From an optimization exercise on the open Yosys and OpenROAD flow, aimed at small area; shortcuts taken in it are not production practice. At most, simulation tests tie the RTL to the original design; equivalence was not proved. Some runs may be left out. An edit can pass the tests and still lose a function that they never use. Function not checked in runs 2 to 4: the RTL went through the layout flow alone. Power and IR drop assume default switching activity.

==> flow/design.v <==
`timescale 1ns / 1ps
module pcie_us_axi_dma_rd #
(
    parameter AXIS_PCIE_DATA_WIDTH = 256,
    parameter AXIS_PCIE_KEEP_WIDTH = (AXIS_PCIE_DATA_WIDTH/32),
    parameter AXIS_PCIE_RC_USER_WIDTH = AXIS_PCIE_DATA_WIDTH < 512 ? 75 : 161,
    parameter AXIS_PCIE_RQ_USER_WIDTH = AXIS_PCIE_DATA_WIDTH < 512 ? 60 : 137,
    parameter RQ_SEQ_NUM_WIDTH = AXIS_PCIE_RQ_USER_WIDTH == 60 ? 4 : 6,
    parameter RQ_SEQ_NUM_ENABLE = 0,
    parameter AXI_DATA_WIDTH = AXIS_PCIE_DATA_WIDTH,
    parameter AXI_ADDR_WIDTH = 64,
    parameter AXI_STRB_WIDTH = (AXI_DATA_WIDTH/8),
    parameter AXI_ID_WIDTH = 8,
    parameter AXI_MAX_BURST_LEN = 256,
    parameter PCIE_ADDR_WIDTH = 64,
    parameter PCIE_TAG_COUNT = AXIS_PCIE_RQ_USER_WIDTH == 60 ? 64 : 256,
    parameter LEN_WIDTH = 20,
    parameter TAG_WIDTH = 8,
    parameter OP_TABLE_SIZE = (2**AXI_ID_WIDTH < PCIE_TAG_COUNT) ? 2**AXI_ID_WIDTH : PCIE_TAG_COUNT,
    parameter TX_LIMIT = 2**(RQ_SEQ_NUM_WIDTH-1),
    parameter TX_FC_ENABLE = 0
)
(
    input  wire                               clk,
    input  wire                               rst,
    input  wire [AXIS_PCIE_DATA_WIDTH-1:0]    s_axis_rc_tdata,
    input  wire [AXIS_PCIE_KEEP_WIDTH-1:0]    s_axis_rc_tkeep,
    input  wire                               s_axis_rc_tvalid,
    output wire                               s_axis_rc_tready,
    input  wire                               s_axis_rc_tlast,
    input  wire [AXIS_PCIE_RC_USER_WIDTH-1:0] s_axis_rc_tuser,
    output wire [AXIS_PCIE_DATA_WIDTH-1:0]    m_axis_rq_tdata,
    output wire [AXIS_PCIE_KEEP_WIDTH-1:0]    m_axis_rq_tkeep,
    output wire                               m_axis_rq_tvalid,
    input  wire                               m_axis_rq_tready,
    output wire                               m_axis_rq_tlast,
    output wire [AXIS_PCIE_RQ_USER_WIDTH-1:0] m_axis_rq_tuser,
    input  wire [RQ_SEQ_NUM_WIDTH-1:0]        s_axis_rq_seq_num_0,
    input  wire                               s_axis_rq_seq_num_valid_0,
    input  wire [RQ_SEQ_NUM_WIDTH-1:0]        s_axis_rq_seq_num_1,
    input  wire                               s_axis_rq_seq_num_valid_1,
    input  wire [7:0]                         pcie_tx_fc_nph_av,
    input  wire [PCIE_ADDR_WIDTH-1:0]         s_axis_read_desc_pcie_addr,
    input  wire [AXI_ADDR_WIDTH-1:0]          s_axis_read_desc_axi_addr,
    input  wire [LEN_WIDTH-1:0]               s_axis_read_desc_len,
    input  wire [TAG_WIDTH-1:0]               s_axis_read_desc_tag,
    input  wire                               s_axis_read_desc_valid,
    output wire                               s_axis_read_desc_ready,
    output wire [TAG_WIDTH-1:0]               m_axis_read_desc_status_tag,
    output wire                               m_axis_read_desc_status_valid,
    output wire [AXI_ID_WIDTH-1:0]            m_axi_awid,
    output wire [AXI_ADDR_WIDTH-1:0]          m_axi_awaddr,
    output wire [7:0]                         m_axi_awlen,
    output wire [2:0]                         m_axi_awsize,
    output wire [1:0]                         m_axi_awburst,
    output wire                               m_axi_awlock,
    output wire [3:0]                         m_axi_awcache,
    output wire [2:0]                         m_axi_awprot,
    output wire                               m_axi_awvalid,
    input  wire                               m_axi_awready,
    output wire [AXI_DATA_WIDTH-1:0]          m_axi_wdata,
    output wire [AXI_STRB_WIDTH-1:0]          m_axi_wstrb,
    output wire                               m_axi_wlast,
    output wire                               m_axi_wvalid,
    input  wire                               m_axi_wready,
    input  wire [AXI_ID_WIDTH-1:0]            m_axi_bid,
    input  wire [1:0]                         m_axi_bresp,
    input  wire                               m_axi_bvalid,
    output wire                               m_axi_bready,
    input  wire                               enable,
    input  wire                               ext_tag_enable,
    input  wire [15:0]                        requester_id,
    input  wire                               requester_id_enable,
    input  wire [2:0]                         max_read_request_size,
    output wire                               status_error_cor,
    output wire                               status_error_uncor
);
parameter AXI_WORD_WIDTH = AXI_STRB_WIDTH;
parameter AXI_WORD_SIZE = AXI_DATA_WIDTH/AXI_WORD_WIDTH;
parameter AXI_BURST_SIZE = $clog2(AXI_STRB_WIDTH);
parameter AXI_MAX_BURST_SIZE = AXI_MAX_BURST_LEN*AXI_WORD_WIDTH;
parameter AXIS_PCIE_WORD_WIDTH = AXIS_PCIE_KEEP_WIDTH;
parameter AXIS_PCIE_WORD_SIZE = AXIS_PCIE_DATA_WIDTH/AXIS_PCIE_WORD_WIDTH;
parameter OFFSET_WIDTH = $clog2(AXIS_PCIE_DATA_WIDTH/8);
parameter CYCLE_COUNT_WIDTH = 13-AXI_BURST_SIZE;
parameter PCIE_TAG_WIDTH = $clog2(PCIE_TAG_COUNT);
parameter PCIE_TAG_COUNT_1 = 2**PCIE_TAG_WIDTH > 32 ? 32 : 2**PCIE_TAG_WIDTH;
parameter PCIE_TAG_WIDTH_1 = $clog2(PCIE_TAG_COUNT_1);
parameter PCIE_TAG_COUNT_2 = 2**PCIE_TAG_WIDTH > 32 ? 2**PCIE_TAG_WIDTH-32 : 0;
parameter PCIE_TAG_WIDTH_2 = $clog2(PCIE_TAG_COUNT_2);
parameter OP_TAG_WIDTH = $clog2(OP_TABLE_SIZE);
parameter OP_TABLE_READ_COUNT_WIDTH = PCIE_TAG_WIDTH+1;
parameter OP_TABLE_WRITE_COUNT_WIDTH = LEN_WIDTH;
parameter INIT_COUNT_WIDTH = PCIE_TAG_WIDTH > OP_TAG_WIDTH ? PCIE_TAG_WIDTH : OP_TAG_WIDTH;
localparam [3:0]
    REQ_MEM_READ = 4'b0000,
    REQ_MEM_WRITE = 4'b0001,
    REQ_IO_READ = 4'b0010,
    REQ_IO_WRITE = 4'b0011,
    REQ_MEM_FETCH_ADD = 4'b0100,
    REQ_MEM_SWAP = 4'b0101,
    REQ_MEM_CAS = 4'b0110,
    REQ_MEM_READ_LOCKED = 4'b0111,
    REQ_CFG_READ_0 = 4'b1000,
    REQ_CFG_READ_1 = 4'b1001,
    REQ_CFG_WRITE_0 = 4'b1010,
    REQ_CFG_WRITE_1 = 4'b1011,
    REQ_MSG = 4'b1100,
    REQ_MSG_VENDOR = 4'b1101,
    REQ_MSG_ATS = 4'b1110;
localparam [2:0]
    CPL_STATUS_SC  = 3'b000,  
    CPL_STATUS_UR  = 3'b001,  
    CPL_STATUS_CRS = 3'b010,  
    CPL_STATUS_CA  = 3'b100;  
localparam [4:0]
    RC_ERROR_NORMAL_TERMINATION = 4'b0000,
    RC_ERROR_POISONED = 4'b0001,
    RC_ERROR_BAD_STATUS = 4'b0010,
    RC_ERROR_INVALID_LENGTH = 4'b0011,
    RC_ERROR_MISMATCH = 4'b0100,
    RC_ERROR_INVALID_ADDRESS = 4'b0101,
    RC_ERROR_INVALID_TAG = 4'b0110,
    RC_ERROR_TIMEOUT = 4'b1001,
    RC_ERROR_FLR = 4'b1000;
localparam [1:0]
    REQ_STATE_IDLE = 2'd0,
    REQ_STATE_START = 2'd1,
    REQ_STATE_HEADER = 2'd2;
reg [1:0] req_state_reg, req_state_next;
localparam [2:0]
    TLP_STATE_IDLE = 3'd0,
    TLP_STATE_HEADER = 3'd1,
    TLP_STATE_START = 3'd2,
    TLP_STATE_TRANSFER = 3'd3,
    TLP_STATE_DROP_TAG = 3'd4,
    TLP_STATE_WAIT_END = 3'd5;
reg [2:0] tlp_state_reg, tlp_state_next;
reg transfer_in_save;
reg [3:0] first_be;
reg [3:0] last_be;
reg [10:0] dword_count;
reg req_last_tlp;
reg [PCIE_ADDR_WIDTH-1:0] req_pcie_addr;
reg [INIT_COUNT_WIDTH-1:0] init_count_reg;
reg init_done_reg;
reg init_pcie_tag_reg;
reg init_op_tag_reg;
reg [PCIE_ADDR_WIDTH-1:0] req_pcie_addr_reg, req_pcie_addr_next;
reg [AXI_ADDR_WIDTH-1:0] req_axi_addr_reg, req_axi_addr_next;
reg [LEN_WIDTH-1:0] req_op_count_reg, req_op_count_next;
reg [12:0] req_tlp_count_reg, req_tlp_count_next;
reg [OP_TAG_WIDTH-1:0] req_op_tag_reg, req_op_tag_next;
reg [PCIE_TAG_WIDTH-1:0] req_pcie_tag_reg, req_pcie_tag_next;
reg req_pcie_tag_valid_reg, req_pcie_tag_valid_next;
reg [11:0] lower_addr_reg, lower_addr_next;
reg [12:0] byte_count_reg, byte_count_next;
reg [3:0] error_code_reg, error_code_next;
reg [AXI_ADDR_WIDTH-1:0] axi_addr_reg, axi_addr_next;
reg [9:0] op_dword_count_reg, op_dword_count_next;
reg [12:0] op_count_reg, op_count_next;
reg [12:0] tr_count_reg, tr_count_next;
reg [CYCLE_COUNT_WIDTH-1:0] input_cycle_count_reg, input_cycle_count_next;
reg [CYCLE_COUNT_WIDTH-1:0] output_cycle_count_reg, output_cycle_count_next;
reg input_active_reg, input_active_next;
reg bubble_cycle_reg, bubble_cycle_next;
reg first_cycle_reg, first_cycle_next;
reg last_cycle_reg, last_cycle_next;
reg [PCIE_TAG_WIDTH-1:0] pcie_tag_reg, pcie_tag_next;
reg [OP_TAG_WIDTH-1:0] op_tag_reg, op_tag_next;
reg final_cpl_reg, final_cpl_next;
reg finish_tag_reg, finish_tag_next;
reg [OFFSET_WIDTH-1:0] offset_reg, offset_next;
reg [OFFSET_WIDTH-1:0] first_cycle_offset_reg, first_cycle_offset_next;
reg [OFFSET_WIDTH-1:0] last_cycle_offset_reg, last_cycle_offset_next;
reg [127:0] tlp_header_data;
reg [AXIS_PCIE_RQ_USER_WIDTH-1:0] tlp_tuser;
reg [10:0] max_read_request_size_dw_reg;
reg have_credit_reg;
reg [RQ_SEQ_NUM_WIDTH-1:0] active_tx_count_reg;
reg active_tx_count_av_reg;
reg inc_active_tx;
reg s_axis_rc_tready_reg, s_axis_rc_tready_next;
reg s_axis_read_desc_ready_reg, s_axis_read_desc_ready_next;
reg [TAG_WIDTH-1:0] m_axis_read_desc_status_tag_reg, m_axis_read_desc_status_tag_next;
reg m_axis_read_desc_status_valid_reg, m_axis_read_desc_status_valid_next;
reg [AXI_ID_WIDTH-1:0] m_axi_awid_reg, m_axi_awid_next;
reg [AXI_ADDR_WIDTH-1:0] m_axi_awaddr_reg, m_axi_awaddr_next;
reg [7:0] m_axi_awlen_reg, m_axi_awlen_next;
reg m_axi_awvalid_reg, m_axi_awvalid_next;
reg m_axi_bready_reg, m_axi_bready_next;
reg status_error_cor_reg, status_error_cor_next;
reg status_error_uncor_reg, status_error_uncor_next;
reg [AXIS_PCIE_DATA_WIDTH-1:0] save_axis_tdata_reg;
wire [AXI_DATA_WIDTH-1:0] shift_axis_tdata = {s_axis_rc_tdata, save_axis_tdata_reg} >> ((AXI_STRB_WIDTH-offset_reg)*AXI_WORD_SIZE);
reg  [AXIS_PCIE_DATA_WIDTH-1:0]    m_axis_rq_tdata_int;
reg  [AXIS_PCIE_KEEP_WIDTH-1:0]    m_axis_rq_tkeep_int;
reg                                m_axis_rq_tvalid_int;
reg                                m_axis_rq_tready_int_reg;
reg                                m_axis_rq_tlast_int;
reg  [AXIS_PCIE_RQ_USER_WIDTH-1:0] m_axis_rq_tuser_int;
wire                               m_axis_rq_tready_int_early;
reg  [AXI_DATA_WIDTH-1:0]  m_axi_wdata_int;
reg  [AXI_STRB_WIDTH-1:0]  m_axi_wstrb_int;
reg                        m_axi_wvalid_int;
reg                        m_axi_wready_int_reg;
reg                        m_axi_wlast_int;
wire                       m_axi_wready_int_early;
assign s_axis_rc_tready = s_axis_rc_tready_reg;
assign s_axis_read_desc_ready = s_axis_read_desc_ready_reg;
assign m_axis_read_desc_status_tag = m_axis_read_desc_status_tag_reg;
assign m_axis_read_desc_status_valid = m_axis_read_desc_status_valid_reg;
assign m_axi_awid = m_axi_awid_reg;
assign m_axi_awaddr = m_axi_awaddr_reg;
assign m_axi_awlen = m_axi_awlen_reg;
assign m_axi_awsize = $clog2(AXI_STRB_WIDTH);
assign m_axi_awburst = 2'b01;
assign m_axi_awlock = 1'b0;
assign m_axi_awcache = 4'b0011;
assign m_axi_awprot = 3'b010;
assign m_axi_awvalid = m_axi_awvalid_reg;
assign m_axi_bready = m_axi_bready_reg;
assign status_error_cor = status_error_cor_reg;
assign status_error_uncor = status_error_uncor_reg;
reg [PCIE_TAG_WIDTH-1:0] pcie_tag_table_start_ptr;
reg [AXI_ADDR_WIDTH-1:0] pcie_tag_table_start_axi_addr;
reg [OP_TAG_WIDTH-1:0] pcie_tag_table_start_op_tag;
reg pcie_tag_table_start_en;
reg [PCIE_TAG_WIDTH-1:0] pcie_tag_table_finish_ptr;
reg pcie_tag_table_finish_en;
reg [AXI_ADDR_WIDTH-1:0] pcie_tag_table_axi_addr[(2**PCIE_TAG_WIDTH)-1:0];
reg [OP_TAG_WIDTH-1:0] pcie_tag_table_op_tag[(2**PCIE_TAG_WIDTH)-1:0];
reg [(2**PCIE_TAG_WIDTH)-1:0] pcie_tag_table_active;
reg [PCIE_TAG_WIDTH-1:0] pcie_tag_fifo_wr_tag;
reg [PCIE_TAG_WIDTH_1+1-1:0] pcie_tag_fifo_1_wr_ptr_reg;
reg [PCIE_TAG_WIDTH_1+1-1:0] pcie_tag_fifo_1_rd_ptr_reg, pcie_tag_fifo_1_rd_ptr_next;
reg [PCIE_TAG_WIDTH_1-1:0] pcie_tag_fifo_1_mem [2**PCIE_TAG_WIDTH_1-1:0];
reg pcie_tag_fifo_1_we;
reg [PCIE_TAG_WIDTH_2+1-1:0] pcie_tag_fifo_2_wr_ptr_reg;
reg [PCIE_TAG_WIDTH_2+1-1:0] pcie_tag_fifo_2_rd_ptr_reg, pcie_tag_fifo_2_rd_ptr_next;
reg [PCIE_TAG_WIDTH_2-1:0] pcie_tag_fifo_2_mem [2**PCIE_TAG_WIDTH_2-1:0];
reg pcie_tag_fifo_2_we;
reg [OP_TAG_WIDTH-1:0] op_table_start_ptr;
reg [TAG_WIDTH-1:0] op_table_start_tag;
reg op_table_start_en;
reg [OP_TAG_WIDTH-1:0] op_table_write_start_ptr;
reg op_table_write_start_commit;
reg op_table_write_start_en;
reg [OP_TAG_WIDTH-1:0] op_table_write_finish_ptr;
reg op_table_write_finish_en;
reg op_read_done;
parameter WR_COUNT_WIDTH = 11;
reg [TAG_WIDTH-1:0] op_table_tag [2**OP_TAG_WIDTH-1:0];
reg op_table_write_commit [2**OP_TAG_WIDTH-1:0];
reg [WR_COUNT_WIDTH-1:0] op_table_write_count [2**OP_TAG_WIDTH-1:0];
reg [OP_TAG_WIDTH+1-1:0] op_tag_fifo_wr_ptr_reg;
reg [OP_TAG_WIDTH+1-1:0] op_tag_fifo_rd_ptr_reg, op_tag_fifo_rd_ptr_next;
reg [OP_TAG_WIDTH-1:0] op_tag_fifo_mem [2**OP_TAG_WIDTH-1:0];
reg [OP_TAG_WIDTH-1:0] op_tag_fifo_wr_tag;
reg op_tag_fifo_we;
integer i;
always @* begin
    req_state_next = REQ_STATE_IDLE;
    s_axis_read_desc_ready_next = 1'b0;
    req_pcie_addr_next = req_pcie_addr_reg;
    req_axi_addr_next = req_axi_addr_reg;
    req_op_count_next = req_op_count_reg;
    req_tlp_count_next = req_tlp_count_reg;
    req_op_tag_next = req_op_tag_reg;
    req_pcie_tag_next = req_pcie_tag_reg;
    req_pcie_tag_valid_next = req_pcie_tag_valid_reg;
    inc_active_tx = 1'b0;
    op_table_start_ptr = op_tag_fifo_mem[op_tag_fifo_rd_ptr_reg[OP_TAG_WIDTH-1:0]];
    op_table_start_tag = s_axis_read_desc_tag;
    op_table_start_en = 1'b0;
    op_tag_fifo_rd_ptr_next = op_tag_fifo_rd_ptr_reg;
    if (req_op_count_reg + req_pcie_addr_reg[1:0] <= {max_read_request_size_dw_reg, 2'b00}) begin
        if (((req_pcie_addr_reg & 12'hfff) + (req_op_count_reg & 12'hfff)) >> 12 != 0 || req_op_count_reg >> 12 != 0) begin
            req_tlp_count_next = 13'h1000 - req_pcie_addr_reg[11:0];
            dword_count = 11'h400 - req_pcie_addr_reg[11:2];
            req_last_tlp = (((req_pcie_addr_reg & 12'hfff) + (req_op_count_reg & 12'hfff)) & 12'hfff) == 0;
            req_pcie_addr[PCIE_ADDR_WIDTH-1:12] = req_pcie_addr_reg[PCIE_ADDR_WIDTH-1:12]+1;
            req_pcie_addr[11:0] = 12'd0;
        end else begin
            req_tlp_count_next = req_op_count_reg;
            dword_count = (req_op_count_reg + req_pcie_addr_reg[1:0] + 3) >> 2;
            req_last_tlp = 1'b1;
            req_pcie_addr[PCIE_ADDR_WIDTH-1:12] = req_pcie_addr_reg[PCIE_ADDR_WIDTH-1:12];
            req_pcie_addr[11:0] = req_pcie_addr_reg[11:0] + req_op_count_reg;
        end
    end else begin
        if (((req_pcie_addr_reg & 12'hfff) + {max_read_request_size_dw_reg, 2'b00}) >> 12 != 0) begin
            req_tlp_count_next = 13'h1000 - req_pcie_addr_reg[11:0];
            dword_count = 11'h400 - req_pcie_addr_reg[11:2];
            req_last_tlp = 1'b0;
            req_pcie_addr[PCIE_ADDR_WIDTH-1:12] = req_pcie_addr_reg[PCIE_ADDR_WIDTH-1:12]+1;
            req_pcie_addr[11:0] = 12'd0;
        end else begin
            req_tlp_count_next = {max_read_request_size_dw_reg, 2'b00}-req_pcie_addr_reg[1:0];
            dword_count = max_read_request_size_dw_reg;
            req_last_tlp = 1'b0;
            req_pcie_addr[PCIE_ADDR_WIDTH-1:12] = req_pcie_addr_reg[PCIE_ADDR_WIDTH-1:12];
            req_pcie_addr[11:0] = {req_pcie_addr_reg[11:2] + max_read_request_size_dw_reg, 2'b00};
        end
    end
    pcie_tag_table_start_ptr = req_pcie_tag_reg;
    pcie_tag_table_start_axi_addr = req_axi_addr_reg + req_tlp_count_next;
    pcie_tag_table_start_op_tag = req_op_tag_reg;
    pcie_tag_table_start_en = 1'b0;
    first_be = 4'b1111 << req_pcie_addr_reg[1:0];
    last_be = 4'b1111 >> (3 - ((req_pcie_addr_reg[1:0] + req_tlp_count_next[1:0] - 1) & 3));
    tlp_header_data[1:0] = 2'b0;  
    tlp_header_data[63:2] = req_pcie_addr_reg[PCIE_ADDR_WIDTH-1:2];  
    tlp_header_data[74:64] = dword_count;  
    tlp_header_data[78:75] = REQ_MEM_READ;  
    tlp_header_data[79] = 1'b0;  
    tlp_header_data[95:80] = requester_id;
    tlp_header_data[103:96] = req_pcie_tag_reg;
    tlp_header_data[119:104] = 16'd0;  
    tlp_header_data[120] = requester_id_enable;
    tlp_header_data[123:121] = 3'b000;  
    tlp_header_data[126:124] = 3'b000;  
    tlp_header_data[127] = 1'b0;  
    if (AXIS_PCIE_DATA_WIDTH == 512) begin
        tlp_tuser[3:0] = dword_count == 1 ? first_be & last_be : first_be;  
        tlp_tuser[7:4] = 4'd0;  
        tlp_tuser[11:8] = dword_count == 1 ? 4'b0000 : last_be;  
        tlp_tuser[15:12] = 4'd0;  
        tlp_tuser[19:16] = 3'd0;  
        tlp_tuser[21:20] = 2'b01;  
        tlp_tuser[23:22] = 2'd0;  
        tlp_tuser[25:24] = 2'd0;  
        tlp_tuser[27:26] = 2'b01;  
        tlp_tuser[31:28]  = 4'd3;  
        tlp_tuser[35:32] = 4'd0;  
        tlp_tuser[36] = 1'b0;  
        tlp_tuser[38:37] = 2'b00;  
        tlp_tuser[42:39] = 4'b0000;  
        tlp_tuser[44:43] = 2'b00;  
        tlp_tuser[60:45] = 16'd0;  
        tlp_tuser[66:61] = 6'd0;  
        tlp_tuser[72:67] = 6'd0;  
        tlp_tuser[136:73] = 64'd0;  
    end else begin
        tlp_tuser[3:0] = dword_count == 1 ? first_be & last_be : first_be;  
        tlp_tuser[7:4] = dword_count == 1 ? 4'b0000 : last_be;  
        tlp_tuser[10:8] = 3'd0;  
        tlp_tuser[11] = 1'b0;  
        tlp_tuser[12] = 1'b0;  
        tlp_tuser[14:13] = 2'b00;  
        tlp_tuser[15] = 1'b0;  
        tlp_tuser[23:16] = 8'd0;  
        tlp_tuser[27:24] = 4'd0;  
        tlp_tuser[59:28] = 32'd0;  
        if (AXIS_PCIE_RQ_USER_WIDTH == 62) begin
            tlp_tuser[61:60] = 2'd0;  
        end
    end
    if (AXIS_PCIE_DATA_WIDTH == 512) begin
        m_axis_rq_tdata_int = tlp_header_data;
        m_axis_rq_tkeep_int = 16'b0000000000001111;
        m_axis_rq_tlast_int = 1'b1;
    end else if (AXIS_PCIE_DATA_WIDTH == 256) begin
        m_axis_rq_tdata_int = tlp_header_data;
        m_axis_rq_tkeep_int = 8'b00001111;
        m_axis_rq_tlast_int = 1'b1;
    end else if (AXIS_PCIE_DATA_WIDTH == 128) begin
        m_axis_rq_tdata_int = tlp_header_data;
        m_axis_rq_tkeep_int = 4'b1111;
        m_axis_rq_tlast_int = 1'b1;
    end else if (AXIS_PCIE_DATA_WIDTH == 64) begin
        m_axis_rq_tdata_int = tlp_header_data[63:0];
        m_axis_rq_tkeep_int = 2'b11;
        m_axis_rq_tlast_int = 1'b0;
    end
    m_axis_rq_tvalid_int = 1'b0;
    m_axis_rq_tuser_int = tlp_tuser;
    case (req_state_reg)
        REQ_STATE_IDLE: begin
            s_axis_read_desc_ready_next = init_done_reg && enable && (op_tag_fifo_rd_ptr_reg != op_tag_fifo_wr_ptr_reg);
            if (s_axis_read_desc_ready && s_axis_read_desc_valid) begin
                s_axis_read_desc_ready_next = 1'b0;
                req_pcie_addr_next = s_axis_read_desc_pcie_addr;
                req_axi_addr_next = s_axis_read_desc_axi_addr;
                req_op_count_next = s_axis_read_desc_len;
                req_op_tag_next = op_tag_fifo_mem[op_tag_fifo_rd_ptr_reg[OP_TAG_WIDTH-1:0]];
                op_table_start_ptr = op_tag_fifo_mem[op_tag_fifo_rd_ptr_reg[OP_TAG_WIDTH-1:0]];
                op_table_start_tag = s_axis_read_desc_tag;
                op_table_start_en = 1'b1;
                op_tag_fifo_rd_ptr_next = op_tag_fifo_rd_ptr_reg+1;
                req_state_next = REQ_STATE_START;
            end else begin
                req_state_next = REQ_STATE_IDLE;
            end
        end
        REQ_STATE_START: begin
            if (m_axis_rq_tready_int_reg && req_pcie_tag_valid_reg && (!TX_FC_ENABLE || have_credit_reg) && (!RQ_SEQ_NUM_ENABLE || active_tx_count_av_reg)) begin
                m_axis_rq_tvalid_int = 1'b1;
                inc_active_tx = 1'b1;
                if (AXIS_PCIE_DATA_WIDTH > 64) begin
                    req_pcie_addr_next = req_pcie_addr;
                    req_axi_addr_next = req_axi_addr_reg + req_tlp_count_next;
                    req_op_count_next = req_op_count_reg - req_tlp_count_next;
                    pcie_tag_table_start_en = 1'b1;
                    req_pcie_tag_valid_next = 1'b0;
                    if (!req_last_tlp) begin
                        req_state_next = REQ_STATE_START;
                    end else begin
                        s_axis_read_desc_ready_next = init_done_reg && enable && (op_tag_fifo_rd_ptr_reg != op_tag_fifo_wr_ptr_reg);
                        req_state_next = REQ_STATE_IDLE;
                    end
                end else begin
                    req_state_next = REQ_STATE_HEADER;
                end
            end else begin
                req_state_next = REQ_STATE_START;
            end
        end
        REQ_STATE_HEADER: begin
            if (AXIS_PCIE_DATA_WIDTH == 64) begin
                m_axis_rq_tdata_int = tlp_header_data[127:64];
                m_axis_rq_tkeep_int = 2'b11;
                m_axis_rq_tlast_int = 1'b1;
                if (m_axis_rq_tready_int_reg && req_pcie_tag_valid_reg) begin
                    req_pcie_addr_next = req_pcie_addr;
                    req_axi_addr_next = req_axi_addr_reg + req_tlp_count_next;
                    req_op_count_next = req_op_count_reg - req_tlp_count_next;
                    m_axis_rq_tvalid_int = 1'b1;
                    pcie_tag_table_start_en = 1'b1;
                    req_pcie_tag_valid_next = 1'b0;
                    if (!req_last_tlp) begin
                        req_state_next = REQ_STATE_START;
                    end else begin
                        s_axis_read_desc_ready_next = init_done_reg && enable && (op_tag_fifo_rd_ptr_reg != op_tag_fifo_wr_ptr_reg);
                        req_state_next = REQ_STATE_IDLE;
                    end
                end else begin
                    req_state_next = REQ_STATE_HEADER;
                end
            end
        end
    endcase
    pcie_tag_fifo_1_rd_ptr_next = pcie_tag_fifo_1_rd_ptr_reg;
    pcie_tag_fifo_2_rd_ptr_next = pcie_tag_fifo_2_rd_ptr_reg;
    if (!req_pcie_tag_valid_next) begin
        if (pcie_tag_fifo_1_rd_ptr_reg != pcie_tag_fifo_1_wr_ptr_reg) begin
            req_pcie_tag_next = pcie_tag_fifo_1_mem[pcie_tag_fifo_1_rd_ptr_reg[PCIE_TAG_WIDTH_1-1:0]];
            req_pcie_tag_valid_next = 1'b1;
            pcie_tag_fifo_1_rd_ptr_next = pcie_tag_fifo_1_rd_ptr_reg + 1;
        end else if (PCIE_TAG_COUNT > 32 && ext_tag_enable && pcie_tag_fifo_2_rd_ptr_reg != pcie_tag_fifo_2_wr_ptr_reg) begin
            req_pcie_tag_next = {1'b1, pcie_tag_fifo_2_mem[pcie_tag_fifo_2_rd_ptr_reg[PCIE_TAG_WIDTH_2-1:0]]};
            req_pcie_tag_valid_next = 1'b1;
            pcie_tag_fifo_2_rd_ptr_next = pcie_tag_fifo_2_rd_ptr_reg + 1;
        end
    end
end
integer j;
always @* begin
    op_read_done = !(req_state_reg != REQ_STATE_IDLE && req_op_tag_reg == op_tag_reg);
    for (j = 0; j < 2**PCIE_TAG_WIDTH; j = j + 1) begin
        if (pcie_tag_table_active[j] && pcie_tag_table_op_tag[j] == op_tag_reg && j != pcie_tag_reg) begin
            op_read_done = 1'b0;
        end
    end
end
always @* begin
    tlp_state_next = TLP_STATE_IDLE;
    transfer_in_save = 1'b0;
    s_axis_rc_tready_next = 1'b0;
    lower_addr_next = lower_addr_reg;
    byte_count_next = byte_count_reg;
    error_code_next = error_code_reg;
    axi_addr_next = axi_addr_reg;
    op_count_next = op_count_reg;
    tr_count_next = tr_count_reg;
    op_dword_count_next = op_dword_count_reg;
    input_cycle_count_next = input_cycle_count_reg;
    output_cycle_count_next = output_cycle_count_reg;
    input_active_next = input_active_reg;
    bubble_cycle_next = bubble_cycle_reg;
    first_cycle_next = first_cycle_reg;
    last_cycle_next = last_cycle_reg;
    pcie_tag_next = pcie_tag_reg;
    op_tag_next = op_tag_reg;
    final_cpl_next = final_cpl_reg;
    finish_tag_next = 1'b0;
    offset_next = offset_reg;
    first_cycle_offset_next = first_cycle_offset_reg;
    last_cycle_offset_next = last_cycle_offset_reg;
    m_axi_awid_next = m_axi_awid_reg;
    m_axi_awaddr_next = m_axi_awaddr_reg;
    m_axi_awlen_next = m_axi_awlen_reg;
    m_axi_awvalid_next = m_axi_awvalid_reg && !m_axi_awready;
    m_axi_bready_next = 1'b0;
    m_axi_wdata_int = shift_axis_tdata;
    m_axi_wstrb_int = {AXI_STRB_WIDTH{1'b1}};
    m_axi_wvalid_int = 1'b0;
    m_axi_wlast_int = 1'b0;
    status_error_cor_next = 1'b0;
    status_error_uncor_next = 1'b0;
    pcie_tag_table_finish_en = 1'b0;
    op_table_write_start_ptr = op_tag_reg;
    op_table_write_start_commit = 1'b0;
    op_table_write_start_en = 1'b0;
    case (tlp_state_reg)
        TLP_STATE_IDLE: begin
            if (AXIS_PCIE_DATA_WIDTH > 64) begin
                s_axis_rc_tready_next = 1'b0;
                if (init_done_reg && s_axis_rc_tvalid) begin
                    lower_addr_next = s_axis_rc_tdata[11:0];  
                    error_code_next = s_axis_rc_tdata[15:12];  
                    byte_count_next = s_axis_rc_tdata[28:16];  
                    op_dword_count_next = s_axis_rc_tdata[42:32];  
                    pcie_tag_next = s_axis_rc_tdata[71:64];  
                    if (byte_count_next > (op_dword_count_next << 2) - lower_addr_next[1:0]) begin
                        op_count_next = (op_dword_count_next << 2) - lower_addr_next[1:0];
                        final_cpl_next = 1'b0;
                    end else begin
                        op_count_next = byte_count_next;
                        final_cpl_next = 1'b1;
                    end
                    axi_addr_next = pcie_tag_table_axi_addr[pcie_tag_next] - byte_count_next;
                    offset_next = axi_addr_next[OFFSET_WIDTH-1:0] - (12+lower_addr_next[1:0]);
                    bubble_cycle_next = axi_addr_next[OFFSET_WIDTH-1:0] < 12+lower_addr_next[1:0];
                    first_cycle_offset_next = axi_addr_next[OFFSET_WIDTH-1:0];
                    first_cycle_next = 1'b1;
                    if (op_count_next <= AXI_MAX_BURST_SIZE-axi_addr_next[OFFSET_WIDTH-1:0] || AXI_MAX_BURST_SIZE >= 4096) begin
                        if ((axi_addr_next ^ (axi_addr_next + op_count_next)) & (1 << 12)) begin
                            tr_count_next = 13'h1000 - axi_addr_next[11:0];
                        end else begin
                            tr_count_next = op_count_next;
                        end
                    end else begin
                        if ((axi_addr_next ^ (axi_addr_next + AXI_MAX_BURST_SIZE)) & (1 << 12)) begin
                            tr_count_next = 13'h1000 - axi_addr_next[11:0];
                        end else begin
                            tr_count_next = AXI_MAX_BURST_SIZE - axi_addr_next[OFFSET_WIDTH-1:0];
                        end
                    end
                    op_tag_next = pcie_tag_table_op_tag[pcie_tag_next];
                    if (pcie_tag_table_active[pcie_tag_next] && error_code_next == RC_ERROR_NORMAL_TERMINATION) begin
                        s_axis_rc_tready_next = !m_axi_awvalid || m_axi_awready;
                        tlp_state_next = TLP_STATE_START;
                    end else if (error_code_next == RC_ERROR_MISMATCH) begin
                        status_error_uncor_next = 1'b1;
                        s_axis_rc_tready_next = 1'b1;
                        tlp_state_next = TLP_STATE_WAIT_END;
                    end else if (!pcie_tag_table_active[pcie_tag_next] || error_code_next == RC_ERROR_INVALID_TAG) begin
                        status_error_cor_next = 1'b1;
                        s_axis_rc_tready_next = 1'b1;
                        tlp_state_next = TLP_STATE_WAIT_END;
                    end else begin
                        case (error_code_next)
                            RC_ERROR_POISONED: status_error_cor_next = 1'b1;  
                            RC_ERROR_BAD_STATUS: status_error_cor_next = 1'b1;  
                            RC_ERROR_INVALID_LENGTH: status_error_cor_next = 1'b1;  
                            RC_ERROR_MISMATCH: status_error_uncor_next = 1'b1;  
                            RC_ERROR_INVALID_ADDRESS: status_error_cor_next = 1'b1;  
                            RC_ERROR_INVALID_TAG: status_error_cor_next = 1'b1;  
                            RC_ERROR_TIMEOUT: status_error_uncor_next = 1'b1;  
                            RC_ERROR_FLR: status_error_cor_next = 1'b1;  
                            default: status_error_uncor_next = 1'b1;
                        endcase
                        s_axis_rc_tready_next = 1'b1;
                        tlp_state_next = TLP_STATE_DROP_TAG;
                    end
                end else begin
                    s_axis_rc_tready_next = 1'b0;
                    tlp_state_next = TLP_STATE_IDLE;
                end
            end else begin
                s_axis_rc_tready_next = init_done_reg;
                if (s_axis_rc_tready && s_axis_rc_tvalid) begin
                    lower_addr_next = s_axis_rc_tdata[11:0];  
                    error_code_next = s_axis_rc_tdata[15:12];  
                    byte_count_next = s_axis_rc_tdata[28:16];  
                    op_dword_count_next = s_axis_rc_tdata[42:32];  
                    if (byte_count_next > (op_dword_count_next << 2) - lower_addr_next[1:0]) begin
                        op_count_next = (op_dword_count_next << 2) - lower_addr_next[1:0];
                        final_cpl_next = 1'b0;
                    end else begin
                        op_count_next = byte_count_next;
                        final_cpl_next = 1'b1;
                    end
                    if (s_axis_rc_tlast) begin
                        s_axis_rc_tready_next = init_done_reg;
                        tlp_state_next = TLP_STATE_IDLE;
                    end else begin
                        s_axis_rc_tready_next = 1'b0;
                        tlp_state_next = TLP_STATE_HEADER;
                    end
                end else begin
                    s_axis_rc_tready_next = init_done_reg;
                    tlp_state_next = TLP_STATE_IDLE;
                end
            end
        end
        TLP_STATE_HEADER: begin
            s_axis_rc_tready_next = 1'b0;
            if (s_axis_rc_tvalid) begin
                pcie_tag_next = s_axis_rc_tdata[7:0];  
                axi_addr_next = pcie_tag_table_axi_addr[pcie_tag_next] - byte_count_reg;
                offset_next = axi_addr_next[OFFSET_WIDTH-1:0] - (4+lower_addr_reg[1:0]);
                bubble_cycle_next = axi_addr_next[OFFSET_WIDTH-1:0] < 4+lower_addr_reg[1:0];
                first_cycle_offset_next = axi_addr_next[OFFSET_WIDTH-1:0];
                first_cycle_next = 1'b1;
                if (op_count_next <= AXI_MAX_BURST_SIZE-axi_addr_next[OFFSET_WIDTH-1:0] || AXI_MAX_BURST_SIZE >= 4096) begin
                    if ((axi_addr_next ^ (axi_addr_next + op_count_next)) & (1 << 12)) begin
                        tr_count_next = 13'h1000 - axi_addr_next[11:0];
                    end else begin
                        tr_count_next = op_count_next;
                    end
                end else begin
                    if ((axi_addr_next ^ (axi_addr_next + AXI_MAX_BURST_SIZE)) & (1 << 12)) begin
                        tr_count_next = 13'h1000 - axi_addr_next[11:0];
                    end else begin
                        tr_count_next = AXI_MAX_BURST_SIZE - axi_addr_next[OFFSET_WIDTH-1:0];
                    end
                end
                op_tag_next = pcie_tag_table_op_tag[pcie_tag_next];
                if (pcie_tag_table_active[pcie_tag_next] && error_code_reg == RC_ERROR_NORMAL_TERMINATION) begin
                    s_axis_rc_tready_next = !m_axi_awvalid || m_axi_awready;
                    tlp_state_next = TLP_STATE_START;
                end else if (error_code_next == RC_ERROR_MISMATCH) begin
                    status_error_uncor_next = 1'b1;
                    s_axis_rc_tready_next = 1'b1;
                    tlp_state_next = TLP_STATE_WAIT_END;
                end else if (!pcie_tag_table_active[pcie_tag_next] || error_code_next == RC_ERROR_INVALID_TAG) begin
                    status_error_cor_next = 1'b1;
                    s_axis_rc_tready_next = 1'b1;
                    tlp_state_next = TLP_STATE_WAIT_END;
                end else begin
                    case (error_code_next)
                        RC_ERROR_POISONED: status_error_cor_next = 1'b1;  
                        RC_ERROR_BAD_STATUS: status_error_cor_next = 1'b1;  
                        RC_ERROR_INVALID_LENGTH: status_error_cor_next = 1'b1;  
                        RC_ERROR_MISMATCH: status_error_uncor_next = 1'b1;  
                        RC_ERROR_INVALID_ADDRESS: status_error_cor_next = 1'b1;  
                        RC_ERROR_INVALID_TAG: status_error_cor_next = 1'b1;  
                        RC_ERROR_TIMEOUT: status_error_uncor_next = 1'b1;  
                        RC_ERROR_FLR: status_error_cor_next = 1'b1;  
                        default: status_error_uncor_next = 1'b1;
                    endcase
                    s_axis_rc_tready_next = 1'b1;
                    tlp_state_next = TLP_STATE_DROP_TAG;
                end
            end else begin
                tlp_state_next = TLP_STATE_HEADER;
            end
        end
        TLP_STATE_START: begin
            s_axis_rc_tready_next = !m_axi_awvalid || m_axi_awready;
            if (s_axis_rc_tready && s_axis_rc_tvalid) begin
                transfer_in_save = 1'b1;
                if (AXIS_PCIE_DATA_WIDTH == 64) begin
                    input_cycle_count_next = (tr_count_next + 4+lower_addr_reg[1:0] - 1) >> (AXI_BURST_SIZE);
                end else begin
                    input_cycle_count_next = (tr_count_next + 12+lower_addr_reg[1:0] - 1) >> (AXI_BURST_SIZE);
                end
                output_cycle_count_next = (tr_count_next + axi_addr_reg[OFFSET_WIDTH-1:0] - 1) >> (AXI_BURST_SIZE);
                last_cycle_offset_next = axi_addr_reg[OFFSET_WIDTH-1:0] + tr_count_next;
                last_cycle_next = output_cycle_count_next == 0;
                input_active_next = 1'b1;
                m_axi_awid_next = op_tag_reg;
                m_axi_awaddr_next = axi_addr_reg;
                m_axi_awlen_next = output_cycle_count_next;
                m_axi_awvalid_next = 1'b1;
                axi_addr_next = axi_addr_reg + tr_count_next;
                op_count_next = op_count_reg - tr_count_next;
                if (op_count_next <= AXI_MAX_BURST_SIZE-axi_addr_next[OFFSET_WIDTH-1:0] || AXI_MAX_BURST_SIZE >= 4096) begin
                    if (((axi_addr_next & 12'hfff) + (op_count_next & 12'hfff)) >> 12 != 0 || op_count_next >> 12 != 0) begin
                        tr_count_next = 13'h1000 - axi_addr_next[11:0];
                    end else begin
                        tr_count_next = op_count_next;
                    end
                end else begin
                    if (((axi_addr_next & 12'hfff) + AXI_MAX_BURST_SIZE) >> 12 != 0) begin
                        tr_count_next = 13'h1000 - axi_addr_next[11:0];
                    end else begin
                        tr_count_next = AXI_MAX_BURST_SIZE - axi_addr_next[OFFSET_WIDTH-1:0];
                    end
                end
                op_table_write_start_ptr = op_tag_reg;
                op_table_write_start_commit = op_count_next == 0 && final_cpl_reg && op_read_done;
                op_table_write_start_en = 1'b1;
                input_active_next = input_cycle_count_next != 0;
                input_cycle_count_next = input_cycle_count_next - 1;
                s_axis_rc_tready_next = m_axi_wready_int_early && input_active_next && bubble_cycle_reg && (!last_cycle_next || op_count_next == 0);
                tlp_state_next = TLP_STATE_TRANSFER;
            end else begin
                tlp_state_next = TLP_STATE_START;
            end
        end
        TLP_STATE_TRANSFER: begin
            s_axis_rc_tready_next = m_axi_wready_int_early && input_active_reg && !(first_cycle_reg && !bubble_cycle_reg) && (!last_cycle_reg || op_count_reg == 0 || !m_axi_awvalid || m_axi_awready);
            if (m_axi_wready_int_reg && ((s_axis_rc_tready && s_axis_rc_tvalid) || !input_active_reg || (first_cycle_reg && !bubble_cycle_reg)) && (!last_cycle_reg || op_count_reg == 0 || !m_axi_awvalid || m_axi_awready)) begin
                transfer_in_save = s_axis_rc_tready && s_axis_rc_tvalid;
                if (first_cycle_reg && !bubble_cycle_reg) begin
                    m_axi_wdata_int = {save_axis_tdata_reg, {AXIS_PCIE_DATA_WIDTH{1'b0}}} >> ((AXI_STRB_WIDTH-offset_reg)*8);
                end else begin
                    m_axi_wdata_int = shift_axis_tdata;
                end
                if (first_cycle_reg) begin
                    m_axi_wstrb_int = {AXI_STRB_WIDTH{1'b1}} << first_cycle_offset_reg;
                end else begin
                    m_axi_wstrb_int = {AXI_STRB_WIDTH{1'b1}};
                end
                if (input_active_reg && !(first_cycle_reg && !bubble_cycle_reg)) begin
                    input_cycle_count_next = input_cycle_count_reg - 1;
                    input_active_next = input_cycle_count_reg != 0;
                end
                output_cycle_count_next = output_cycle_count_reg - 1;
                last_cycle_next = output_cycle_count_next == 0;
                if (last_cycle_reg) begin
                    if (last_cycle_offset_reg != 0 && op_count_reg == 0) begin
                        m_axi_wstrb_int = m_axi_wstrb_int & {AXI_STRB_WIDTH{1'b1}} >> (AXI_STRB_WIDTH-last_cycle_offset_reg);
                    end
                    m_axi_wlast_int = 1'b1;
                end
                m_axi_wvalid_int = 1'b1;
                first_cycle_next = 1'b0;
                if (!last_cycle_reg) begin
                    s_axis_rc_tready_next = m_axi_wready_int_early && input_active_next && (!last_cycle_next || op_count_reg == 0 || !m_axi_awvalid || m_axi_awready);
                    tlp_state_next = TLP_STATE_TRANSFER;
                end else if (op_count_reg != 0) begin
                    bubble_cycle_next = 1'b0;
                    first_cycle_next = 1'b0;
                    input_cycle_count_next = (tr_count_next - offset_reg - 1) >> (AXI_BURST_SIZE);
                    output_cycle_count_next = (tr_count_next + axi_addr_reg[OFFSET_WIDTH-1:0] - 1) >> (AXI_BURST_SIZE);
                    last_cycle_offset_next = axi_addr_reg[OFFSET_WIDTH-1:0] + tr_count_next;
                    last_cycle_next = output_cycle_count_next == 0;
                    input_active_next = tr_count_next > offset_reg;
                    m_axi_awaddr_next = axi_addr_reg;
                    m_axi_awlen_next = output_cycle_count_next;
                    m_axi_awvalid_next = 1'b1;
                    axi_addr_next = axi_addr_reg + tr_count_next;
                    op_count_next = op_count_reg - tr_count_next;
                    if (op_count_next <= AXI_MAX_BURST_SIZE-axi_addr_next[OFFSET_WIDTH-1:0] || AXI_MAX_BURST_SIZE >= 4096) begin
                        if (((axi_addr_next & 12'hfff) + (op_count_next & 12'hfff)) >> 12 != 0 || op_count_next >> 12 != 0) begin
                            tr_count_next = 13'h1000 - axi_addr_next[11:0];
                        end else begin
                            tr_count_next = op_count_next;
                        end
                    end else begin
                        if (((axi_addr_next & 12'hfff) + AXI_MAX_BURST_SIZE) >> 12 != 0) begin
                            tr_count_next = 13'h1000 - axi_addr_next[11:0];
                        end else begin
                            tr_count_next = AXI_MAX_BURST_SIZE - axi_addr_next[OFFSET_WIDTH-1:0];
                        end
                    end
                    op_table_write_start_ptr = op_tag_reg;
                    op_table_write_start_commit = op_count_next == 0 && final_cpl_reg && op_read_done;
                    op_table_write_start_en = 1'b1;
                    s_axis_rc_tready_next = m_axi_wready_int_early && input_active_next && (!last_cycle_next || op_count_next == 0);
                    tlp_state_next = TLP_STATE_TRANSFER;
                end else begin
                    if (final_cpl_reg) begin
                        finish_tag_next = 1'b1;  
                        pcie_tag_table_finish_en = 1'b1;
                    end
                    if (AXIS_PCIE_DATA_WIDTH > 64) begin
                        s_axis_rc_tready_next = 1'b0;
                    end else begin
                        s_axis_rc_tready_next = init_done_reg;
                    end
                    tlp_state_next = TLP_STATE_IDLE;
                end
            end else begin
                tlp_state_next = TLP_STATE_TRANSFER;
            end
        end
        TLP_STATE_DROP_TAG: begin
            s_axis_rc_tready_next = 1'b1;
            finish_tag_next = 1'b1;
            pcie_tag_table_finish_en = 1'b1;
            op_table_write_start_ptr = op_tag_reg;
            op_table_write_start_commit = op_read_done;
            if (s_axis_rc_tready & s_axis_rc_tvalid) begin
                if (s_axis_rc_tlast) begin
                    if (AXIS_PCIE_DATA_WIDTH > 64) begin
                        s_axis_rc_tready_next = 1'b0;
                    end else begin
                        s_axis_rc_tready_next = init_done_reg;
                    end
                    tlp_state_next = TLP_STATE_IDLE;
                end else begin
                    tlp_state_next = TLP_STATE_WAIT_END;
                end
            end else begin
                tlp_state_next = TLP_STATE_WAIT_END;
            end
        end
        TLP_STATE_WAIT_END: begin
            s_axis_rc_tready_next = 1'b1;
            if (s_axis_rc_tready & s_axis_rc_tvalid) begin
                if (s_axis_rc_tlast) begin
                    if (AXIS_PCIE_DATA_WIDTH > 64) begin
                        s_axis_rc_tready_next = 1'b0;
                    end else begin
                        s_axis_rc_tready_next = init_done_reg;
                    end
                    tlp_state_next = TLP_STATE_IDLE;
                end else begin
                    tlp_state_next = TLP_STATE_WAIT_END;
                end
            end else begin
                tlp_state_next = TLP_STATE_WAIT_END;
            end
        end
    endcase
    pcie_tag_table_finish_ptr = pcie_tag_reg;
    pcie_tag_fifo_wr_tag = pcie_tag_reg;
    pcie_tag_fifo_1_we = 1'b0;
    pcie_tag_fifo_2_we = 1'b0;
    if (init_pcie_tag_reg) begin
        pcie_tag_fifo_wr_tag = init_count_reg;
        if (pcie_tag_fifo_wr_tag < PCIE_TAG_COUNT_1) begin
            pcie_tag_fifo_1_we = 1'b1;
        end else if (pcie_tag_fifo_wr_tag) begin
            pcie_tag_fifo_2_we = 1'b1;
        end
    end else if (finish_tag_reg) begin
        pcie_tag_fifo_wr_tag = pcie_tag_reg;
        if (pcie_tag_fifo_wr_tag < PCIE_TAG_COUNT_1) begin
            pcie_tag_fifo_1_we = 1'b1;
        end else begin
            pcie_tag_fifo_2_we = 1'b1;
        end
    end
    m_axis_read_desc_status_tag_next = op_table_tag[op_table_write_finish_ptr];
    m_axis_read_desc_status_valid_next = 1'b0;
    m_axi_bready_next = 1'b1;
    op_table_write_finish_ptr = m_axi_bid;
    op_table_write_finish_en = 1'b0;
    op_tag_fifo_wr_tag = m_axi_bid;
    op_tag_fifo_we = 1'b0;
    if (init_op_tag_reg) begin
        op_tag_fifo_wr_tag = init_count_reg;
        op_tag_fifo_we = 1'b1;
    end else if (m_axi_bready && m_axi_bvalid) begin
        op_table_write_finish_ptr = m_axi_bid;
        op_table_write_finish_en = 1'b1;
        op_tag_fifo_wr_tag = m_axi_bid;
        m_axis_read_desc_status_tag_next = op_table_tag[op_table_write_finish_ptr];
        if (op_table_write_commit[op_table_write_finish_ptr] && op_table_write_count[op_table_write_finish_ptr] == 1) begin
            op_tag_fifo_we = 1'b1;
            m_axis_read_desc_status_valid_next = 1'b1;
        end
    end
end
always @(posedge clk) begin
    req_state_reg <= req_state_next;
    tlp_state_reg <= tlp_state_next;
    if (!init_done_reg) begin
        {init_done_reg, init_count_reg} <= init_count_reg + 1;
        init_pcie_tag_reg <= init_count_reg + 1 < 2**PCIE_TAG_WIDTH;
        init_op_tag_reg <= init_count_reg + 1 < 2**OP_TAG_WIDTH;
    end
    status_error_cor_reg <= status_error_cor_next;
    status_error_uncor_reg <= status_error_uncor_next;
    req_pcie_addr_reg <= req_pcie_addr_next;
    req_axi_addr_reg <= req_axi_addr_next;
    req_op_count_reg <= req_op_count_next;
    req_tlp_count_reg <= req_tlp_count_next;
    req_op_tag_reg <= req_op_tag_next;
    req_pcie_tag_reg <= req_pcie_tag_next;
    req_pcie_tag_valid_reg <= req_pcie_tag_valid_next;
    lower_addr_reg <= lower_addr_next;
    byte_count_reg <= byte_count_next;
    error_code_reg <= error_code_next;
    axi_addr_reg <= axi_addr_next;
    op_count_reg <= op_count_next;
    tr_count_reg <= tr_count_next;
    op_dword_count_reg <= op_dword_count_next;
    input_cycle_count_reg <= input_cycle_count_next;
    output_cycle_count_reg <= output_cycle_count_next;
    input_active_reg <= input_active_next;
    bubble_cycle_reg <= bubble_cycle_next;
    first_cycle_reg <= first_cycle_next;
    last_cycle_reg <= last_cycle_next;
    pcie_tag_reg <= pcie_tag_next;
    op_tag_reg <= op_tag_next;
    final_cpl_reg <= final_cpl_next;
    finish_tag_reg <= finish_tag_next;
    offset_reg <= offset_next;
    first_cycle_offset_reg <= first_cycle_offset_next;
    last_cycle_offset_reg <= last_cycle_offset_next;
    s_axis_rc_tready_reg <= s_axis_rc_tready_next;
    s_axis_read_desc_ready_reg <= s_axis_read_desc_ready_next;
    m_axis_read_desc_status_tag_reg <= m_axis_read_desc_status_tag_next;
    m_axis_read_desc_status_valid_reg <= m_axis_read_desc_status_valid_next;
    m_axi_awid_reg <= m_axi_awid_next;
    m_axi_awaddr_reg <= m_axi_awaddr_next;
    m_axi_awlen_reg <= m_axi_awlen_next;
    m_axi_awvalid_reg <= m_axi_awvalid_next;
    m_axi_bready_reg <= m_axi_bready_next;
    max_read_request_size_dw_reg <= 11'd32 << (max_read_request_size > 5 ? 5 : max_read_request_size);
    have_credit_reg <= pcie_tx_fc_nph_av > 4;
    if (inc_active_tx && !s_axis_rq_seq_num_valid_0 && !s_axis_rq_seq_num_valid_1) begin
        active_tx_count_reg <= active_tx_count_reg + 1;
        active_tx_count_av_reg <= active_tx_count_reg < (TX_LIMIT-1);
    end else if ((inc_active_tx && s_axis_rq_seq_num_valid_0 && s_axis_rq_seq_num_valid_1) || (!inc_active_tx && (s_axis_rq_seq_num_valid_0 ^ s_axis_rq_seq_num_valid_1))) begin
        active_tx_count_reg <= active_tx_count_reg - 1;
        active_tx_count_av_reg <= 1'b1;
    end else if (!inc_active_tx && s_axis_rq_seq_num_valid_0 && s_axis_rq_seq_num_valid_1) begin
        active_tx_count_reg <= active_tx_count_reg - 2;
        active_tx_count_av_reg <= 1'b1;
    end else begin
        active_tx_count_av_reg <= active_tx_count_reg < TX_LIMIT;
    end
    if (transfer_in_save) begin
        save_axis_tdata_reg <= s_axis_rc_tdata;
    end
    if (init_pcie_tag_reg) begin
        pcie_tag_table_active[init_count_reg] <= 1'b0;
    end else begin
        if (pcie_tag_table_start_en) begin
            pcie_tag_table_axi_addr[pcie_tag_table_start_ptr] <= pcie_tag_table_start_axi_addr;
            pcie_tag_table_op_tag[pcie_tag_table_start_ptr] <= pcie_tag_table_start_op_tag;
            pcie_tag_table_active[pcie_tag_table_start_ptr] <= 1'b1;
        end
        if (pcie_tag_table_finish_en) begin
            pcie_tag_table_active[pcie_tag_table_finish_ptr] <= 1'b0;
        end
    end
    if (pcie_tag_fifo_1_we) begin
        pcie_tag_fifo_1_mem[pcie_tag_fifo_1_wr_ptr_reg[PCIE_TAG_WIDTH_1-1:0]] <= pcie_tag_fifo_wr_tag;
        pcie_tag_fifo_1_wr_ptr_reg <= pcie_tag_fifo_1_wr_ptr_reg + 1;
    end
    pcie_tag_fifo_1_rd_ptr_reg <= pcie_tag_fifo_1_rd_ptr_next;
    if (pcie_tag_fifo_2_we) begin
        pcie_tag_fifo_2_mem[pcie_tag_fifo_2_wr_ptr_reg[PCIE_TAG_WIDTH_2-1:0]] <= pcie_tag_fifo_wr_tag;
        pcie_tag_fifo_2_wr_ptr_reg <= pcie_tag_fifo_2_wr_ptr_reg + 1;
    end
    pcie_tag_fifo_2_rd_ptr_reg <= pcie_tag_fifo_2_rd_ptr_next;
    if (op_table_start_en) begin
        op_table_tag[op_table_start_ptr] <= op_table_start_tag;
    end
    if (op_table_write_start_en) begin
        op_table_write_commit[op_table_write_start_ptr] <= op_table_write_start_commit;
    end else if (op_table_write_start_commit) begin
        op_table_write_commit[op_table_write_start_ptr] <= op_table_write_start_commit;
    end
    if (init_op_tag_reg) begin
        op_table_write_count[init_count_reg] <= 0;
    end else if (op_table_write_start_en && op_table_write_finish_en && op_table_write_start_ptr == op_table_write_finish_ptr) begin
    end else begin
        if (op_table_write_start_en) begin
            op_table_write_count[op_table_write_start_ptr] <= op_table_write_count[op_table_write_start_ptr] + 1;
        end
        if (op_table_write_finish_en) begin
            op_table_write_count[op_table_write_finish_ptr] <= op_table_write_count[op_table_write_finish_ptr] - 1;
        end
    end
    if (op_tag_fifo_we) begin
        op_tag_fifo_mem[op_tag_fifo_wr_ptr_reg[OP_TAG_WIDTH-1:0]] <= op_tag_fifo_wr_tag;
        op_tag_fifo_wr_ptr_reg <= op_tag_fifo_wr_ptr_reg + 1;
    end
    op_tag_fifo_rd_ptr_reg <= op_tag_fifo_rd_ptr_next;
    if (rst) begin
        req_state_reg <= REQ_STATE_IDLE;
        tlp_state_reg <= TLP_STATE_IDLE;
        init_count_reg <= 0;
        init_done_reg <= 1'b0;
        init_pcie_tag_reg <= 1'b1;
        init_op_tag_reg <= 1'b1;
        req_pcie_tag_valid_reg <= 1'b0;
        finish_tag_reg <= 1'b0;
        s_axis_rc_tready_reg <= 1'b0;
        s_axis_read_desc_ready_reg <= 1'b0;
        m_axis_read_desc_status_valid_reg <= 1'b0;
        m_axi_awvalid_reg <= 1'b0;
        m_axi_bready_reg <= 1'b0;
        active_tx_count_reg <= {RQ_SEQ_NUM_WIDTH{1'b0}};
        active_tx_count_av_reg <= 1'b1;
        pcie_tag_fifo_1_wr_ptr_reg <= 0;
        pcie_tag_fifo_1_rd_ptr_reg <= 0;
        pcie_tag_fifo_2_wr_ptr_reg <= 0;
        pcie_tag_fifo_2_rd_ptr_reg <= 0;
        op_tag_fifo_wr_ptr_reg <= 0;
        op_tag_fifo_rd_ptr_reg <= 0;
        status_error_cor_reg <= 1'b0;
        status_error_uncor_reg <= 1'b0;
    end
end
reg [AXIS_PCIE_DATA_WIDTH-1:0]    m_axis_rq_tdata_reg;
reg [AXIS_PCIE_KEEP_WIDTH-1:0]    m_axis_rq_tkeep_reg;
reg                               m_axis_rq_tvalid_reg, m_axis_rq_tvalid_next;
reg                               m_axis_rq_tlast_reg;
reg [AXIS_PCIE_RQ_USER_WIDTH-1:0] m_axis_rq_tuser_reg;
reg [AXIS_PCIE_DATA_WIDTH-1:0]    temp_m_axis_rq_tdata_reg;
reg [AXIS_PCIE_KEEP_WIDTH-1:0]    temp_m_axis_rq_tkeep_reg;
reg                               temp_m_axis_rq_tvalid_reg, temp_m_axis_rq_tvalid_next;
reg                               temp_m_axis_rq_tlast_reg;
reg [AXIS_PCIE_RQ_USER_WIDTH-1:0] temp_m_axis_rq_tuser_reg;
reg store_axis_rq_int_to_output;
reg store_axis_rq_int_to_temp;
reg store_axis_rq_temp_to_output;
assign m_axis_rq_tdata = m_axis_rq_tdata_reg;
assign m_axis_rq_tkeep = m_axis_rq_tkeep_reg;
assign m_axis_rq_tvalid = m_axis_rq_tvalid_reg;
assign m_axis_rq_tlast = m_axis_rq_tlast_reg;
assign m_axis_rq_tuser = m_axis_rq_tuser_reg;
assign m_axis_rq_tready_int_early = m_axis_rq_tready || (!temp_m_axis_rq_tvalid_reg && (!m_axis_rq_tvalid_reg || !m_axis_rq_tvalid_int));
always @* begin
    m_axis_rq_tvalid_next = m_axis_rq_tvalid_reg;
    temp_m_axis_rq_tvalid_next = temp_m_axis_rq_tvalid_reg;
    store_axis_rq_int_to_output = 1'b0;
    store_axis_rq_int_to_temp = 1'b0;
    store_axis_rq_temp_to_output = 1'b0;
    if (m_axis_rq_tready_int_reg) begin
        if (m_axis_rq_tready || !m_axis_rq_tvalid_reg) begin
            m_axis_rq_tvalid_next = m_axis_rq_tvalid_int;
            store_axis_rq_int_to_output = 1'b1;
        end else begin
            temp_m_axis_rq_tvalid_next = m_axis_rq_tvalid_int;
            store_axis_rq_int_to_temp = 1'b1;
        end
    end else if (m_axis_rq_tready) begin
        m_axis_rq_tvalid_next = temp_m_axis_rq_tvalid_reg;
        temp_m_axis_rq_tvalid_next = 1'b0;
        store_axis_rq_temp_to_output = 1'b1;
    end
end
always @(posedge clk) begin
    if (rst) begin
        m_axis_rq_tvalid_reg <= 1'b0;
        m_axis_rq_tready_int_reg <= 1'b0;
        temp_m_axis_rq_tvalid_reg <= 1'b0;
    end else begin
        m_axis_rq_tvalid_reg <= m_axis_rq_tvalid_next;
        m_axis_rq_tready_int_reg <= m_axis_rq_tready_int_early;
        temp_m_axis_rq_tvalid_reg <= temp_m_axis_rq_tvalid_next;
    end
    if (store_axis_rq_int_to_output) begin
        m_axis_rq_tdata_reg <= m_axis_rq_tdata_int;
        m_axis_rq_tkeep_reg <= m_axis_rq_tkeep_int;
        m_axis_rq_tlast_reg <= m_axis_rq_tlast_int;
        m_axis_rq_tuser_reg <= m_axis_rq_tuser_int;
    end else if (store_axis_rq_temp_to_output) begin
        m_axis_rq_tdata_reg <= temp_m_axis_rq_tdata_reg;
        m_axis_rq_tkeep_reg <= temp_m_axis_rq_tkeep_reg;
        m_axis_rq_tlast_reg <= temp_m_axis_rq_tlast_reg;
        m_axis_rq_tuser_reg <= temp_m_axis_rq_tuser_reg;
    end
    if (store_axis_rq_int_to_temp) begin
        temp_m_axis_rq_tdata_reg <= m_axis_rq_tdata_int;
        temp_m_axis_rq_tkeep_reg <= m_axis_rq_tkeep_int;
        temp_m_axis_rq_tlast_reg <= m_axis_rq_tlast_int;
        temp_m_axis_rq_tuser_reg <= m_axis_rq_tuser_int;
    end
end
reg [AXI_DATA_WIDTH-1:0] m_axi_wdata_reg;
reg [AXI_STRB_WIDTH-1:0] m_axi_wstrb_reg;
reg                      m_axi_wvalid_reg, m_axi_wvalid_next;
reg                      m_axi_wlast_reg;
reg [AXI_DATA_WIDTH-1:0] temp_m_axi_wdata_reg;
reg [AXI_STRB_WIDTH-1:0] temp_m_axi_wstrb_reg;
reg                      temp_m_axi_wvalid_reg, temp_m_axi_wvalid_next;
reg                      temp_m_axi_wlast_reg;
reg store_axi_w_int_to_output;
reg store_axi_w_int_to_temp;
reg store_axi_w_temp_to_output;
assign m_axi_wdata = m_axi_wdata_reg;
assign m_axi_wstrb = m_axi_wstrb_reg;
assign m_axi_wvalid = m_axi_wvalid_reg;
assign m_axi_wlast = m_axi_wlast_reg;
assign m_axi_wready_int_early = m_axi_wready || (!temp_m_axi_wvalid_reg && (!m_axi_wvalid_reg || !m_axi_wvalid_int));
always @* begin
    m_axi_wvalid_next = m_axi_wvalid_reg;
    temp_m_axi_wvalid_next = temp_m_axi_wvalid_reg;
    store_axi_w_int_to_output = 1'b0;
    store_axi_w_int_to_temp = 1'b0;
    store_axi_w_temp_to_output = 1'b0;
    if (m_axi_wready_int_reg) begin
        if (m_axi_wready || !m_axi_wvalid_reg) begin
            m_axi_wvalid_next = m_axi_wvalid_int;
            store_axi_w_int_to_output = 1'b1;
        end else begin
            temp_m_axi_wvalid_next = m_axi_wvalid_int;
            store_axi_w_int_to_temp = 1'b1;
        end
    end else if (m_axi_wready) begin
        m_axi_wvalid_next = temp_m_axi_wvalid_reg;
        temp_m_axi_wvalid_next = 1'b0;
        store_axi_w_temp_to_output = 1'b1;
    end
end
always @(posedge clk) begin
    if (rst) begin
        m_axi_wvalid_reg <= 1'b0;
        m_axi_wready_int_reg <= 1'b0;
        temp_m_axi_wvalid_reg <= 1'b0;
    end else begin
        m_axi_wvalid_reg <= m_axi_wvalid_next;
        m_axi_wready_int_reg <= m_axi_wready_int_early;
        temp_m_axi_wvalid_reg <= temp_m_axi_wvalid_next;
    end
    if (store_axi_w_int_to_output) begin
        m_axi_wdata_reg <= m_axi_wdata_int;
        m_axi_wstrb_reg <= m_axi_wstrb_int;
        m_axi_wlast_reg <= m_axi_wlast_int;
    end else if (store_axi_w_temp_to_output) begin
        m_axi_wdata_reg <= temp_m_axi_wdata_reg;
        m_axi_wstrb_reg <= temp_m_axi_wstrb_reg;
        m_axi_wlast_reg <= temp_m_axi_wlast_reg;
    end
    if (store_axi_w_int_to_temp) begin
        temp_m_axi_wdata_reg <= m_axi_wdata_int;
        temp_m_axi_wstrb_reg <= m_axi_wstrb_int;
        temp_m_axi_wlast_reg <= m_axi_wlast_int;
    end
end
endmodule
`timescale 1ns / 1ps
module pcie_us_axi_dma_wr #
(
    parameter AXIS_PCIE_DATA_WIDTH = 256,
    parameter AXIS_PCIE_KEEP_WIDTH = (AXIS_PCIE_DATA_WIDTH/32),
    parameter AXIS_PCIE_RQ_USER_WIDTH = AXIS_PCIE_DATA_WIDTH < 512 ? 60 : 137,
    parameter RQ_SEQ_NUM_WIDTH = AXIS_PCIE_RQ_USER_WIDTH == 60 ? 4 : 6,
    parameter RQ_SEQ_NUM_ENABLE = 0,
    parameter AXI_DATA_WIDTH = AXIS_PCIE_DATA_WIDTH,
    parameter AXI_ADDR_WIDTH = 64,
    parameter AXI_STRB_WIDTH = (AXI_DATA_WIDTH/8),
    parameter AXI_ID_WIDTH = 8,
    parameter AXI_MAX_BURST_LEN = 256,
    parameter PCIE_ADDR_WIDTH = 64,
    parameter LEN_WIDTH = 20,
    parameter TAG_WIDTH = 8,
    parameter OP_TABLE_SIZE = 2**(RQ_SEQ_NUM_WIDTH-1),
    parameter TX_LIMIT = 2**(RQ_SEQ_NUM_WIDTH-1),
    parameter TX_FC_ENABLE = 0
)
(
    input  wire                               clk,
    input  wire                               rst,
    input  wire [AXIS_PCIE_DATA_WIDTH-1:0]    s_axis_rq_tdata,
    input  wire [AXIS_PCIE_KEEP_WIDTH-1:0]    s_axis_rq_tkeep,
    input  wire                               s_axis_rq_tvalid,
    output wire                               s_axis_rq_tready,
    input  wire                               s_axis_rq_tlast,
    input  wire [AXIS_PCIE_RQ_USER_WIDTH-1:0] s_axis_rq_tuser,
    output wire [AXIS_PCIE_DATA_WIDTH-1:0]    m_axis_rq_tdata,
    output wire [AXIS_PCIE_KEEP_WIDTH-1:0]    m_axis_rq_tkeep,
    output wire                               m_axis_rq_tvalid,
    input  wire                               m_axis_rq_tready,
    output wire                               m_axis_rq_tlast,
    output wire [AXIS_PCIE_RQ_USER_WIDTH-1:0] m_axis_rq_tuser,
    input  wire [RQ_SEQ_NUM_WIDTH-1:0]        s_axis_rq_seq_num_0,
    input  wire                               s_axis_rq_seq_num_valid_0,
    input  wire [RQ_SEQ_NUM_WIDTH-1:0]        s_axis_rq_seq_num_1,
    input  wire                               s_axis_rq_seq_num_valid_1,
    output wire [RQ_SEQ_NUM_WIDTH-1:0]        m_axis_rq_seq_num_0,
    output wire                               m_axis_rq_seq_num_valid_0,
    output wire [RQ_SEQ_NUM_WIDTH-1:0]        m_axis_rq_seq_num_1,
    output wire                               m_axis_rq_seq_num_valid_1,
    input  wire [7:0]                         pcie_tx_fc_ph_av,
    input  wire [11:0]                        pcie_tx_fc_pd_av,
    input  wire [PCIE_ADDR_WIDTH-1:0]         s_axis_write_desc_pcie_addr,
    input  wire [AXI_ADDR_WIDTH-1:0]          s_axis_write_desc_axi_addr,
    input  wire [LEN_WIDTH-1:0]               s_axis_write_desc_len,
    input  wire [TAG_WIDTH-1:0]               s_axis_write_desc_tag,
    input  wire                               s_axis_write_desc_valid,
    output wire                               s_axis_write_desc_ready,
    output wire [TAG_WIDTH-1:0]               m_axis_write_desc_status_tag,
    output wire                               m_axis_write_desc_status_valid,
    output wire [AXI_ID_WIDTH-1:0]            m_axi_arid,
    output wire [AXI_ADDR_WIDTH-1:0]          m_axi_araddr,
    output wire [7:0]                         m_axi_arlen,
    output wire [2:0]                         m_axi_arsize,
    output wire [1:0]                         m_axi_arburst,
    output wire                               m_axi_arlock,
    output wire [3:0]                         m_axi_arcache,
    output wire [2:0]                         m_axi_arprot,
    output wire                               m_axi_arvalid,
    input  wire                               m_axi_arready,
    input  wire [AXI_ID_WIDTH-1:0]            m_axi_rid,
    input  wire [AXI_DATA_WIDTH-1:0]          m_axi_rdata,
    input  wire [1:0]                         m_axi_rresp,
    input  wire                               m_axi_rlast,
    input  wire                               m_axi_rvalid,
    output wire                               m_axi_rready,
    input  wire                               enable,
    input  wire [15:0]                        requester_id,
    input  wire                               requester_id_enable,
    input  wire [2:0]                         max_payload_size
);
parameter AXI_WORD_WIDTH = AXI_STRB_WIDTH;
parameter AXI_WORD_SIZE = AXI_DATA_WIDTH/AXI_WORD_WIDTH;
parameter AXI_BURST_SIZE = $clog2(AXI_STRB_WIDTH);
parameter AXI_MAX_BURST_SIZE = AXI_MAX_BURST_LEN*AXI_WORD_WIDTH;
parameter AXIS_PCIE_WORD_WIDTH = AXIS_PCIE_KEEP_WIDTH;
parameter AXIS_PCIE_WORD_SIZE = AXIS_PCIE_DATA_WIDTH/AXIS_PCIE_WORD_WIDTH;
parameter OFFSET_WIDTH = $clog2(AXI_DATA_WIDTH/8);
parameter WORD_LEN_WIDTH = LEN_WIDTH - $clog2(AXIS_PCIE_KEEP_WIDTH);
parameter CYCLE_COUNT_WIDTH = 13-AXI_BURST_SIZE;
parameter SEQ_NUM_MASK = {RQ_SEQ_NUM_WIDTH-1{1'b1}};
parameter SEQ_NUM_FLAG = {1'b1, {RQ_SEQ_NUM_WIDTH-1{1'b0}}};
parameter OP_TAG_WIDTH = $clog2(OP_TABLE_SIZE);
localparam [3:0]
    REQ_MEM_READ = 4'b0000,
    REQ_MEM_WRITE = 4'b0001,
    REQ_IO_READ = 4'b0010,
    REQ_IO_WRITE = 4'b0011,
    REQ_MEM_FETCH_ADD = 4'b0100,
    REQ_MEM_SWAP = 4'b0101,
    REQ_MEM_CAS = 4'b0110,
    REQ_MEM_READ_LOCKED = 4'b0111,
    REQ_CFG_READ_0 = 4'b1000,
    REQ_CFG_READ_1 = 4'b1001,
    REQ_CFG_WRITE_0 = 4'b1010,
    REQ_CFG_WRITE_1 = 4'b1011,
    REQ_MSG = 4'b1100,
    REQ_MSG_VENDOR = 4'b1101,
    REQ_MSG_ATS = 4'b1110;
localparam [2:0]
    CPL_STATUS_SC  = 3'b000,  
    CPL_STATUS_UR  = 3'b001,  
    CPL_STATUS_CRS = 3'b010,  
    CPL_STATUS_CA  = 3'b100;  
localparam [1:0]
    AXI_STATE_IDLE = 2'd0,
    AXI_STATE_START = 2'd1,
    AXI_STATE_REQ = 2'd2;
reg [1:0] axi_state_reg, axi_state_next;
localparam [2:0]
    TLP_STATE_IDLE = 3'd0,
    TLP_STATE_HEADER_1 = 3'd1,
    TLP_STATE_HEADER_2 = 3'd2,
    TLP_STATE_TRANSFER = 3'd3,
    TLP_STATE_PASSTHROUGH = 3'd4;
reg [2:0] tlp_state_reg, tlp_state_next;
reg transfer_in_save;
reg [12:0] tlp_count;
reg [10:0] dword_count;
reg last_tlp;
reg [PCIE_ADDR_WIDTH-1:0] pcie_addr;
reg [12:0] tr_count;
reg last_tr;
reg [AXI_ADDR_WIDTH-1:0] axi_addr;
reg [PCIE_ADDR_WIDTH-1:0] pcie_addr_reg, pcie_addr_next;
reg [AXI_ADDR_WIDTH-1:0] axi_addr_reg, axi_addr_next;
reg [LEN_WIDTH-1:0] op_count_reg, op_count_next;
reg [LEN_WIDTH-1:0] tr_count_reg, tr_count_next;
reg [12:0] tlp_count_reg, tlp_count_next;
reg [OFFSET_WIDTH-1:0] offset_reg, offset_next;
reg [9:0] dword_count_reg, dword_count_next;
reg [CYCLE_COUNT_WIDTH-1:0] input_cycle_count_reg, input_cycle_count_next;
reg input_active_reg, input_active_next;
reg bubble_cycle_reg, bubble_cycle_next;
reg last_cycle_reg, last_cycle_next;
reg [TAG_WIDTH-1:0] tlp_cmd_tag_reg, tlp_cmd_tag_next;
reg tlp_cmd_last_reg, tlp_cmd_last_next;
reg [127:0] tlp_header_data;
reg [AXIS_PCIE_RQ_USER_WIDTH-1:0] tlp_tuser;
reg [10:0] max_payload_size_dw_reg;
reg have_credit_reg;
reg [RQ_SEQ_NUM_WIDTH-1:0] active_tx_count_reg;
reg active_tx_count_av_reg;
reg inc_active_tx;
reg s_axis_rq_tready_reg, s_axis_rq_tready_next;
reg s_axis_write_desc_ready_reg, s_axis_write_desc_ready_next;
reg [TAG_WIDTH-1:0] m_axis_write_desc_status_tag_reg, m_axis_write_desc_status_tag_next;
reg m_axis_write_desc_status_valid_reg, m_axis_write_desc_status_valid_next;
reg [AXI_ADDR_WIDTH-1:0] m_axi_araddr_reg, m_axi_araddr_next;
reg [7:0] m_axi_arlen_reg, m_axi_arlen_next;
reg m_axi_arvalid_reg, m_axi_arvalid_next;
reg m_axi_rready_reg, m_axi_rready_next;
reg [AXI_DATA_WIDTH-1:0] save_axi_rdata_reg;
wire [AXI_DATA_WIDTH-1:0] shift_axi_rdata = {m_axi_rdata, save_axi_rdata_reg} >> ((AXI_STRB_WIDTH-offset_reg)*AXI_WORD_SIZE);
reg  [AXIS_PCIE_DATA_WIDTH-1:0]    m_axis_rq_tdata_int;
reg  [AXIS_PCIE_KEEP_WIDTH-1:0]    m_axis_rq_tkeep_int;
reg                                m_axis_rq_tvalid_int;
reg                                m_axis_rq_tready_int_reg;
reg                                m_axis_rq_tlast_int;
reg  [AXIS_PCIE_RQ_USER_WIDTH-1:0] m_axis_rq_tuser_int;
wire                               m_axis_rq_tready_int_early;
assign s_axis_rq_tready = s_axis_rq_tready_reg;
assign m_axis_rq_seq_num_0 = s_axis_rq_seq_num_0 & SEQ_NUM_MASK;
assign m_axis_rq_seq_num_valid_0 = s_axis_rq_seq_num_valid_0 && (s_axis_rq_seq_num_0 & SEQ_NUM_FLAG);
assign m_axis_rq_seq_num_1 = s_axis_rq_seq_num_1 & SEQ_NUM_MASK;
assign m_axis_rq_seq_num_valid_1 = s_axis_rq_seq_num_valid_1 && (s_axis_rq_seq_num_1 & SEQ_NUM_FLAG);
wire axis_rq_seq_num_valid_0_int = s_axis_rq_seq_num_valid_0 && !(s_axis_rq_seq_num_0 & SEQ_NUM_FLAG);
wire axis_rq_seq_num_valid_1_int = s_axis_rq_seq_num_valid_1 && !(s_axis_rq_seq_num_1 & SEQ_NUM_FLAG);
assign s_axis_write_desc_ready = s_axis_write_desc_ready_reg;
assign m_axis_write_desc_status_tag = m_axis_write_desc_status_tag_reg;
assign m_axis_write_desc_status_valid = m_axis_write_desc_status_valid_reg;
assign m_axi_arid = {AXI_ID_WIDTH{1'b0}};
assign m_axi_araddr = m_axi_araddr_reg;
assign m_axi_arlen = m_axi_arlen_reg;
assign m_axi_arsize = AXI_BURST_SIZE;
assign m_axi_arburst = 2'b01;
assign m_axi_arlock = 1'b0;
assign m_axi_arcache = 4'b0011;
assign m_axi_arprot = 3'b010;
assign m_axi_arvalid = m_axi_arvalid_reg;
assign m_axi_rready = m_axi_rready_reg;
reg [OP_TAG_WIDTH+1-1:0] op_table_start_ptr_reg;
reg [PCIE_ADDR_WIDTH-1:0] op_table_start_pcie_addr;
reg [11:0] op_table_start_len;
reg [9:0] op_table_start_dword_len;
reg [CYCLE_COUNT_WIDTH-1:0] op_table_start_input_cycle_count;
reg [CYCLE_COUNT_WIDTH-1:0] op_table_start_output_cycle_count;
reg [OFFSET_WIDTH-1:0] op_table_start_offset;
reg op_table_start_bubble_cycle;
reg [TAG_WIDTH-1:0] op_table_start_tag;
reg op_table_start_last;
reg op_table_start_en;
reg [OP_TAG_WIDTH+1-1:0] op_table_tx_start_ptr_reg;
reg op_table_tx_start_en;
reg [OP_TAG_WIDTH+1-1:0] op_table_tx_finish_ptr_reg;
reg op_table_tx_finish_en;
reg [OP_TAG_WIDTH+1-1:0] op_table_finish_ptr_reg;
reg op_table_finish_en;
reg [2**OP_TAG_WIDTH-1:0] op_table_active;
reg [2**OP_TAG_WIDTH-1:0] op_table_tx_done;
reg [1:0] tlp_addr_reg, tlp_addr_next;
reg [1:0] tlp_len_reg, tlp_len_next;
reg [PCIE_ADDR_WIDTH-1:0] op_table_pcie_addr[2**OP_TAG_WIDTH-1:0];
reg [10:0] op_table_len[2**OP_TAG_WIDTH-1:0];
reg [OFFSET_WIDTH-1:0] op_table_axi_addr[2**OP_TAG_WIDTH-1:0];
wire [OP_TAG_WIDTH-1:0] op_table_rd_ptr = tlp_state_reg == TLP_STATE_HEADER_1 ? op_table_tx_start_ptr_reg[OP_TAG_WIDTH-1:0] - 1 : op_table_tx_start_ptr_reg[OP_TAG_WIDTH-1:0];
wire [PCIE_ADDR_WIDTH-1:0] rd_pcie_addr = op_table_pcie_addr[op_table_rd_ptr];
wire [10:0] rd_len = op_table_len[op_table_rd_ptr];
wire [OFFSET_WIDTH-1:0] rd_axi_addr = op_table_axi_addr[op_table_rd_ptr];
wire [11:0] rd_len_a = rd_len + rd_pcie_addr[1:0];
wire [9:0] rd_dword_len = (rd_len_a + 3) >> 2;
wire [11:0] rd_len_x = rd_len + rd_axi_addr - 1;
wire [CYCLE_COUNT_WIDTH-1:0] rd_input_cycle_count = rd_len_x >> AXI_BURST_SIZE;
wire rd_last_cycle = rd_len_a <= 8;
wire [OFFSET_WIDTH-1:0] rd_offset = rd_pcie_addr[1:0] - rd_axi_addr;
wire rd_bubble_cycle = rd_axi_addr > rd_pcie_addr[1:0];
reg [TAG_WIDTH-1:0] op_table_tag[2**OP_TAG_WIDTH-1:0];
reg op_table_last[2**OP_TAG_WIDTH-1:0];
integer i;
always @* begin
    axi_state_next = AXI_STATE_IDLE;
    s_axis_write_desc_ready_next = 1'b0;
    m_axi_araddr_next = m_axi_araddr_reg;
    m_axi_arlen_next = m_axi_arlen_reg;
    m_axi_arvalid_next = m_axi_arvalid_reg && !m_axi_arready;
    pcie_addr_next = pcie_addr_reg;
    axi_addr_next = axi_addr_reg;
    op_count_next = op_count_reg;
    tr_count_next = tr_count_reg;
    tlp_count_next = tlp_count_reg;
    tlp_cmd_tag_next = tlp_cmd_tag_reg;
    tlp_cmd_last_next = tlp_cmd_last_reg;
    if (op_count_reg <= {max_payload_size_dw_reg, 2'b00}-pcie_addr_reg[1:0]) begin
        if (((pcie_addr_reg & 12'hfff) + (op_count_reg & 12'hfff)) >> 12 != 0 || op_count_reg >> 12 != 0) begin
            tlp_count = 13'h1000 - pcie_addr_reg[11:0];
            dword_count = 11'h400 - pcie_addr_reg[11:2];
            last_tlp = (((pcie_addr_reg & 12'hfff) + (op_count_reg & 12'hfff)) & 12'hfff) == 0;
            pcie_addr[PCIE_ADDR_WIDTH-1:12] = pcie_addr_reg[PCIE_ADDR_WIDTH-1:12]+1;
            pcie_addr[11:0] = 12'd0;
        end else begin
            tlp_count = op_count_reg;
            dword_count = (op_count_reg + pcie_addr_reg[1:0] + 3) >> 2;
            last_tlp = 1'b1;
            pcie_addr[PCIE_ADDR_WIDTH-1:12] = pcie_addr_reg[PCIE_ADDR_WIDTH-1:12];
            pcie_addr[11:0] = pcie_addr_reg[11:0] + op_count_reg;
        end
    end else begin
        if (((pcie_addr_reg & 12'hfff) + {max_payload_size_dw_reg, 2'b00}) >> 12 != 0) begin
            tlp_count = 13'h1000 - pcie_addr_reg[11:0];
            dword_count = 11'h400 - pcie_addr_reg[11:2];
            last_tlp = 1'b0;
            pcie_addr[PCIE_ADDR_WIDTH-1:12] = pcie_addr_reg[PCIE_ADDR_WIDTH-1:12]+1;
            pcie_addr[11:0] = 12'd0;
        end else begin
            tlp_count = {max_payload_size_dw_reg, 2'b00}-pcie_addr_reg[1:0];
            dword_count = max_payload_size_dw_reg;
            last_tlp = 1'b0;
            pcie_addr[PCIE_ADDR_WIDTH-1:12] = pcie_addr_reg[PCIE_ADDR_WIDTH-1:12];
            pcie_addr[11:0] = {pcie_addr_reg[11:2] + max_payload_size_dw_reg, 2'b00};
        end
    end
    if (tlp_count_reg <= AXI_MAX_BURST_SIZE-axi_addr_reg[OFFSET_WIDTH-1:0] || AXI_MAX_BURST_SIZE >= 4096) begin
        if (((axi_addr_reg & 12'hfff) + (tlp_count_reg & 12'hfff)) >> 12 != 0 || tlp_count_reg >> 12 != 0) begin
            tr_count = 13'h1000 - axi_addr_reg[11:0];
            last_tr = (((axi_addr_reg & 12'hfff) + (tlp_count_reg & 12'hfff)) & 12'hfff) == 0;
            axi_addr[AXI_ADDR_WIDTH-1:12] = axi_addr_reg[AXI_ADDR_WIDTH-1:12]+1;
            axi_addr[11:0] = 12'd0;
        end else begin
            tr_count = tlp_count_reg;
            last_tr = 1'b1;
            axi_addr[AXI_ADDR_WIDTH-1:12] = axi_addr_reg[AXI_ADDR_WIDTH-1:12];
            axi_addr[11:0] = axi_addr_reg[11:0] + tlp_count_reg;
        end
    end else begin
        if (((axi_addr_reg & 12'hfff) + AXI_MAX_BURST_SIZE) >> 12 != 0) begin
            tr_count = 13'h1000 - axi_addr_reg[11:0];
            last_tr = 1'b0;
            axi_addr[AXI_ADDR_WIDTH-1:12] = axi_addr_reg[AXI_ADDR_WIDTH-1:12]+1;
            axi_addr[11:0] = 12'd0;
        end else begin
            tr_count = AXI_MAX_BURST_SIZE-axi_addr_reg[1:0];
            last_tr = 1'b0;
            axi_addr[AXI_ADDR_WIDTH-1:12] = axi_addr_reg[AXI_ADDR_WIDTH-1:12];
            axi_addr[11:0] = {axi_addr_reg[11:2], 2'b00} + AXI_MAX_BURST_SIZE;
        end
    end
    op_table_start_pcie_addr = pcie_addr_reg;
    op_table_start_len = tlp_count;
    op_table_start_dword_len = dword_count;
    op_table_start_input_cycle_count = (tlp_count + axi_addr_reg[OFFSET_WIDTH-1:0] - 1) >> AXI_BURST_SIZE;
    if (AXIS_PCIE_DATA_WIDTH >= 256) begin
        op_table_start_output_cycle_count = (tlp_count + 16+pcie_addr_reg[1:0] - 1) >> AXI_BURST_SIZE;
    end else begin
        op_table_start_output_cycle_count = (tlp_count + pcie_addr_reg[1:0] - 1) >> AXI_BURST_SIZE;
    end
    if (AXIS_PCIE_DATA_WIDTH >= 256) begin
        op_table_start_offset = 16+pcie_addr_reg[1:0]-axi_addr_reg[OFFSET_WIDTH-1:0];
        op_table_start_bubble_cycle = axi_addr_reg[OFFSET_WIDTH-1:0] > 16+pcie_addr_reg[1:0];
    end else begin
        op_table_start_offset = pcie_addr_reg[1:0]-axi_addr_reg[OFFSET_WIDTH-1:0];
        op_table_start_bubble_cycle = axi_addr_reg[OFFSET_WIDTH-1:0] > pcie_addr_reg[1:0];
    end
    op_table_start_tag = tlp_cmd_tag_reg;
    op_table_start_last = last_tlp;
    op_table_start_en = 1'b0;
    case (axi_state_reg)
        AXI_STATE_IDLE: begin
            s_axis_write_desc_ready_next = !op_table_active[op_table_start_ptr_reg[OP_TAG_WIDTH-1:0]] && ($unsigned(op_table_start_ptr_reg - op_table_finish_ptr_reg) < 2**OP_TAG_WIDTH) && enable;
            pcie_addr_next = s_axis_write_desc_pcie_addr;
            axi_addr_next = s_axis_write_desc_axi_addr;
            op_count_next = s_axis_write_desc_len;
            if (s_axis_write_desc_ready & s_axis_write_desc_valid) begin
                s_axis_write_desc_ready_next = 1'b0;
                tlp_cmd_tag_next = s_axis_write_desc_tag;
                axi_state_next = AXI_STATE_START;
            end else begin
                axi_state_next = AXI_STATE_IDLE;
            end
        end
        AXI_STATE_START: begin
            tlp_count_next = tlp_count;
            op_table_start_pcie_addr = pcie_addr_reg;
            op_table_start_len = tlp_count;
            op_table_start_dword_len = dword_count;
            op_table_start_input_cycle_count = (tlp_count + axi_addr_reg[OFFSET_WIDTH-1:0] - 1) >> AXI_BURST_SIZE;
            if (AXIS_PCIE_DATA_WIDTH >= 256) begin
                op_table_start_output_cycle_count = (tlp_count + 16+pcie_addr_reg[1:0] - 1) >> AXI_BURST_SIZE;
            end else begin
                op_table_start_output_cycle_count = (tlp_count + pcie_addr_reg[1:0] - 1) >> AXI_BURST_SIZE;
            end
            if (AXIS_PCIE_DATA_WIDTH >= 256) begin
                op_table_start_offset = 16+pcie_addr_reg[1:0]-axi_addr_reg[OFFSET_WIDTH-1:0];
                op_table_start_bubble_cycle = axi_addr_reg[OFFSET_WIDTH-1:0] > 16+pcie_addr_reg[1:0];
            end else begin
                op_table_start_offset = pcie_addr_reg[1:0]-axi_addr_reg[OFFSET_WIDTH-1:0];
                op_table_start_bubble_cycle = axi_addr_reg[OFFSET_WIDTH-1:0] > pcie_addr_reg[1:0];
            end
            op_table_start_tag = tlp_cmd_tag_reg;
            op_table_start_last = last_tlp;
            if (!op_table_active[op_table_start_ptr_reg[OP_TAG_WIDTH-1:0]] && ($unsigned(op_table_start_ptr_reg - op_table_finish_ptr_reg) < 2**OP_TAG_WIDTH)) begin
                pcie_addr_next = pcie_addr;
                op_count_next = op_count_reg - tlp_count_next;
                tlp_cmd_last_next = last_tlp;
                op_table_start_en = 1'b1;
                axi_state_next = AXI_STATE_REQ;
            end else begin
                axi_state_next = AXI_STATE_START;
            end
        end
        AXI_STATE_REQ: begin
            if (!m_axi_arvalid) begin
                tr_count_next = tr_count;
                m_axi_araddr_next = axi_addr_reg;
                m_axi_arlen_next = (tr_count_next + axi_addr_reg[OFFSET_WIDTH-1:0] - 1) >> AXI_BURST_SIZE;
                m_axi_arvalid_next = 1;
                axi_addr_next = axi_addr;
                tlp_count_next = tlp_count_reg - tr_count_next;
                if (!last_tr) begin
                    axi_state_next = AXI_STATE_REQ;
                end else if (!tlp_cmd_last_reg) begin
                    axi_state_next = AXI_STATE_START;
                end else begin
                    s_axis_write_desc_ready_next = !op_table_active[op_table_start_ptr_reg[OP_TAG_WIDTH-1:0]] && ($unsigned(op_table_start_ptr_reg - op_table_finish_ptr_reg) < 2**OP_TAG_WIDTH) && enable;
                    axi_state_next = AXI_STATE_IDLE;
                end
            end else begin
                axi_state_next = AXI_STATE_REQ;
            end
        end
    endcase
end
wire [3:0] first_be = 4'b1111 << tlp_addr_reg;
wire [3:0] last_be = 4'b1111 >> (3 - ((tlp_addr_reg + tlp_len_reg - 1) & 3));
always @* begin
    tlp_state_next = TLP_STATE_IDLE;
    transfer_in_save = 1'b0;
    s_axis_rq_tready_next = 1'b0;
    m_axis_write_desc_status_tag_next = m_axis_write_desc_status_tag_reg;
    m_axis_write_desc_status_valid_next = 1'b0;
    m_axi_rready_next = 1'b0;
    tlp_addr_next = tlp_addr_reg;
    tlp_len_next = tlp_len_reg;
    dword_count_next = dword_count_reg;
    offset_next = offset_reg;
    input_cycle_count_next = input_cycle_count_reg;
    input_active_next = input_active_reg;
    bubble_cycle_next = bubble_cycle_reg;
    last_cycle_next = last_cycle_reg;
    op_table_tx_start_en = 1'b0;
    op_table_tx_finish_en = 1'b0;
    inc_active_tx = 1'b0;
    tlp_header_data[1:0] = 2'b0;  
    tlp_header_data[63:2] = rd_pcie_addr[PCIE_ADDR_WIDTH-1:2];  
    tlp_header_data[74:64] = dword_count_reg;  
    tlp_header_data[78:75] = REQ_MEM_WRITE;  
    tlp_header_data[79] = 1'b0;  
    tlp_header_data[95:80] = requester_id;
    tlp_header_data[103:96] = 8'd0;  
    tlp_header_data[119:104] = 16'd0;  
    tlp_header_data[120] = requester_id_enable;  
    tlp_header_data[123:121] = 3'b000;  
    tlp_header_data[126:124] = 3'b000;  
    tlp_header_data[127] = 1'b0;  
    if (AXIS_PCIE_DATA_WIDTH == 512) begin
        tlp_tuser[3:0] = dword_count_reg == 1 ? first_be & last_be : first_be;  
        tlp_tuser[7:4] = 4'd0;  
        tlp_tuser[11:8] = dword_count_reg == 1 ? 4'b0000 : last_be;  
        tlp_tuser[15:12] = 4'd0;  
        tlp_tuser[19:16] = 3'd0;  
        tlp_tuser[21:20] = 2'b01;  
        tlp_tuser[23:22] = 2'd0;  
        tlp_tuser[25:24] = 2'd0;  
        tlp_tuser[27:26] = 2'b01;  
        tlp_tuser[31:28]  = 4'd3;  
        tlp_tuser[35:32] = 4'd0;  
        tlp_tuser[36] = 1'b0;  
        tlp_tuser[38:37] = 2'b00;  
        tlp_tuser[42:39] = 4'b0000;  
        tlp_tuser[44:43] = 2'b00;  
        tlp_tuser[60:45] = 16'd0;  
        tlp_tuser[66:61] = op_table_tx_finish_ptr_reg[OP_TAG_WIDTH-1:0] & SEQ_NUM_MASK;  
        tlp_tuser[72:67] = 6'd0;  
        tlp_tuser[136:73] = 64'd0;  
    end else begin
        tlp_tuser[3:0] = dword_count_reg == 1 ? first_be & last_be : first_be;  
        tlp_tuser[7:4] = dword_count_reg == 1 ? 4'b0000 : last_be;  
        tlp_tuser[10:8] = 3'd0;  
        tlp_tuser[11] = 1'b0;  
        tlp_tuser[12] = 1'b0;  
        tlp_tuser[14:13] = 2'b00;  
        tlp_tuser[15] = 1'b0;  
        tlp_tuser[23:16] = 8'd0;  
        tlp_tuser[27:24] = op_table_tx_finish_ptr_reg[OP_TAG_WIDTH-1:0] & SEQ_NUM_MASK;  
        tlp_tuser[59:28] = 32'd0;  
        if (AXIS_PCIE_RQ_USER_WIDTH == 62) begin
            tlp_tuser[61:60] = (op_table_tx_finish_ptr_reg[OP_TAG_WIDTH-1:0] & SEQ_NUM_MASK) >> 4;  
        end
    end
    if (AXIS_PCIE_DATA_WIDTH == 512) begin
        m_axis_rq_tdata_int = tlp_header_data;
        m_axis_rq_tkeep_int = 16'b0000000000001111;
    end else if (AXIS_PCIE_DATA_WIDTH == 256) begin
        m_axis_rq_tdata_int = tlp_header_data;
        m_axis_rq_tkeep_int = 8'b00001111;
    end else if (AXIS_PCIE_DATA_WIDTH == 128) begin
        m_axis_rq_tdata_int = tlp_header_data;
        m_axis_rq_tkeep_int = 4'b1111;
    end else if (AXIS_PCIE_DATA_WIDTH == 64) begin
        m_axis_rq_tdata_int = tlp_header_data[63:0];
        m_axis_rq_tkeep_int = 2'b11;
    end
    m_axis_rq_tvalid_int = 1'b0;
    m_axis_rq_tlast_int = 1'b0;
    m_axis_rq_tuser_int = tlp_tuser;
    case (tlp_state_reg)
        TLP_STATE_IDLE: begin
            s_axis_rq_tready_next = m_axis_rq_tready_int_early;
            m_axis_rq_tdata_int = s_axis_rq_tdata;
            m_axis_rq_tkeep_int = s_axis_rq_tkeep;
            m_axis_rq_tvalid_int = s_axis_rq_tready && s_axis_rq_tvalid;
            m_axis_rq_tlast_int = s_axis_rq_tlast;
            m_axis_rq_tuser_int = s_axis_rq_tuser;
            if (AXIS_PCIE_DATA_WIDTH == 512) begin
                m_axis_rq_tuser_int[61+RQ_SEQ_NUM_WIDTH-1] = 1'b1;
            end else begin
                if (RQ_SEQ_NUM_WIDTH > 4) begin
                    m_axis_rq_tuser_int[60+RQ_SEQ_NUM_WIDTH-4-1] = 1'b1;
                end else begin
                    m_axis_rq_tuser_int[24+RQ_SEQ_NUM_WIDTH-1] = 1'b1;
                end
            end
            m_axi_rready_next = 1'b0;
            tlp_addr_next = rd_pcie_addr[1:0];
            tlp_len_next = rd_len[1:0];
            dword_count_next = rd_dword_len;
            offset_next = rd_offset;
            input_cycle_count_next = rd_input_cycle_count;
            input_active_next = 1'b1;
            bubble_cycle_next = rd_bubble_cycle;
            last_cycle_next = rd_last_cycle;
            if (s_axis_rq_tready && s_axis_rq_tvalid) begin
                if (s_axis_rq_tlast) begin
                    tlp_state_next = TLP_STATE_IDLE;
                end else begin
                    tlp_state_next = TLP_STATE_PASSTHROUGH;
                end
            end else if (op_table_active[op_table_tx_start_ptr_reg[OP_TAG_WIDTH-1:0]] && op_table_tx_start_ptr_reg != op_table_start_ptr_reg && (!TX_FC_ENABLE || have_credit_reg) && (!RQ_SEQ_NUM_ENABLE || active_tx_count_av_reg)) begin
                s_axis_rq_tready_next = 1'b0;
                op_table_tx_start_en = 1'b1;
                if (AXIS_PCIE_DATA_WIDTH >= 256) begin
                    m_axi_rready_next = m_axis_rq_tready_int_early;
                end else if (AXIS_PCIE_DATA_WIDTH == 128) begin
                    m_axi_rready_next = m_axis_rq_tready_int_early && bubble_cycle_next;
                end else begin
                    m_axi_rready_next = 1'b0;
                end
                tlp_state_next = TLP_STATE_HEADER_1;
            end else begin
                tlp_state_next = TLP_STATE_IDLE;
            end
        end
        TLP_STATE_HEADER_1: begin
            if (AXIS_PCIE_DATA_WIDTH >= 256) begin
                m_axi_rready_next = m_axis_rq_tready_int_early && input_active_reg;
                m_axis_rq_tdata_int[AXIS_PCIE_DATA_WIDTH-1:128] = shift_axi_rdata[AXIS_PCIE_DATA_WIDTH-1:128];
                if (dword_count_reg >= AXIS_PCIE_KEEP_WIDTH-4) begin
                    m_axis_rq_tkeep_int = {AXIS_PCIE_KEEP_WIDTH{1'b1}};
                end else begin
                    m_axis_rq_tkeep_int = {AXIS_PCIE_KEEP_WIDTH{1'b1}} >> (AXIS_PCIE_KEEP_WIDTH-4 - dword_count_reg);
                end
                if (m_axis_rq_tready_int_reg && ((m_axi_rready && m_axi_rvalid) || !input_active_reg)) begin
                    transfer_in_save = m_axi_rready && m_axi_rvalid;
                    if (bubble_cycle_reg) begin
                        if (input_active_reg) begin
                            input_cycle_count_next = input_cycle_count_reg - 1;
                            input_active_next = input_cycle_count_reg != 0;
                        end
                        bubble_cycle_next = 1'b0;
                        m_axi_rready_next = m_axis_rq_tready_int_early && input_active_next;
                        tlp_state_next = TLP_STATE_HEADER_1;
                    end else begin
                        dword_count_next = dword_count_reg - (AXIS_PCIE_KEEP_WIDTH-4);
                        if (input_active_reg) begin
                            input_cycle_count_next = input_cycle_count_reg - 1;
                            input_active_next = input_cycle_count_reg != 0;
                        end
                        last_cycle_next = dword_count_reg == 3 || dword_count_reg == 4;
                        m_axis_rq_tvalid_int = 1'b1;
                        inc_active_tx = 1'b1;
                        if (last_cycle_reg) begin
                            m_axis_rq_tlast_int = 1'b1;
                            op_table_tx_finish_en = 1'b1;
                            tlp_addr_next = rd_pcie_addr[1:0];
                            tlp_len_next = rd_len[1:0];
                            dword_count_next = rd_dword_len;
                            offset_next = rd_offset;
                            input_cycle_count_next = rd_input_cycle_count;
                            input_active_next = 1'b1;
                            bubble_cycle_next = rd_bubble_cycle;
                            last_cycle_next = rd_last_cycle;
                            if (op_table_active[op_table_tx_start_ptr_reg[OP_TAG_WIDTH-1:0]] && op_table_tx_start_ptr_reg != op_table_start_ptr_reg && !s_axis_rq_tvalid && (!TX_FC_ENABLE || have_credit_reg) && (!RQ_SEQ_NUM_ENABLE || active_tx_count_av_reg)) begin
                                op_table_tx_start_en = 1'b1;
                                if (AXIS_PCIE_DATA_WIDTH >= 256) begin
                                    m_axi_rready_next = m_axis_rq_tready_int_early;
                                end else if (AXIS_PCIE_DATA_WIDTH == 128) begin
                                    m_axi_rready_next = m_axis_rq_tready_int_early && bubble_cycle_next;
                                end else begin
                                    m_axi_rready_next = 1'b0;
                                end
                                tlp_state_next = TLP_STATE_HEADER_1;
                            end else begin
                                s_axis_rq_tready_next = m_axis_rq_tready_int_early;
                                m_axi_rready_next = 0;
                                tlp_state_next = TLP_STATE_IDLE;
                            end
                        end else begin
                            m_axi_rready_next = m_axis_rq_tready_int_early && input_active_next;
                            tlp_state_next = TLP_STATE_TRANSFER;
                        end
                    end
                end else begin
                    tlp_state_next = TLP_STATE_HEADER_1;
                end
            end else begin
                if (m_axis_rq_tready_int_reg) begin
                    m_axis_rq_tvalid_int = 1'b1;
                    inc_active_tx = 1'b1;
                    if (AXIS_PCIE_DATA_WIDTH == 128) begin
                        m_axi_rready_next = m_axis_rq_tready_int_early;
                        if ((m_axi_rready && m_axi_rvalid) && bubble_cycle_reg) begin
                            transfer_in_save = 1'b1;
                            if (input_active_reg) begin
                                input_cycle_count_next = input_cycle_count_reg - 1;
                                input_active_next = input_cycle_count_reg != 0;
                            end
                            bubble_cycle_next = 1'b0;
                            m_axi_rready_next = m_axis_rq_tready_int_early && input_active_next;
                        end
                        tlp_state_next = TLP_STATE_TRANSFER;
                    end else begin
                        m_axi_rready_next = m_axis_rq_tready_int_early && bubble_cycle_reg;
                        tlp_state_next = TLP_STATE_HEADER_2;
                    end
                end else begin
                    tlp_state_next = TLP_STATE_HEADER_1;
                end
            end
        end
        TLP_STATE_HEADER_2: begin
            if (AXIS_PCIE_DATA_WIDTH == 64) begin
                m_axis_rq_tdata_int = tlp_header_data[127:64];
                m_axis_rq_tkeep_int = 2'b11;
                if (m_axis_rq_tready_int_reg) begin
                    m_axis_rq_tvalid_int = 1'b1;
                    m_axi_rready_next = m_axis_rq_tready_int_early;
                    if ((m_axi_rready && m_axi_rvalid) && bubble_cycle_reg) begin
                        transfer_in_save = 1'b1;
                        if (input_active_reg) begin
                            input_cycle_count_next = input_cycle_count_reg - 1;
                            input_active_next = input_cycle_count_reg != 0;
                        end
                        bubble_cycle_next = 1'b0;
                        m_axi_rready_next = m_axis_rq_tready_int_early && input_active_next;
                    end
                    tlp_state_next = TLP_STATE_TRANSFER;
                end else begin
                    tlp_state_next = TLP_STATE_HEADER_2;
                end
            end
        end
        TLP_STATE_TRANSFER: begin
            m_axi_rready_next = m_axis_rq_tready_int_early && input_active_reg;
            m_axis_rq_tdata_int = shift_axi_rdata;
            if (dword_count_reg >= AXIS_PCIE_KEEP_WIDTH) begin
                m_axis_rq_tkeep_int = {AXIS_PCIE_KEEP_WIDTH{1'b1}};
            end else begin
                m_axis_rq_tkeep_int = {AXIS_PCIE_KEEP_WIDTH{1'b1}} >> (AXIS_PCIE_KEEP_WIDTH - dword_count_reg);
            end
            if (m_axis_rq_tready_int_reg && ((m_axi_rready && m_axi_rvalid) || !input_active_reg)) begin
                transfer_in_save = 1'b1;
                if (bubble_cycle_reg) begin
                    if (input_active_reg) begin
                        input_cycle_count_next = input_cycle_count_reg - 1;
                        input_active_next = input_cycle_count_reg != 0;
                    end
                    bubble_cycle_next = 1'b0;
                    m_axi_rready_next = m_axis_rq_tready_int_early && input_active_next;
                    tlp_state_next = TLP_STATE_TRANSFER;
                end else begin
                    dword_count_next = dword_count_reg - AXIS_PCIE_KEEP_WIDTH;
                    if (input_active_reg) begin
                        input_cycle_count_next = input_cycle_count_reg - 1;
                        input_active_next = input_cycle_count_reg != 0;
                    end
                    last_cycle_next = dword_count_reg == 3 || dword_count_reg == 4;
                    m_axis_rq_tvalid_int = 1'b1;
                    if (last_cycle_reg) begin
                        m_axis_rq_tlast_int = 1'b1;
                        op_table_tx_finish_en = 1'b1;
                        tlp_addr_next = rd_pcie_addr[1:0];
                        tlp_len_next = rd_len[1:0];
                        dword_count_next = rd_dword_len;
                        offset_next = rd_offset;
                        input_cycle_count_next = rd_input_cycle_count;
                        input_active_next = 1'b1;
                        bubble_cycle_next = rd_bubble_cycle;
                        last_cycle_next = rd_last_cycle;
                        if (op_table_active[op_table_tx_start_ptr_reg[OP_TAG_WIDTH-1:0]] && op_table_tx_start_ptr_reg != op_table_start_ptr_reg && !s_axis_rq_tvalid && (!TX_FC_ENABLE || have_credit_reg) && (!RQ_SEQ_NUM_ENABLE || active_tx_count_av_reg)) begin
                            op_table_tx_start_en = 1'b1;
                            if (AXIS_PCIE_DATA_WIDTH >= 256) begin
                                m_axi_rready_next = m_axis_rq_tready_int_early;
                            end else if (AXIS_PCIE_DATA_WIDTH == 128) begin
                                m_axi_rready_next = m_axis_rq_tready_int_early && bubble_cycle_next;
                            end else begin
                                m_axi_rready_next = 1'b0;
                            end
                            tlp_state_next = TLP_STATE_HEADER_1;
                        end else begin
                            s_axis_rq_tready_next = m_axis_rq_tready_int_early;
                            m_axi_rready_next = 0;
                            tlp_state_next = TLP_STATE_IDLE;
                        end
                    end else begin
                        m_axi_rready_next = m_axis_rq_tready_int_early && input_active_next;
                        tlp_state_next = TLP_STATE_TRANSFER;
                    end
                end
            end else begin
                tlp_state_next = TLP_STATE_TRANSFER;
            end
        end
        TLP_STATE_PASSTHROUGH: begin
            s_axis_rq_tready_next = m_axis_rq_tready_int_early;
            m_axis_rq_tdata_int = s_axis_rq_tdata;
            m_axis_rq_tkeep_int = s_axis_rq_tkeep;
            m_axis_rq_tvalid_int = s_axis_rq_tready && s_axis_rq_tvalid;
            m_axis_rq_tlast_int = s_axis_rq_tlast;
            m_axis_rq_tuser_int = s_axis_rq_tuser;
            if (AXIS_PCIE_DATA_WIDTH == 512) begin
                m_axis_rq_tuser_int[61+RQ_SEQ_NUM_WIDTH-1] = 1'b1;
            end else begin
                if (RQ_SEQ_NUM_WIDTH > 4) begin
                    m_axis_rq_tuser_int[60+RQ_SEQ_NUM_WIDTH-4-1] = 1'b1;
                end else begin
                    m_axis_rq_tuser_int[24+RQ_SEQ_NUM_WIDTH-1] = 1'b1;
                end
            end
            if (s_axis_rq_tready && s_axis_rq_tvalid && s_axis_rq_tlast) begin
                tlp_state_next = TLP_STATE_IDLE;
            end else begin
                tlp_state_next = TLP_STATE_PASSTHROUGH;
            end
        end
    endcase
    op_table_finish_en = 1'b0;
    if (op_table_active[op_table_finish_ptr_reg[OP_TAG_WIDTH-1:0]] && (!RQ_SEQ_NUM_ENABLE || op_table_tx_done[op_table_finish_ptr_reg[OP_TAG_WIDTH-1:0]]) && op_table_finish_ptr_reg != op_table_tx_finish_ptr_reg) begin
        op_table_finish_en = 1'b1;
        if (op_table_last[op_table_finish_ptr_reg[OP_TAG_WIDTH-1:0]]) begin
            m_axis_write_desc_status_tag_next = op_table_tag[op_table_finish_ptr_reg[OP_TAG_WIDTH-1:0]];
            m_axis_write_desc_status_valid_next = 1'b1;
        end
    end
end
always @(posedge clk) begin
    axi_state_reg <= axi_state_next;
    tlp_state_reg <= tlp_state_next;
    pcie_addr_reg <= pcie_addr_next;
    axi_addr_reg <= axi_addr_next;
    op_count_reg <= op_count_next;
    tr_count_reg <= tr_count_next;
    tlp_count_reg <= tlp_count_next;
    tlp_addr_reg <= tlp_addr_next;
    tlp_len_reg <= tlp_len_next;
    dword_count_reg <= dword_count_next;
    offset_reg <= offset_next;
    input_cycle_count_reg <= input_cycle_count_next;
    input_active_reg <= input_active_next;
    bubble_cycle_reg <= bubble_cycle_next;
    last_cycle_reg <= last_cycle_next;
    tlp_cmd_tag_reg <= tlp_cmd_tag_next;
    tlp_cmd_last_reg <= tlp_cmd_last_next;
    s_axis_rq_tready_reg <= s_axis_rq_tready_next;
    s_axis_write_desc_ready_reg <= s_axis_write_desc_ready_next;
    m_axis_write_desc_status_tag_reg <= m_axis_write_desc_status_tag_next;
    m_axis_write_desc_status_valid_reg <= m_axis_write_desc_status_valid_next;
    m_axi_araddr_reg <= m_axi_araddr_next;
    m_axi_arlen_reg <= m_axi_arlen_next;
    m_axi_arvalid_reg <= m_axi_arvalid_next;
    m_axi_rready_reg <= m_axi_rready_next;
    max_payload_size_dw_reg <= 11'd32 << (max_payload_size > 5 ? 5 : max_payload_size);
    have_credit_reg <= (pcie_tx_fc_ph_av > 4) && (pcie_tx_fc_pd_av > (max_payload_size_dw_reg >> 1));
    if (active_tx_count_reg < TX_LIMIT && inc_active_tx && !axis_rq_seq_num_valid_0_int && !axis_rq_seq_num_valid_1_int) begin
        active_tx_count_reg <= active_tx_count_reg + 1;
        active_tx_count_av_reg <= active_tx_count_reg < (TX_LIMIT-1);
    end else if (active_tx_count_reg > 0 && ((inc_active_tx && axis_rq_seq_num_valid_0_int && axis_rq_seq_num_valid_1_int) || (!inc_active_tx && (axis_rq_seq_num_valid_0_int ^ axis_rq_seq_num_valid_1_int)))) begin
        active_tx_count_reg <= active_tx_count_reg - 1;
        active_tx_count_av_reg <= 1'b1;
    end else if (active_tx_count_reg > 1 && !inc_active_tx && axis_rq_seq_num_valid_0_int && axis_rq_seq_num_valid_1_int) begin
        active_tx_count_reg <= active_tx_count_reg - 2;
        active_tx_count_av_reg <= 1'b1;
    end else begin
        active_tx_count_av_reg <= active_tx_count_reg < TX_LIMIT;
    end
    if (op_table_start_en) begin
        op_table_start_ptr_reg <= op_table_start_ptr_reg + 1;
        op_table_active[op_table_start_ptr_reg[OP_TAG_WIDTH-1:0]] <= 1'b1;
        op_table_tx_done[op_table_start_ptr_reg[OP_TAG_WIDTH-1:0]] <= 1'b0;
        op_table_pcie_addr[op_table_start_ptr_reg[OP_TAG_WIDTH-1:0]] <= op_table_start_pcie_addr;
        op_table_len[op_table_start_ptr_reg[OP_TAG_WIDTH-1:0]] <= op_table_start_len;
        op_table_axi_addr[op_table_start_ptr_reg[OP_TAG_WIDTH-1:0]] <= axi_addr_reg[OFFSET_WIDTH-1:0];
        op_table_tag[op_table_start_ptr_reg[OP_TAG_WIDTH-1:0]] <= op_table_start_tag;
        op_table_last[op_table_start_ptr_reg[OP_TAG_WIDTH-1:0]] <= op_table_start_last;
    end
    if (op_table_tx_start_en) begin
        op_table_tx_start_ptr_reg <= op_table_tx_start_ptr_reg + 1;
    end
    if (op_table_tx_finish_en) begin
        op_table_tx_finish_ptr_reg <= op_table_tx_finish_ptr_reg + 1;
    end
    if (axis_rq_seq_num_valid_0_int) begin
        op_table_tx_done[s_axis_rq_seq_num_0[OP_TAG_WIDTH-1:0]] <= 1'b1;
    end
    if (axis_rq_seq_num_valid_1_int) begin
        op_table_tx_done[s_axis_rq_seq_num_1[OP_TAG_WIDTH-1:0]] <= 1'b1;
    end
    if (op_table_finish_en) begin
        op_table_finish_ptr_reg <= op_table_finish_ptr_reg + 1;
        op_table_active[op_table_finish_ptr_reg[OP_TAG_WIDTH-1:0]] <= 1'b0;
    end
    if (transfer_in_save) begin
        save_axi_rdata_reg <= m_axi_rdata;
    end
    if (rst) begin
        axi_state_reg <= AXI_STATE_IDLE;
        tlp_state_reg <= TLP_STATE_IDLE;
        s_axis_rq_tready_reg <= 1'b0;
        s_axis_write_desc_ready_reg <= 1'b0;
        m_axis_write_desc_status_valid_reg <= 1'b0;
        m_axi_arvalid_reg <= 1'b0;
        m_axi_rready_reg <= 1'b0;
        active_tx_count_reg <= {RQ_SEQ_NUM_WIDTH{1'b0}};
        active_tx_count_av_reg <= 1'b1;
        op_table_start_ptr_reg <= 0;
        op_table_tx_start_ptr_reg <= 0;
        op_table_tx_finish_ptr_reg <= 0;
        op_table_finish_ptr_reg <= 0;
        op_table_active <= 0;
    end
end
reg [AXIS_PCIE_DATA_WIDTH-1:0]    m_axis_rq_tdata_reg;
reg [AXIS_PCIE_KEEP_WIDTH-1:0]    m_axis_rq_tkeep_reg;
reg                               m_axis_rq_tvalid_reg, m_axis_rq_tvalid_next;
reg                               m_axis_rq_tlast_reg;
reg [AXIS_PCIE_RQ_USER_WIDTH-1:0] m_axis_rq_tuser_reg;
reg [AXIS_PCIE_DATA_WIDTH-1:0]    temp_m_axis_rq_tdata_reg;
reg [AXIS_PCIE_KEEP_WIDTH-1:0]    temp_m_axis_rq_tkeep_reg;
reg                               temp_m_axis_rq_tvalid_reg, temp_m_axis_rq_tvalid_next;
reg                               temp_m_axis_rq_tlast_reg;
reg [AXIS_PCIE_RQ_USER_WIDTH-1:0] temp_m_axis_rq_tuser_reg;
reg store_axis_rq_int_to_output;
reg store_axis_rq_int_to_temp;
reg store_axis_rq_temp_to_output;
assign m_axis_rq_tdata = m_axis_rq_tdata_reg;
assign m_axis_rq_tkeep = m_axis_rq_tkeep_reg;
assign m_axis_rq_tvalid = m_axis_rq_tvalid_reg;
assign m_axis_rq_tlast = m_axis_rq_tlast_reg;
assign m_axis_rq_tuser = m_axis_rq_tuser_reg;
assign m_axis_rq_tready_int_early = m_axis_rq_tready || (!temp_m_axis_rq_tvalid_reg && (!m_axis_rq_tvalid_reg || !m_axis_rq_tvalid_int));
always @* begin
    m_axis_rq_tvalid_next = m_axis_rq_tvalid_reg;
    temp_m_axis_rq_tvalid_next = temp_m_axis_rq_tvalid_reg;
    store_axis_rq_int_to_output = 1'b0;
    store_axis_rq_int_to_temp = 1'b0;
    store_axis_rq_temp_to_output = 1'b0;
    if (m_axis_rq_tready_int_reg) begin
        if (m_axis_rq_tready || !m_axis_rq_tvalid_reg) begin
            m_axis_rq_tvalid_next = m_axis_rq_tvalid_int;
            store_axis_rq_int_to_output = 1'b1;
        end else begin
            temp_m_axis_rq_tvalid_next = m_axis_rq_tvalid_int;
            store_axis_rq_int_to_temp = 1'b1;
        end
    end else if (m_axis_rq_tready) begin
        m_axis_rq_tvalid_next = temp_m_axis_rq_tvalid_reg;
        temp_m_axis_rq_tvalid_next = 1'b0;
        store_axis_rq_temp_to_output = 1'b1;
    end
end
always @(posedge clk) begin
    if (rst) begin
        m_axis_rq_tvalid_reg <= 1'b0;
        m_axis_rq_tready_int_reg <= 1'b0;
        temp_m_axis_rq_tvalid_reg <= 1'b0;
    end else begin
        m_axis_rq_tvalid_reg <= m_axis_rq_tvalid_next;
        m_axis_rq_tready_int_reg <= m_axis_rq_tready_int_early;
        temp_m_axis_rq_tvalid_reg <= temp_m_axis_rq_tvalid_next;
    end
    if (store_axis_rq_int_to_output) begin
        m_axis_rq_tdata_reg <= m_axis_rq_tdata_int;
        m_axis_rq_tkeep_reg <= m_axis_rq_tkeep_int;
        m_axis_rq_tlast_reg <= m_axis_rq_tlast_int;
        m_axis_rq_tuser_reg <= m_axis_rq_tuser_int;
    end else if (store_axis_rq_temp_to_output) begin
        m_axis_rq_tdata_reg <= temp_m_axis_rq_tdata_reg;
        m_axis_rq_tkeep_reg <= temp_m_axis_rq_tkeep_reg;
        m_axis_rq_tlast_reg <= temp_m_axis_rq_tlast_reg;
        m_axis_rq_tuser_reg <= temp_m_axis_rq_tuser_reg;
    end
    if (store_axis_rq_int_to_temp) begin
        temp_m_axis_rq_tdata_reg <= m_axis_rq_tdata_int;
        temp_m_axis_rq_tkeep_reg <= m_axis_rq_tkeep_int;
        temp_m_axis_rq_tlast_reg <= m_axis_rq_tlast_int;
        temp_m_axis_rq_tuser_reg <= m_axis_rq_tuser_int;
    end
end
endmodule
`timescale 1ns / 1ps
module pcie_us_axi_dma #
(
    parameter AXIS_PCIE_DATA_WIDTH = 256,
    parameter AXIS_PCIE_KEEP_WIDTH = (AXIS_PCIE_DATA_WIDTH/32),
    parameter AXIS_PCIE_RC_USER_WIDTH = AXIS_PCIE_DATA_WIDTH < 512 ? 75 : 161,
    parameter AXIS_PCIE_RQ_USER_WIDTH = AXIS_PCIE_DATA_WIDTH < 512 ? 60 : 137,
    parameter RQ_SEQ_NUM_WIDTH = AXIS_PCIE_RQ_USER_WIDTH == 60 ? 4 : 6,
    parameter RQ_SEQ_NUM_ENABLE = 0,
    parameter AXI_DATA_WIDTH = AXIS_PCIE_DATA_WIDTH,
    parameter AXI_ADDR_WIDTH = 64,
    parameter AXI_STRB_WIDTH = (AXI_DATA_WIDTH/8),
    parameter AXI_ID_WIDTH = 8,
    parameter AXI_MAX_BURST_LEN = 256,
    parameter PCIE_ADDR_WIDTH = 64,
    parameter PCIE_TAG_COUNT = AXIS_PCIE_RQ_USER_WIDTH == 60 ? 64 : 256,
    parameter LEN_WIDTH = 20,
    parameter TAG_WIDTH = 8,
    parameter READ_OP_TABLE_SIZE = (2**AXI_ID_WIDTH < PCIE_TAG_COUNT) ? 2**AXI_ID_WIDTH : PCIE_TAG_COUNT,
    parameter READ_TX_LIMIT = 2**(RQ_SEQ_NUM_WIDTH-1),
    parameter READ_TX_FC_ENABLE = 0,
    parameter WRITE_OP_TABLE_SIZE = 2**(RQ_SEQ_NUM_WIDTH-1),
    parameter WRITE_TX_LIMIT = 2**(RQ_SEQ_NUM_WIDTH-1),
    parameter WRITE_TX_FC_ENABLE = 0
)
(
    input  wire                               clk,
    input  wire                               rst,
    input  wire [AXIS_PCIE_DATA_WIDTH-1:0]    s_axis_rc_tdata,
    input  wire [AXIS_PCIE_KEEP_WIDTH-1:0]    s_axis_rc_tkeep,
    input  wire                               s_axis_rc_tvalid,
    output wire                               s_axis_rc_tready,
    input  wire                               s_axis_rc_tlast,
    input  wire [AXIS_PCIE_RC_USER_WIDTH-1:0] s_axis_rc_tuser,
    output wire [AXIS_PCIE_DATA_WIDTH-1:0]    m_axis_rq_tdata,
    output wire [AXIS_PCIE_KEEP_WIDTH-1:0]    m_axis_rq_tkeep,
    output wire                               m_axis_rq_tvalid,
    input  wire                               m_axis_rq_tready,
    output wire                               m_axis_rq_tlast,
    output wire [AXIS_PCIE_RQ_USER_WIDTH-1:0] m_axis_rq_tuser,
    input  wire [RQ_SEQ_NUM_WIDTH-1:0]        s_axis_rq_seq_num_0,
    input  wire                               s_axis_rq_seq_num_valid_0,
    input  wire [RQ_SEQ_NUM_WIDTH-1:0]        s_axis_rq_seq_num_1,
    input  wire                               s_axis_rq_seq_num_valid_1,
    input  wire [7:0]                         pcie_tx_fc_nph_av,
    input  wire [7:0]                         pcie_tx_fc_ph_av,
    input  wire [11:0]                        pcie_tx_fc_pd_av,
    input  wire [PCIE_ADDR_WIDTH-1:0]         s_axis_read_desc_pcie_addr,
    input  wire [AXI_ADDR_WIDTH-1:0]          s_axis_read_desc_axi_addr,
    input  wire [LEN_WIDTH-1:0]               s_axis_read_desc_len,
    input  wire [TAG_WIDTH-1:0]               s_axis_read_desc_tag,
    input  wire                               s_axis_read_desc_valid,
    output wire                               s_axis_read_desc_ready,
    output wire [TAG_WIDTH-1:0]               m_axis_read_desc_status_tag,
    output wire                               m_axis_read_desc_status_valid,
    input  wire [PCIE_ADDR_WIDTH-1:0]         s_axis_write_desc_pcie_addr,
    input  wire [AXI_ADDR_WIDTH-1:0]          s_axis_write_desc_axi_addr,
    input  wire [LEN_WIDTH-1:0]               s_axis_write_desc_len,
    input  wire [TAG_WIDTH-1:0]               s_axis_write_desc_tag,
    input  wire                               s_axis_write_desc_valid,
    output wire                               s_axis_write_desc_ready,
    output wire [TAG_WIDTH-1:0]               m_axis_write_desc_status_tag,
    output wire                               m_axis_write_desc_status_valid,
    output wire [AXI_ID_WIDTH-1:0]            m_axi_awid,
    output wire [AXI_ADDR_WIDTH-1:0]          m_axi_awaddr,
    output wire [7:0]                         m_axi_awlen,
    output wire [2:0]                         m_axi_awsize,
    output wire [1:0]                         m_axi_awburst,
    output wire                               m_axi_awlock,
    output wire [3:0]                         m_axi_awcache,
    output wire [2:0]                         m_axi_awprot,
    output wire                               m_axi_awvalid,
    input  wire                               m_axi_awready,
    output wire [AXI_DATA_WIDTH-1:0]          m_axi_wdata,
    output wire [AXI_STRB_WIDTH-1:0]          m_axi_wstrb,
    output wire                               m_axi_wlast,
    output wire                               m_axi_wvalid,
    input  wire                               m_axi_wready,
    input  wire [AXI_ID_WIDTH-1:0]            m_axi_bid,
    input  wire [1:0]                         m_axi_bresp,
    input  wire                               m_axi_bvalid,
    output wire                               m_axi_bready,
    output wire [AXI_ID_WIDTH-1:0]            m_axi_arid,
    output wire [AXI_ADDR_WIDTH-1:0]          m_axi_araddr,
    output wire [7:0]                         m_axi_arlen,
    output wire [2:0]                         m_axi_arsize,
    output wire [1:0]                         m_axi_arburst,
    output wire                               m_axi_arlock,
    output wire [3:0]                         m_axi_arcache,
    output wire [2:0]                         m_axi_arprot,
    output wire                               m_axi_arvalid,
    input  wire                               m_axi_arready,
    input  wire [AXI_ID_WIDTH-1:0]            m_axi_rid,
    input  wire [AXI_DATA_WIDTH-1:0]          m_axi_rdata,
    input  wire [1:0]                         m_axi_rresp,
    input  wire                               m_axi_rlast,
    input  wire                               m_axi_rvalid,
    output wire                               m_axi_rready,
    input  wire                               read_enable,
    input  wire                               write_enable,
    input  wire                               ext_tag_enable,
    input  wire [15:0]                        requester_id,
    input  wire                               requester_id_enable,
    input  wire [2:0]                         max_read_request_size,
    input  wire [2:0]                         max_payload_size,
    output wire                               status_error_cor,
    output wire                               status_error_uncor
);
wire [AXIS_PCIE_DATA_WIDTH-1:0]    axis_rq_tdata_read;
wire [AXIS_PCIE_KEEP_WIDTH-1:0]    axis_rq_tkeep_read;
wire                               axis_rq_tvalid_read;
wire                               axis_rq_tready_read;
wire                               axis_rq_tlast_read;
wire [AXIS_PCIE_RQ_USER_WIDTH-1:0] axis_rq_tuser_read;
wire [RQ_SEQ_NUM_WIDTH-1:0]        axis_rq_seq_num_read_0;
wire                               axis_rq_seq_num_valid_read_0;
wire [RQ_SEQ_NUM_WIDTH-1:0]        axis_rq_seq_num_read_1;
wire                               axis_rq_seq_num_valid_read_1;
pcie_us_axi_dma_rd #(
    .AXIS_PCIE_DATA_WIDTH(AXIS_PCIE_DATA_WIDTH),
    .AXIS_PCIE_KEEP_WIDTH(AXIS_PCIE_KEEP_WIDTH),
    .AXIS_PCIE_RC_USER_WIDTH(AXIS_PCIE_RC_USER_WIDTH),
    .AXIS_PCIE_RQ_USER_WIDTH(AXIS_PCIE_RQ_USER_WIDTH),
    .RQ_SEQ_NUM_WIDTH(RQ_SEQ_NUM_WIDTH),
    .RQ_SEQ_NUM_ENABLE(RQ_SEQ_NUM_ENABLE),
    .AXI_DATA_WIDTH(AXI_DATA_WIDTH),
    .AXI_ADDR_WIDTH(AXI_ADDR_WIDTH),
    .AXI_STRB_WIDTH(AXI_STRB_WIDTH),
    .AXI_ID_WIDTH(AXI_ID_WIDTH),
    .AXI_MAX_BURST_LEN(AXI_MAX_BURST_LEN),
    .PCIE_ADDR_WIDTH(PCIE_ADDR_WIDTH),
    .PCIE_TAG_COUNT(PCIE_TAG_COUNT),
    .LEN_WIDTH(LEN_WIDTH),
    .TAG_WIDTH(TAG_WIDTH),
    .OP_TABLE_SIZE(READ_OP_TABLE_SIZE),
    .TX_LIMIT(READ_TX_LIMIT),
    .TX_FC_ENABLE(READ_TX_FC_ENABLE)
)
pcie_us_axi_dma_rd_inst (
    .clk(clk),
    .rst(rst),
    .s_axis_rc_tdata(s_axis_rc_tdata),
    .s_axis_rc_tkeep(s_axis_rc_tkeep),
    .s_axis_rc_tvalid(s_axis_rc_tvalid),
    .s_axis_rc_tready(s_axis_rc_tready),
    .s_axis_rc_tlast(s_axis_rc_tlast),
    .s_axis_rc_tuser(s_axis_rc_tuser),
    .m_axis_rq_tdata(axis_rq_tdata_read),
    .m_axis_rq_tkeep(axis_rq_tkeep_read),
    .m_axis_rq_tvalid(axis_rq_tvalid_read),
    .m_axis_rq_tready(axis_rq_tready_read),
    .m_axis_rq_tlast(axis_rq_tlast_read),
    .m_axis_rq_tuser(axis_rq_tuser_read),
    .s_axis_rq_seq_num_0(axis_rq_seq_num_read_0),
    .s_axis_rq_seq_num_valid_0(axis_rq_seq_num_valid_read_0),
    .s_axis_rq_seq_num_1(axis_rq_seq_num_read_1),
    .s_axis_rq_seq_num_valid_1(axis_rq_seq_num_valid_read_1),
    .pcie_tx_fc_nph_av(pcie_tx_fc_nph_av),
    .s_axis_read_desc_pcie_addr(s_axis_read_desc_pcie_addr),
    .s_axis_read_desc_axi_addr(s_axis_read_desc_axi_addr),
    .s_axis_read_desc_len(s_axis_read_desc_len),
    .s_axis_read_desc_tag(s_axis_read_desc_tag),
    .s_axis_read_desc_valid(s_axis_read_desc_valid),
    .s_axis_read_desc_ready(s_axis_read_desc_ready),
    .m_axis_read_desc_status_tag(m_axis_read_desc_status_tag),
    .m_axis_read_desc_status_valid(m_axis_read_desc_status_valid),
    .m_axi_awid(m_axi_awid),
    .m_axi_awaddr(m_axi_awaddr),
    .m_axi_awlen(m_axi_awlen),
    .m_axi_awsize(m_axi_awsize),
    .m_axi_awburst(m_axi_awburst),
    .m_axi_awlock(m_axi_awlock),
    .m_axi_awcache(m_axi_awcache),
    .m_axi_awprot(m_axi_awprot),
    .m_axi_awvalid(m_axi_awvalid),
    .m_axi_awready(m_axi_awready),
    .m_axi_wdata(m_axi_wdata),
    .m_axi_wstrb(m_axi_wstrb),
    .m_axi_wlast(m_axi_wlast),
    .m_axi_wvalid(m_axi_wvalid),
    .m_axi_wready(m_axi_wready),
    .m_axi_bid(m_axi_bid),
    .m_axi_bresp(m_axi_bresp),
    .m_axi_bvalid(m_axi_bvalid),
    .m_axi_bready(m_axi_bready),
    .enable(read_enable),
    .ext_tag_enable(ext_tag_enable),
    .requester_id(requester_id),
    .requester_id_enable(requester_id_enable),
    .max_read_request_size(max_read_request_size),
    .status_error_cor(status_error_cor),
    .status_error_uncor(status_error_uncor)
);
pcie_us_axi_dma_wr #(
    .AXIS_PCIE_DATA_WIDTH(AXIS_PCIE_DATA_WIDTH),
    .AXIS_PCIE_KEEP_WIDTH(AXIS_PCIE_KEEP_WIDTH),
    .AXIS_PCIE_RQ_USER_WIDTH(AXIS_PCIE_RQ_USER_WIDTH),
    .RQ_SEQ_NUM_WIDTH(RQ_SEQ_NUM_WIDTH),
    .RQ_SEQ_NUM_ENABLE(RQ_SEQ_NUM_ENABLE),
    .AXI_DATA_WIDTH(AXI_DATA_WIDTH),
    .AXI_ADDR_WIDTH(AXI_ADDR_WIDTH),
    .AXI_STRB_WIDTH(AXI_STRB_WIDTH),
    .AXI_ID_WIDTH(AXI_ID_WIDTH),
    .AXI_MAX_BURST_LEN(AXI_MAX_BURST_LEN),
    .PCIE_ADDR_WIDTH(PCIE_ADDR_WIDTH),
    .LEN_WIDTH(LEN_WIDTH),
    .TAG_WIDTH(TAG_WIDTH),
    .OP_TABLE_SIZE(WRITE_OP_TABLE_SIZE),
    .TX_LIMIT(WRITE_TX_LIMIT),
    .TX_FC_ENABLE(WRITE_TX_FC_ENABLE)
)
pcie_us_axi_dma_wr_inst (
    .clk(clk),
    .rst(rst),
    .s_axis_rq_tdata(axis_rq_tdata_read),
    .s_axis_rq_tkeep(axis_rq_tkeep_read),
    .s_axis_rq_tvalid(axis_rq_tvalid_read),
    .s_axis_rq_tready(axis_rq_tready_read),
    .s_axis_rq_tlast(axis_rq_tlast_read),
    .s_axis_rq_tuser(axis_rq_tuser_read),
    .m_axis_rq_tdata(m_axis_rq_tdata),
    .m_axis_rq_tkeep(m_axis_rq_tkeep),
    .m_axis_rq_tvalid(m_axis_rq_tvalid),
    .m_axis_rq_tready(m_axis_rq_tready),
    .m_axis_rq_tlast(m_axis_rq_tlast),
    .m_axis_rq_tuser(m_axis_rq_tuser),
    .s_axis_rq_seq_num_0(s_axis_rq_seq_num_0),
    .s_axis_rq_seq_num_valid_0(s_axis_rq_seq_num_valid_0),
    .s_axis_rq_seq_num_1(s_axis_rq_seq_num_1),
    .s_axis_rq_seq_num_valid_1(s_axis_rq_seq_num_valid_1),
    .m_axis_rq_seq_num_0(axis_rq_seq_num_read_0),
    .m_axis_rq_seq_num_valid_0(axis_rq_seq_num_valid_read_0),
    .m_axis_rq_seq_num_1(axis_rq_seq_num_read_1),
    .m_axis_rq_seq_num_valid_1(axis_rq_seq_num_valid_read_1),
    .pcie_tx_fc_ph_av(pcie_tx_fc_ph_av),
    .pcie_tx_fc_pd_av(pcie_tx_fc_pd_av),
    .s_axis_write_desc_pcie_addr(s_axis_write_desc_pcie_addr),
    .s_axis_write_desc_axi_addr(s_axis_write_desc_axi_addr),
    .s_axis_write_desc_len(s_axis_write_desc_len),
    .s_axis_write_desc_tag(s_axis_write_desc_tag),
    .s_axis_write_desc_valid(s_axis_write_desc_valid),
    .s_axis_write_desc_ready(s_axis_write_desc_ready),
    .m_axis_write_desc_status_tag(m_axis_write_desc_status_tag),
    .m_axis_write_desc_status_valid(m_axis_write_desc_status_valid),
    .m_axi_arid(m_axi_arid),
    .m_axi_araddr(m_axi_araddr),
    .m_axi_arlen(m_axi_arlen),
    .m_axi_arsize(m_axi_arsize),
    .m_axi_arburst(m_axi_arburst),
    .m_axi_arlock(m_axi_arlock),
    .m_axi_arcache(m_axi_arcache),
    .m_axi_arprot(m_axi_arprot),
    .m_axi_arvalid(m_axi_arvalid),
    .m_axi_arready(m_axi_arready),
    .m_axi_rid(m_axi_rid),
    .m_axi_rdata(m_axi_rdata),
    .m_axi_rresp(m_axi_rresp),
    .m_axi_rlast(m_axi_rlast),
    .m_axi_rvalid(m_axi_rvalid),
    .m_axi_rready(m_axi_rready),
    .enable(write_enable),
    .requester_id(requester_id),
    .requester_id_enable(requester_id_enable),
    .max_payload_size(max_payload_size)
);
endmodule
`timescale 1ns / 1ps
module pcie_us_axi_dma_x64 (
    input  wire          clk,
    input  wire          rst,
    input  wire [63:0]   s_axis_rc_tdata,
    input  wire [1:0]    s_axis_rc_tkeep,
    input  wire          s_axis_rc_tvalid,
    output wire          s_axis_rc_tready,
    input  wire          s_axis_rc_tlast,
    input  wire [74:0]   s_axis_rc_tuser,
    output wire [63:0]   m_axis_rq_tdata,
    output wire [1:0]    m_axis_rq_tkeep,
    output wire          m_axis_rq_tvalid,
    input  wire          m_axis_rq_tready,
    output wire          m_axis_rq_tlast,
    output wire [59:0]   m_axis_rq_tuser,
    input  wire [63:0]   s_axis_read_desc_pcie_addr,
    input  wire [31:0]   s_axis_read_desc_axi_addr,
    input  wire [15:0]   s_axis_read_desc_len,
    input  wire [7:0]    s_axis_read_desc_tag,
    input  wire          s_axis_read_desc_valid,
    output wire          s_axis_read_desc_ready,
    output wire [7:0]    m_axis_read_desc_status_tag,
    output wire          m_axis_read_desc_status_valid,
    input  wire [63:0]   s_axis_write_desc_pcie_addr,
    input  wire [31:0]   s_axis_write_desc_axi_addr,
    input  wire [15:0]   s_axis_write_desc_len,
    input  wire [7:0]    s_axis_write_desc_tag,
    input  wire          s_axis_write_desc_valid,
    output wire          s_axis_write_desc_ready,
    output wire [7:0]    m_axis_write_desc_status_tag,
    output wire          m_axis_write_desc_status_valid,
    output wire [7:0]    m_axi_awid,
    output wire [31:0]   m_axi_awaddr,
    output wire [7:0]    m_axi_awlen,
    output wire [2:0]    m_axi_awsize,
    output wire [1:0]    m_axi_awburst,
    output wire          m_axi_awlock,
    output wire [3:0]    m_axi_awcache,
    output wire [2:0]    m_axi_awprot,
    output wire          m_axi_awvalid,
    input  wire          m_axi_awready,
    output wire [63:0]   m_axi_wdata,
    output wire [7:0]    m_axi_wstrb,
    output wire          m_axi_wlast,
    output wire          m_axi_wvalid,
    input  wire          m_axi_wready,
    input  wire [7:0]    m_axi_bid,
    input  wire [1:0]    m_axi_bresp,
    input  wire          m_axi_bvalid,
    output wire          m_axi_bready,
    output wire [7:0]    m_axi_arid,
    output wire [31:0]   m_axi_araddr,
    output wire [7:0]    m_axi_arlen,
    output wire [2:0]    m_axi_arsize,
    output wire [1:0]    m_axi_arburst,
    output wire          m_axi_arlock,
    output wire [3:0]    m_axi_arcache,
    output wire [2:0]    m_axi_arprot,
    output wire          m_axi_arvalid,
    input  wire          m_axi_arready,
    input  wire [7:0]    m_axi_rid,
    input  wire [63:0]   m_axi_rdata,
    input  wire [1:0]    m_axi_rresp,
    input  wire          m_axi_rlast,
    input  wire          m_axi_rvalid,
    output wire          m_axi_rready,
    input  wire          read_enable,
    input  wire          write_enable,
    input  wire          ext_tag_enable,
    input  wire [15:0]   requester_id,
    input  wire          requester_id_enable,
    input  wire [2:0]    max_read_request_size,
    input  wire [2:0]    max_payload_size,
    output wire          status_error_cor,
    output wire          status_error_uncor
);
pcie_us_axi_dma #(
    .AXIS_PCIE_DATA_WIDTH(64),
    .AXIS_PCIE_KEEP_WIDTH(2),
    .AXIS_PCIE_RC_USER_WIDTH(75),
    .AXIS_PCIE_RQ_USER_WIDTH(60),
    .RQ_SEQ_NUM_WIDTH(4),
    .RQ_SEQ_NUM_ENABLE(0),
    .AXI_DATA_WIDTH(64),
    .AXI_ADDR_WIDTH(32),
    .AXI_STRB_WIDTH(8),
    .AXI_ID_WIDTH(8),
    .AXI_MAX_BURST_LEN(256),
    .PCIE_ADDR_WIDTH(64),
    .PCIE_TAG_COUNT(64),
    .LEN_WIDTH(16),
    .TAG_WIDTH(8),
    .READ_TX_FC_ENABLE(0),
    .WRITE_TX_FC_ENABLE(0)
)
dma_inst (
    .clk(clk),
    .rst(rst),
    .s_axis_rc_tdata(s_axis_rc_tdata),
    .s_axis_rc_tkeep(s_axis_rc_tkeep),
    .s_axis_rc_tvalid(s_axis_rc_tvalid),
    .s_axis_rc_tready(s_axis_rc_tready),
    .s_axis_rc_tlast(s_axis_rc_tlast),
    .s_axis_rc_tuser(s_axis_rc_tuser),
    .m_axis_rq_tdata(m_axis_rq_tdata),
    .m_axis_rq_tkeep(m_axis_rq_tkeep),
    .m_axis_rq_tvalid(m_axis_rq_tvalid),
    .m_axis_rq_tready(m_axis_rq_tready),
    .m_axis_rq_tlast(m_axis_rq_tlast),
    .m_axis_rq_tuser(m_axis_rq_tuser),
    .s_axis_rq_seq_num_0(4'd0),
    .s_axis_rq_seq_num_valid_0(1'b0),
    .s_axis_rq_seq_num_1(4'd0),
    .s_axis_rq_seq_num_valid_1(1'b0),
    .pcie_tx_fc_nph_av(8'd0),
    .pcie_tx_fc_ph_av(8'd0),
    .pcie_tx_fc_pd_av(12'd0),
    .s_axis_read_desc_pcie_addr(s_axis_read_desc_pcie_addr),
    .s_axis_read_desc_axi_addr(s_axis_read_desc_axi_addr),
    .s_axis_read_desc_len(s_axis_read_desc_len),
    .s_axis_read_desc_tag(s_axis_read_desc_tag),
    .s_axis_read_desc_valid(s_axis_read_desc_valid),
    .s_axis_read_desc_ready(s_axis_read_desc_ready),
    .m_axis_read_desc_status_tag(m_axis_read_desc_status_tag),
    .m_axis_read_desc_status_valid(m_axis_read_desc_status_valid),
    .s_axis_write_desc_pcie_addr(s_axis_write_desc_pcie_addr),
    .s_axis_write_desc_axi_addr(s_axis_write_desc_axi_addr),
    .s_axis_write_desc_len(s_axis_write_desc_len),
    .s_axis_write_desc_tag(s_axis_write_desc_tag),
    .s_axis_write_desc_valid(s_axis_write_desc_valid),
    .s_axis_write_desc_ready(s_axis_write_desc_ready),
    .m_axis_write_desc_status_tag(m_axis_write_desc_status_tag),
    .m_axis_write_desc_status_valid(m_axis_write_desc_status_valid),
    .m_axi_awid(m_axi_awid),
    .m_axi_awaddr(m_axi_awaddr),
    .m_axi_awlen(m_axi_awlen),
    .m_axi_awsize(m_axi_awsize),
    .m_axi_awburst(m_axi_awburst),
    .m_axi_awlock(m_axi_awlock),
    .m_axi_awcache(m_axi_awcache),
    .m_axi_awprot(m_axi_awprot),
    .m_axi_awvalid(m_axi_awvalid),
    .m_axi_awready(m_axi_awready),
    .m_axi_wdata(m_axi_wdata),
    .m_axi_wstrb(m_axi_wstrb),
    .m_axi_wlast(m_axi_wlast),
    .m_axi_wvalid(m_axi_wvalid),
    .m_axi_wready(m_axi_wready),
    .m_axi_bid(m_axi_bid),
    .m_axi_bresp(m_axi_bresp),
    .m_axi_bvalid(m_axi_bvalid),
    .m_axi_bready(m_axi_bready),
    .m_axi_arid(m_axi_arid),
    .m_axi_araddr(m_axi_araddr),
    .m_axi_arlen(m_axi_arlen),
    .m_axi_arsize(m_axi_arsize),
    .m_axi_arburst(m_axi_arburst),
    .m_axi_arlock(m_axi_arlock),
    .m_axi_arcache(m_axi_arcache),
    .m_axi_arprot(m_axi_arprot),
    .m_axi_arvalid(m_axi_arvalid),
    .m_axi_arready(m_axi_arready),
    .m_axi_rid(m_axi_rid),
    .m_axi_rdata(m_axi_rdata),
    .m_axi_rresp(m_axi_rresp),
    .m_axi_rlast(m_axi_rlast),
    .m_axi_rvalid(m_axi_rvalid),
    .m_axi_rready(m_axi_rready),
    .read_enable(read_enable),
    .write_enable(write_enable),
    .ext_tag_enable(ext_tag_enable),
    .requester_id(requester_id),
    .requester_id_enable(requester_id_enable),
    .max_read_request_size(max_read_request_size),
    .max_payload_size(max_payload_size),
    .status_error_cor(status_error_cor),
    .status_error_uncor(status_error_uncor)
);
endmodule
==> flow/run.sh <==
#!/bin/bash
# synth_recipe.tcl (not shown) runs the flow's synth.tcl, then flattens the netlist and writes it again
# the make line also repeats each setting of config.mk as NAME=value (left out here)
make -C /OpenROAD-flow-scripts/flow DESIGN_CONFIG=/design/flow/config.mk WORK_HOME=/design/flow/orfs CLKGATE_MAP_FILE= SYNTH_SCRIPT=/design/flow/synth_recipe.tcl finish
==> flow/config.mk <==
export PLATFORM = sky130hd
export DESIGN_NAME = pcie_us_axi_dma_x64
export DESIGN_NICKNAME = pcie_us_axi_dma_x64
export VERILOG_FILES = /design/flow/design.v
export SDC_FILE = /design/flow/constraint.sdc
export NUM_CORES = 8
export LEC_CHECK = 0
export CAP_MARGIN = 20
export CORE_MARGIN = 2
export CORE_UTILIZATION = 40
export SLEW_MARGIN = 20
==> flow/constraint.sdc <==
create_clock -name core_clock -period 10.0 [get_ports {clk}]
set_input_delay 2.0000 -clock core_clock [delete_from_list [all_inputs] [get_ports {clk}]]
set_output_delay 2.0000 -clock core_clock [all_outputs]
set_load 0.01 [all_outputs]
### Clock wires, drivers and flops, run 1

Drawn at 1 px/um.
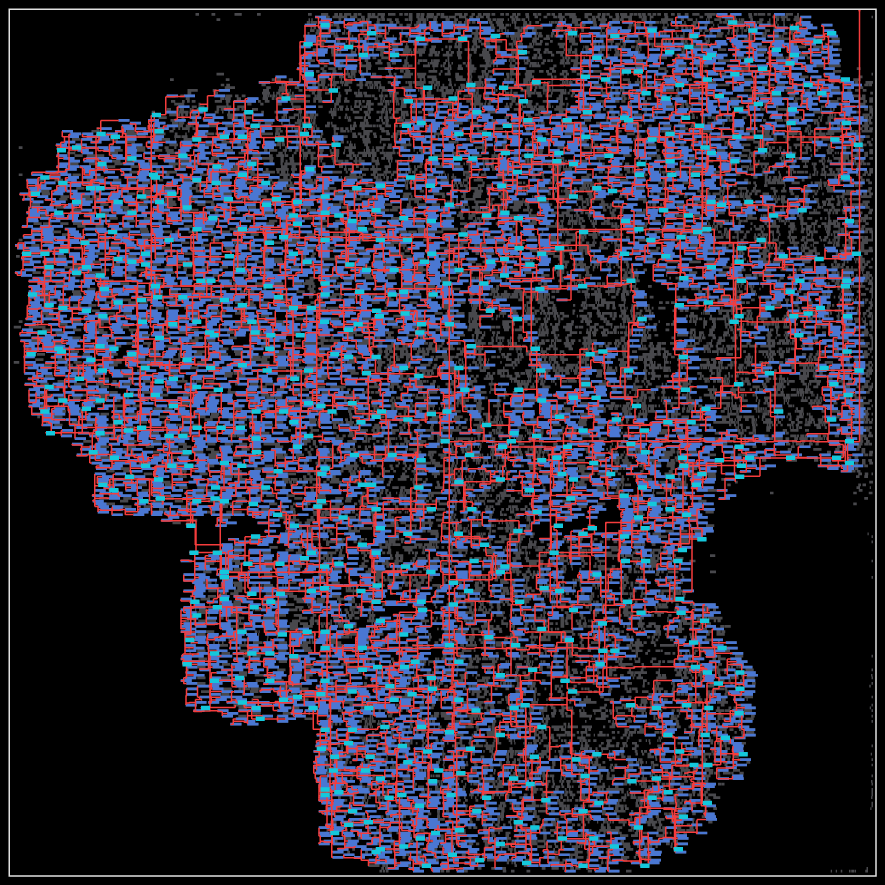
legend:
  cyan:
    item: cells driving clock nets
    count: 683
  red:
    item: clock wires
    length: 79.0 mm
  blue:
    item: flip-flops
    count: 6403
routed clock nets: 684
flops lie: spread over the die
clock share of power: 0.420
Clk. pwr: 25.7 mW
Max Clock Skew: 121 ps
Worst-Skew Late Latency: 1200 ps

### Signal wires by layer, run 1

Drawn at 1 px/um.
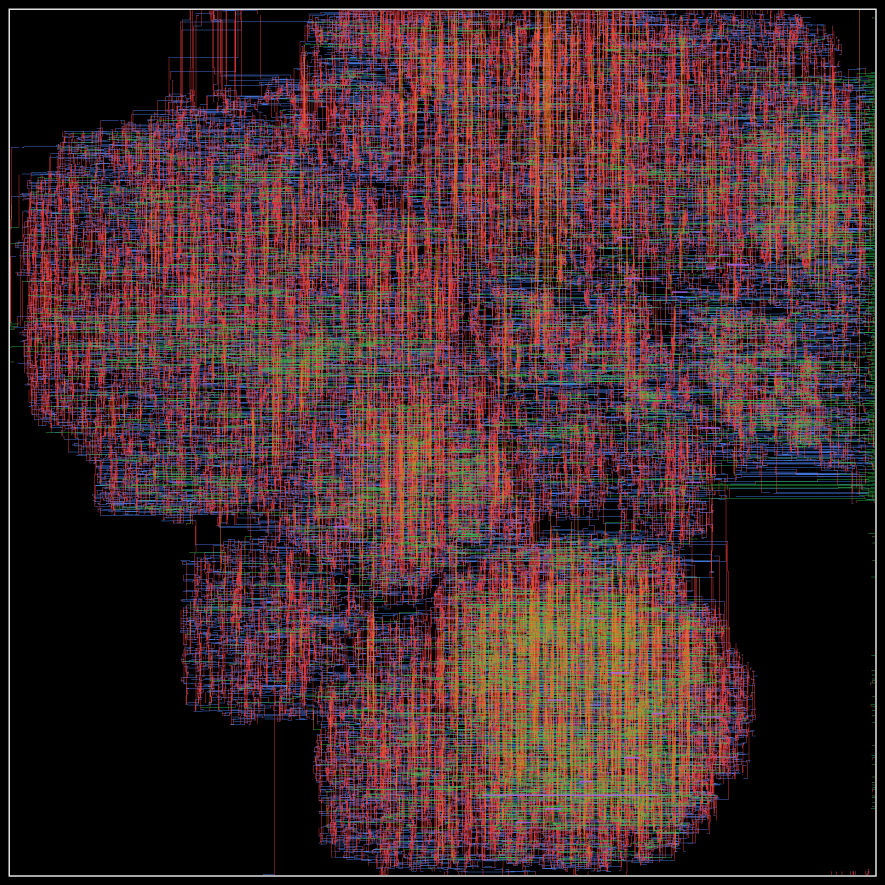
legend:
  red:
    layer: met2
    wire_length: 455 mm
  orange:
    layer: met4
    wire_length: 56.4 mm
  green:
    layer: met3
    wire_length: 115 mm
  blue:
    layer: met1
    wire_length: 403 mm
  purple:
    layer: met5
    wire_length: 501 um

==> results.toml, run 1 <==
[final_layout]
layout.area.seq_um2 = 190000
largest-register = "dma_inst.pcie_us_axi_dma_rd_inst.pcie_tag_table_axi_addr"
finalInstanceArea_um2 = 340000
largest_reg_flops = 2048
fill_cells = 64100
largestRegisters = "dma_inst.pcie_us_axi_dma_rd_inst.pcie_tag_table_axi_addr: 2048 flops, dma_inst.pcie_us_axi_dma_rd_inst.op_table_write_count: 704 flops"
multi_input_area_um2 = 101000
drive_gt1_frac = 0.180
nNetsFinal = 21400
final_core_util = 0.459
area_growth_syn_to_layout_pct = 14.5

[worst_hold_path]
min_path_cells = 0
hold_class = "flip-flop to flip-flop"

[grt]
grt_usage = 0.265
grt_max_degree = 137
gr-max-usage-layer = "met2"
grt_antenna_before_repair = 126
grtUsageMet3 = 0.0619
use_met1 = 0.367
met2_usage = 0.399
first_global_vias = 183000
grt_pass1_wl_um = 1430000
gr-total-overflow = 0

[power_and_ir_drop]
p_seq_frac = 0.492
comb_power_share = 0.088
power.leakage_nw = 113
switchingPower_mw = 14.9
p_sw_frac = 0.244
p_int_mw = 46.2
ir_drop_mv = 0.188
power_density_nw_per_um2 = 180

[clocking]
hold_buffers = 0
cts_resized = 0
cts_root_buf = "clkbuf_16"
cts_buffer_depth = 4
path_clk_slew_ps = 60
cts_tree = "built"
h-tree-depth = 6
post-cts-setup-buffer-count = 0

[critical_path]
cp.arrival_ps = 9040
r2r_cells = 26
cp_max_fo = 65
crit_type = "flip-flop to flip-flop"
required_ps = 10790
critical_path.startpoint_type = "flip-flop"
crit_path_end_kind = "flip-flop"
reg2reg_slack_ps = 1750

[placed_design]
place_ws_ps = 942
io_buffers = 678
hpwl_um = 665000
placed_area_um2 = 317000
globalplace.congestion = 0.997

[timing]
setup_violations = 0
setup_slack_ps = 1750
fin_crit_ps = 8250
slew_viol_final = 0
slew_headroom = 0.114
fmax_mhz = 121
holdWs_ps = 445
setup-tns-final_ps = 0
timing.final.crit_share = 0.825
finalHoldViolCount = 0
worst_slew_pin_slew_ps = 1330
rsz0062_at_grt = "false"

[drt]
ant_nets = 0
vias = 193000
dr.pass1.iters = 9
wire_per_inst_um = 33.3
vias_per_cell = 6.23
drt_iter0_markers = 28100
drc = 0
totalWireLength_um = 1030000

[synth]
yosys.area.top_type = "edfxtp_1"
synth_seq_cells = 6403
ys_seq_area_frac = 0.641
synth_edf_count = 6195
synth-main-ff-cell = "edfxtp_1"
synth_cell_types = 103
syn_avg_cell_area_um2 = 15.0
syn_area_um2 = 297000
synth.area.top_cells = "edfxtp_1 63%, mux4_2 10%, mux2i_1 2.6%"
ys_warn_count = 2
synthArstFlopShare = 0
synth_cells = 19800
synth.top_cell.area_share = 0.627

[floorplanning]
dieHeight_um = 865
start_util = 0.401
top_level_ports = 855
die-area_um2 = 749000
die_w_um = 865

[run_status]
outcome = "no timing/DRC/antenna violations"

[flow_run]
max_cap_violations = 0
### Clock wiring as the flow saved it, run 1

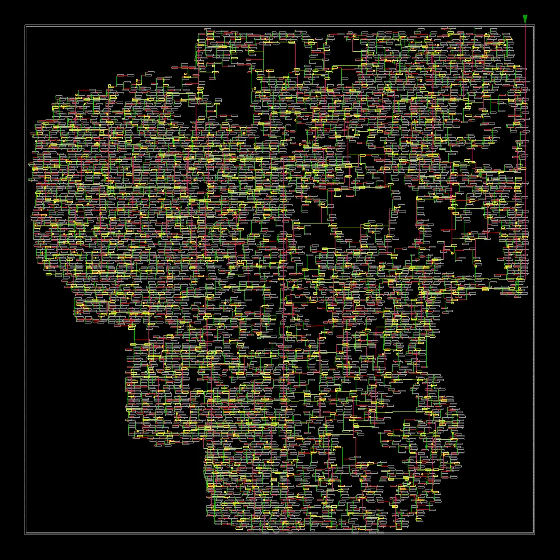
FF+latch count: 6403
TritonCTS Buffers: 683
Sink Count: 6403

### Placed cells, one color a class, run 1

Drawn at 1 px/um. Fill, decap, tap and diode cells in gray.
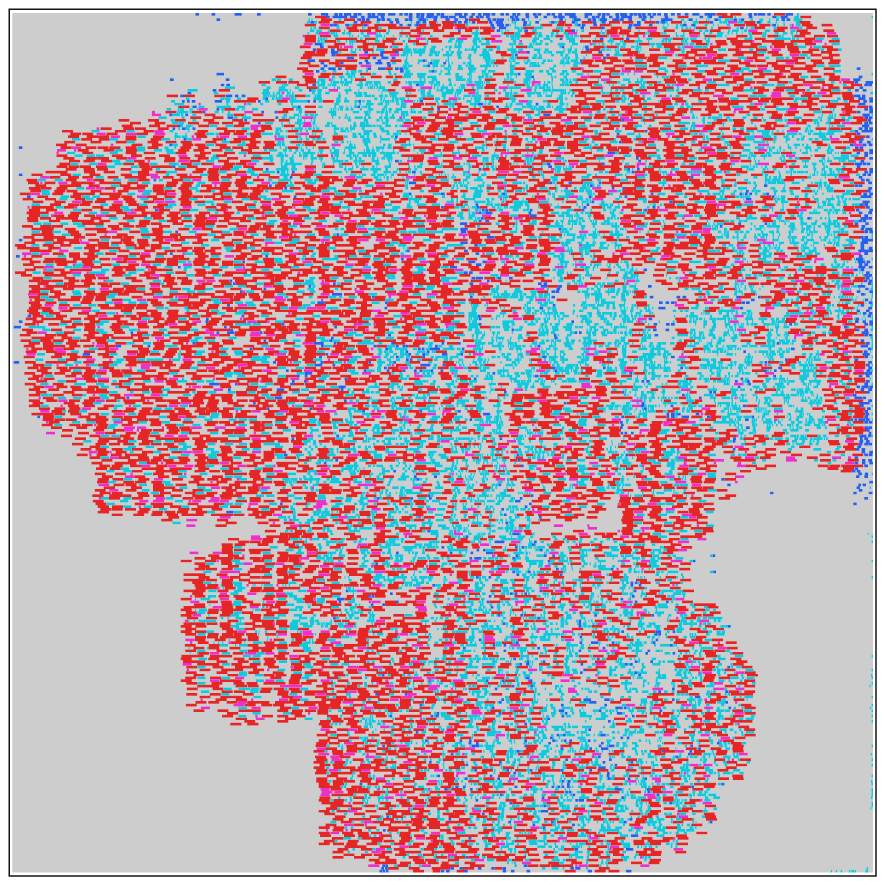
legend:
  red:
    class: flip-flops
    cells: 6403
    share_of_their_area: 58%
  magenta:
    class: clock drivers and dummy loads
    cells: 1253
    share_of_their_area: 6.9%
  blue:
    class: other buffers and delay cells
    cells: 1271
    share_of_their_area: 3.6%
  cyan:
    class: all other logic
    cells: 12095
    share_of_their_area: 31%
Row Count: 316
core area: 740000 um2
sequential share of cell area: 0.560

[run 1: cells in the final DEF, fill, tap and decap left out, types with 247 or more instances in the layout]
master,n
xor2_1,360
nor2_1,1151
o22ai_1,377
a21oi_1,880
clkbuf_16,688
mux4_2,1371
ha_1,383
clkdlybuf4s50_1,660
xnor2_1,536
nand3_1,321
edfxtp_1,6195
o21ai_0,761
mux2_2,459
a22oi_1,247
buf_4,557
inv_1,319
nand2_1,1386
mux2i_1,780
[run 1: cell usage after synthesis (221+ instances only)]
cell / n
o21ai_0: 813
edfxtp_1: 6195
clkbuf_1: 806
buf_1: 233
xor2_1: 379
ha_1: 388
a21oi_1: 888
o22ai_1: 377
buf_2: 221
a22oi_1: 247
xnor2_1: 566
mux4_2: 1371
inv_1: 324
nand3_1: 321
mux2i_1: 780
nand2_1: 1394
nor2_1: 1240
mux2_2: 460
[run 1: worst max-delay path, stage by stage (launching register included)]
cell	delay, ps
edfxtp_1	490
ha_1	250
fa_1	310
nand2_1	130
nor3_1	460
nand3_1	160
xnor2_1	150
ha_1	320
nand3_1	100
nor3_1	50
o221a_2	150
o2bb2ai_2	420
buf_4	360
and2_1	400
nor3_1	140
a221o_1	410
ha_1	400
a21o_1	220
a21oi_1	280
o21bai_1	100
a21oi_1	390
o21bai_1	120
a21oi_1	430
o211ai_1	510
nand4b_1	340
xnor2_2	130
buf_4	510
[run 1: final cells by class]
type	instances	share of cell area
multi-input combinational	11800	0.299
clock inverter	390	0.0131
sequential	6403	0.560
antenna	61	0.000449
inverter	334	0.00369
timing repair buffer	1271	0.0347
tap	9858	0.0363
clock buffer	863	0.0531
[run 1: logic make-up (layout without fill, tap and decap cells)]
logic type	Yosys count	count (layout)	synth area share
flops	6403	6403	0.641
simple gates	4145	4145	0.0643
compound gates	3568	3568	0.0767
mux	2614	2614	0.148
buf+inv	1723	2858	0.0245
xor+xnor	946	946	0.0280
fa+ha+maj	404	404	0.0174
other cells	2	145	0.0000253
[run 1: routing by layer]
layer	wire length, um	vias up
met5	501	-
met4	56400	49
met3	115000	2357
met2	455000	11900
met1	403000	99100
li1	-	79200
[run 1: power groups by stage]
stage	clock network, mW	registers (mW)	logic, mW
after floorplan	0	30.5	3.11
after global routing	27.0	30.1	5.65
after CTS	26.0	30.1	5.26
after global placement	0	30.6	5.20
after detailed placement	0	30.6	5.24
final	25.7	30.1	5.36
[run 1: worst paths after layout]
path | from | end
max reg2reg | flip-flop | flip-flop
min | dma_inst.pcie_us_axi_dma_rd_inst.axi_addr_reg[11]$_DFFE_PP_ | flip-flop
min reg2reg | dma_inst.pcie_us_axi_dma_rd_inst.axi_addr_reg[11]$_DFFE_PP_ | flip-flop
max | flip-flop | flip-flop
[run 1: per-stage QoR]
step | total power [mW] | std cells
global placement | 35.8 | 29600
CTS | 61.3 | 30900
global route | 62.7 | 30900
floorplan | 33.6 | 19900
finish | 61.1 | 30900
detailed placement | 35.9 | 29600
### Power grid, run 1

Drawn at 0.5 px/um. Pins as bars on the die edge.
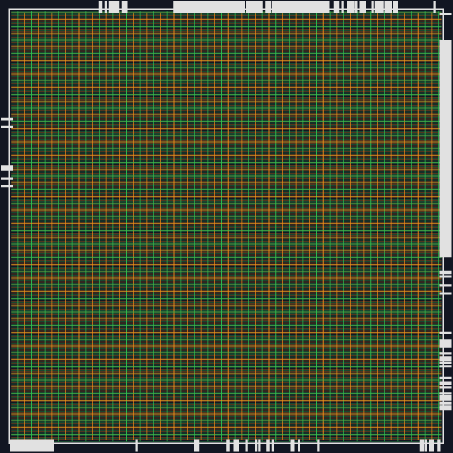

==> run 1 -> run 2 <==
--- a/flow/design.v
+++ b/flow/design.v
@@ -252,2 +252,4 @@
 parameter WR_COUNT_WIDTH = 11;
+localparam [WR_COUNT_WIDTH-1:0] WR_COUNT_ZERO = 11'b00000000001;
+localparam [WR_COUNT_WIDTH-1:0] WR_COUNT_ONE = 11'b00000000010;
 reg [TAG_WIDTH-1:0] op_table_tag [2**OP_TAG_WIDTH-1:0];
@@ -261,2 +263,53 @@
 integer i;
+reg [2**PCIE_TAG_WIDTH-1:0] tag_rd_sel;
+reg [AXI_ADDR_WIDTH-1:0] tag_rd_axi_addr;
+reg [OP_TAG_WIDTH-1:0] tag_rd_op_tag;
+reg tag_rd_active;
+reg [2**OP_TAG_WIDTH-1:0] bid_rd_sel;
+reg [TAG_WIDTH-1:0] bid_rd_tag;
+reg bid_rd_commit;
+reg bid_rd_count_one;
+reg [2**OP_TAG_WIDTH-1:0] op_rd_sel;
+reg [2**OP_TAG_WIDTH-1:0] op_tag_fifo_rd_sel;
+reg [OP_TAG_WIDTH-1:0] op_tag_fifo_rd_data;
+reg [2**PCIE_TAG_WIDTH_1-1:0] pcie_tag_fifo_1_rd_sel;
+reg [PCIE_TAG_WIDTH_1-1:0] pcie_tag_fifo_1_rd_data;
+reg [2**PCIE_TAG_WIDTH_2-1:0] pcie_tag_fifo_2_rd_sel;
+reg [PCIE_TAG_WIDTH_2-1:0] pcie_tag_fifo_2_rd_data;
+integer k;
+integer m;
+always @* begin
+    tag_rd_sel = {{2**PCIE_TAG_WIDTH-1{1'b0}}, 1'b1} << s_axis_rc_tdata[PCIE_TAG_WIDTH-1:0];
+    tag_rd_axi_addr = 0;
+    tag_rd_op_tag = 0;
+    tag_rd_active = 1'b0;
+    for (k = 0; k < 2**PCIE_TAG_WIDTH; k = k + 1) begin
+        tag_rd_axi_addr = tag_rd_axi_addr | (pcie_tag_table_axi_addr[k] & {AXI_ADDR_WIDTH{tag_rd_sel[k]}});
+        tag_rd_op_tag = tag_rd_op_tag | (pcie_tag_table_op_tag[k] & {OP_TAG_WIDTH{tag_rd_sel[k]}});
+        tag_rd_active = tag_rd_active | (pcie_tag_table_active[k] & tag_rd_sel[k]);
+    end
+    bid_rd_sel = {{2**OP_TAG_WIDTH-1{1'b0}}, 1'b1} << m_axi_bid[OP_TAG_WIDTH-1:0];
+    op_rd_sel = {{2**OP_TAG_WIDTH-1{1'b0}}, 1'b1} << op_tag_reg;
+    op_tag_fifo_rd_sel = {{2**OP_TAG_WIDTH-1{1'b0}}, 1'b1} << op_tag_fifo_rd_ptr_reg[OP_TAG_WIDTH-1:0];
+    bid_rd_tag = 0;
+    bid_rd_commit = 1'b0;
+    bid_rd_count_one = 1'b0;
+    op_tag_fifo_rd_data = 0;
+    for (k = 0; k < 2**OP_TAG_WIDTH; k = k + 1) begin
+        bid_rd_tag = bid_rd_tag | (op_table_tag[k] & {TAG_WIDTH{bid_rd_sel[k]}});
+        bid_rd_commit = bid_rd_commit | (op_table_write_commit[k] & bid_rd_sel[k]);
+        bid_rd_count_one = bid_rd_count_one | (op_table_write_count[k] == WR_COUNT_ONE && bid_rd_sel[k]);
+        op_tag_fifo_rd_data = op_tag_fifo_rd_data | (op_tag_fifo_mem[k] & {OP_TAG_WIDTH{op_tag_fifo_rd_sel[k]}});
+    end
+    pcie_tag_fifo_1_rd_sel = {{2**PCIE_TAG_WIDTH_1-1{1'b0}}, 1'b1} << pcie_tag_fifo_1_rd_ptr_reg[PCIE_TAG_WIDTH_1-1:0];
+    pcie_tag_fifo_2_rd_sel = {{2**PCIE_TAG_WIDTH_2-1{1'b0}}, 1'b1} << pcie_tag_fifo_2_rd_ptr_reg[PCIE_TAG_WIDTH_2-1:0];
+    pcie_tag_fifo_1_rd_data = 0;
+    pcie_tag_fifo_2_rd_data = 0;
+    for (k = 0; k < 2**PCIE_TAG_WIDTH_1; k = k + 1) begin
+        pcie_tag_fifo_1_rd_data = pcie_tag_fifo_1_rd_data | (pcie_tag_fifo_1_mem[k] & {PCIE_TAG_WIDTH_1{pcie_tag_fifo_1_rd_sel[k]}});
+    end
+    for (k = 0; k < 2**PCIE_TAG_WIDTH_2; k = k + 1) begin
+        pcie_tag_fifo_2_rd_data = pcie_tag_fifo_2_rd_data | (pcie_tag_fifo_2_mem[k] & {PCIE_TAG_WIDTH_2{pcie_tag_fifo_2_rd_sel[k]}});
+    end
+end
 always @* begin
@@ -272,3 +325,3 @@
     inc_active_tx = 1'b0;
-    op_table_start_ptr = op_tag_fifo_mem[op_tag_fifo_rd_ptr_reg[OP_TAG_WIDTH-1:0]];
+    op_table_start_ptr = op_tag_fifo_rd_data;
     op_table_start_tag = s_axis_read_desc_tag;
@@ -385,4 +438,4 @@
                 req_op_count_next = s_axis_read_desc_len;
-                req_op_tag_next = op_tag_fifo_mem[op_tag_fifo_rd_ptr_reg[OP_TAG_WIDTH-1:0]];
-                op_table_start_ptr = op_tag_fifo_mem[op_tag_fifo_rd_ptr_reg[OP_TAG_WIDTH-1:0]];
+                req_op_tag_next = op_tag_fifo_rd_data;
+                op_table_start_ptr = op_tag_fifo_rd_data;
                 op_table_start_tag = s_axis_read_desc_tag;
@@ -446,3 +499,3 @@
         if (pcie_tag_fifo_1_rd_ptr_reg != pcie_tag_fifo_1_wr_ptr_reg) begin
-            req_pcie_tag_next = pcie_tag_fifo_1_mem[pcie_tag_fifo_1_rd_ptr_reg[PCIE_TAG_WIDTH_1-1:0]];
+            req_pcie_tag_next = pcie_tag_fifo_1_rd_data;
             req_pcie_tag_valid_next = 1'b1;
@@ -450,3 +503,3 @@
         end else if (PCIE_TAG_COUNT > 32 && ext_tag_enable && pcie_tag_fifo_2_rd_ptr_reg != pcie_tag_fifo_2_wr_ptr_reg) begin
-            req_pcie_tag_next = {1'b1, pcie_tag_fifo_2_mem[pcie_tag_fifo_2_rd_ptr_reg[PCIE_TAG_WIDTH_2-1:0]]};
+            req_pcie_tag_next = {1'b1, pcie_tag_fifo_2_rd_data};
             req_pcie_tag_valid_next = 1'b1;
@@ -521,3 +574,3 @@
                     end
-                    axi_addr_next = pcie_tag_table_axi_addr[pcie_tag_next] - byte_count_next;
+                    axi_addr_next = tag_rd_axi_addr - byte_count_next;
                     offset_next = axi_addr_next[OFFSET_WIDTH-1:0] - (12+lower_addr_next[1:0]);
@@ -539,4 +592,4 @@
                     end
-                    op_tag_next = pcie_tag_table_op_tag[pcie_tag_next];
-                    if (pcie_tag_table_active[pcie_tag_next] && error_code_next == RC_ERROR_NORMAL_TERMINATION) begin
+                    op_tag_next = tag_rd_op_tag;
+                    if (tag_rd_active && error_code_next == RC_ERROR_NORMAL_TERMINATION) begin
                         s_axis_rc_tready_next = !m_axi_awvalid || m_axi_awready;
@@ -547,3 +600,3 @@
                         tlp_state_next = TLP_STATE_WAIT_END;
-                    end else if (!pcie_tag_table_active[pcie_tag_next] || error_code_next == RC_ERROR_INVALID_TAG) begin
+                    end else if (!tag_rd_active || error_code_next == RC_ERROR_INVALID_TAG) begin
                         status_error_cor_next = 1'b1;
@@ -601,3 +654,3 @@
                 pcie_tag_next = s_axis_rc_tdata[7:0];  
-                axi_addr_next = pcie_tag_table_axi_addr[pcie_tag_next] - byte_count_reg;
+                axi_addr_next = tag_rd_axi_addr - byte_count_reg;
                 offset_next = axi_addr_next[OFFSET_WIDTH-1:0] - (4+lower_addr_reg[1:0]);
@@ -619,4 +672,4 @@
                 end
-                op_tag_next = pcie_tag_table_op_tag[pcie_tag_next];
-                if (pcie_tag_table_active[pcie_tag_next] && error_code_reg == RC_ERROR_NORMAL_TERMINATION) begin
+                op_tag_next = tag_rd_op_tag;
+                if (tag_rd_active && error_code_reg == RC_ERROR_NORMAL_TERMINATION) begin
                     s_axis_rc_tready_next = !m_axi_awvalid || m_axi_awready;
@@ -627,3 +680,3 @@
                     tlp_state_next = TLP_STATE_WAIT_END;
-                end else if (!pcie_tag_table_active[pcie_tag_next] || error_code_next == RC_ERROR_INVALID_TAG) begin
+                end else if (!tag_rd_active || error_code_next == RC_ERROR_INVALID_TAG) begin
                     status_error_cor_next = 1'b1;
@@ -829,3 +882,3 @@
     end
-    m_axis_read_desc_status_tag_next = op_table_tag[op_table_write_finish_ptr];
+    m_axis_read_desc_status_tag_next = bid_rd_tag;
     m_axis_read_desc_status_valid_next = 1'b0;
@@ -843,4 +896,4 @@
         op_tag_fifo_wr_tag = m_axi_bid;
-        m_axis_read_desc_status_tag_next = op_table_tag[op_table_write_finish_ptr];
-        if (op_table_write_commit[op_table_write_finish_ptr] && op_table_write_count[op_table_write_finish_ptr] == 1) begin
+        m_axis_read_desc_status_tag_next = bid_rd_tag;
+        if (bid_rd_commit && bid_rd_count_one) begin
             op_tag_fifo_we = 1'b1;
@@ -943,11 +996,11 @@
     end
-    if (init_op_tag_reg) begin
-        op_table_write_count[init_count_reg] <= 0;
-    end else if (op_table_write_start_en && op_table_write_finish_en && op_table_write_start_ptr == op_table_write_finish_ptr) begin
-    end else begin
-        if (op_table_write_start_en) begin
-            op_table_write_count[op_table_write_start_ptr] <= op_table_write_count[op_table_write_start_ptr] + 1;
-        end
-        if (op_table_write_finish_en) begin
-            op_table_write_count[op_table_write_finish_ptr] <= op_table_write_count[op_table_write_finish_ptr] - 1;
+    for (m = 0; m < 2**OP_TAG_WIDTH; m = m + 1) begin
+        if (init_op_tag_reg) begin
+            if (init_count_reg == m) begin
+                op_table_write_count[m] <= WR_COUNT_ZERO;
+            end
+        end else if (op_table_write_start_en && op_rd_sel[m] && !(op_table_write_finish_en && bid_rd_sel[m])) begin
+            op_table_write_count[m] <= {op_table_write_count[m][WR_COUNT_WIDTH-2:0], op_table_write_count[m][10] ^ op_table_write_count[m][8]};
+        end else if (op_table_write_finish_en && bid_rd_sel[m] && !(op_table_write_start_en && op_rd_sel[m])) begin
+            op_table_write_count[m] <= {op_table_write_count[m][0] ^ op_table_write_count[m][9], op_table_write_count[m][WR_COUNT_WIDTH-1:1]};
         end
--- a/flow/config.mk
+++ b/flow/config.mk
@@ -9,3 +9,5 @@
 export CORE_MARGIN = 2
-export CORE_UTILIZATION = 40
+export CORE_UTILIZATION = 60
+export CTS_BUF_LIST = sky130_fd_sc_hd__clkbuf_4 sky130_fd_sc_hd__clkbuf_8 sky130_fd_sc_hd__clkbuf_16
+export PLACE_DENSITY = 0.7
 export SLEW_MARGIN = 20
### Power grid, run 2

Drawn at 0.5 px/um. Pins as bars on the die edge.
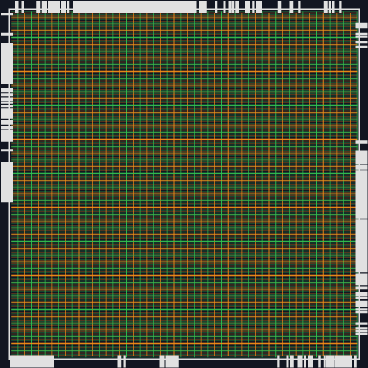
legend:
  orange:
    net: VDD
  green:
    net: VSS
rows: 254
met1 rails: 255
signal pins: 855
met5 straps: 50
Die Y: 697 um
peak supply drop: 0.218 mV

### Signal wires by layer, run 2

Drawn at 1 px/um.
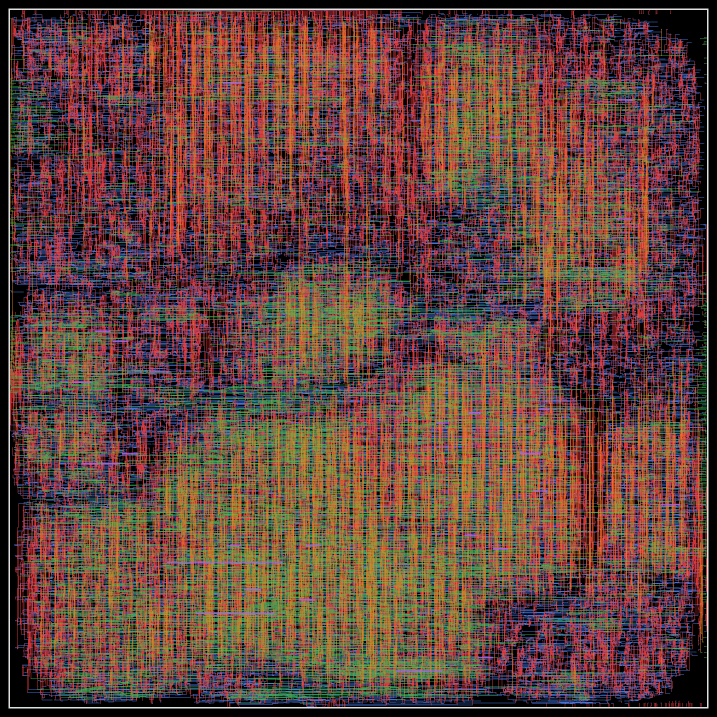
drt total wl: 1060000 um
GR Util All Layers: 0.425
WL/cell: 35.7 um

==> results.toml, run 2 <==
[run_status]
outcome = "no timing/DRC/antenna violations"

[final_layout]
area_growth_syn_to_layout_pct = 13.8
largest-register = "dma_inst.pcie_us_axi_dma_rd_inst.pcie_tag_table_axi_addr"
final_common_cell = "edfxtp_1"
drive_gt1_frac = 0.125
final_core_util = 0.686
largestRegisters = "dma_inst.pcie_us_axi_dma_rd_inst.pcie_tag_table_axi_addr: 2048 flops, dma_inst.pcie_us_axi_dma_rd_inst.op_table_write_count: 704 flops"
fill_cells = 33400
layout.area.seq_um2 = 190000
largest_reg_flops = 2048
finalInstanceArea_um2 = 328000
multi_input_area_um2 = 94000
fin_cells = 29700
nNetsFinal = 23700
final_cell_mix = "6195 x edfxtp_1, 2326 x nand2_1, 1247 x nor2_1, 1110 x a22oi_1, 970 x nand3_1"

[clocking]
worstSkewPairLatency_ps = 1180
cts_resized = 0
cts-buffers-inserted = 653
cts_buffer_depth = 4
cts_root_buf = "clkbuf_16"
path_clk_slew_ps = 60
hold_buffers = 0
h-tree-depth = 6
cts_tree = "built"
post-cts-setup-buffer-count = 0
clock_sinks = 6387

[timing]
timing.final.crit_share = 0.961
rsz0062_at_grt = "false"
slew_viol_final = 0
setup_slack_ps = 391
slew_headroom = 0.0813
finClkSkew_ps = 120
setup_violations = 0
worst_slew_pin_slew_ps = 1370
finalHoldViolCount = 0
fin_crit_ps = 9610
fmax_mhz = 104

[drt]
drt_iter0_markers = 35600
dr.pass1.iters = 12
vias_per_cell = 7.03
drc = 0
vias = 209000
ant_nets = 0

[synth]
synth_fa_ha_area_frac = 0.0187
ys_seq_area_frac = 0.659
synth-main-ff-cell = "edfxtp_1"
synth_cell_types = 105
synth.area.top_cells = "edfxtp_1 65%, nand2_1 3.0%, a22oi_1 2.9%"
synth_seq_cells = 6387
synth-compound-area-share = 0.101
synth_top_family_by_area = "simple AND/OR/NAND/NOR gates"
syn_area_um2 = 288000
ys_warn_count = 3
synthArstFlopShare = 0
synth_edf_count = 6195
synth_mux_area_frac = 0.0539
synth_xor_area_frac = 0.0325
synth_cells = 21900
yosys.area.top_type = "edfxtp_1"
yosys.area_share.simple = 0.111
synth.top_cell.area_share = 0.646
syn_avg_cell_area_um2 = 13.2
yosys.cell_count.top_type = "edfxtp_1"
netlist_top_cells_count = "6195 x edfxtp_1, 2335 x nand2_1, 1419 x nor2_1, 1110 x a22oi_1, 970 x nand3_1"

[critical_path]
crit_top_cell = "buf_4"
critical_path.startpoint_type = "primary input"
critPathLaunch = "s_axis_rc_tdata[1]"
crit_type = "primary input to flip-flop"
required_ps = 10830
cp_max_fo = 18
worst-path-buf-inv = 7
crit_family = "simple AND/OR/NAND/NOR gates"
critPathMaxStageDelay_ps = 960
slowest_stage = "clkdlybuf4s50_1"
cp.arrival_ps = 10440
crit_path_end_kind = "flip-flop"
r2r_cells = 25
reg2reg_slack_ps = 860

[grt]
gr-total-overflow = 0
grt_pass1_wl_um = 1470000
grt_antenna_before_repair = 81
grt_max_degree = 239
first_global_vias = 194000

[floorplanning]
fp-row-count = 254
die-area_um2 = 486000
core_area_um2 = 478000
start_util = 0.602
top_level_ports = 855
die_w_um = 697

[power_and_ir_drop]
p_sw_frac = 0.239
p_total_mw = 60.3
p_seq_frac = 0.497
power_density_nw_per_um2 = 184
p_int_mw = 45.9
power.leakage_nw = 113
switchingPower_mw = 14.4
clkPwrFrac = 0.423
comb_power_share = 0.080

[placed_design]
io_buffers = 678
place_ws_ps = -301
placed_area_um2 = 305000
globalplace.congestion = 1.04
placed_cells = 28500
hpwl_um = 692000

[worst_hold_path]
min_path_cells = 0
min_from = "dma_inst.pcie_us_axi_dma_rd_inst.axi_addr_reg[27]$_DFFE_PP_"
hold_class = "flip-flop to flip-flop"

[flow_run]
max_cap_violations = 0
-- run 2: worst reg2reg max path: stages (launching register included) --
cell	delay [ps]
edfxtp_1	480
ha_1	240
fa_1	330
nand2_1	80
nor3_1	470
nand3_1	170
xnor2_1	160
ha_1	300
nand3_1	80
or4_1	590
a22o_1	540
a21oi_4	560
mux2i_1	600
inv_1	170
fa_2	440
a21o_1	180
a21oi_1	280
nor2b_1	80
o21a_1	200
o41ai_1	630
o21ai_0	440
o21a_1	370
nand4b_1	280
o21ai_0	190
nand2_2	260
buf_4	630
-- run 2: how the worst max path moves through the flow --
stage	end	slack (ps)	cells after the start
4_1_cts	dma_inst.pcie_us_axi_dma_rd_inst.tr_count_reg[1]$_DFFE_PP_	820	29
5_1_grt	dma_inst.pcie_us_axi_dma_rd_inst.tr_count_reg[1]$_DFFE_PP_	230	29
3_3_place_gp	dma_inst.pcie_us_axi_dma_rd_inst.tr_count_reg[0]$_DFFE_PP_	-130	28
3_5_place_dp	dma_inst.pcie_us_axi_dma_rd_inst.tr_count_reg[1]$_DFFE_PP_	-300	29
6_report	dma_inst.pcie_us_axi_dma_rd_inst.tr_count_reg[1]$_DFFE_PP_	390	28
2_1_floorplan	flip-flop	-970	10
-- run 2: logic make-up (layout without fill, tap and decap cells) --
logic type | count (synthesis) | in the layout
XOR/XNOR | 1065 | 1065
adder cells (fa/ha/maj) | 422 | 422
AO/OA/AOI/OAI | 4338 | 4338
other | 2 | 140
multiplexers | 1245 | 1245
flip-flops | 6387 | 6387
AND/OR/NAND/NOR | 6777 | 6777
buffers and inverters | 1650 | 2965
-- run 2: per-layer routing --
| metal | vias to the layer above | track usage | wire (um) |
|---|---|---|---|
| li1 | 85800 | - | - |
| met1 | 102000 | 0.563 | 369000 |
| met2 | 17200 | 0.615 | 450000 |
| met3 | 3870 | 0.136 | 158000 |
| met4 | 58 | 0.260 | 83800 |
| met5 | - | 0 | 610 |
-- run 2: power groups by stage --
stage / sequential (mW) / clock, mW / combinational, mW
3_5_place_dp: 30.6 / 0 / 4.64
3_3_place_gp: 30.6 / 0 / 4.57
5_1_grt: 30.0 / 26.5 / 5.05
2_1_floorplan: 30.5 / 0 / 2.62
6_report: 30.0 / 25.5 / 4.82
4_1_cts: 30.0 / 25.5 / 4.66
-- run 2: layout make-up --
cell class	count	share of cell area
Antenna cell	56	0.000427
Clock buffer	778	0.0532
Clock inverter	432	0.0146
Inverter	345	0.00396
Multi-Input combinational cell	13900	0.286
Sequential cell	6387	0.579
Tap cell	6400	0.0244
Timing Repair Buffer	1410	0.0381
-- run 2: stage by stage --
| step | setup TNS [ps] | hold WS, ps |
|---|---|---|
| floorplan | -169000 | 421 |
| global placement | -809 | 443 |
| detailed placement | -2340 | 447 |
| CTS | 0 | 466 |
| global route | 0 | 479 |
| finish | 0 | 463 |
### Signal routing as the flow saved it, run 2

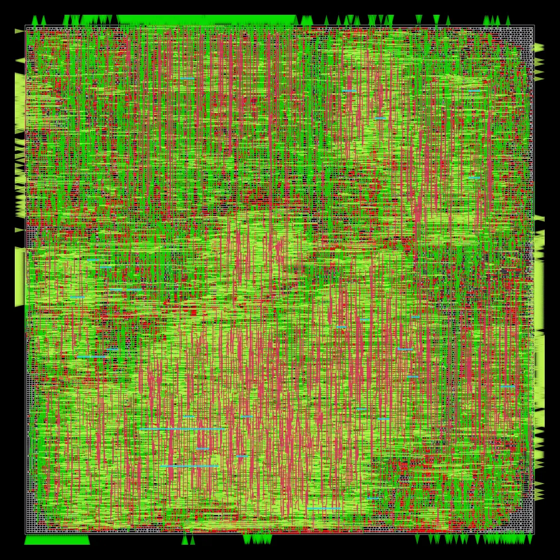

==> run 2 -> run 3 <==
--- a/flow/config.mk
+++ b/flow/config.mk
@@ -10,3 +10,3 @@
 export CORE_UTILIZATION = 60
-export CTS_BUF_LIST = sky130_fd_sc_hd__clkbuf_4 sky130_fd_sc_hd__clkbuf_8 sky130_fd_sc_hd__clkbuf_16
+export CTS_BUF_LIST = sky130_fd_sc_hd__clkbuf_4
 export PLACE_DENSITY = 0.7
### Signal routing as the flow saved it, run 3

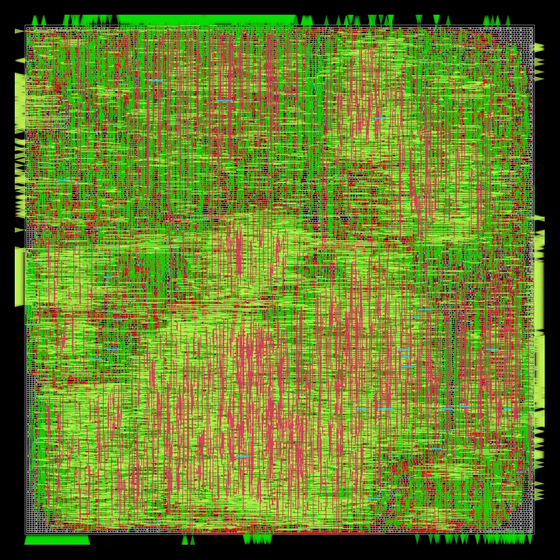
DRT met1 WL: 369000 um
drt total wl: 1070000 um
Met2 Wirelength: 454000 um
DR top layer: met5

==> results.toml, run 3 <==
[critical_path]
cp.arrival_ps = 10640
slowest_stage = "buf_4"
critical_path.startpoint_type = "flip-flop"
required_ps = 11460
r2r_cells = 25
cp_max_fo = 64
crit_path_end_kind = "flip-flop"
critPathMaxStageDelay_ps = 640
crit_type = "flip-flop to flip-flop"
reg2reg_slack_ps = 810

[grt]
grt_max_degree = 239
grt_antenna_before_repair = 73
first_global_vias = 201000
grt_usage = 0.431
grt_pass1_wl_um = 1480000
gr-total-overflow = 0

[clocking]
hold_buffers = 0
h-tree-depth = 7
cts_resized = 0
cts_buffer_depth = 5
cts_root_buf = "clkbuf_4"
worstSkewPairLatency_ps = 1920
cts_tree = "built"
post-cts-setup-buffer-count = 0
path_clk_slew_ps = 70
cts-buffers-inserted = 1659
clock_sinks = 6387

[synth]
ys_seq_area_frac = 0.659
yosys.area.top_type = "edfxtp_1"
synth-main-ff-cell = "edfxtp_1"
synth_cells = 21900
synth_cell_types = 105
synth_xor_area_frac = 0.0325
synth_seq_cells = 6387
synth-compound-area-share = 0.101
synth_top_family_by_area = "simple AND/OR/NAND/NOR gates"
synth_fa_ha_area_frac = 0.0187
yosys.cell_count.top_type = "edfxtp_1"
syn_avg_cell_area_um2 = 13.2
synth.top_cell.area_share = 0.646
yosys.area_share.simple = 0.111
netlist_top_cells_count = "6195 x edfxtp_1, 2335 x nand2_1, 1419 x nor2_1, 1110 x a22oi_1, 970 x nand3_1"
synthArstFlopShare = 0
syn_area_um2 = 288000
synth_mux_area_frac = 0.0539
synth.area.top_cells = "edfxtp_1 65%, nand2_1 3.0%, a22oi_1 2.9%"
ys_warn_count = 3
synth_edf_count = 6195

[floorplanning]
top_level_ports = 855
dieHeight_um = 697
die_w_um = 697
start_util = 0.602
fp-row-count = 254
die-area_um2 = 486000
core_area_um2 = 478000

[power_and_ir_drop]
comb_power_share = 0.085
p_int_mw = 42.3
switchingPower_mw = 14.4
power_density_nw_per_um2 = 174
clkPwrFrac = 0.386
p_seq_frac = 0.529
ir_drop_mv = 0.161
p_sw_frac = 0.253
power.leakage_nw = 114

[drt]
dr.pass1.iters = 10
vias_per_cell = 6.86
drc = 0
wire_per_inst_um = 34.1
vias = 215000
drt_iter0_markers = 35400
ant_nets = 0

[placed_design]
io_buffers = 678
place_ws_ps = -301
globalplace.congestion = 1.04
placed_area_um2 = 305000
hpwl_um = 692000

[worst_hold_path]
min_from = "dma_inst.pcie_us_axi_dma_rd_inst.axi_addr_reg[27]$_DFFE_PP_"
min_path_cells = 0
hold_class = "flip-flop to flip-flop"

[final_layout]
largestRegisters = "dma_inst.pcie_us_axi_dma_rd_inst.pcie_tag_table_axi_addr: 2048 flops, dma_inst.pcie_us_axi_dma_rd_inst.op_table_write_count: 704 flops"
drive_gt1_frac = 0.172
finalInstanceArea_um2 = 326000
final_cell_mix = "6195 x edfxtp_1, 2345 x clkbuf_4, 2326 x nand2_1, 1247 x nor2_1, 1110 x a22oi_1"
largest-register = "dma_inst.pcie_us_axi_dma_rd_inst.pcie_tag_table_axi_addr"
area_growth_syn_to_layout_pct = 13.0
final_common_cell = "edfxtp_1"
fill_cells = 34600
largest_reg_flops = 2048
nNetsFinal = 24700

[timing]
fin_crit_ps = 9190
rsz0062_at_grt = "false"
finClkSkew_ps = 235
slew_headroom = 0.0721
setup_slack_ps = 814
worst_slew_pin_slew_ps = 1380
timing.final.crit_share = 0.919
fmax_mhz = 109
setup_violations = 0
finalHoldViolCount = 0
slew_viol_final = 0

[flow_run]
max_cap_violations = 0

[run_status]
outcome = "no timing/DRC/antenna violations"
### Clock wiring as the flow saved it, run 3

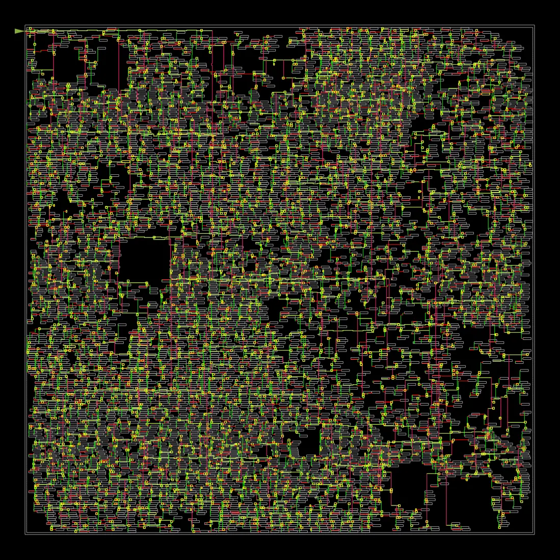
FF+latch count: 6387
Clk. pwr: 21.9 mW
Clock Buffer Count: 2345

## run 3: worst max-delay path by stage
| stage | to | slack [ps] | cells after the start |
|---|---|---|---|
| after CTS | flip-flop | 910 | 25 |
| final | flip-flop | 810 | 25 |
| after global placement | dma_inst.pcie_us_axi_dma_rd_inst.tr_count_reg[0]$_DFFE_PP_ | -130 | 28 |
| after global routing | flip-flop | 270 | 25 |
| after floorplan | flip-flop | -970 | 10 |
| after detailed placement | dma_inst.pcie_us_axi_dma_rd_inst.tr_count_reg[1]$_DFFE_PP_ | -300 | 29 |
## run 3: through the flow
stage	hold WS, ps	power (mW)	utilization	TNS (ps)	std cells
final	456	56.7	0.681	0	31300
after detailed placement	447	35.2	0.639	-2340	28500
after CTS	442	56.6	0.680	0	31200
after global placement	443	35.1	0.638	-809	28500
after global routing	451	58.3	0.680	0	31300
after floorplan	421	33.1	-	-169000	22000
## run 3: cell families after synthesis
group	Yosys count
AND/OR/NAND/NOR	6777
buffers and inverters	1650
adder cells (fa/ha/maj)	422
multiplexers	1245
XOR/XNOR	1065
flip-flops	6387
AO/OA/AOI/OAI	4338
other	2
## run 3: layout make-up
type	count	area [um2]	area share
well taps	6400	8010	0.0246
repair buffers	1410	12500	0.0384
flip-flops and latches	6387	190000	0.583
clock inverters	431	2120	0.00652
clock buffers	2345	17600	0.0541
inverters	345	1300	0.00399
diodes	65	163	0.000500
multi-input cells	13900	94000	0.289
## run 3: worst max-delay path: cells and delay by family, from the launching register on
family	cells	cell delay [ps]
compound gates	9	3390
simple gates	8	2020
fa+ha+maj	4	1280
buf+inv	2	810
mux	1	590
flops	1	480
xor+xnor	1	160
## run 3: power by group through the flow
stage	logic (mW)	registers (mW)	clock network, mW
floorplan	2.62	30.5	0
global placement	4.57	30.6	0
detailed placement	4.64	30.6	0
CTS	4.66	30.0	22.0
global route	5.05	30.0	23.3
finish	4.81	30.0	21.9
## run 3: metal layers
layer,track usage,up-vias,share of wire
met3,0.147,4037,0.15
met1,0.560,104000,0.35
met4,0.277,44,0.078
met2,0.621,18100,0.43
met5,0,-,0.00027
li1,-,88800,-
### Signal wires by layer, run 3

Drawn at 1 px/um.
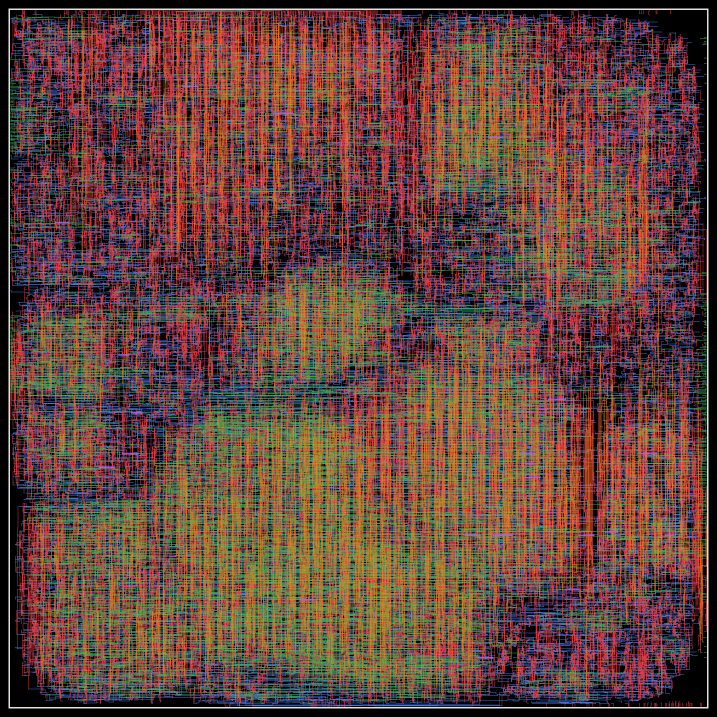

==> run 3 -> run 4 <==
--- a/flow/config.mk
+++ b/flow/config.mk
@@ -10,3 +10,3 @@
 export CORE_UTILIZATION = 60
-export CTS_BUF_LIST = sky130_fd_sc_hd__clkbuf_4
+export CTS_BUF_LIST = sky130_fd_sc_hd__clkbuf_8
 export PLACE_DENSITY = 0.7
### Signal wires by layer, run 4

Drawn at 1 px/um.
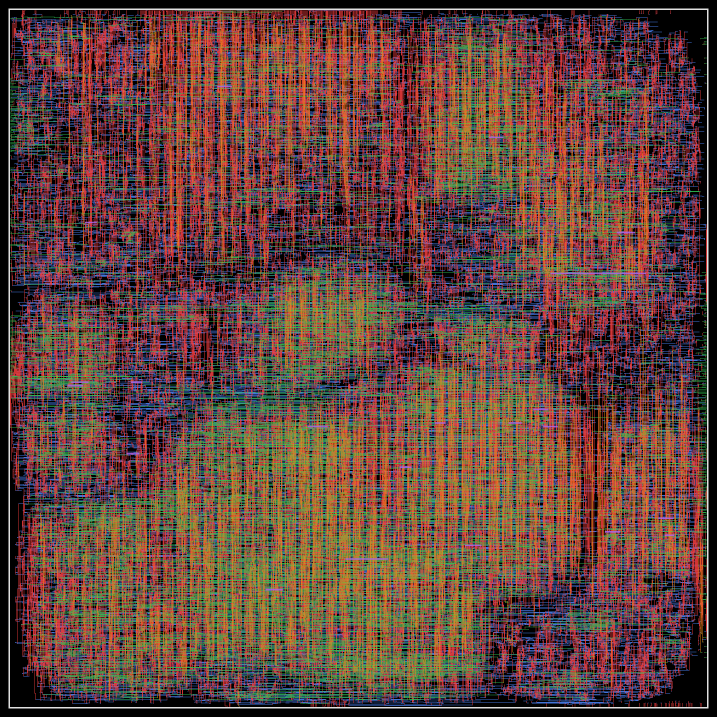
legend:
  red:
    layer: met2
    wire_length: 450 mm
  blue:
    layer: met1
    wire_length: 372 mm
  green:
    layer: met3
    wire_length: 161 mm
  purple:
    layer: met5
    wire_length: 380 um
  orange:
    layer: met4
    wire_length: 83.2 mm
WL/cell: 35.1 um
drt total wl: 1070000 um
Via Count: 211000

==> results.toml, run 4 <==
[grt]
grt_usage = 0.429
grt_antenna_before_repair = 74
gr-total-overflow = 0
grt_max_degree = 239
first_global_vias = 197000
grt_pass1_wl_um = 1470000

[critical_path]
critPathMaxStageDelay_ps = 940
crit_path_end_kind = "flip-flop"
cp.arrival_ps = 10420
crit_top_cell = "buf_4"
crit_type = "primary input to flip-flop"
critical_path.startpoint_type = "primary input"
cp_max_fo = 17
reg2reg_slack_ps = 820
slowest_stage = "clkdlybuf4s50_1"
required_ps = 11100

[floorplanning]
die-area_um2 = 486000
die_w_um = 697
fp-row-count = 254
core_area_um2 = 478000
dieHeight_um = 697
top_level_ports = 855
start_util = 0.602

[placed_design]
placed_area_um2 = 305000
hpwl_um = 692000
globalplace.congestion = 1.04
place_ws_ps = -301
io_buffers = 678

[synth]
synth_seq_cells = 6387
synthArstFlopShare = 0
ys_warn_count = 3
syn_area_um2 = 288000
synth.area.top_cells = "edfxtp_1 65%, nand2_1 3.0%, a22oi_1 2.9%"
synth_cell_types = 105
synth-main-ff-cell = "edfxtp_1"
yosys.cell_count.top_type = "edfxtp_1"
synth_edf_count = 6195
synth_cells = 21900
netlist_top_cells_count = "6195 x edfxtp_1, 2335 x nand2_1, 1419 x nor2_1, 1110 x a22oi_1, 970 x nand3_1"
yosys.area.top_type = "edfxtp_1"
synth.top_cell.area_share = 0.646
syn_avg_cell_area_um2 = 13.2
ys_seq_area_frac = 0.659

[run_status]
outcome = "no timing/DRC/antenna violations"

[timing]
setup_slack_ps = 675
fmax_mhz = 107
finalHoldViolCount = 0
setup_violations = 0
holdWs_ps = 458
worst_slew_pin_slew_ps = 1360
timing.final.crit_share = 0.932
slew_headroom = 0.0963
fin_crit_ps = 9320
slew_viol_final = 0
rsz0062_at_grt = "false"

[drt]
drc = 0
ant_nets = 0
vias_per_cell = 6.95
dr.pass1.iters = 13
drt_iter0_markers = 35600

[clocking]
cts-buffers-inserted = 1114
cts_resized = 0
path_clk_slew_ps = 60
post-cts-setup-buffer-count = 0
cts_tree = "built"
hold_buffers = 0
cts_root_buf = "clkbuf_8"
cts_buffer_depth = 5
h-tree-depth = 7

[worst_hold_path]
hold_class = "flip-flop to flip-flop"

[final_layout]
largest_reg_flops = 2048
nNetsFinal = 24100
drive_gt1_frac = 0.129
area_growth_syn_to_layout_pct = 12.7
final_cell_mix = "6195 x edfxtp_1, 2326 x nand2_1, 1247 x nor2_1, 1158 x clkbuf_8, 1110 x a22oi_1"
largestRegisters = "dma_inst.pcie_us_axi_dma_rd_inst.pcie_tag_table_axi_addr: 2048 flops, dma_inst.pcie_us_axi_dma_rd_inst.op_table_write_count: 704 flops"
largest-register = "dma_inst.pcie_us_axi_dma_rd_inst.pcie_tag_table_axi_addr"
finalInstanceArea_um2 = 325000
final_common_cell = "edfxtp_1"

[power_and_ir_drop]
power_density_nw_per_um2 = 173
p_total_mw = 56.3
power.leakage_nw = 113
ir_drop_mv = 0.166

[flow_run]
max_cap_violations = 0
### Clock wiring as the flow saved it, run 4

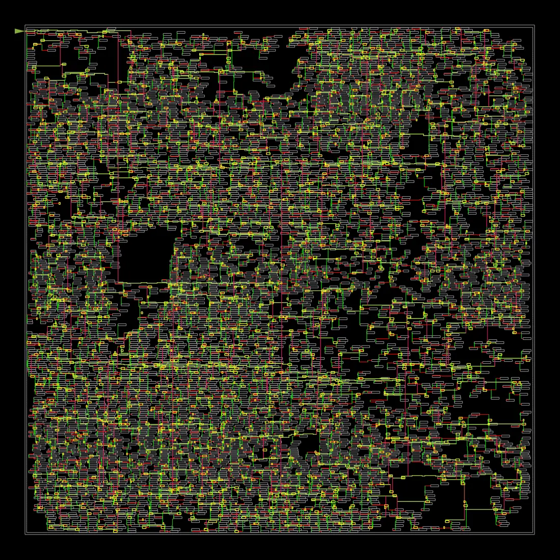
Clk. pwr: 21.5 mW
Sink Count: 6387
Max Clock Skew: 125 ps
Worst-Skew Late Latency: 1430 ps

==> run 4: cell count changes in the layout (fill, tap and decap cells not counted), moves of 4 or more <==
cell,previous run,this run
clkinv_4,4,0
clkinv_1,336,252
bufinv_16,15,9
clkbuf_4,2345,1
clkinv_2,58,72
clkinvlp_4,5,23
clkbuf_8,0,1158
inv_1,331,654
inv_2,26,7
diode_2,65,59
==> run 4: worst max-delay path, delay by kind of cell <==
family          cells  cell delay, ps
fa+ha+maj           3             950
buf+inv             8            2710
compound gates      5            1190
xor+xnor            2             350
simple gates        9            2870
mux                 2             280
==> run 4: metrics by stage <==
stage          cells  TNS, ps   util
3_5_place_dp   28500    -2340  0.639
4_1_cts        30300        0  0.678
6_report       30400        0  0.679
5_1_grt        30300        0  0.679
3_3_place_gp   28500     -809  0.638
2_1_floorplan  22000  -169000      -
==> run 4: where the power goes <==
group	internal [mW]	switching [mW]	leakage, nW
Clock	10.8	10.6	10.8
Sequential	29.7	0.297	57.3
Combinational	1.54	3.27	44.8
Total	42.1	14.2	113
==> run 4: final cells by class <==
class,count,area [um2]
diodes,59,148
clock buffers,1158,15900
clock inverters,674,2950
fillers,34100,154000
inverters,345,1300
multi-input cells,13900,94000
flip-flops and latches,6387,190000
well taps,6400,8010
repair buffers,1410,12500
==> run 4: path summary, 6_finish.rpt <==
path,startpoint,cells past startpoint,endpoint
max,s_axis_rc_tdata[1],29,dma_inst.pcie_us_axi_dma_rd_inst.tr_count_reg[2]$_DFFE_PP_
min,dma_inst.pcie_us_axi_dma_rd_inst.axi_addr_reg[6]$_DFFE_PP_,0,flip-flop
max reg2reg,flip-flop,25,flip-flop
min reg2reg,dma_inst.pcie_us_axi_dma_rd_inst.axi_addr_reg[6]$_DFFE_PP_,0,flip-flop
==> run 4: cells by family after synthesis <==
family,synth area share
buffers and inverters,0.0235
muxes,0.0539
DFF,0.659
xor gates and xnor gates,0.0325
other,0.0000261
adders and majority gates,0.0187
AOI/OAI and AO/OA,0.101
and+or+nand+nor,0.111
==> run 4: layer usage <==
layer / vias to the layer above / track usage / share of wire
met3: 3897 / 0.153 / 0.15
li1: 86700 / - / -
met1: 103000 / 0.559 / 0.35
met5: - / 0.00392 / 0.00036
met2: 17300 / 0.614 / 0.42
met4: 42 / 0.274 / 0.078
### Signal routing as the flow saved it, run 4

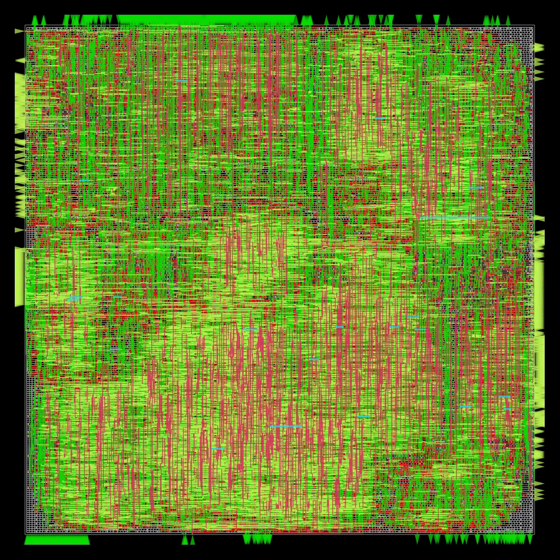

==> run 4 -> run 5 <==
--- a/flow/design.v
+++ b/flow/design.v
@@ -234,10 +234,12 @@
 reg [PCIE_TAG_WIDTH-1:0] pcie_tag_fifo_wr_tag;
-reg [PCIE_TAG_WIDTH_1+1-1:0] pcie_tag_fifo_1_wr_ptr_reg;
-reg [PCIE_TAG_WIDTH_1+1-1:0] pcie_tag_fifo_1_rd_ptr_reg, pcie_tag_fifo_1_rd_ptr_next;
-reg [PCIE_TAG_WIDTH_1-1:0] pcie_tag_fifo_1_mem [2**PCIE_TAG_WIDTH_1-1:0];
+reg [PCIE_TAG_WIDTH_1-1:0] pcie_tag_fifo_1_head_reg, pcie_tag_fifo_1_tail_reg;
+reg pcie_tag_fifo_1_valid_reg;
 reg pcie_tag_fifo_1_we;
-reg [PCIE_TAG_WIDTH_2+1-1:0] pcie_tag_fifo_2_wr_ptr_reg;
-reg [PCIE_TAG_WIDTH_2+1-1:0] pcie_tag_fifo_2_rd_ptr_reg, pcie_tag_fifo_2_rd_ptr_next;
-reg [PCIE_TAG_WIDTH_2-1:0] pcie_tag_fifo_2_mem [2**PCIE_TAG_WIDTH_2-1:0];
+reg pcie_tag_fifo_1_pop;
+reg [PCIE_TAG_WIDTH_2-1:0] pcie_tag_fifo_2_head_reg, pcie_tag_fifo_2_tail_reg;
+reg pcie_tag_fifo_2_valid_reg;
 reg pcie_tag_fifo_2_we;
+reg pcie_tag_fifo_2_pop;
+reg [PCIE_TAG_WIDTH-1:0] pcie_tag_link_wr_ptr;
+reg pcie_tag_link_we;
 reg [OP_TAG_WIDTH-1:0] op_table_start_ptr;
@@ -257,7 +259,8 @@
 reg [WR_COUNT_WIDTH-1:0] op_table_write_count [2**OP_TAG_WIDTH-1:0];
-reg [OP_TAG_WIDTH+1-1:0] op_tag_fifo_wr_ptr_reg;
-reg [OP_TAG_WIDTH+1-1:0] op_tag_fifo_rd_ptr_reg, op_tag_fifo_rd_ptr_next;
-reg [OP_TAG_WIDTH-1:0] op_tag_fifo_mem [2**OP_TAG_WIDTH-1:0];
+reg [OP_TAG_WIDTH-1:0] op_tag_fifo_head_reg, op_tag_fifo_tail_reg;
+reg op_tag_fifo_valid_reg;
 reg [OP_TAG_WIDTH-1:0] op_tag_fifo_wr_tag;
 reg op_tag_fifo_we;
+reg op_tag_fifo_pop;
+reg op_tag_link_we;
 integer i;
@@ -273,7 +276,5 @@
 reg [2**OP_TAG_WIDTH-1:0] op_tag_fifo_rd_sel;
-reg [OP_TAG_WIDTH-1:0] op_tag_fifo_rd_data;
-reg [2**PCIE_TAG_WIDTH_1-1:0] pcie_tag_fifo_1_rd_sel;
-reg [PCIE_TAG_WIDTH_1-1:0] pcie_tag_fifo_1_rd_data;
-reg [2**PCIE_TAG_WIDTH_2-1:0] pcie_tag_fifo_2_rd_sel;
-reg [PCIE_TAG_WIDTH_2-1:0] pcie_tag_fifo_2_rd_data;
+reg [OP_TAG_WIDTH-1:0] op_tag_fifo_rd_link;
+reg [2**PCIE_TAG_WIDTH-1:0] pcie_tag_fifo_rd_sel;
+reg [PCIE_TAG_WIDTH_1-1:0] pcie_tag_fifo_rd_link;
 integer k;
@@ -292,3 +293,3 @@
     op_rd_sel = {{2**OP_TAG_WIDTH-1{1'b0}}, 1'b1} << op_tag_reg;
-    op_tag_fifo_rd_sel = {{2**OP_TAG_WIDTH-1{1'b0}}, 1'b1} << op_tag_fifo_rd_ptr_reg[OP_TAG_WIDTH-1:0];
+    op_tag_fifo_rd_sel = {{2**OP_TAG_WIDTH-1{1'b0}}, 1'b1} << op_tag_fifo_head_reg;
     bid_rd_tag = 0;
@@ -296,3 +297,3 @@
     bid_rd_count_one = 1'b0;
-    op_tag_fifo_rd_data = 0;
+    op_tag_fifo_rd_link = 0;
     for (k = 0; k < 2**OP_TAG_WIDTH; k = k + 1) begin
@@ -301,13 +302,8 @@
         bid_rd_count_one = bid_rd_count_one | (op_table_write_count[k] == WR_COUNT_ONE && bid_rd_sel[k]);
-        op_tag_fifo_rd_data = op_tag_fifo_rd_data | (op_tag_fifo_mem[k] & {OP_TAG_WIDTH{op_tag_fifo_rd_sel[k]}});
+        op_tag_fifo_rd_link = op_tag_fifo_rd_link | (op_table_tag[k][OP_TAG_WIDTH-1:0] & {OP_TAG_WIDTH{op_tag_fifo_rd_sel[k]}});
     end
-    pcie_tag_fifo_1_rd_sel = {{2**PCIE_TAG_WIDTH_1-1{1'b0}}, 1'b1} << pcie_tag_fifo_1_rd_ptr_reg[PCIE_TAG_WIDTH_1-1:0];
-    pcie_tag_fifo_2_rd_sel = {{2**PCIE_TAG_WIDTH_2-1{1'b0}}, 1'b1} << pcie_tag_fifo_2_rd_ptr_reg[PCIE_TAG_WIDTH_2-1:0];
-    pcie_tag_fifo_1_rd_data = 0;
-    pcie_tag_fifo_2_rd_data = 0;
-    for (k = 0; k < 2**PCIE_TAG_WIDTH_1; k = k + 1) begin
-        pcie_tag_fifo_1_rd_data = pcie_tag_fifo_1_rd_data | (pcie_tag_fifo_1_mem[k] & {PCIE_TAG_WIDTH_1{pcie_tag_fifo_1_rd_sel[k]}});
-    end
-    for (k = 0; k < 2**PCIE_TAG_WIDTH_2; k = k + 1) begin
-        pcie_tag_fifo_2_rd_data = pcie_tag_fifo_2_rd_data | (pcie_tag_fifo_2_mem[k] & {PCIE_TAG_WIDTH_2{pcie_tag_fifo_2_rd_sel[k]}});
+    pcie_tag_fifo_rd_sel = {{2**PCIE_TAG_WIDTH-1{1'b0}}, 1'b1} << (pcie_tag_fifo_1_valid_reg ? {1'b0, pcie_tag_fifo_1_head_reg} : {1'b1, pcie_tag_fifo_2_head_reg});
+    pcie_tag_fifo_rd_link = 0;
+    for (k = 0; k < 2**PCIE_TAG_WIDTH; k = k + 1) begin
+        pcie_tag_fifo_rd_link = pcie_tag_fifo_rd_link | (pcie_tag_table_op_tag[k][PCIE_TAG_WIDTH_1-1:0] & {PCIE_TAG_WIDTH_1{pcie_tag_fifo_rd_sel[k]}});
     end
@@ -325,6 +321,6 @@
     inc_active_tx = 1'b0;
-    op_table_start_ptr = op_tag_fifo_rd_data;
+    op_table_start_ptr = op_tag_fifo_head_reg;
     op_table_start_tag = s_axis_read_desc_tag;
     op_table_start_en = 1'b0;
-    op_tag_fifo_rd_ptr_next = op_tag_fifo_rd_ptr_reg;
+    op_tag_fifo_pop = 1'b0;
     if (req_op_count_reg + req_pcie_addr_reg[1:0] <= {max_read_request_size_dw_reg, 2'b00}) begin
@@ -432,3 +428,3 @@
         REQ_STATE_IDLE: begin
-            s_axis_read_desc_ready_next = init_done_reg && enable && (op_tag_fifo_rd_ptr_reg != op_tag_fifo_wr_ptr_reg);
+            s_axis_read_desc_ready_next = init_done_reg && enable && op_tag_fifo_valid_reg;
             if (s_axis_read_desc_ready && s_axis_read_desc_valid) begin
@@ -438,7 +434,7 @@
                 req_op_count_next = s_axis_read_desc_len;
-                req_op_tag_next = op_tag_fifo_rd_data;
-                op_table_start_ptr = op_tag_fifo_rd_data;
+                req_op_tag_next = op_tag_fifo_head_reg;
+                op_table_start_ptr = op_tag_fifo_head_reg;
                 op_table_start_tag = s_axis_read_desc_tag;
                 op_table_start_en = 1'b1;
-                op_tag_fifo_rd_ptr_next = op_tag_fifo_rd_ptr_reg+1;
+                op_tag_fifo_pop = 1'b1;
                 req_state_next = REQ_STATE_START;
@@ -461,3 +457,3 @@
                     end else begin
-                        s_axis_read_desc_ready_next = init_done_reg && enable && (op_tag_fifo_rd_ptr_reg != op_tag_fifo_wr_ptr_reg);
+                        s_axis_read_desc_ready_next = init_done_reg && enable && op_tag_fifo_valid_reg;
                         req_state_next = REQ_STATE_IDLE;
@@ -486,3 +482,3 @@
                     end else begin
-                        s_axis_read_desc_ready_next = init_done_reg && enable && (op_tag_fifo_rd_ptr_reg != op_tag_fifo_wr_ptr_reg);
+                        s_axis_read_desc_ready_next = init_done_reg && enable && op_tag_fifo_valid_reg;
                         req_state_next = REQ_STATE_IDLE;
@@ -495,13 +491,13 @@
     endcase
-    pcie_tag_fifo_1_rd_ptr_next = pcie_tag_fifo_1_rd_ptr_reg;
-    pcie_tag_fifo_2_rd_ptr_next = pcie_tag_fifo_2_rd_ptr_reg;
+    pcie_tag_fifo_1_pop = 1'b0;
+    pcie_tag_fifo_2_pop = 1'b0;
     if (!req_pcie_tag_valid_next) begin
-        if (pcie_tag_fifo_1_rd_ptr_reg != pcie_tag_fifo_1_wr_ptr_reg) begin
-            req_pcie_tag_next = pcie_tag_fifo_1_rd_data;
+        if (pcie_tag_fifo_1_valid_reg) begin
+            req_pcie_tag_next = {1'b0, pcie_tag_fifo_1_head_reg};
             req_pcie_tag_valid_next = 1'b1;
-            pcie_tag_fifo_1_rd_ptr_next = pcie_tag_fifo_1_rd_ptr_reg + 1;
-        end else if (PCIE_TAG_COUNT > 32 && ext_tag_enable && pcie_tag_fifo_2_rd_ptr_reg != pcie_tag_fifo_2_wr_ptr_reg) begin
-            req_pcie_tag_next = {1'b1, pcie_tag_fifo_2_rd_data};
+            pcie_tag_fifo_1_pop = 1'b1;
+        end else if (PCIE_TAG_COUNT > 32 && ext_tag_enable && pcie_tag_fifo_2_valid_reg) begin
+            req_pcie_tag_next = {1'b1, pcie_tag_fifo_2_head_reg};
             req_pcie_tag_valid_next = 1'b1;
-            pcie_tag_fifo_2_rd_ptr_next = pcie_tag_fifo_2_rd_ptr_reg + 1;
+            pcie_tag_fifo_2_pop = 1'b1;
         end
@@ -978,12 +974,41 @@
     end
+    pcie_tag_link_we = 1'b0;
+    pcie_tag_link_wr_ptr = {1'b0, pcie_tag_fifo_1_tail_reg};
+    if (pcie_tag_fifo_1_pop) begin
+        if (pcie_tag_fifo_1_head_reg == pcie_tag_fifo_1_tail_reg) begin
+            pcie_tag_fifo_1_valid_reg <= 1'b0;
+        end else begin
+            pcie_tag_fifo_1_head_reg <= pcie_tag_fifo_rd_link;
+        end
+    end
     if (pcie_tag_fifo_1_we) begin
-        pcie_tag_fifo_1_mem[pcie_tag_fifo_1_wr_ptr_reg[PCIE_TAG_WIDTH_1-1:0]] <= pcie_tag_fifo_wr_tag;
-        pcie_tag_fifo_1_wr_ptr_reg <= pcie_tag_fifo_1_wr_ptr_reg + 1;
+        if (!pcie_tag_fifo_1_valid_reg || (pcie_tag_fifo_1_pop && pcie_tag_fifo_1_head_reg == pcie_tag_fifo_1_tail_reg)) begin
+            pcie_tag_fifo_1_head_reg <= pcie_tag_fifo_wr_tag[PCIE_TAG_WIDTH_1-1:0];
+        end else begin
+            pcie_tag_link_we = 1'b1;
+            pcie_tag_link_wr_ptr = {1'b0, pcie_tag_fifo_1_tail_reg};
+        end
+        pcie_tag_fifo_1_tail_reg <= pcie_tag_fifo_wr_tag[PCIE_TAG_WIDTH_1-1:0];
+        pcie_tag_fifo_1_valid_reg <= 1'b1;
+    end
+    if (pcie_tag_fifo_2_pop) begin
+        if (pcie_tag_fifo_2_head_reg == pcie_tag_fifo_2_tail_reg) begin
+            pcie_tag_fifo_2_valid_reg <= 1'b0;
+        end else begin
+            pcie_tag_fifo_2_head_reg <= pcie_tag_fifo_rd_link;
+        end
     end
-    pcie_tag_fifo_1_rd_ptr_reg <= pcie_tag_fifo_1_rd_ptr_next;
     if (pcie_tag_fifo_2_we) begin
-        pcie_tag_fifo_2_mem[pcie_tag_fifo_2_wr_ptr_reg[PCIE_TAG_WIDTH_2-1:0]] <= pcie_tag_fifo_wr_tag;
-        pcie_tag_fifo_2_wr_ptr_reg <= pcie_tag_fifo_2_wr_ptr_reg + 1;
+        if (!pcie_tag_fifo_2_valid_reg || (pcie_tag_fifo_2_pop && pcie_tag_fifo_2_head_reg == pcie_tag_fifo_2_tail_reg)) begin
+            pcie_tag_fifo_2_head_reg <= pcie_tag_fifo_wr_tag[PCIE_TAG_WIDTH_2-1:0];
+        end else begin
+            pcie_tag_link_we = 1'b1;
+            pcie_tag_link_wr_ptr = {1'b1, pcie_tag_fifo_2_tail_reg};
+        end
+        pcie_tag_fifo_2_tail_reg <= pcie_tag_fifo_wr_tag[PCIE_TAG_WIDTH_2-1:0];
+        pcie_tag_fifo_2_valid_reg <= 1'b1;
+    end
+    if (pcie_tag_link_we) begin
+        pcie_tag_table_op_tag[pcie_tag_link_wr_ptr] <= pcie_tag_fifo_wr_tag[PCIE_TAG_WIDTH_1-1:0];
     end
-    pcie_tag_fifo_2_rd_ptr_reg <= pcie_tag_fifo_2_rd_ptr_next;
     if (op_table_start_en) begin
@@ -1007,7 +1032,22 @@
     end
+    op_tag_link_we = 1'b0;
+    if (op_tag_fifo_pop) begin
+        if (op_tag_fifo_head_reg == op_tag_fifo_tail_reg) begin
+            op_tag_fifo_valid_reg <= 1'b0;
+        end else begin
+            op_tag_fifo_head_reg <= op_tag_fifo_rd_link;
+        end
+    end
     if (op_tag_fifo_we) begin
-        op_tag_fifo_mem[op_tag_fifo_wr_ptr_reg[OP_TAG_WIDTH-1:0]] <= op_tag_fifo_wr_tag;
-        op_tag_fifo_wr_ptr_reg <= op_tag_fifo_wr_ptr_reg + 1;
+        if (!op_tag_fifo_valid_reg || (op_tag_fifo_pop && op_tag_fifo_head_reg == op_tag_fifo_tail_reg)) begin
+            op_tag_fifo_head_reg <= op_tag_fifo_wr_tag;
+        end else begin
+            op_tag_link_we = 1'b1;
+        end
+        op_tag_fifo_tail_reg <= op_tag_fifo_wr_tag;
+        op_tag_fifo_valid_reg <= 1'b1;
+    end
+    if (op_tag_link_we) begin
+        op_table_tag[op_tag_fifo_tail_reg] <= op_tag_fifo_wr_tag;
     end
-    op_tag_fifo_rd_ptr_reg <= op_tag_fifo_rd_ptr_next;
     if (rst) begin
@@ -1028,8 +1068,5 @@
         active_tx_count_av_reg <= 1'b1;
-        pcie_tag_fifo_1_wr_ptr_reg <= 0;
-        pcie_tag_fifo_1_rd_ptr_reg <= 0;
-        pcie_tag_fifo_2_wr_ptr_reg <= 0;
-        pcie_tag_fifo_2_rd_ptr_reg <= 0;
-        op_tag_fifo_wr_ptr_reg <= 0;
-        op_tag_fifo_rd_ptr_reg <= 0;
+        pcie_tag_fifo_1_valid_reg <= 1'b0;
+        pcie_tag_fifo_2_valid_reg <= 1'b0;
+        op_tag_fifo_valid_reg <= 1'b0;
         status_error_cor_reg <= 1'b0;
### Signal routing as the flow saved it, run 5

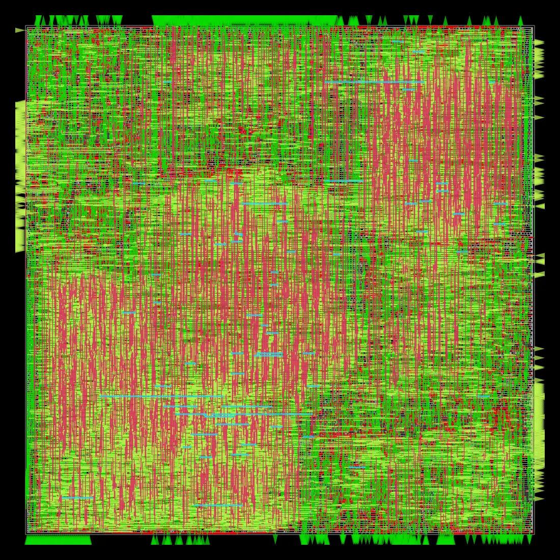
Via Count: 233000
GR Util All Layers: 0.522
drt total wl: 1250000 um

==> results.toml, run 5 <==
[flow_run]
max_cap_violations = 0

[critical_path]
crit_path_end_kind = "flip-flop"
cp_max_fo = 12
critical_path.startpoint_type = "primary input"
cp.arrival_ps = 10350
reg2reg_slack_ps = 890
crit_type = "primary input to flip-flop"
required_ps = 11130

[synth]
synth_cells = 23300
synth.top_cell.area_share = 0.577
syn_area_um2 = 276000
synth-main-ff-cell = "edfxtp_1"
netlist_top_cells_count = "5315 x edfxtp_1, 2810 x nand2_1, 1449 x nor2_1, 1333 x nand3_1, 1275 x o21ai_0"
yosys.cell_count.top_type = "edfxtp_1"
synth_edf_count = 5315
synth_cell_types = 111
synth.area.top_cells = "edfxtp_1 58%, nand2_1 3.8%, mux2i_1 3.3%"
ys_seq_area_frac = 0.604
synth_seq_cells = 5680
ys_warn_count = 3
synthArstFlopShare = 0
syn_avg_cell_area_um2 = 11.9
yosys.area.top_type = "edfxtp_1"

[timing]
setup_slack_ps = 771
timing.final.crit_share = 0.923
worst_slew_pin_slew_ps = 1370
setup_violations = 0
holdWs_ps = 463
finClkSkew_ps = 238
rsz0062_at_grt = "false"
slew_headroom = 0.0850
fin_crit_ps = 9230
slew_viol_final = 0
finalHoldViolCount = 0
fmax_mhz = 108

[power_and_ir_drop]
power.leakage_nw = 108
power_density_nw_per_um2 = 170
p_total_mw = 53.0

[grt]
gr-total-overflow = 0
grt_antenna_before_repair = 175
grt_max_degree = 189
first_global_vias = 210000
grt_pass1_wl_um = 1680000

[final_layout]
final_common_cell = "edfxtp_1"
fin_cells = 31300
fill_cells = 32700
largest-register = "dma_inst.pcie_us_axi_dma_rd_inst.pcie_tag_table_axi_addr"
nNetsFinal = 25100
drive_gt1_frac = 0.123
area_growth_syn_to_layout_pct = 12.6
largestRegisters = "dma_inst.pcie_us_axi_dma_rd_inst.pcie_tag_table_axi_addr: 2048 flops, dma_inst.pcie_us_axi_dma_rd_inst.op_table_write_count: 704 flops"
final_cell_mix = "5315 x edfxtp_1, 2802 x nand2_1, 1330 x nand3_1, 1259 x nor2_1, 1257 x o21ai_0"
largest_reg_flops = 2048

[run_status]
so_faults = "antenna rules"
outcome = "finished with violations"

[floorplanning]
die-area_um2 = 466000
fp-row-count = 249
top_level_ports = 855
start_util = 0.602

[drt]
drc = 0
vias_per_cell = 7.45
wire_per_inst_um = 40.0
ant_nets = 1
dr.pass1.iters = 14
drt_iter0_markers = 46400

[clocking]
cts_buffer_depth = 4
worstSkewPairLatency_ps = 1580
path_clk_slew_ps = 60
post-cts-setup-buffer-count = 0
cts_root_buf = "clkbuf_8"
clock_sinks = 5680
cts-buffers-inserted = 879
hold_buffers = 0
h-tree-depth = 6
cts_tree = "built"
cts_resized = 0

[placed_design]
placed_cells = 29500
globalplace.congestion = 1.18
io_buffers = 678
place_ws_ps = -57.3
hpwl_um = 833000

[worst_hold_path]
hold_class = "flip-flop to flip-flop"
### Power grid, run 5

Pins as bars on the die edge.
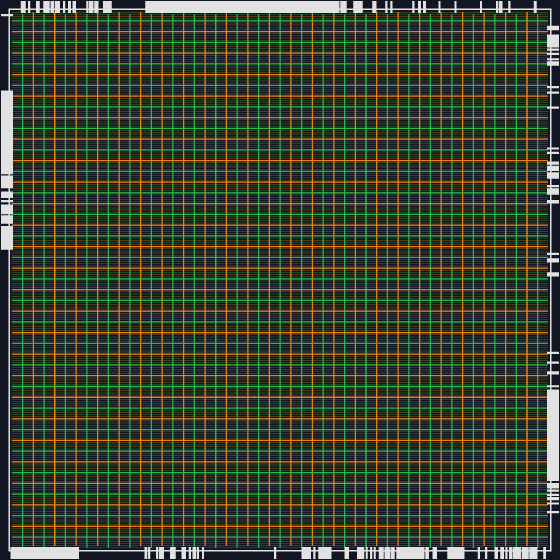
legend:
  green:
    net: VSS
  orange:
    net: VDD
rows: 249
met5 straps: 49
core area: 459000 um2
peak supply drop: 0.196 mV
die width: 683 um

## run 5: metal layers
metal  vias to the layer above  global-route usage  part of all wire
met1                    111000               0.633              0.32
met2                     23800               0.705              0.40
met5                         -              0.0195            0.0013
met4                       124               0.399              0.10
li1                      91000                   -                 -
met3                      6863               0.262              0.18
## run 5: stage by stage
stage	cell area [um2]	utilization	TNS, ps
6_report	311000	0.678	0
5_1_grt	311000	0.677	0
4_1_cts	310000	0.676	0
3_5_place_dp	294000	0.639	-169
3_3_place_gp	293000	0.639	-67.1
2_1_floorplan	277000	-	0
## run 5: kinds of logic (layout without fill, tap and decap cells)
group                      count (synthesis)  after routing  synth area share
muxes                                   1472           1472            0.0646
AOI/OAI and AO/OA                       5136           5136             0.122
buffers and inverters                   1937           3477            0.0285
adders and majority gates                394            394            0.0183
other                                      2            246         0.0000272
DFF                                     5680           5680             0.604
xor gates and xnor gates                1048           1048            0.0333
and+or+nand+nor                         7653           7653             0.130
## run 5: cell type report
cell class / count / area, um2 / share of cell area
Sequential cell: 5680 / 167000 / 0.536
Multi-Input combinational cell: 15800 / 105000 / 0.336
Timing Repair Buffer: 1543 / 13600 / 0.0437
Clock buffer: 925 / 12700 / 0.0409
Tap cell: 6149 / 7690 / 0.0247
Clock inverter: 694 / 4080 / 0.0131
Inverter: 315 / 1190 / 0.00382
Antenna cell: 162 / 405 / 0.00130
## run 5: worst max-delay path, stage by stage
cell             delay [ps]
clkdlybuf4s50_1         620
ha_1                    590
nor3b_2                 320
and2_2                  440
buf_4                   310
a22oi_1                 220
nand4_1                 180
nor4_1                 1050
nand3_1                1080
ha_1                    580
a2111oi_0               460
buf_4                   190
nand2b_1                130
xor2_1                  200
inv_1                    80
ha_1                    290
o21a_1                  110
o21ai_0                 150
a21oi_1                  80
o41ai_1                 390
a21boi_0                330
a22o_1                  290
o211a_1                 200
## run 5: final timing paths
check	start	endpoint	depth (start not counted)
hold / removal	dma_inst.pcie_us_axi_dma_rd_inst.axi_addr_reg[6]$_DFFE_PP_	flip-flop	0
setup reg to reg	flip-flop	flip-flop	25
setup / recovery	s_axis_rc_tdata[0]	dma_inst.pcie_us_axi_dma_rd_inst.tr_count_reg[10]$_DFFE_PP_	23
hold reg to reg	dma_inst.pcie_us_axi_dma_rd_inst.axi_addr_reg[6]$_DFFE_PP_	flip-flop	0
## run 5: power by group
part	switching [mW]	internal, mW	total (mW)
logic	4.61	2.24	6.85
registers	0.560	26.4	27.0
clock network	9.86	9.31	19.2
total	15.0	38.0	53.0
### Clock wiring as the flow saved it, run 5

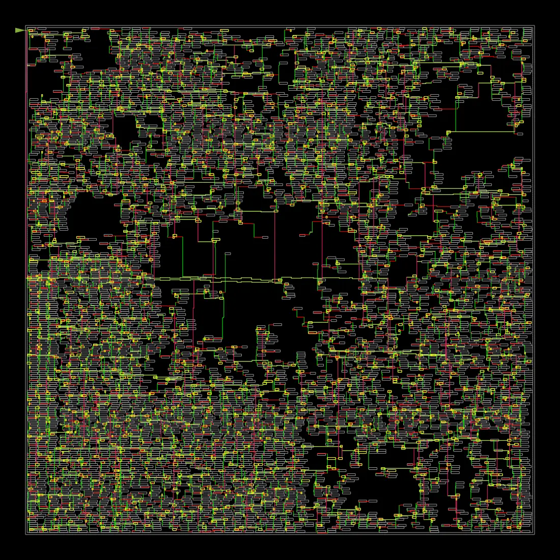

==> run 5 -> run 6 <==
--- a/flow/design.v
+++ b/flow/design.v
@@ -194,3 +194,4 @@
 reg [AXIS_PCIE_DATA_WIDTH-1:0] save_axis_tdata_reg;
-wire [AXI_DATA_WIDTH-1:0] shift_axis_tdata = {s_axis_rc_tdata, save_axis_tdata_reg} >> ((AXI_STRB_WIDTH-offset_reg)*AXI_WORD_SIZE);
+wire shift_axis_first = first_cycle_reg && !bubble_cycle_reg;
+wire [AXI_DATA_WIDTH-1:0] shift_axis_tdata = {shift_axis_first ? save_axis_tdata_reg : s_axis_rc_tdata, shift_axis_first ? {AXIS_PCIE_DATA_WIDTH{1'b0}} : save_axis_tdata_reg} >> ((AXI_STRB_WIDTH-offset_reg)*AXI_WORD_SIZE);
 reg  [AXIS_PCIE_DATA_WIDTH-1:0]    m_axis_rq_tdata_int;
@@ -244,2 +245,8 @@
 reg pcie_tag_link_we;
+reg [PCIE_TAG_WIDTH-1:0] pcie_tag_link_pend_ptr_reg;
+reg [PCIE_TAG_WIDTH_1-1:0] pcie_tag_link_pend_data_reg;
+reg pcie_tag_link_pend_valid_reg;
+reg [PCIE_TAG_WIDTH-1:0] pcie_tag_op_wr_ptr;
+reg [OP_TAG_WIDTH-1:0] pcie_tag_op_wr_data;
+reg pcie_tag_op_we;
 reg [OP_TAG_WIDTH-1:0] op_table_start_ptr;
@@ -309,2 +316,5 @@
     end
+    if (pcie_tag_link_pend_valid_reg && pcie_tag_link_pend_ptr_reg == (pcie_tag_fifo_1_valid_reg ? {1'b0, pcie_tag_fifo_1_head_reg} : {1'b1, pcie_tag_fifo_2_head_reg})) begin
+        pcie_tag_fifo_rd_link = pcie_tag_link_pend_data_reg;
+    end
 end
@@ -575,3 +585,3 @@
                     first_cycle_next = 1'b1;
-                    if (op_count_next <= AXI_MAX_BURST_SIZE-axi_addr_next[OFFSET_WIDTH-1:0] || AXI_MAX_BURST_SIZE >= 4096) begin
+                    if (1'b1) begin  
                         if ((axi_addr_next ^ (axi_addr_next + op_count_next)) & (1 << 12)) begin
@@ -655,3 +665,3 @@
                 first_cycle_next = 1'b1;
-                if (op_count_next <= AXI_MAX_BURST_SIZE-axi_addr_next[OFFSET_WIDTH-1:0] || AXI_MAX_BURST_SIZE >= 4096) begin
+                if (1'b1) begin  
                     if ((axi_addr_next ^ (axi_addr_next + op_count_next)) & (1 << 12)) begin
@@ -718,4 +728,4 @@
                 op_count_next = op_count_reg - tr_count_next;
-                if (op_count_next <= AXI_MAX_BURST_SIZE-axi_addr_next[OFFSET_WIDTH-1:0] || AXI_MAX_BURST_SIZE >= 4096) begin
-                    if (((axi_addr_next & 12'hfff) + (op_count_next & 12'hfff)) >> 12 != 0 || op_count_next >> 12 != 0) begin
+                if (1'b1) begin  
+                    if (((axi_addr_next & 12'hfff) + (op_count_next & 12'hfff)) >> 12 != 0) begin
                         tr_count_next = 13'h1000 - axi_addr_next[11:0];
@@ -747,3 +757,3 @@
                 if (first_cycle_reg && !bubble_cycle_reg) begin
-                    m_axi_wdata_int = {save_axis_tdata_reg, {AXIS_PCIE_DATA_WIDTH{1'b0}}} >> ((AXI_STRB_WIDTH-offset_reg)*8);
+                    m_axi_wdata_int = shift_axis_tdata;
                 end else begin
@@ -786,4 +796,4 @@
                     op_count_next = op_count_reg - tr_count_next;
-                    if (op_count_next <= AXI_MAX_BURST_SIZE-axi_addr_next[OFFSET_WIDTH-1:0] || AXI_MAX_BURST_SIZE >= 4096) begin
-                        if (((axi_addr_next & 12'hfff) + (op_count_next & 12'hfff)) >> 12 != 0 || op_count_next >> 12 != 0) begin
+                    if (1'b1) begin  
+                        if (((axi_addr_next & 12'hfff) + (op_count_next & 12'hfff)) >> 12 != 0) begin
                             tr_count_next = 13'h1000 - axi_addr_next[11:0];
@@ -967,3 +977,2 @@
             pcie_tag_table_axi_addr[pcie_tag_table_start_ptr] <= pcie_tag_table_start_axi_addr;
-            pcie_tag_table_op_tag[pcie_tag_table_start_ptr] <= pcie_tag_table_start_op_tag;
             pcie_tag_table_active[pcie_tag_table_start_ptr] <= 1'b1;
@@ -1010,4 +1019,24 @@
     end
-    if (pcie_tag_link_we) begin
-        pcie_tag_table_op_tag[pcie_tag_link_wr_ptr] <= pcie_tag_fifo_wr_tag[PCIE_TAG_WIDTH_1-1:0];
+    if (!init_pcie_tag_reg && pcie_tag_table_start_en) begin
+        pcie_tag_op_wr_ptr = pcie_tag_table_start_ptr;
+        pcie_tag_op_wr_data = pcie_tag_table_start_op_tag;
+        pcie_tag_op_we = 1'b1;
+    end else if (pcie_tag_link_pend_valid_reg) begin
+        pcie_tag_op_wr_ptr = pcie_tag_link_pend_ptr_reg;
+        pcie_tag_op_wr_data = pcie_tag_link_pend_data_reg;
+        pcie_tag_op_we = 1'b1;
+    end else begin
+        pcie_tag_op_wr_ptr = pcie_tag_link_wr_ptr;
+        pcie_tag_op_wr_data = pcie_tag_fifo_wr_tag[PCIE_TAG_WIDTH_1-1:0];
+        pcie_tag_op_we = pcie_tag_link_we;
+    end
+    if (pcie_tag_op_we) begin
+        pcie_tag_table_op_tag[pcie_tag_op_wr_ptr] <= pcie_tag_op_wr_data;
+    end
+    if (pcie_tag_link_we && ((!init_pcie_tag_reg && pcie_tag_table_start_en) || pcie_tag_link_pend_valid_reg)) begin
+        pcie_tag_link_pend_valid_reg <= 1'b1;
+        pcie_tag_link_pend_ptr_reg <= pcie_tag_link_wr_ptr;
+        pcie_tag_link_pend_data_reg <= pcie_tag_fifo_wr_tag[PCIE_TAG_WIDTH_1-1:0];
+    end else if (init_pcie_tag_reg || !pcie_tag_table_start_en) begin
+        pcie_tag_link_pend_valid_reg <= 1'b0;
     end
@@ -1070,2 +1099,3 @@
         pcie_tag_fifo_2_valid_reg <= 1'b0;
+        pcie_tag_link_pend_valid_reg <= 1'b0;
         op_tag_fifo_valid_reg <= 1'b0;
@@ -1468,4 +1498,4 @@
     end
-    if (tlp_count_reg <= AXI_MAX_BURST_SIZE-axi_addr_reg[OFFSET_WIDTH-1:0] || AXI_MAX_BURST_SIZE >= 4096) begin
-        if (((axi_addr_reg & 12'hfff) + (tlp_count_reg & 12'hfff)) >> 12 != 0 || tlp_count_reg >> 12 != 0) begin
+    if (1'b1) begin  
+        if (((axi_addr_reg & 12'hfff) + (tlp_count_reg & 12'hfff)) >> 12 != 0) begin
             tr_count = 13'h1000 - axi_addr_reg[11:0];
--- a/flow/config.mk
+++ b/flow/config.mk
@@ -10,3 +10,5 @@
 export CORE_UTILIZATION = 60
-export CTS_BUF_LIST = sky130_fd_sc_hd__clkbuf_8
+export CTS_BUF_LIST = sky130_fd_sc_hd__clkbuf_16
+export CTS_CLUSTER_DIAMETER = 90
+export CTS_CLUSTER_SIZE = 20
 export PLACE_DENSITY = 0.7
### Clock wiring as the flow saved it, run 6

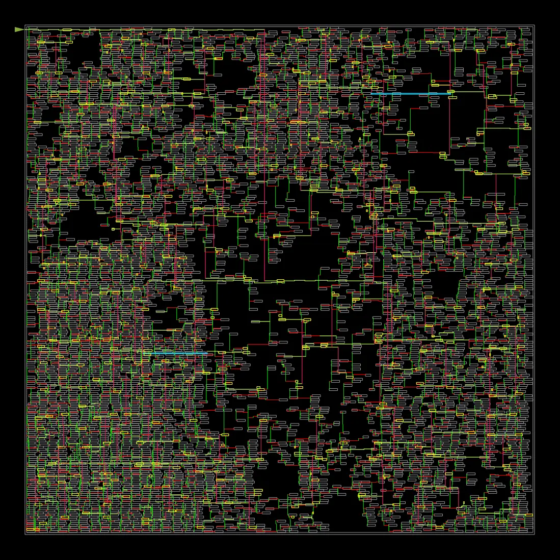
FF+latch count: 5691
Clk. pwr: 14.7 mW
Sink Count: 5691

### Signal routing as the flow saved it, run 6

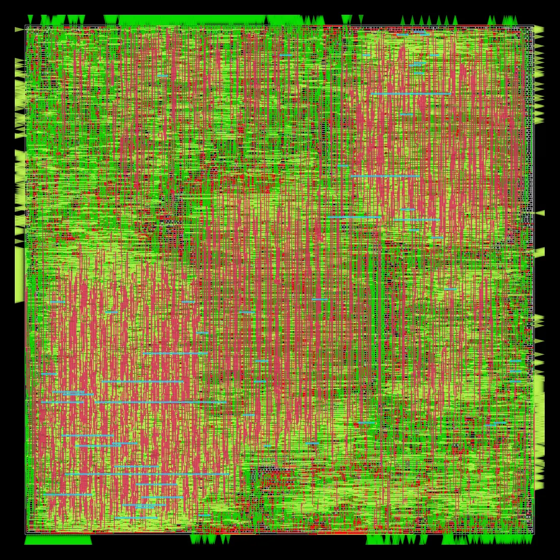
DRT met1 WL: 387000 um
DR WL met3: 205000 um
Via Count: 217000
Met2 Wirelength: 498000 um
GR Util All Layers: 0.529

==> results.toml, run 6 <==
[clocking]
post-cts-setup-buffer-count = 0
h-tree-depth = 5
cts_buffer_depth = 4
cts-buffers-inserted = 336
cts_tree = "built"
cts_root_buf = "clkbuf_16"
hold_buffers = 0
worstSkewPairLatency_ps = 1140
cts_resized = 0
path_clk_slew_ps = 80

[power_and_ir_drop]
power.leakage_nw = 101
p_sw_frac = 0.275
ir_drop_mv = 0.258
switchingPower_mw = 13.2
power_density_nw_per_um2 = 161
p_total_mw = 48.0
p_seq_frac = 0.559
clkPwrFrac = 0.305

[drt]
dr.pass1.iters = 15
totalWireLength_um = 1230000
drc = 0
drt_iter0_markers = 43800
wire_per_inst_um = 43.6
vias_per_cell = 7.69

[floorplanning]
top_level_ports = 855
die_w_um = 674
fp-row-count = 246
start_util = 0.601
die-area_um2 = 454000
core_area_um2 = 448000

[timing]
timing.final.crit_share = 0.940
finalHoldViolCount = 0
finClkSkew_ps = 147
setup-tns-final_ps = 0
slew_headroom = 0.0294
fin_crit_ps = 9400
setup_violations = 0
fmax_mhz = 106
worst_slew_pin_slew_ps = 1460
slew_viol_final = 0
setup_slack_ps = 599

[critical_path]
cp_max_fo = 22
crit_path_end_kind = "flip-flop"
required_ps = 10870
slowest_stage = "nand4_1"
critPathLaunch = "s_axis_rc_tdata[0]"
crit_family = "simple AND/OR/NAND/NOR gates"
cp.arrival_ps = 10270
crit_type = "primary input to flip-flop"

[synth]
synth_edf_count = 5389
synth_cell_types = 108
ys_seq_area_frac = 0.623
syn_area_um2 = 269000
synth.area.top_cells = "edfxtp_1 60%, mux2i_1 4.3%, a22oi_1 3.4%"
synth_cells = 21400
yosys.cell_count.top_type = "edfxtp_1"
ys_warn_count = 3
synth_seq_cells = 5691
synth-main-ff-cell = "edfxtp_1"
syn_avg_cell_area_um2 = 12.6
synth.top_cell.area_share = 0.601
synthArstFlopShare = 0
yosys.area.top_type = "edfxtp_1"

[final_layout]
drive_gt1_frac = 0.106
largestRegisters = "dma_inst.pcie_us_axi_dma_rd_inst.pcie_tag_table_axi_addr: 2048 flops, dma_inst.pcie_us_axi_dma_rd_inst.op_table_write_count: 704 flops"
largest_reg_flops = 2048
area_growth_syn_to_layout_pct = 10.5
final_common_cell = "edfxtp_1"

[grt]
grt_pass1_wl_um = 1640000
grt_max_degree = 216
grt_antenna_before_repair = 202
first_global_vias = 198000
gr-total-overflow = 0

[placed_design]
hpwl_um = 827000
place_ws_ps = 199
globalplace.congestion = 1.11
placed_area_um2 = 287000

[flow_run]
max_cap_violations = 0

[run_status]
outcome = "no timing/DRC/antenna violations"

[worst_hold_path]
hold_class = "flip-flop to flip-flop"
min_from = "dma_inst.pcie_us_axi_dma_rd_inst.axi_addr_reg[3]$_DFFE_PP_"
## run 6: cell types whose count changed after synthesis, moves of 100 or more
cell	delta
o21ai_0	-312
nand3_1	-808
a22oi_1	+360
buf_2	-100
a21oi_1	-359
nand4_1	-166
nor2_1	+244
clkbuf_1	-158
mux2i_1	+242
nand2_1	-546
## run 6: cells by family after synthesis
family,Yosys count,synth area share
and+or+nand+nor,6391,0.110
DFF,5691,0.623
AOI/OAI and AO/OA,4407,0.110
muxes,1754,0.0774
buffers and inverters,1700,0.0254
xor gates and xnor gates,1121,0.0365
adders and majority gates,354,0.0169
other,2,0.0000279
## run 6: worst register-to-register path, delay by kind of cell, from the launching register on
kind / cells / cell delay (ps)
fa+ha+maj: 3 / 1070
flops: 1 / 630
buf+inv: 3 / 870
compound gates: 12 / 3110
xor+xnor: 2 / 900
simple gates: 7 / 2150
## run 6: per-layer routing
layer	track usage	vias up	routed length, um
li1	-	82700	-
met3	0.246	6986	205000
met1	0.625	104000	387000
met2	0.727	23400	498000
met5	0.0326	-	2030
met4	0.452	113	142000
## run 6: final cells by class
class	instances	area, um2
flip-flops and latches	5691	168000
fillers	30900	150000
multi-input cells	14100	97700
repair buffers	1514	13300
clock buffers	338	8460
well taps	5952	7450
clock inverters	157	1290
inverters	300	1130
diodes	217	543
## run 6: final timing paths
check	to	slack, ps	depth (start not counted)
setup / recovery	dma_inst.pcie_us_axi_dma_rd_inst.tr_count_reg[5]$_DFFE_PP_	600	26
hold / removal	flip-flop	470	0
setup reg to reg	flip-flop	1150	27
hold reg to reg	flip-flop	470	0
## run 6: power groups by stage
stage	Sequential [mW]	Combinational (mW)	Clock, mW
6_report	26.9	6.50	14.7
5_1_grt	26.9	6.66	15.1
4_1_cts	26.8	6.12	14.4
3_5_place_dp	27.4	6.07	0
3_3_place_gp	27.4	5.97	0
2_1_floorplan	27.2	3.55	0
## run 6: metrics by stage
stage,hold slack (ps),utilization,cells
floorplan,421,-,21500
global route,481,0.663,28100
CTS,470,0.662,28000
detailed placement,450,0.640,27500
global placement,443,0.640,27500
finish,467,0.664,28300
### Power grid, run 6

Pins as bars on the die edge.
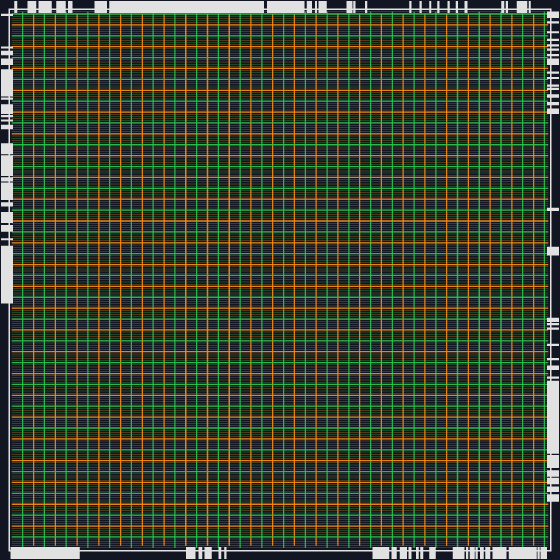

==> run 6 -> run 7 <==
--- a/flow/design.v
+++ b/flow/design.v
@@ -261,4 +261,4 @@
 parameter WR_COUNT_WIDTH = 11;
-localparam [WR_COUNT_WIDTH-1:0] WR_COUNT_ZERO = 11'b00000000001;
-localparam [WR_COUNT_WIDTH-1:0] WR_COUNT_ONE = 11'b00000000010;
+localparam [WR_COUNT_WIDTH-1:0] WR_COUNT_ZERO = 11'b11111111111;
+localparam [WR_COUNT_WIDTH-1:0] WR_COUNT_ONE = 11'b11111111110;
 reg [TAG_WIDTH-1:0] op_table_tag [2**OP_TAG_WIDTH-1:0];
@@ -973,3 +973,3 @@
     if (init_pcie_tag_reg) begin
-        pcie_tag_table_active[init_count_reg] <= 1'b0;
+        pcie_tag_table_active <= 0;
     end else begin
@@ -1052,5 +1052,3 @@
         if (init_op_tag_reg) begin
-            if (init_count_reg == m) begin
-                op_table_write_count[m] <= WR_COUNT_ZERO;
-            end
+            op_table_write_count[m] <= {1'b1, op_table_write_count[m][WR_COUNT_WIDTH-1:1]};
         end else if (op_table_write_start_en && op_rd_sel[m] && !(op_table_write_finish_en && bid_rd_sel[m])) begin
==> flow/flow/run.sh (new file) <==
#!/bin/bash
# Layout: the standard flow (standard.sh: unchanged synthesis, floorplan, power
# grid, placement, clock tree, routing), with two ORFS settings passed through the
# environment:
#  - BUFFER_PORTS_ARGS: every input and output port still gets its own buffer, but a
#    buf_1 instead of the default cell;
#  - RECOVER_POWER: after global routing, gates on paths with positive slack are
#    downsized (ORFS's recover_power step).
# make's output goes to standard.log in this folder; each tool's full log is under
# orfs/logs/.
set -euo pipefail
export BUFFER_PORTS_ARGS="-buffer_cell sky130_fd_sc_hd__buf_1"
export RECOVER_POWER=100
bash standard.sh > standard.log 2>&1
==> flow/standard.sh (new file) <==
#!/bin/bash
# synth_recipe.tcl (not shown) runs the flow's synth.tcl, then flattens the netlist and writes it again
# the make line also repeats each setting of config.mk as NAME=value (left out here)
make -C /OpenROAD-flow-scripts/flow DESIGN_CONFIG=/design/flow/config.mk WORK_HOME=/design/flow/orfs CLKGATE_MAP_FILE= SYNTH_SCRIPT=/design/flow/synth_recipe.tcl "${@:-finish}"
removed: flow/run.sh
### Power grid, run 7

Pins as bars on the die edge.
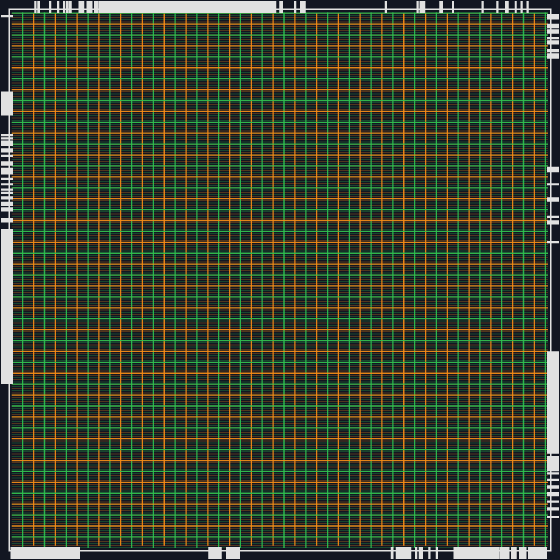
legend:
  orange:
    net: VDD
  green:
    net: VSS
met5 straps: 49
met1 rails: 246
rows: 245

### Clock wiring as the flow saved it, run 7

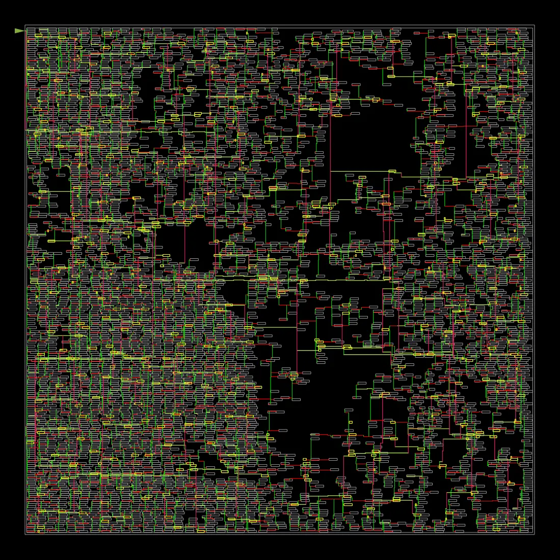
Worst-Skew Late Latency: 1130 ps
Clock Buffer Count: 339
TritonCTS Buffers: 334
Max Clock Skew: 168 ps

==> results.toml, run 7 <==
[synth]
ys_seq_area_frac = 0.623
yosys.area.top_type = "edfxtp_1"
syn_avg_cell_area_um2 = 12.8
syn_area_um2 = 269000
yosys.cell_count.top_type = "edfxtp_1"
ys_warn_count = 3
synthArstFlopShare = 0
synth_cell_types = 108
synth.top_cell.area_share = 0.595
synth_seq_cells = 5691
synth.area.top_cells = "edfxtp_1 60%, mux2_2 4.0%, a22oi_1 3.3%"

[power_and_ir_drop]
ir_drop_mv = 0.223
power.leakage_nw = 96.1
clkPwrFrac = 0.319
switchingPower_mw = 12.0
pg_clk_mw = 14.7
seq_cell_power_mw = 26.6
comb-power_mw = 4.67
p_sw_frac = 0.261
power_density_nw_per_um2 = 159
p_seq_frac = 0.579
maxPowerGroup = "sequential cells"

[final_layout]
largestRegisters = "dma_inst.pcie_us_axi_dma_rd_inst.pcie_tag_table_axi_addr: 2048 flops, dma_inst.pcie_us_axi_dma_rd_inst.op_table_write_count: 704 flops"
final_common_cell = "edfxtp_1"
fill_cells = 31400
area_growth_syn_to_layout_pct = 7.98

[timing]
timing.final.crit_share = 0.972
worst_slew_pin_slew_ps = 5580
slew_viol_final = 5783
slew_headroom = -2.72
fin_crit_ps = 9720
setup-tns-final_ps = 0
finalHoldViolCount = 0
holdWs_ps = 456
fmax_mhz = 103

[floorplanning]
die_w_um = 673
die-area_um2 = 453000
core_area_um2 = 445000
top_level_ports = 855
start_util = 0.603
fp-row-count = 245

[critical_path]
cp_max_fo = 17
required_ps = 10580
reg2reg_slack_ps = 440
crit_family = "simple AND/OR/NAND/NOR gates"
critPathLaunch = "m_axi_bid[0]"
crit_path_end_kind = "flip-flop"
crit_type = "primary input to flip-flop"
slowest_stage = "a211oi_1"
cp.arrival_ps = 10300

[clocking]
post-cts-setup-buffer-count = 0
path_clk_slew_ps = 80
h-tree-depth = 5
hold_buffers = 0
cts_resized = 0
cts_tree = "built"
clock_sinks = 5691
cts_root_buf = "clkbuf_16"

[grt]
grt_antenna_before_repair = 199
grt_usage = 0.520
gr-total-overflow = 0
grt_pass1_wl_um = 1610000
first_global_vias = 195000

[run_status]
so_faults = "capacitance limit, slew limit"
outcome = "finished with violations"

[placed_design]
hpwl_um = 811000

[drt]
drt_iter0_markers = 41700
dr.pass1.iters = 13
vias = 212000
vias_per_cell = 7.63
totalWireLength_um = 1210000

[flow_run]
max_cap_violations = 163

[worst_hold_path]
hold_class = "flip-flop to flip-flop"
min_from = "dma_inst.pcie_us_axi_dma_rd_inst.axi_addr_reg[17]$_DFFE_PP_"
min_path_cells = 0
run 7: worst max-delay path by stage:
stage                                                                 end  cells after the start
3_3_place_gp   dma_inst.pcie_us_axi_dma_rd_inst.tr_count_reg[1]$_DFFE_PP_                     27
2_1_floorplan                                                   flip-flop                     13
3_5_place_dp   dma_inst.pcie_us_axi_dma_rd_inst.tr_count_reg[2]$_DFFE_PP_                     27
4_1_cts        dma_inst.pcie_us_axi_dma_rd_inst.tr_count_reg[5]$_DFFE_PP_                     27
run 7: final cells by class:
type,count,area [um2],area share
diodes,197,493,0.00170
clock buffers,339,8480,0.0292
clock inverters,170,1360,0.00468
inverters,449,1690,0.00582
multi-input cells,13600,96000,0.331
flip-flops and latches,5691,167000,0.577
well taps,5928,7420,0.0256
repair buffers,1403,7360,0.0254
run 7: per-layer routing:
layer,routed length [um],track usage,vias up
met5,937,0.00840,-
met2,486000,0.718,22100
met1,389000,0.626,102000
met3,199000,0.229,6394
met4,135000,0.427,90
li1,-,-,81400
run 7: cells by family (layout without fill, tap and decap cells):
logic type                 Yosys count  after routing  share of synthesized area
AOI/OAI and AO/OA                 3795           3795                     0.0963
DFF                               5691           5691                      0.623
and+or+nand+nor                   6431           6431                      0.117
muxes                             1785           1785                     0.0799
adders and majority gates          477            477                     0.0227
buffers and inverters             1796           2361                     0.0272
xor gates and xnor gates          1044           1044                     0.0341
other                                2            281                  0.0000280
run 7: metrics by stage:
step	power, mW	setup slack [ps]	util	cells
6_report	46.0	282	0.651	27800
5_1_grt	46.7	660	0.651	27700
4_1_cts	45.5	1900	0.653	27600
3_5_place_dp	31.5	838	0.630	27100
3_3_place_gp	31.4	800	0.630	27100
2_1_floorplan	29.5	591	-	21100
run 7: power by group through the flow:
stage	Combinational, mW	Clock, mW	Sequential [mW]
global placement	4.26	0	27.1
CTS	4.38	14.5	26.6
detailed placement	4.34	0	27.1
floorplan	2.52	0	27.0
### Signal wires by layer, run 7

Drawn at 1 px/um.
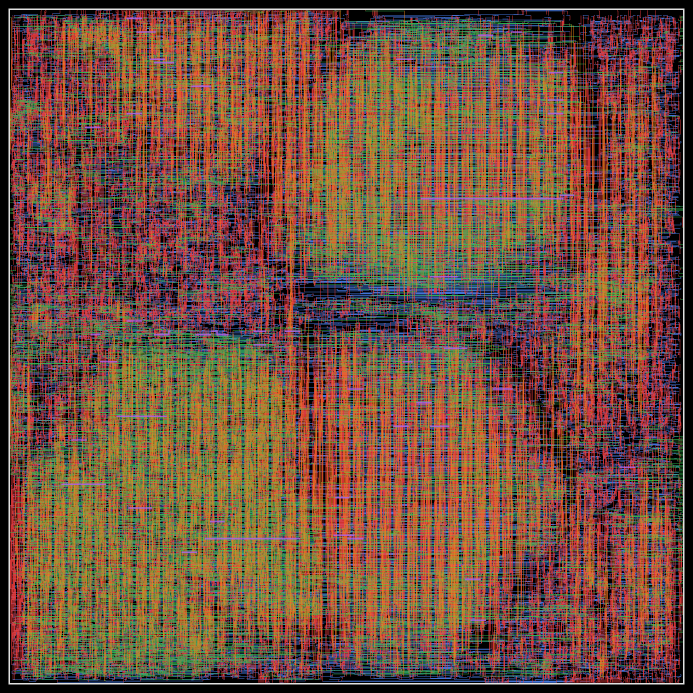

==> run 7 -> run 8 <==
--- a/flow/design.v
+++ b/flow/design.v
@@ -160,4 +160,4 @@
 reg [9:0] op_dword_count_reg, op_dword_count_next;
-reg [12:0] op_count_reg, op_count_next;
-reg [12:0] tr_count_reg, tr_count_next;
+reg [10:0] op_count_reg, op_count_next;
+reg [10:0] tr_count_reg, tr_count_next;
 reg [CYCLE_COUNT_WIDTH-1:0] input_cycle_count_reg, input_cycle_count_next;
@@ -177,3 +177,3 @@
 reg [AXIS_PCIE_RQ_USER_WIDTH-1:0] tlp_tuser;
-reg [10:0] max_read_request_size_dw_reg;
+wire [10:0] max_read_request_size_dw_reg = 11'd32 << (max_read_request_size > 5 ? 5 : max_read_request_size);
 reg have_credit_reg;
@@ -955,3 +955,2 @@
     m_axi_bready_reg <= m_axi_bready_next;
-    max_read_request_size_dw_reg <= 11'd32 << (max_read_request_size > 5 ? 5 : max_read_request_size);
     have_credit_reg <= pcie_tx_fc_nph_av > 4;
@@ -1374,3 +1373,3 @@
 reg [AXIS_PCIE_RQ_USER_WIDTH-1:0] tlp_tuser;
-reg [10:0] max_payload_size_dw_reg;
+wire [10:0] max_payload_size_dw_reg = 11'd32 << (max_payload_size > 5 ? 5 : max_payload_size);
 reg have_credit_reg;
@@ -1964,3 +1963,2 @@
     m_axi_rready_reg <= m_axi_rready_next;
-    max_payload_size_dw_reg <= 11'd32 << (max_payload_size > 5 ? 5 : max_payload_size);
     have_credit_reg <= (pcie_tx_fc_ph_av > 4) && (pcie_tx_fc_pd_av > (max_payload_size_dw_reg >> 1));
--- a/flow/flow/run.sh
+++ b/flow/flow/run.sh
@@ -6,4 +6,4 @@
 #    buf_1 instead of the default cell;
-#  - RECOVER_POWER: after global routing, gates on paths with positive slack are
-#    downsized (ORFS's recover_power step).
+#  - MAX_REPAIR_ANTENNAS_ITER_DRT: more rounds of antenna repair after detailed
+#    routing (10 instead of 5) before giving up.
 # make's output goes to standard.log in this folder; each tool's full log is under
@@ -12,3 +12,3 @@
 export BUFFER_PORTS_ARGS="-buffer_cell sky130_fd_sc_hd__buf_1"
-export RECOVER_POWER=100
+export MAX_REPAIR_ANTENNAS_ITER_DRT=10
 bash standard.sh > standard.log 2>&1
### Signal wires by layer, run 8

Drawn at 1 px/um.
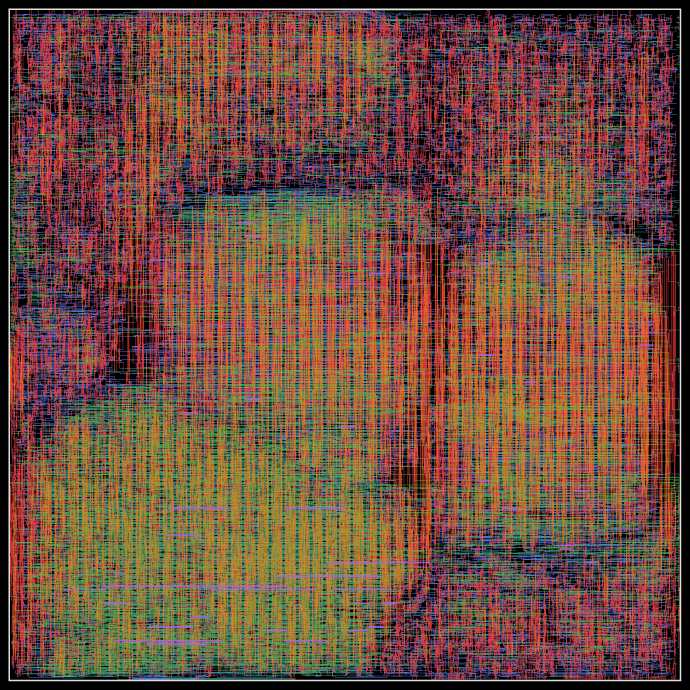
legend:
  red:
    layer: met2
    wire_length: 471 mm
  green:
    layer: met3
    wire_length: 189 mm
  blue:
    layer: met1
    wire_length: 382 mm
  purple:
    layer: met5
    wire_length: 1400 um
  orange:
    layer: met4
    wire_length: 115 mm
GR Util All Layers: 0.503
WL/cell: 43.3 um

### Signal routing as the flow saved it, run 8

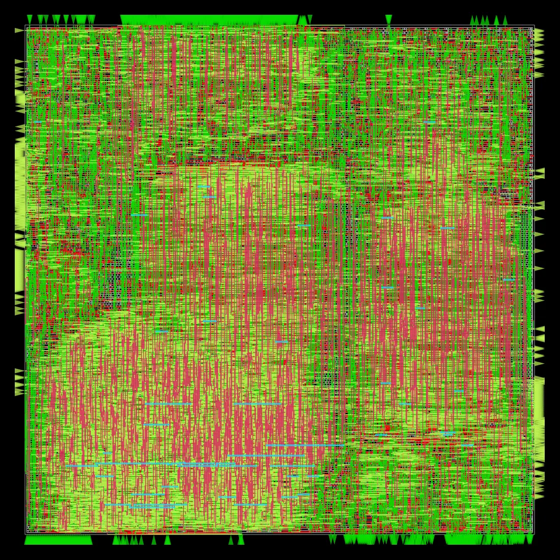
Via Count: 204000
DRT met1 WL: 382000 um
drt total wl: 1160000 um
Met2 Wirelength: 471000 um
DR WL met3: 189000 um

==> results.toml, run 8 <==
[synth]
synth_cells = 20000
synth_seq_cells = 5675
syn_area_um2 = 266000
ys_seq_area_frac = 0.627
synth-main-ff-cell = "edfxtp_1"
ys_warn_count = 3
synth.area.top_cells = "edfxtp_1 60%, mux2_2 4.0%, a22oi_1 3.4%"
yosys.cell_count.top_type = "edfxtp_1"
yosys.area.top_type = "edfxtp_1"
synth_cell_types = 97
synth_edf_count = 5321
synth.top_cell.area_share = 0.601
synthArstFlopShare = 0
syn_avg_cell_area_um2 = 13.3
netlist_top_cells_count = "5321 x edfxtp_1, 1421 x nand2_1, 1215 x a22oi_1, 1046 x nor2_1, 955 x mux2_2"

[final_layout]
largest-register = "dma_inst.pcie_us_axi_dma_rd_inst.pcie_tag_table_axi_addr"
area_growth_syn_to_layout_pct = 8.69
drive_gt1_frac = 0.137
nNetsFinal = 21500
largest_reg_flops = 2048
final_common_cell = "edfxtp_1"
fill_cells = 31100
largestRegisters = "dma_inst.pcie_us_axi_dma_rd_inst.pcie_tag_table_axi_addr: 2048 flops, dma_inst.pcie_us_axi_dma_rd_inst.op_table_write_count: 704 flops"
final_cell_mix = "5321 x edfxtp_1, 1414 x nand2_1, 1211 x a22oi_1, 955 x mux2_2, 906 x nor2_1"

[timing]
rsz0062_at_grt = "false"
slew_headroom = -0.197
fmax_mhz = 112
fin_crit_ps = 8960
worst_slew_pin_slew_ps = 1800
slew_viol_final = 11
setup_violations = 0
timing.final.crit_share = 0.896
finClkSkew_ps = 174
finalHoldViolCount = 0
holdWs_ps = 459

[critical_path]
required_ps = 10700
critical_path.startpoint_type = "primary input"
crit_path_end_kind = "flip-flop"
cp_max_fo = 13
crit_type = "primary input to flip-flop"
cp.arrival_ps = 9660

[clocking]
clock_sinks = 5675
cts_buffer_depth = 4
cts_tree = "built"
hold_buffers = 0
cts-buffers-inserted = 336
cts_resized = 0
worstSkewPairLatency_ps = 1140
cts_root_buf = "clkbuf_16"
post-cts-setup-buffer-count = 0
path_clk_slew_ps = 90
h-tree-depth = 5

[placed_design]
hpwl_um = 785000
io_buffers = 678
globalplace.congestion = 1.12

[flow_run]
max_cap_violations = 2

[grt]
grt_pass1_wl_um = 1550000
gr-total-overflow = 0
grt_antenna_before_repair = 138
first_global_vias = 187000
grt_max_degree = 97

[floorplanning]
dieHeight_um = 670
die_w_um = 670
core_area_um2 = 441000
fp-row-count = 244
top_level_ports = 855
die-area_um2 = 449000
start_util = 0.603

[power_and_ir_drop]
ir_drop_mv = 0.180
p_total_mw = 45.3
power_density_nw_per_um2 = 157
power.leakage_nw = 96.9

[run_status]
so_faults = "capacitance limit, slew limit"
outcome = "finished with violations"

[drt]
drt_iter0_markers = 39900
dr.pass1.iters = 12
ant_nets = 0
vias_per_cell = 7.63
drc = 0

[worst_hold_path]
hold_class = "flip-flop to flip-flop"
run 8: cell types whose count changed after synthesis, sizes merged, moves of 77 or more:
cell | before | now
nand3 | 1158 | 671
nand2 | 1849 | 1421
a22o | 210 | 482
o21ai | 806 | 548
xnor2 | 742 | 533
xor2 | 302 | 502
nor2 | 1210 | 1057
a32o | 9 | 107
nand4 | 567 | 489
a221oi | 114 | 191
run 8: metal layers:
metal | vias up | GRT usage | part of all wire
met5 | - | 0.0104 | 0.0012
met4 | 88 | 0.376 | 0.099
met3 | 5490 | 0.223 | 0.16
met2 | 20400 | 0.698 | 0.41
met1 | 99600 | 0.618 | 0.33
li1 | 78700 | - | -
run 8: worst max-delay path, cell delays in order:
cell and delay [ps]:
buf_1 450, buf_4 250, ha_1 880, nand3_1 520, nor2_4 960, a22o_1 300
a221oi_1 80, nand3_1 220, nor4_1 120, nand2_1 730, ha_1 400, inv_1 70
a21oi_1 60, o31ai_1 460, a21boi_1 560, ha_1 330, o21ai_0 80, a21oi_1 90
o2111ai_1 190, a21o_1 290, buf_4 230, mux2i_1 220, mux2i_1 100
run 8: worst paths after layout:
path	slack, ps	to	start	depth (start not counted)
setup / recovery	1040	dma_inst.pcie_us_axi_dma_rd_inst.tr_count_reg[5]$_DFFE_PP_	s_axis_rc_tdata[0]	23
setup reg to reg	2110	flip-flop	flip-flop	28
hold reg to reg	460	flip-flop	dma_inst.pcie_us_axi_dma_rd_inst.axi_addr_reg[8]$_DFFE_PP_	0
hold / removal	460	flip-flop	dma_inst.pcie_us_axi_dma_rd_inst.axi_addr_reg[8]$_DFFE_PP_	0
run 8: cell type report:
type	instances	area, um2	share of cell area
Clock inverter	157	1280	0.00443
Sequential cell	5675	167000	0.577
Timing Repair Buffer	1416	8280	0.0287
Inverter	440	1660	0.00573
Tap cell	5904	7390	0.0255
Antenna cell	169	423	0.00146
Clock buffer	339	8480	0.0293
Multi-Input combinational cell	12700	94700	0.328
run 8: cells by family after synthesis:
family                     Yosys count  share of synthesized area
AOI/OAI and AO/OA                 3952                      0.107
xor gates and xnor gates          1035                     0.0341
adders and majority gates          467                     0.0224
buffers and inverters             1758                     0.0266
DFF                               5675                      0.627
muxes                             1812                     0.0829
other                                2                  0.0000282
and+or+nand+nor                   5299                     0.0996
run 8: stage by stage:
step / util / area, um2 / instances / setup TNS, ps / setup WS, ps
after floorplan: - / 266000 / 20100 / -176330 / -1010
after global placement: 0.631 / 279000 / 26100 / 0 / 645
after detailed placement: 0.631 / 279000 / 26100 / 0 / 674
after CTS: 0.654 / 289000 / 26600 / 0 / 1670
after global routing: 0.654 / 289000 / 26600 / 0 / 1130
final: 0.655 / 289000 / 26800 / 0 / 1040
run 8: where the power goes:
group          internal [mW]  switching [mW]  leakage [nW]
Sequential              26.1           0.329          51.2
Combinational           1.22            3.03          40.6
Clock                   6.35            8.20          5.09
Total                   33.7            11.6          96.9
### Power grid, run 8

Pins as bars on the die edge.
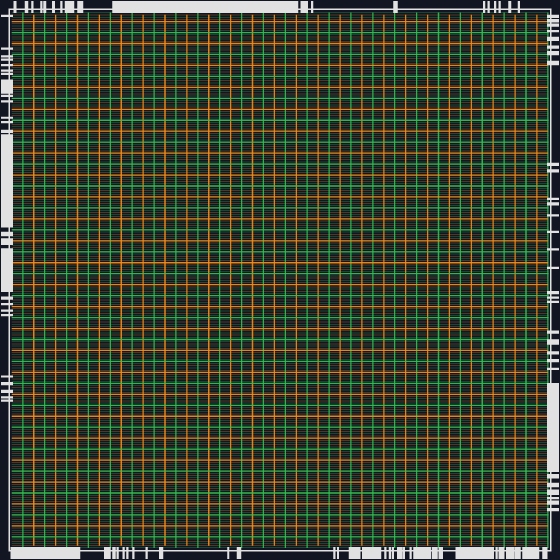

==> run 8 -> run 9 <==
--- a/flow/config.mk
+++ b/flow/config.mk
@@ -9,3 +9,3 @@
 export CORE_MARGIN = 2
-export CORE_UTILIZATION = 60
+export CORE_UTILIZATION = 50
 export CTS_BUF_LIST = sky130_fd_sc_hd__clkbuf_16
@@ -13,3 +13,3 @@
 export CTS_CLUSTER_SIZE = 20
-export PLACE_DENSITY = 0.7
+export PLACE_DENSITY = 0.6
 export SLEW_MARGIN = 20
### Power grid, run 9

Drawn at 0.5 px/um. Pins as bars on the die edge.
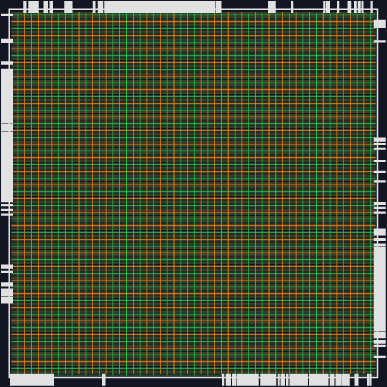
legend:
  green:
    net: VSS
  orange:
    net: VDD
met1 rails: 268
met4 straps: 53
rows: 267
die width: 733 um
peak supply drop: 0.177 mV
core area: 530000 um2

### Placed cells, one color a class, run 9

Drawn at 1 px/um. Fill, decap, tap and diode cells in gray.
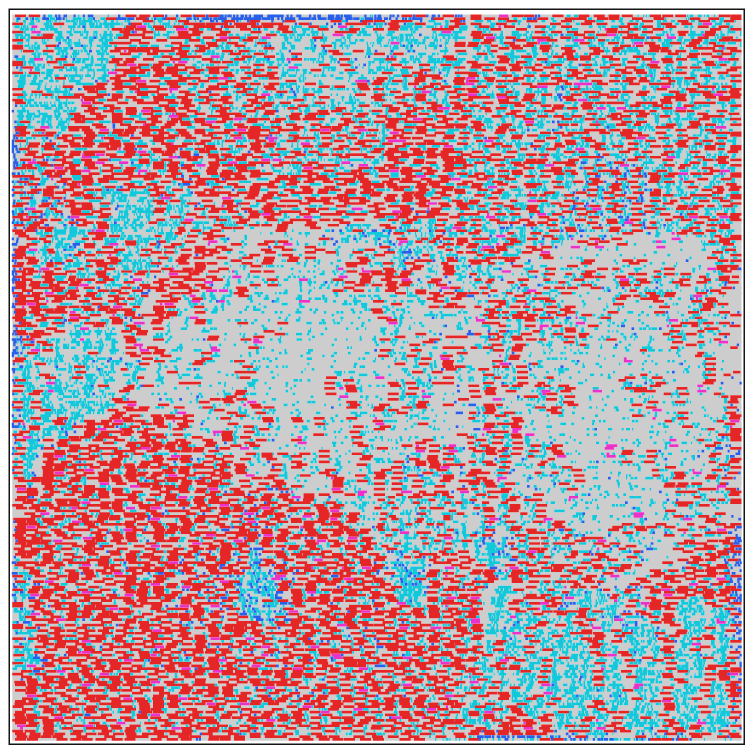
design area: 291000 um2
sequential share of cell area: 0.574
Row Count: 267
Layout Utilization: 0.549

==> results.toml, run 9 <==
[placed_design]
globalplace.congestion = 1.11
hpwl_um = 811000
placed_cells = 27200
placed_area_um2 = 280000
place_ws_ps = 360
io_buffers = 678

[timing]
setup_violations = 0
holdWs_ps = 481
finalHoldViolCount = 0
rsz0062_at_grt = "false"
setup-tns-final_ps = 0
timing.final.crit_share = 0.917
fin_crit_ps = 9170
slew_headroom = 0.106
slew_viol_final = 0
worst_slew_pin_slew_ps = 1340
finClkSkew_ps = 141
fmax_mhz = 109
setup_slack_ps = 832

[clocking]
clock_sinks = 5675
post-cts-setup-buffer-count = 0
cts_root_buf = "clkbuf_16"
cts-buffers-inserted = 339
cts_tree = "built"
worstSkewPairLatency_ps = 1150
path_clk_slew_ps = 80
cts_resized = 0
h-tree-depth = 5
hold_buffers = 0
cts_buffer_depth = 4

[final_layout]
fin_cells = 27800
fill_cells = 43700
final_common_cell = "edfxtp_1"
drive_gt1_frac = 0.137
area_growth_syn_to_layout_pct = 9.33
multi_input_area_um2 = 94700
final_cell_mix = "5321 x edfxtp_1, 1417 x nand2_1, 1214 x a22oi_1, 955 x mux2_2, 921 x nor2_1"
largestRegisters = "dma_inst.pcie_us_axi_dma_rd_inst.pcie_tag_table_axi_addr: 2048 flops, dma_inst.pcie_us_axi_dma_rd_inst.op_table_write_count: 704 flops"
largest-register = "dma_inst.pcie_us_axi_dma_rd_inst.pcie_tag_table_axi_addr"
nNetsFinal = 21500
largest_reg_flops = 2048
layout.area.seq_um2 = 167000

[critical_path]
reg2reg_slack_ps = 2430
crit_chain = "buf_1 -> inv_1 -> ha_1 -> and3b_1 -> and2_2 -> buf_4 -> a22oi_1 -> nand4_1 -> nor4_1 -> nand3_1 -> ha_1 -> nor4_1 -> a21oi_1 -> a31oi_1 -> o31ai_1 -> a2111oi_2 -> nand4_1 -> nor4_1 -> xnor2_1 -> mux2i_1"
critical_path.startpoint_type = "primary input"
worst-path-buf-inv = 3
cp.arrival_ps = 9910
crit_path_end_kind = "flip-flop"
critPathLaunch = "s_axis_rc_tdata[0]"
cp_max_fo = 17
slowest_stage = "nand3_1"
crit_type = "primary input to flip-flop"
critPathMaxStageDelay_ps = 890
crit_top_cell = "nor4_1"
r2r_cells = 29
required_ps = 10740
crit_family = "simple AND/OR/NAND/NOR gates"

[drt]
drc = 0
wire_per_inst_um = 43.0
totalWireLength_um = 1190000
ant_nets = 0
drt_iter0_markers = 32800
vias_per_cell = 7.07
vias = 197000
dr.pass1.iters = 7

[synth]
synth.top_cell.area_share = 0.601
syn_area_um2 = 266000
syn_avg_cell_area_um2 = 13.3
synth-main-ff-cell = "edfxtp_1"
ys_seq_area_frac = 0.627
yosys.cell_count.top_type = "edfxtp_1"
synth_cell_types = 97
synth.area.top_cells = "edfxtp_1 60%, mux2_2 4.0%, a22oi_1 3.4%"
synthArstFlopShare = 0
ys_warn_count = 3
netlist_top_cells_count = "5321 x edfxtp_1, 1421 x nand2_1, 1215 x a22oi_1, 1046 x nor2_1, 955 x mux2_2"
synth_edf_count = 5321
yosys.area.top_type = "edfxtp_1"
synth_seq_cells = 5675
synth_cells = 20000

[power_and_ir_drop]
power.leakage_nw = 97.2
power_density_nw_per_um2 = 157

[floorplanning]
die-area_um2 = 538000
top_level_ports = 855
start_util = 0.502

[run_status]
outcome = "no timing/DRC/antenna violations"

[grt]
grt_antenna_before_repair = 148
grt_max_degree = 146
grt_usage = 0.431
grt_pass1_wl_um = 1590000
gr-total-overflow = 0
first_global_vias = 180000

[worst_hold_path]
hold_class = "flip-flop to flip-flop"
min_path_cells = 0
min_from = "dma_inst.pcie_us_axi_dma_rd_inst.axi_addr_reg[3]$_DFFE_PP_"

[flow_run]
max_cap_violations = 0
## run 9: cell counts after synthesis
Identical to the previous run, type by type.
## run 9: worst max-delay path by stage
stage,end,cells past startpoint
floorplan,flip-flop,8
global placement,dma_inst.pcie_us_axi_dma_rd_inst.axi_addr_reg[30]$_DFFE_PP_,20
detailed placement,dma_inst.pcie_us_axi_dma_rd_inst.axi_addr_reg[30]$_DFFE_PP_,20
CTS,dma_inst.pcie_us_axi_dma_rd_inst.axi_addr_reg[30]$_DFFE_PP_,20
global route,dma_inst.pcie_us_axi_dma_rd_inst.axi_addr_reg[30]$_DFFE_PP_,21
finish,dma_inst.pcie_us_axi_dma_rd_inst.axi_addr_reg[30]$_DFFE_PP_,20
## run 9: logic make-up after synthesis
kind of cell	count (synthesis)	synth area share
AO/OA/AOI/OAI	3952	0.107
XOR/XNOR	1035	0.0341
adder cells (fa/ha/maj)	467	0.0224
buffers and inverters	1758	0.0266
flip-flops	5675	0.627
multiplexers	1812	0.0829
other	2	0.0000282
AND/OR/NAND/NOR	5299	0.0996
## run 9: power by group
part	internal (mW)	switching (mW)
Clock	6.45	8.38
Combinational	1.25	3.04
Sequential	26.2	0.345
Total	33.8	11.8
## run 9: area by class of cell
type,count,share of cell area
inverters,440,0.00570
multi-input cells,12700,0.326
clock buffers,345,0.0297
clock inverters,181,0.00468
repair buffers,1430,0.0296
well taps,6994,0.0301
flip-flops and latches,5675,0.574
diodes,93,0.000800
## run 9: per-stage QoR
stage                      util  power, mW
final                     0.549       45.6
after global routing      0.549       46.6
after CTS                 0.548       45.4
after detailed placement  0.529       31.1
after global placement    0.529       31.1
after floorplan               -       29.2
## run 9: layer usage
layer,global-route usage,routed length [um],vias up
met5,0,508,-
met4,0.259,90400,68
li1,-,-,78600
met2,0.619,503000,15100
met3,0.145,159000,3418
met1,0.567,441000,99400

==> gallery <==
Placed cells, one color a class.
Drawn at 1 px/um. Fill, decap, tap and diode cells in gray.
shot_01.png
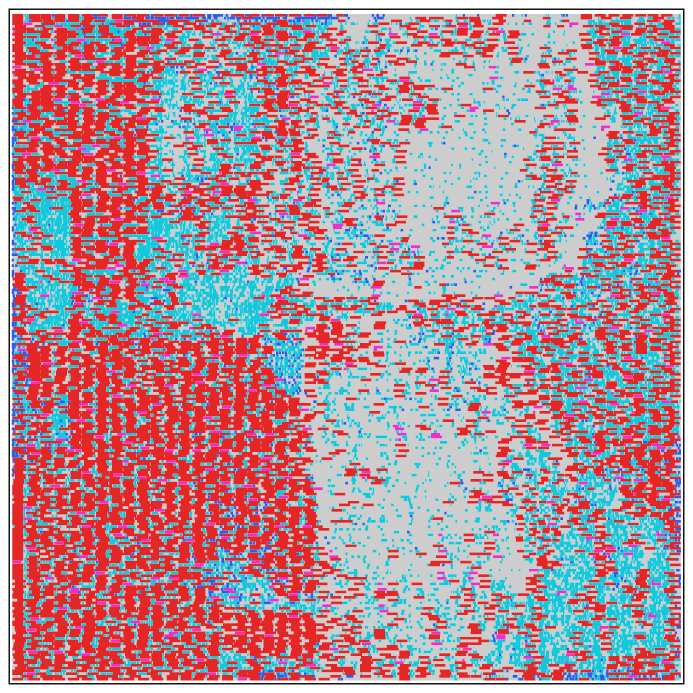
shot_02.png
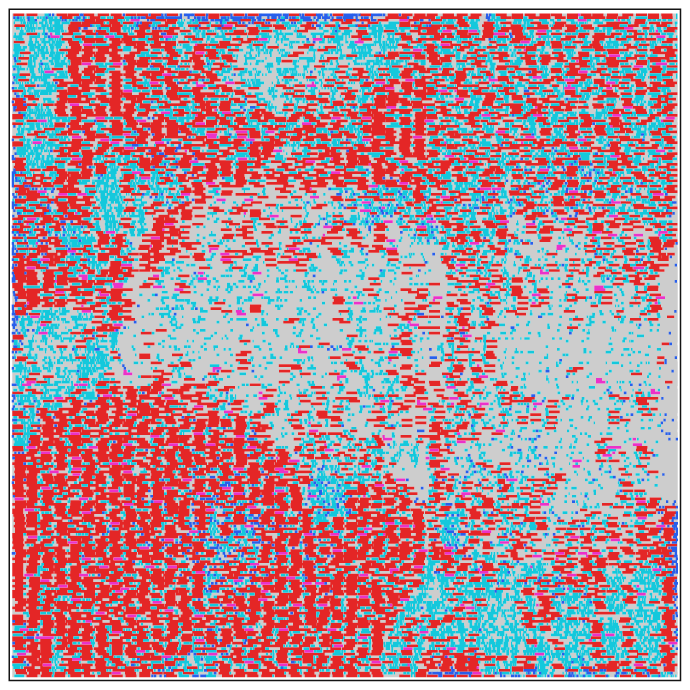
shot_03.png
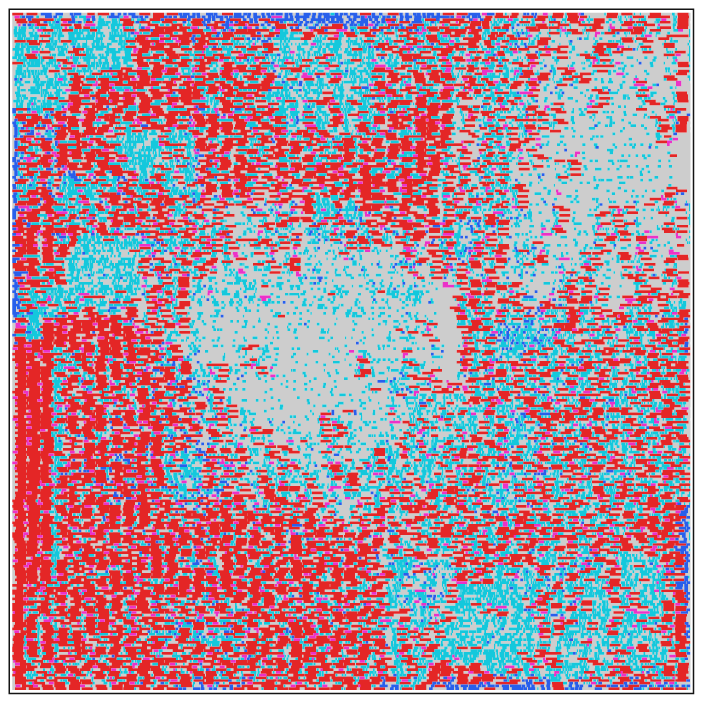
shot_04.png
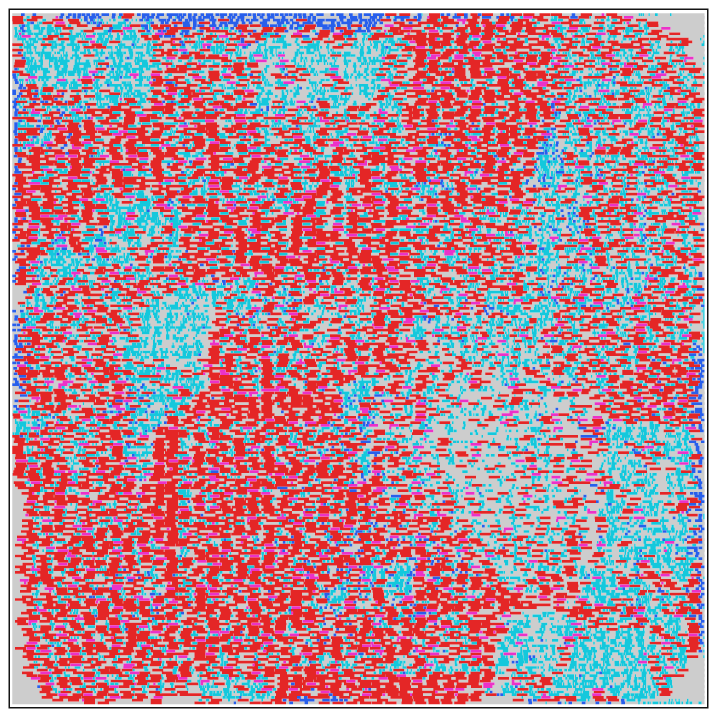
| picture | from |
|---|---|
| shot_02.png | run 8 |
| shot_03.png | run 5 |
| shot_01.png | run 7 |
| shot_04.png | run 2 |

Key to shot_01.png:
legend:
  blue:
    class: other buffers and delay cells
    cells: 1403
    share_of_their_area: 2.6%
  red:
    class: flip-flops
    cells: 5691
    share_of_their_area: 59%
  cyan:
    class: all other logic
    cells: 14065
    share_of_their_area: 35%
  magenta:
    class: clock drivers and dummy loads
    cells: 509
    share_of_their_area: 3.5%


==> screenshots <==
Placed cells, one color a class.
Drawn at 1 px/um. Fill, decap, tap and diode cells in gray.
panel A
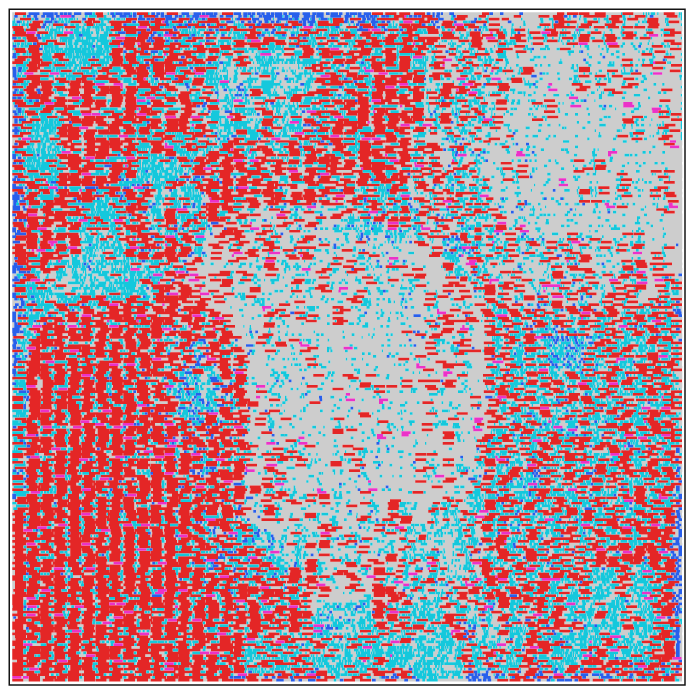
panel B
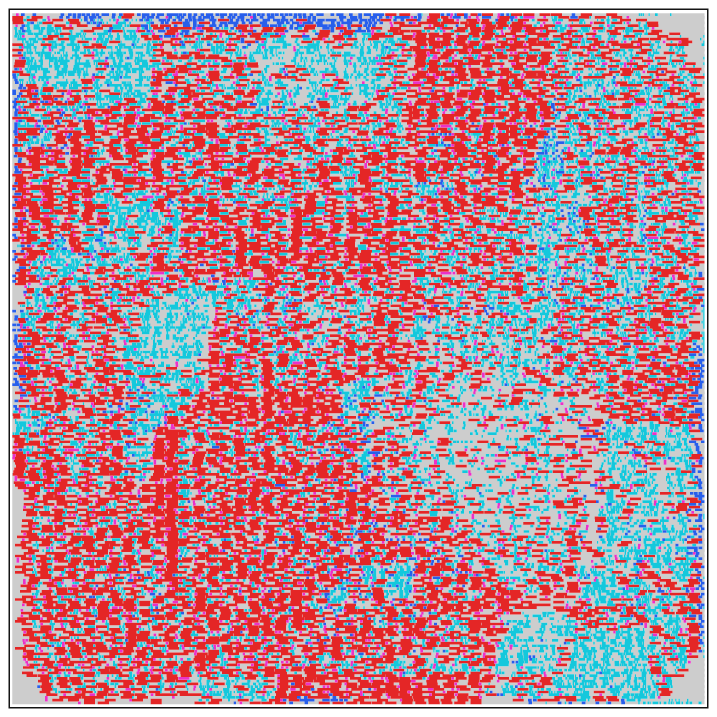
Run 3 is panel B.
Run 6 is panel A.

Key to panel B:
legend:
  magenta:
    class: clock drivers and dummy loads
    cells: 2776
    share_of_their_area: 6.2%
  red:
    class: flip-flops
    cells: 6387
    share_of_their_area: 60%
  cyan:
    class: all other logic
    cells: 14276
    share_of_their_area: 30%
  blue:
    class: other buffers and delay cells
    cells: 1410
    share_of_their_area: 3.9%

static timing again, ports no longer ideal:
Ports are ideal in the flow. The routed layouts listed here were re-timed in OpenROAD.
Step 1 (the two cells are an assumption about what drives the block):
set clk [get_ports {clk}]
set_driving_cell -lib_cell sky130_fd_sc_hd__clkbuf_16 $clk
set_driving_cell -lib_cell sky130_fd_sc_hd__buf_2 [delete_from_list [all_inputs] $clk]
Step 2 also shifts input and output timing later by t, the mid clock arrival at the registers, as if the neighbouring blocks saw the same clock.
Three values: no drivers, after step 1, after step 2; two values: the first two.
run	t, ns	slack for setup (ns)	hold WS [ns]	clock arrival spread, ns	worst register clock-pin slew, ns
run 1	1.300	1.749 / 1.749 / 0.784	0.445 / 0.445 / 0.445	0.136 / 0.135	0.07 / 0.07
run 2	1.248	0.391 / 0.496 / -0.752	0.463 / 0.463 / 0.463	0.126 / 0.126	0.07 / 0.07
run 3	1.938	0.814 / 0.814 / -0.926	0.456 / 0.456 / 0.456	0.237 / 0.237	0.08 / 0.08
run 4	1.506	0.675 / 0.784 / -0.722	0.458 / 0.458 / 0.458	0.126 / 0.127	0.08 / 0.08
run 5	1.591	0.771 / 0.879 / -0.712	0.463 / 0.463 / 0.463	0.249 / 0.249	0.08 / 0.08
run 6	1.212	0.599 / 0.580 / -0.632	0.467 / 0.467 / 0.467	0.149 / 0.150	0.10 / 0.10
run 7	1.191	0.282 / 0.365 / -0.826	0.456 / 0.456 / 0.456	0.168 / 0.168	0.10 / 0.10
run 8	1.196	1.040 / 1.155 / -0.041	0.459 / 0.459 / 0.459	0.189 / 0.189	0.10 / 0.10
run 9	1.224	0.832 / 0.957 / -0.266	0.481 / 0.481 / 0.481	0.163 / 0.163	0.10 / 0.10
The setup slack of run 3, which loses most, moves by 0.000 ns with the drivers and by -1.740 ns with both steps.
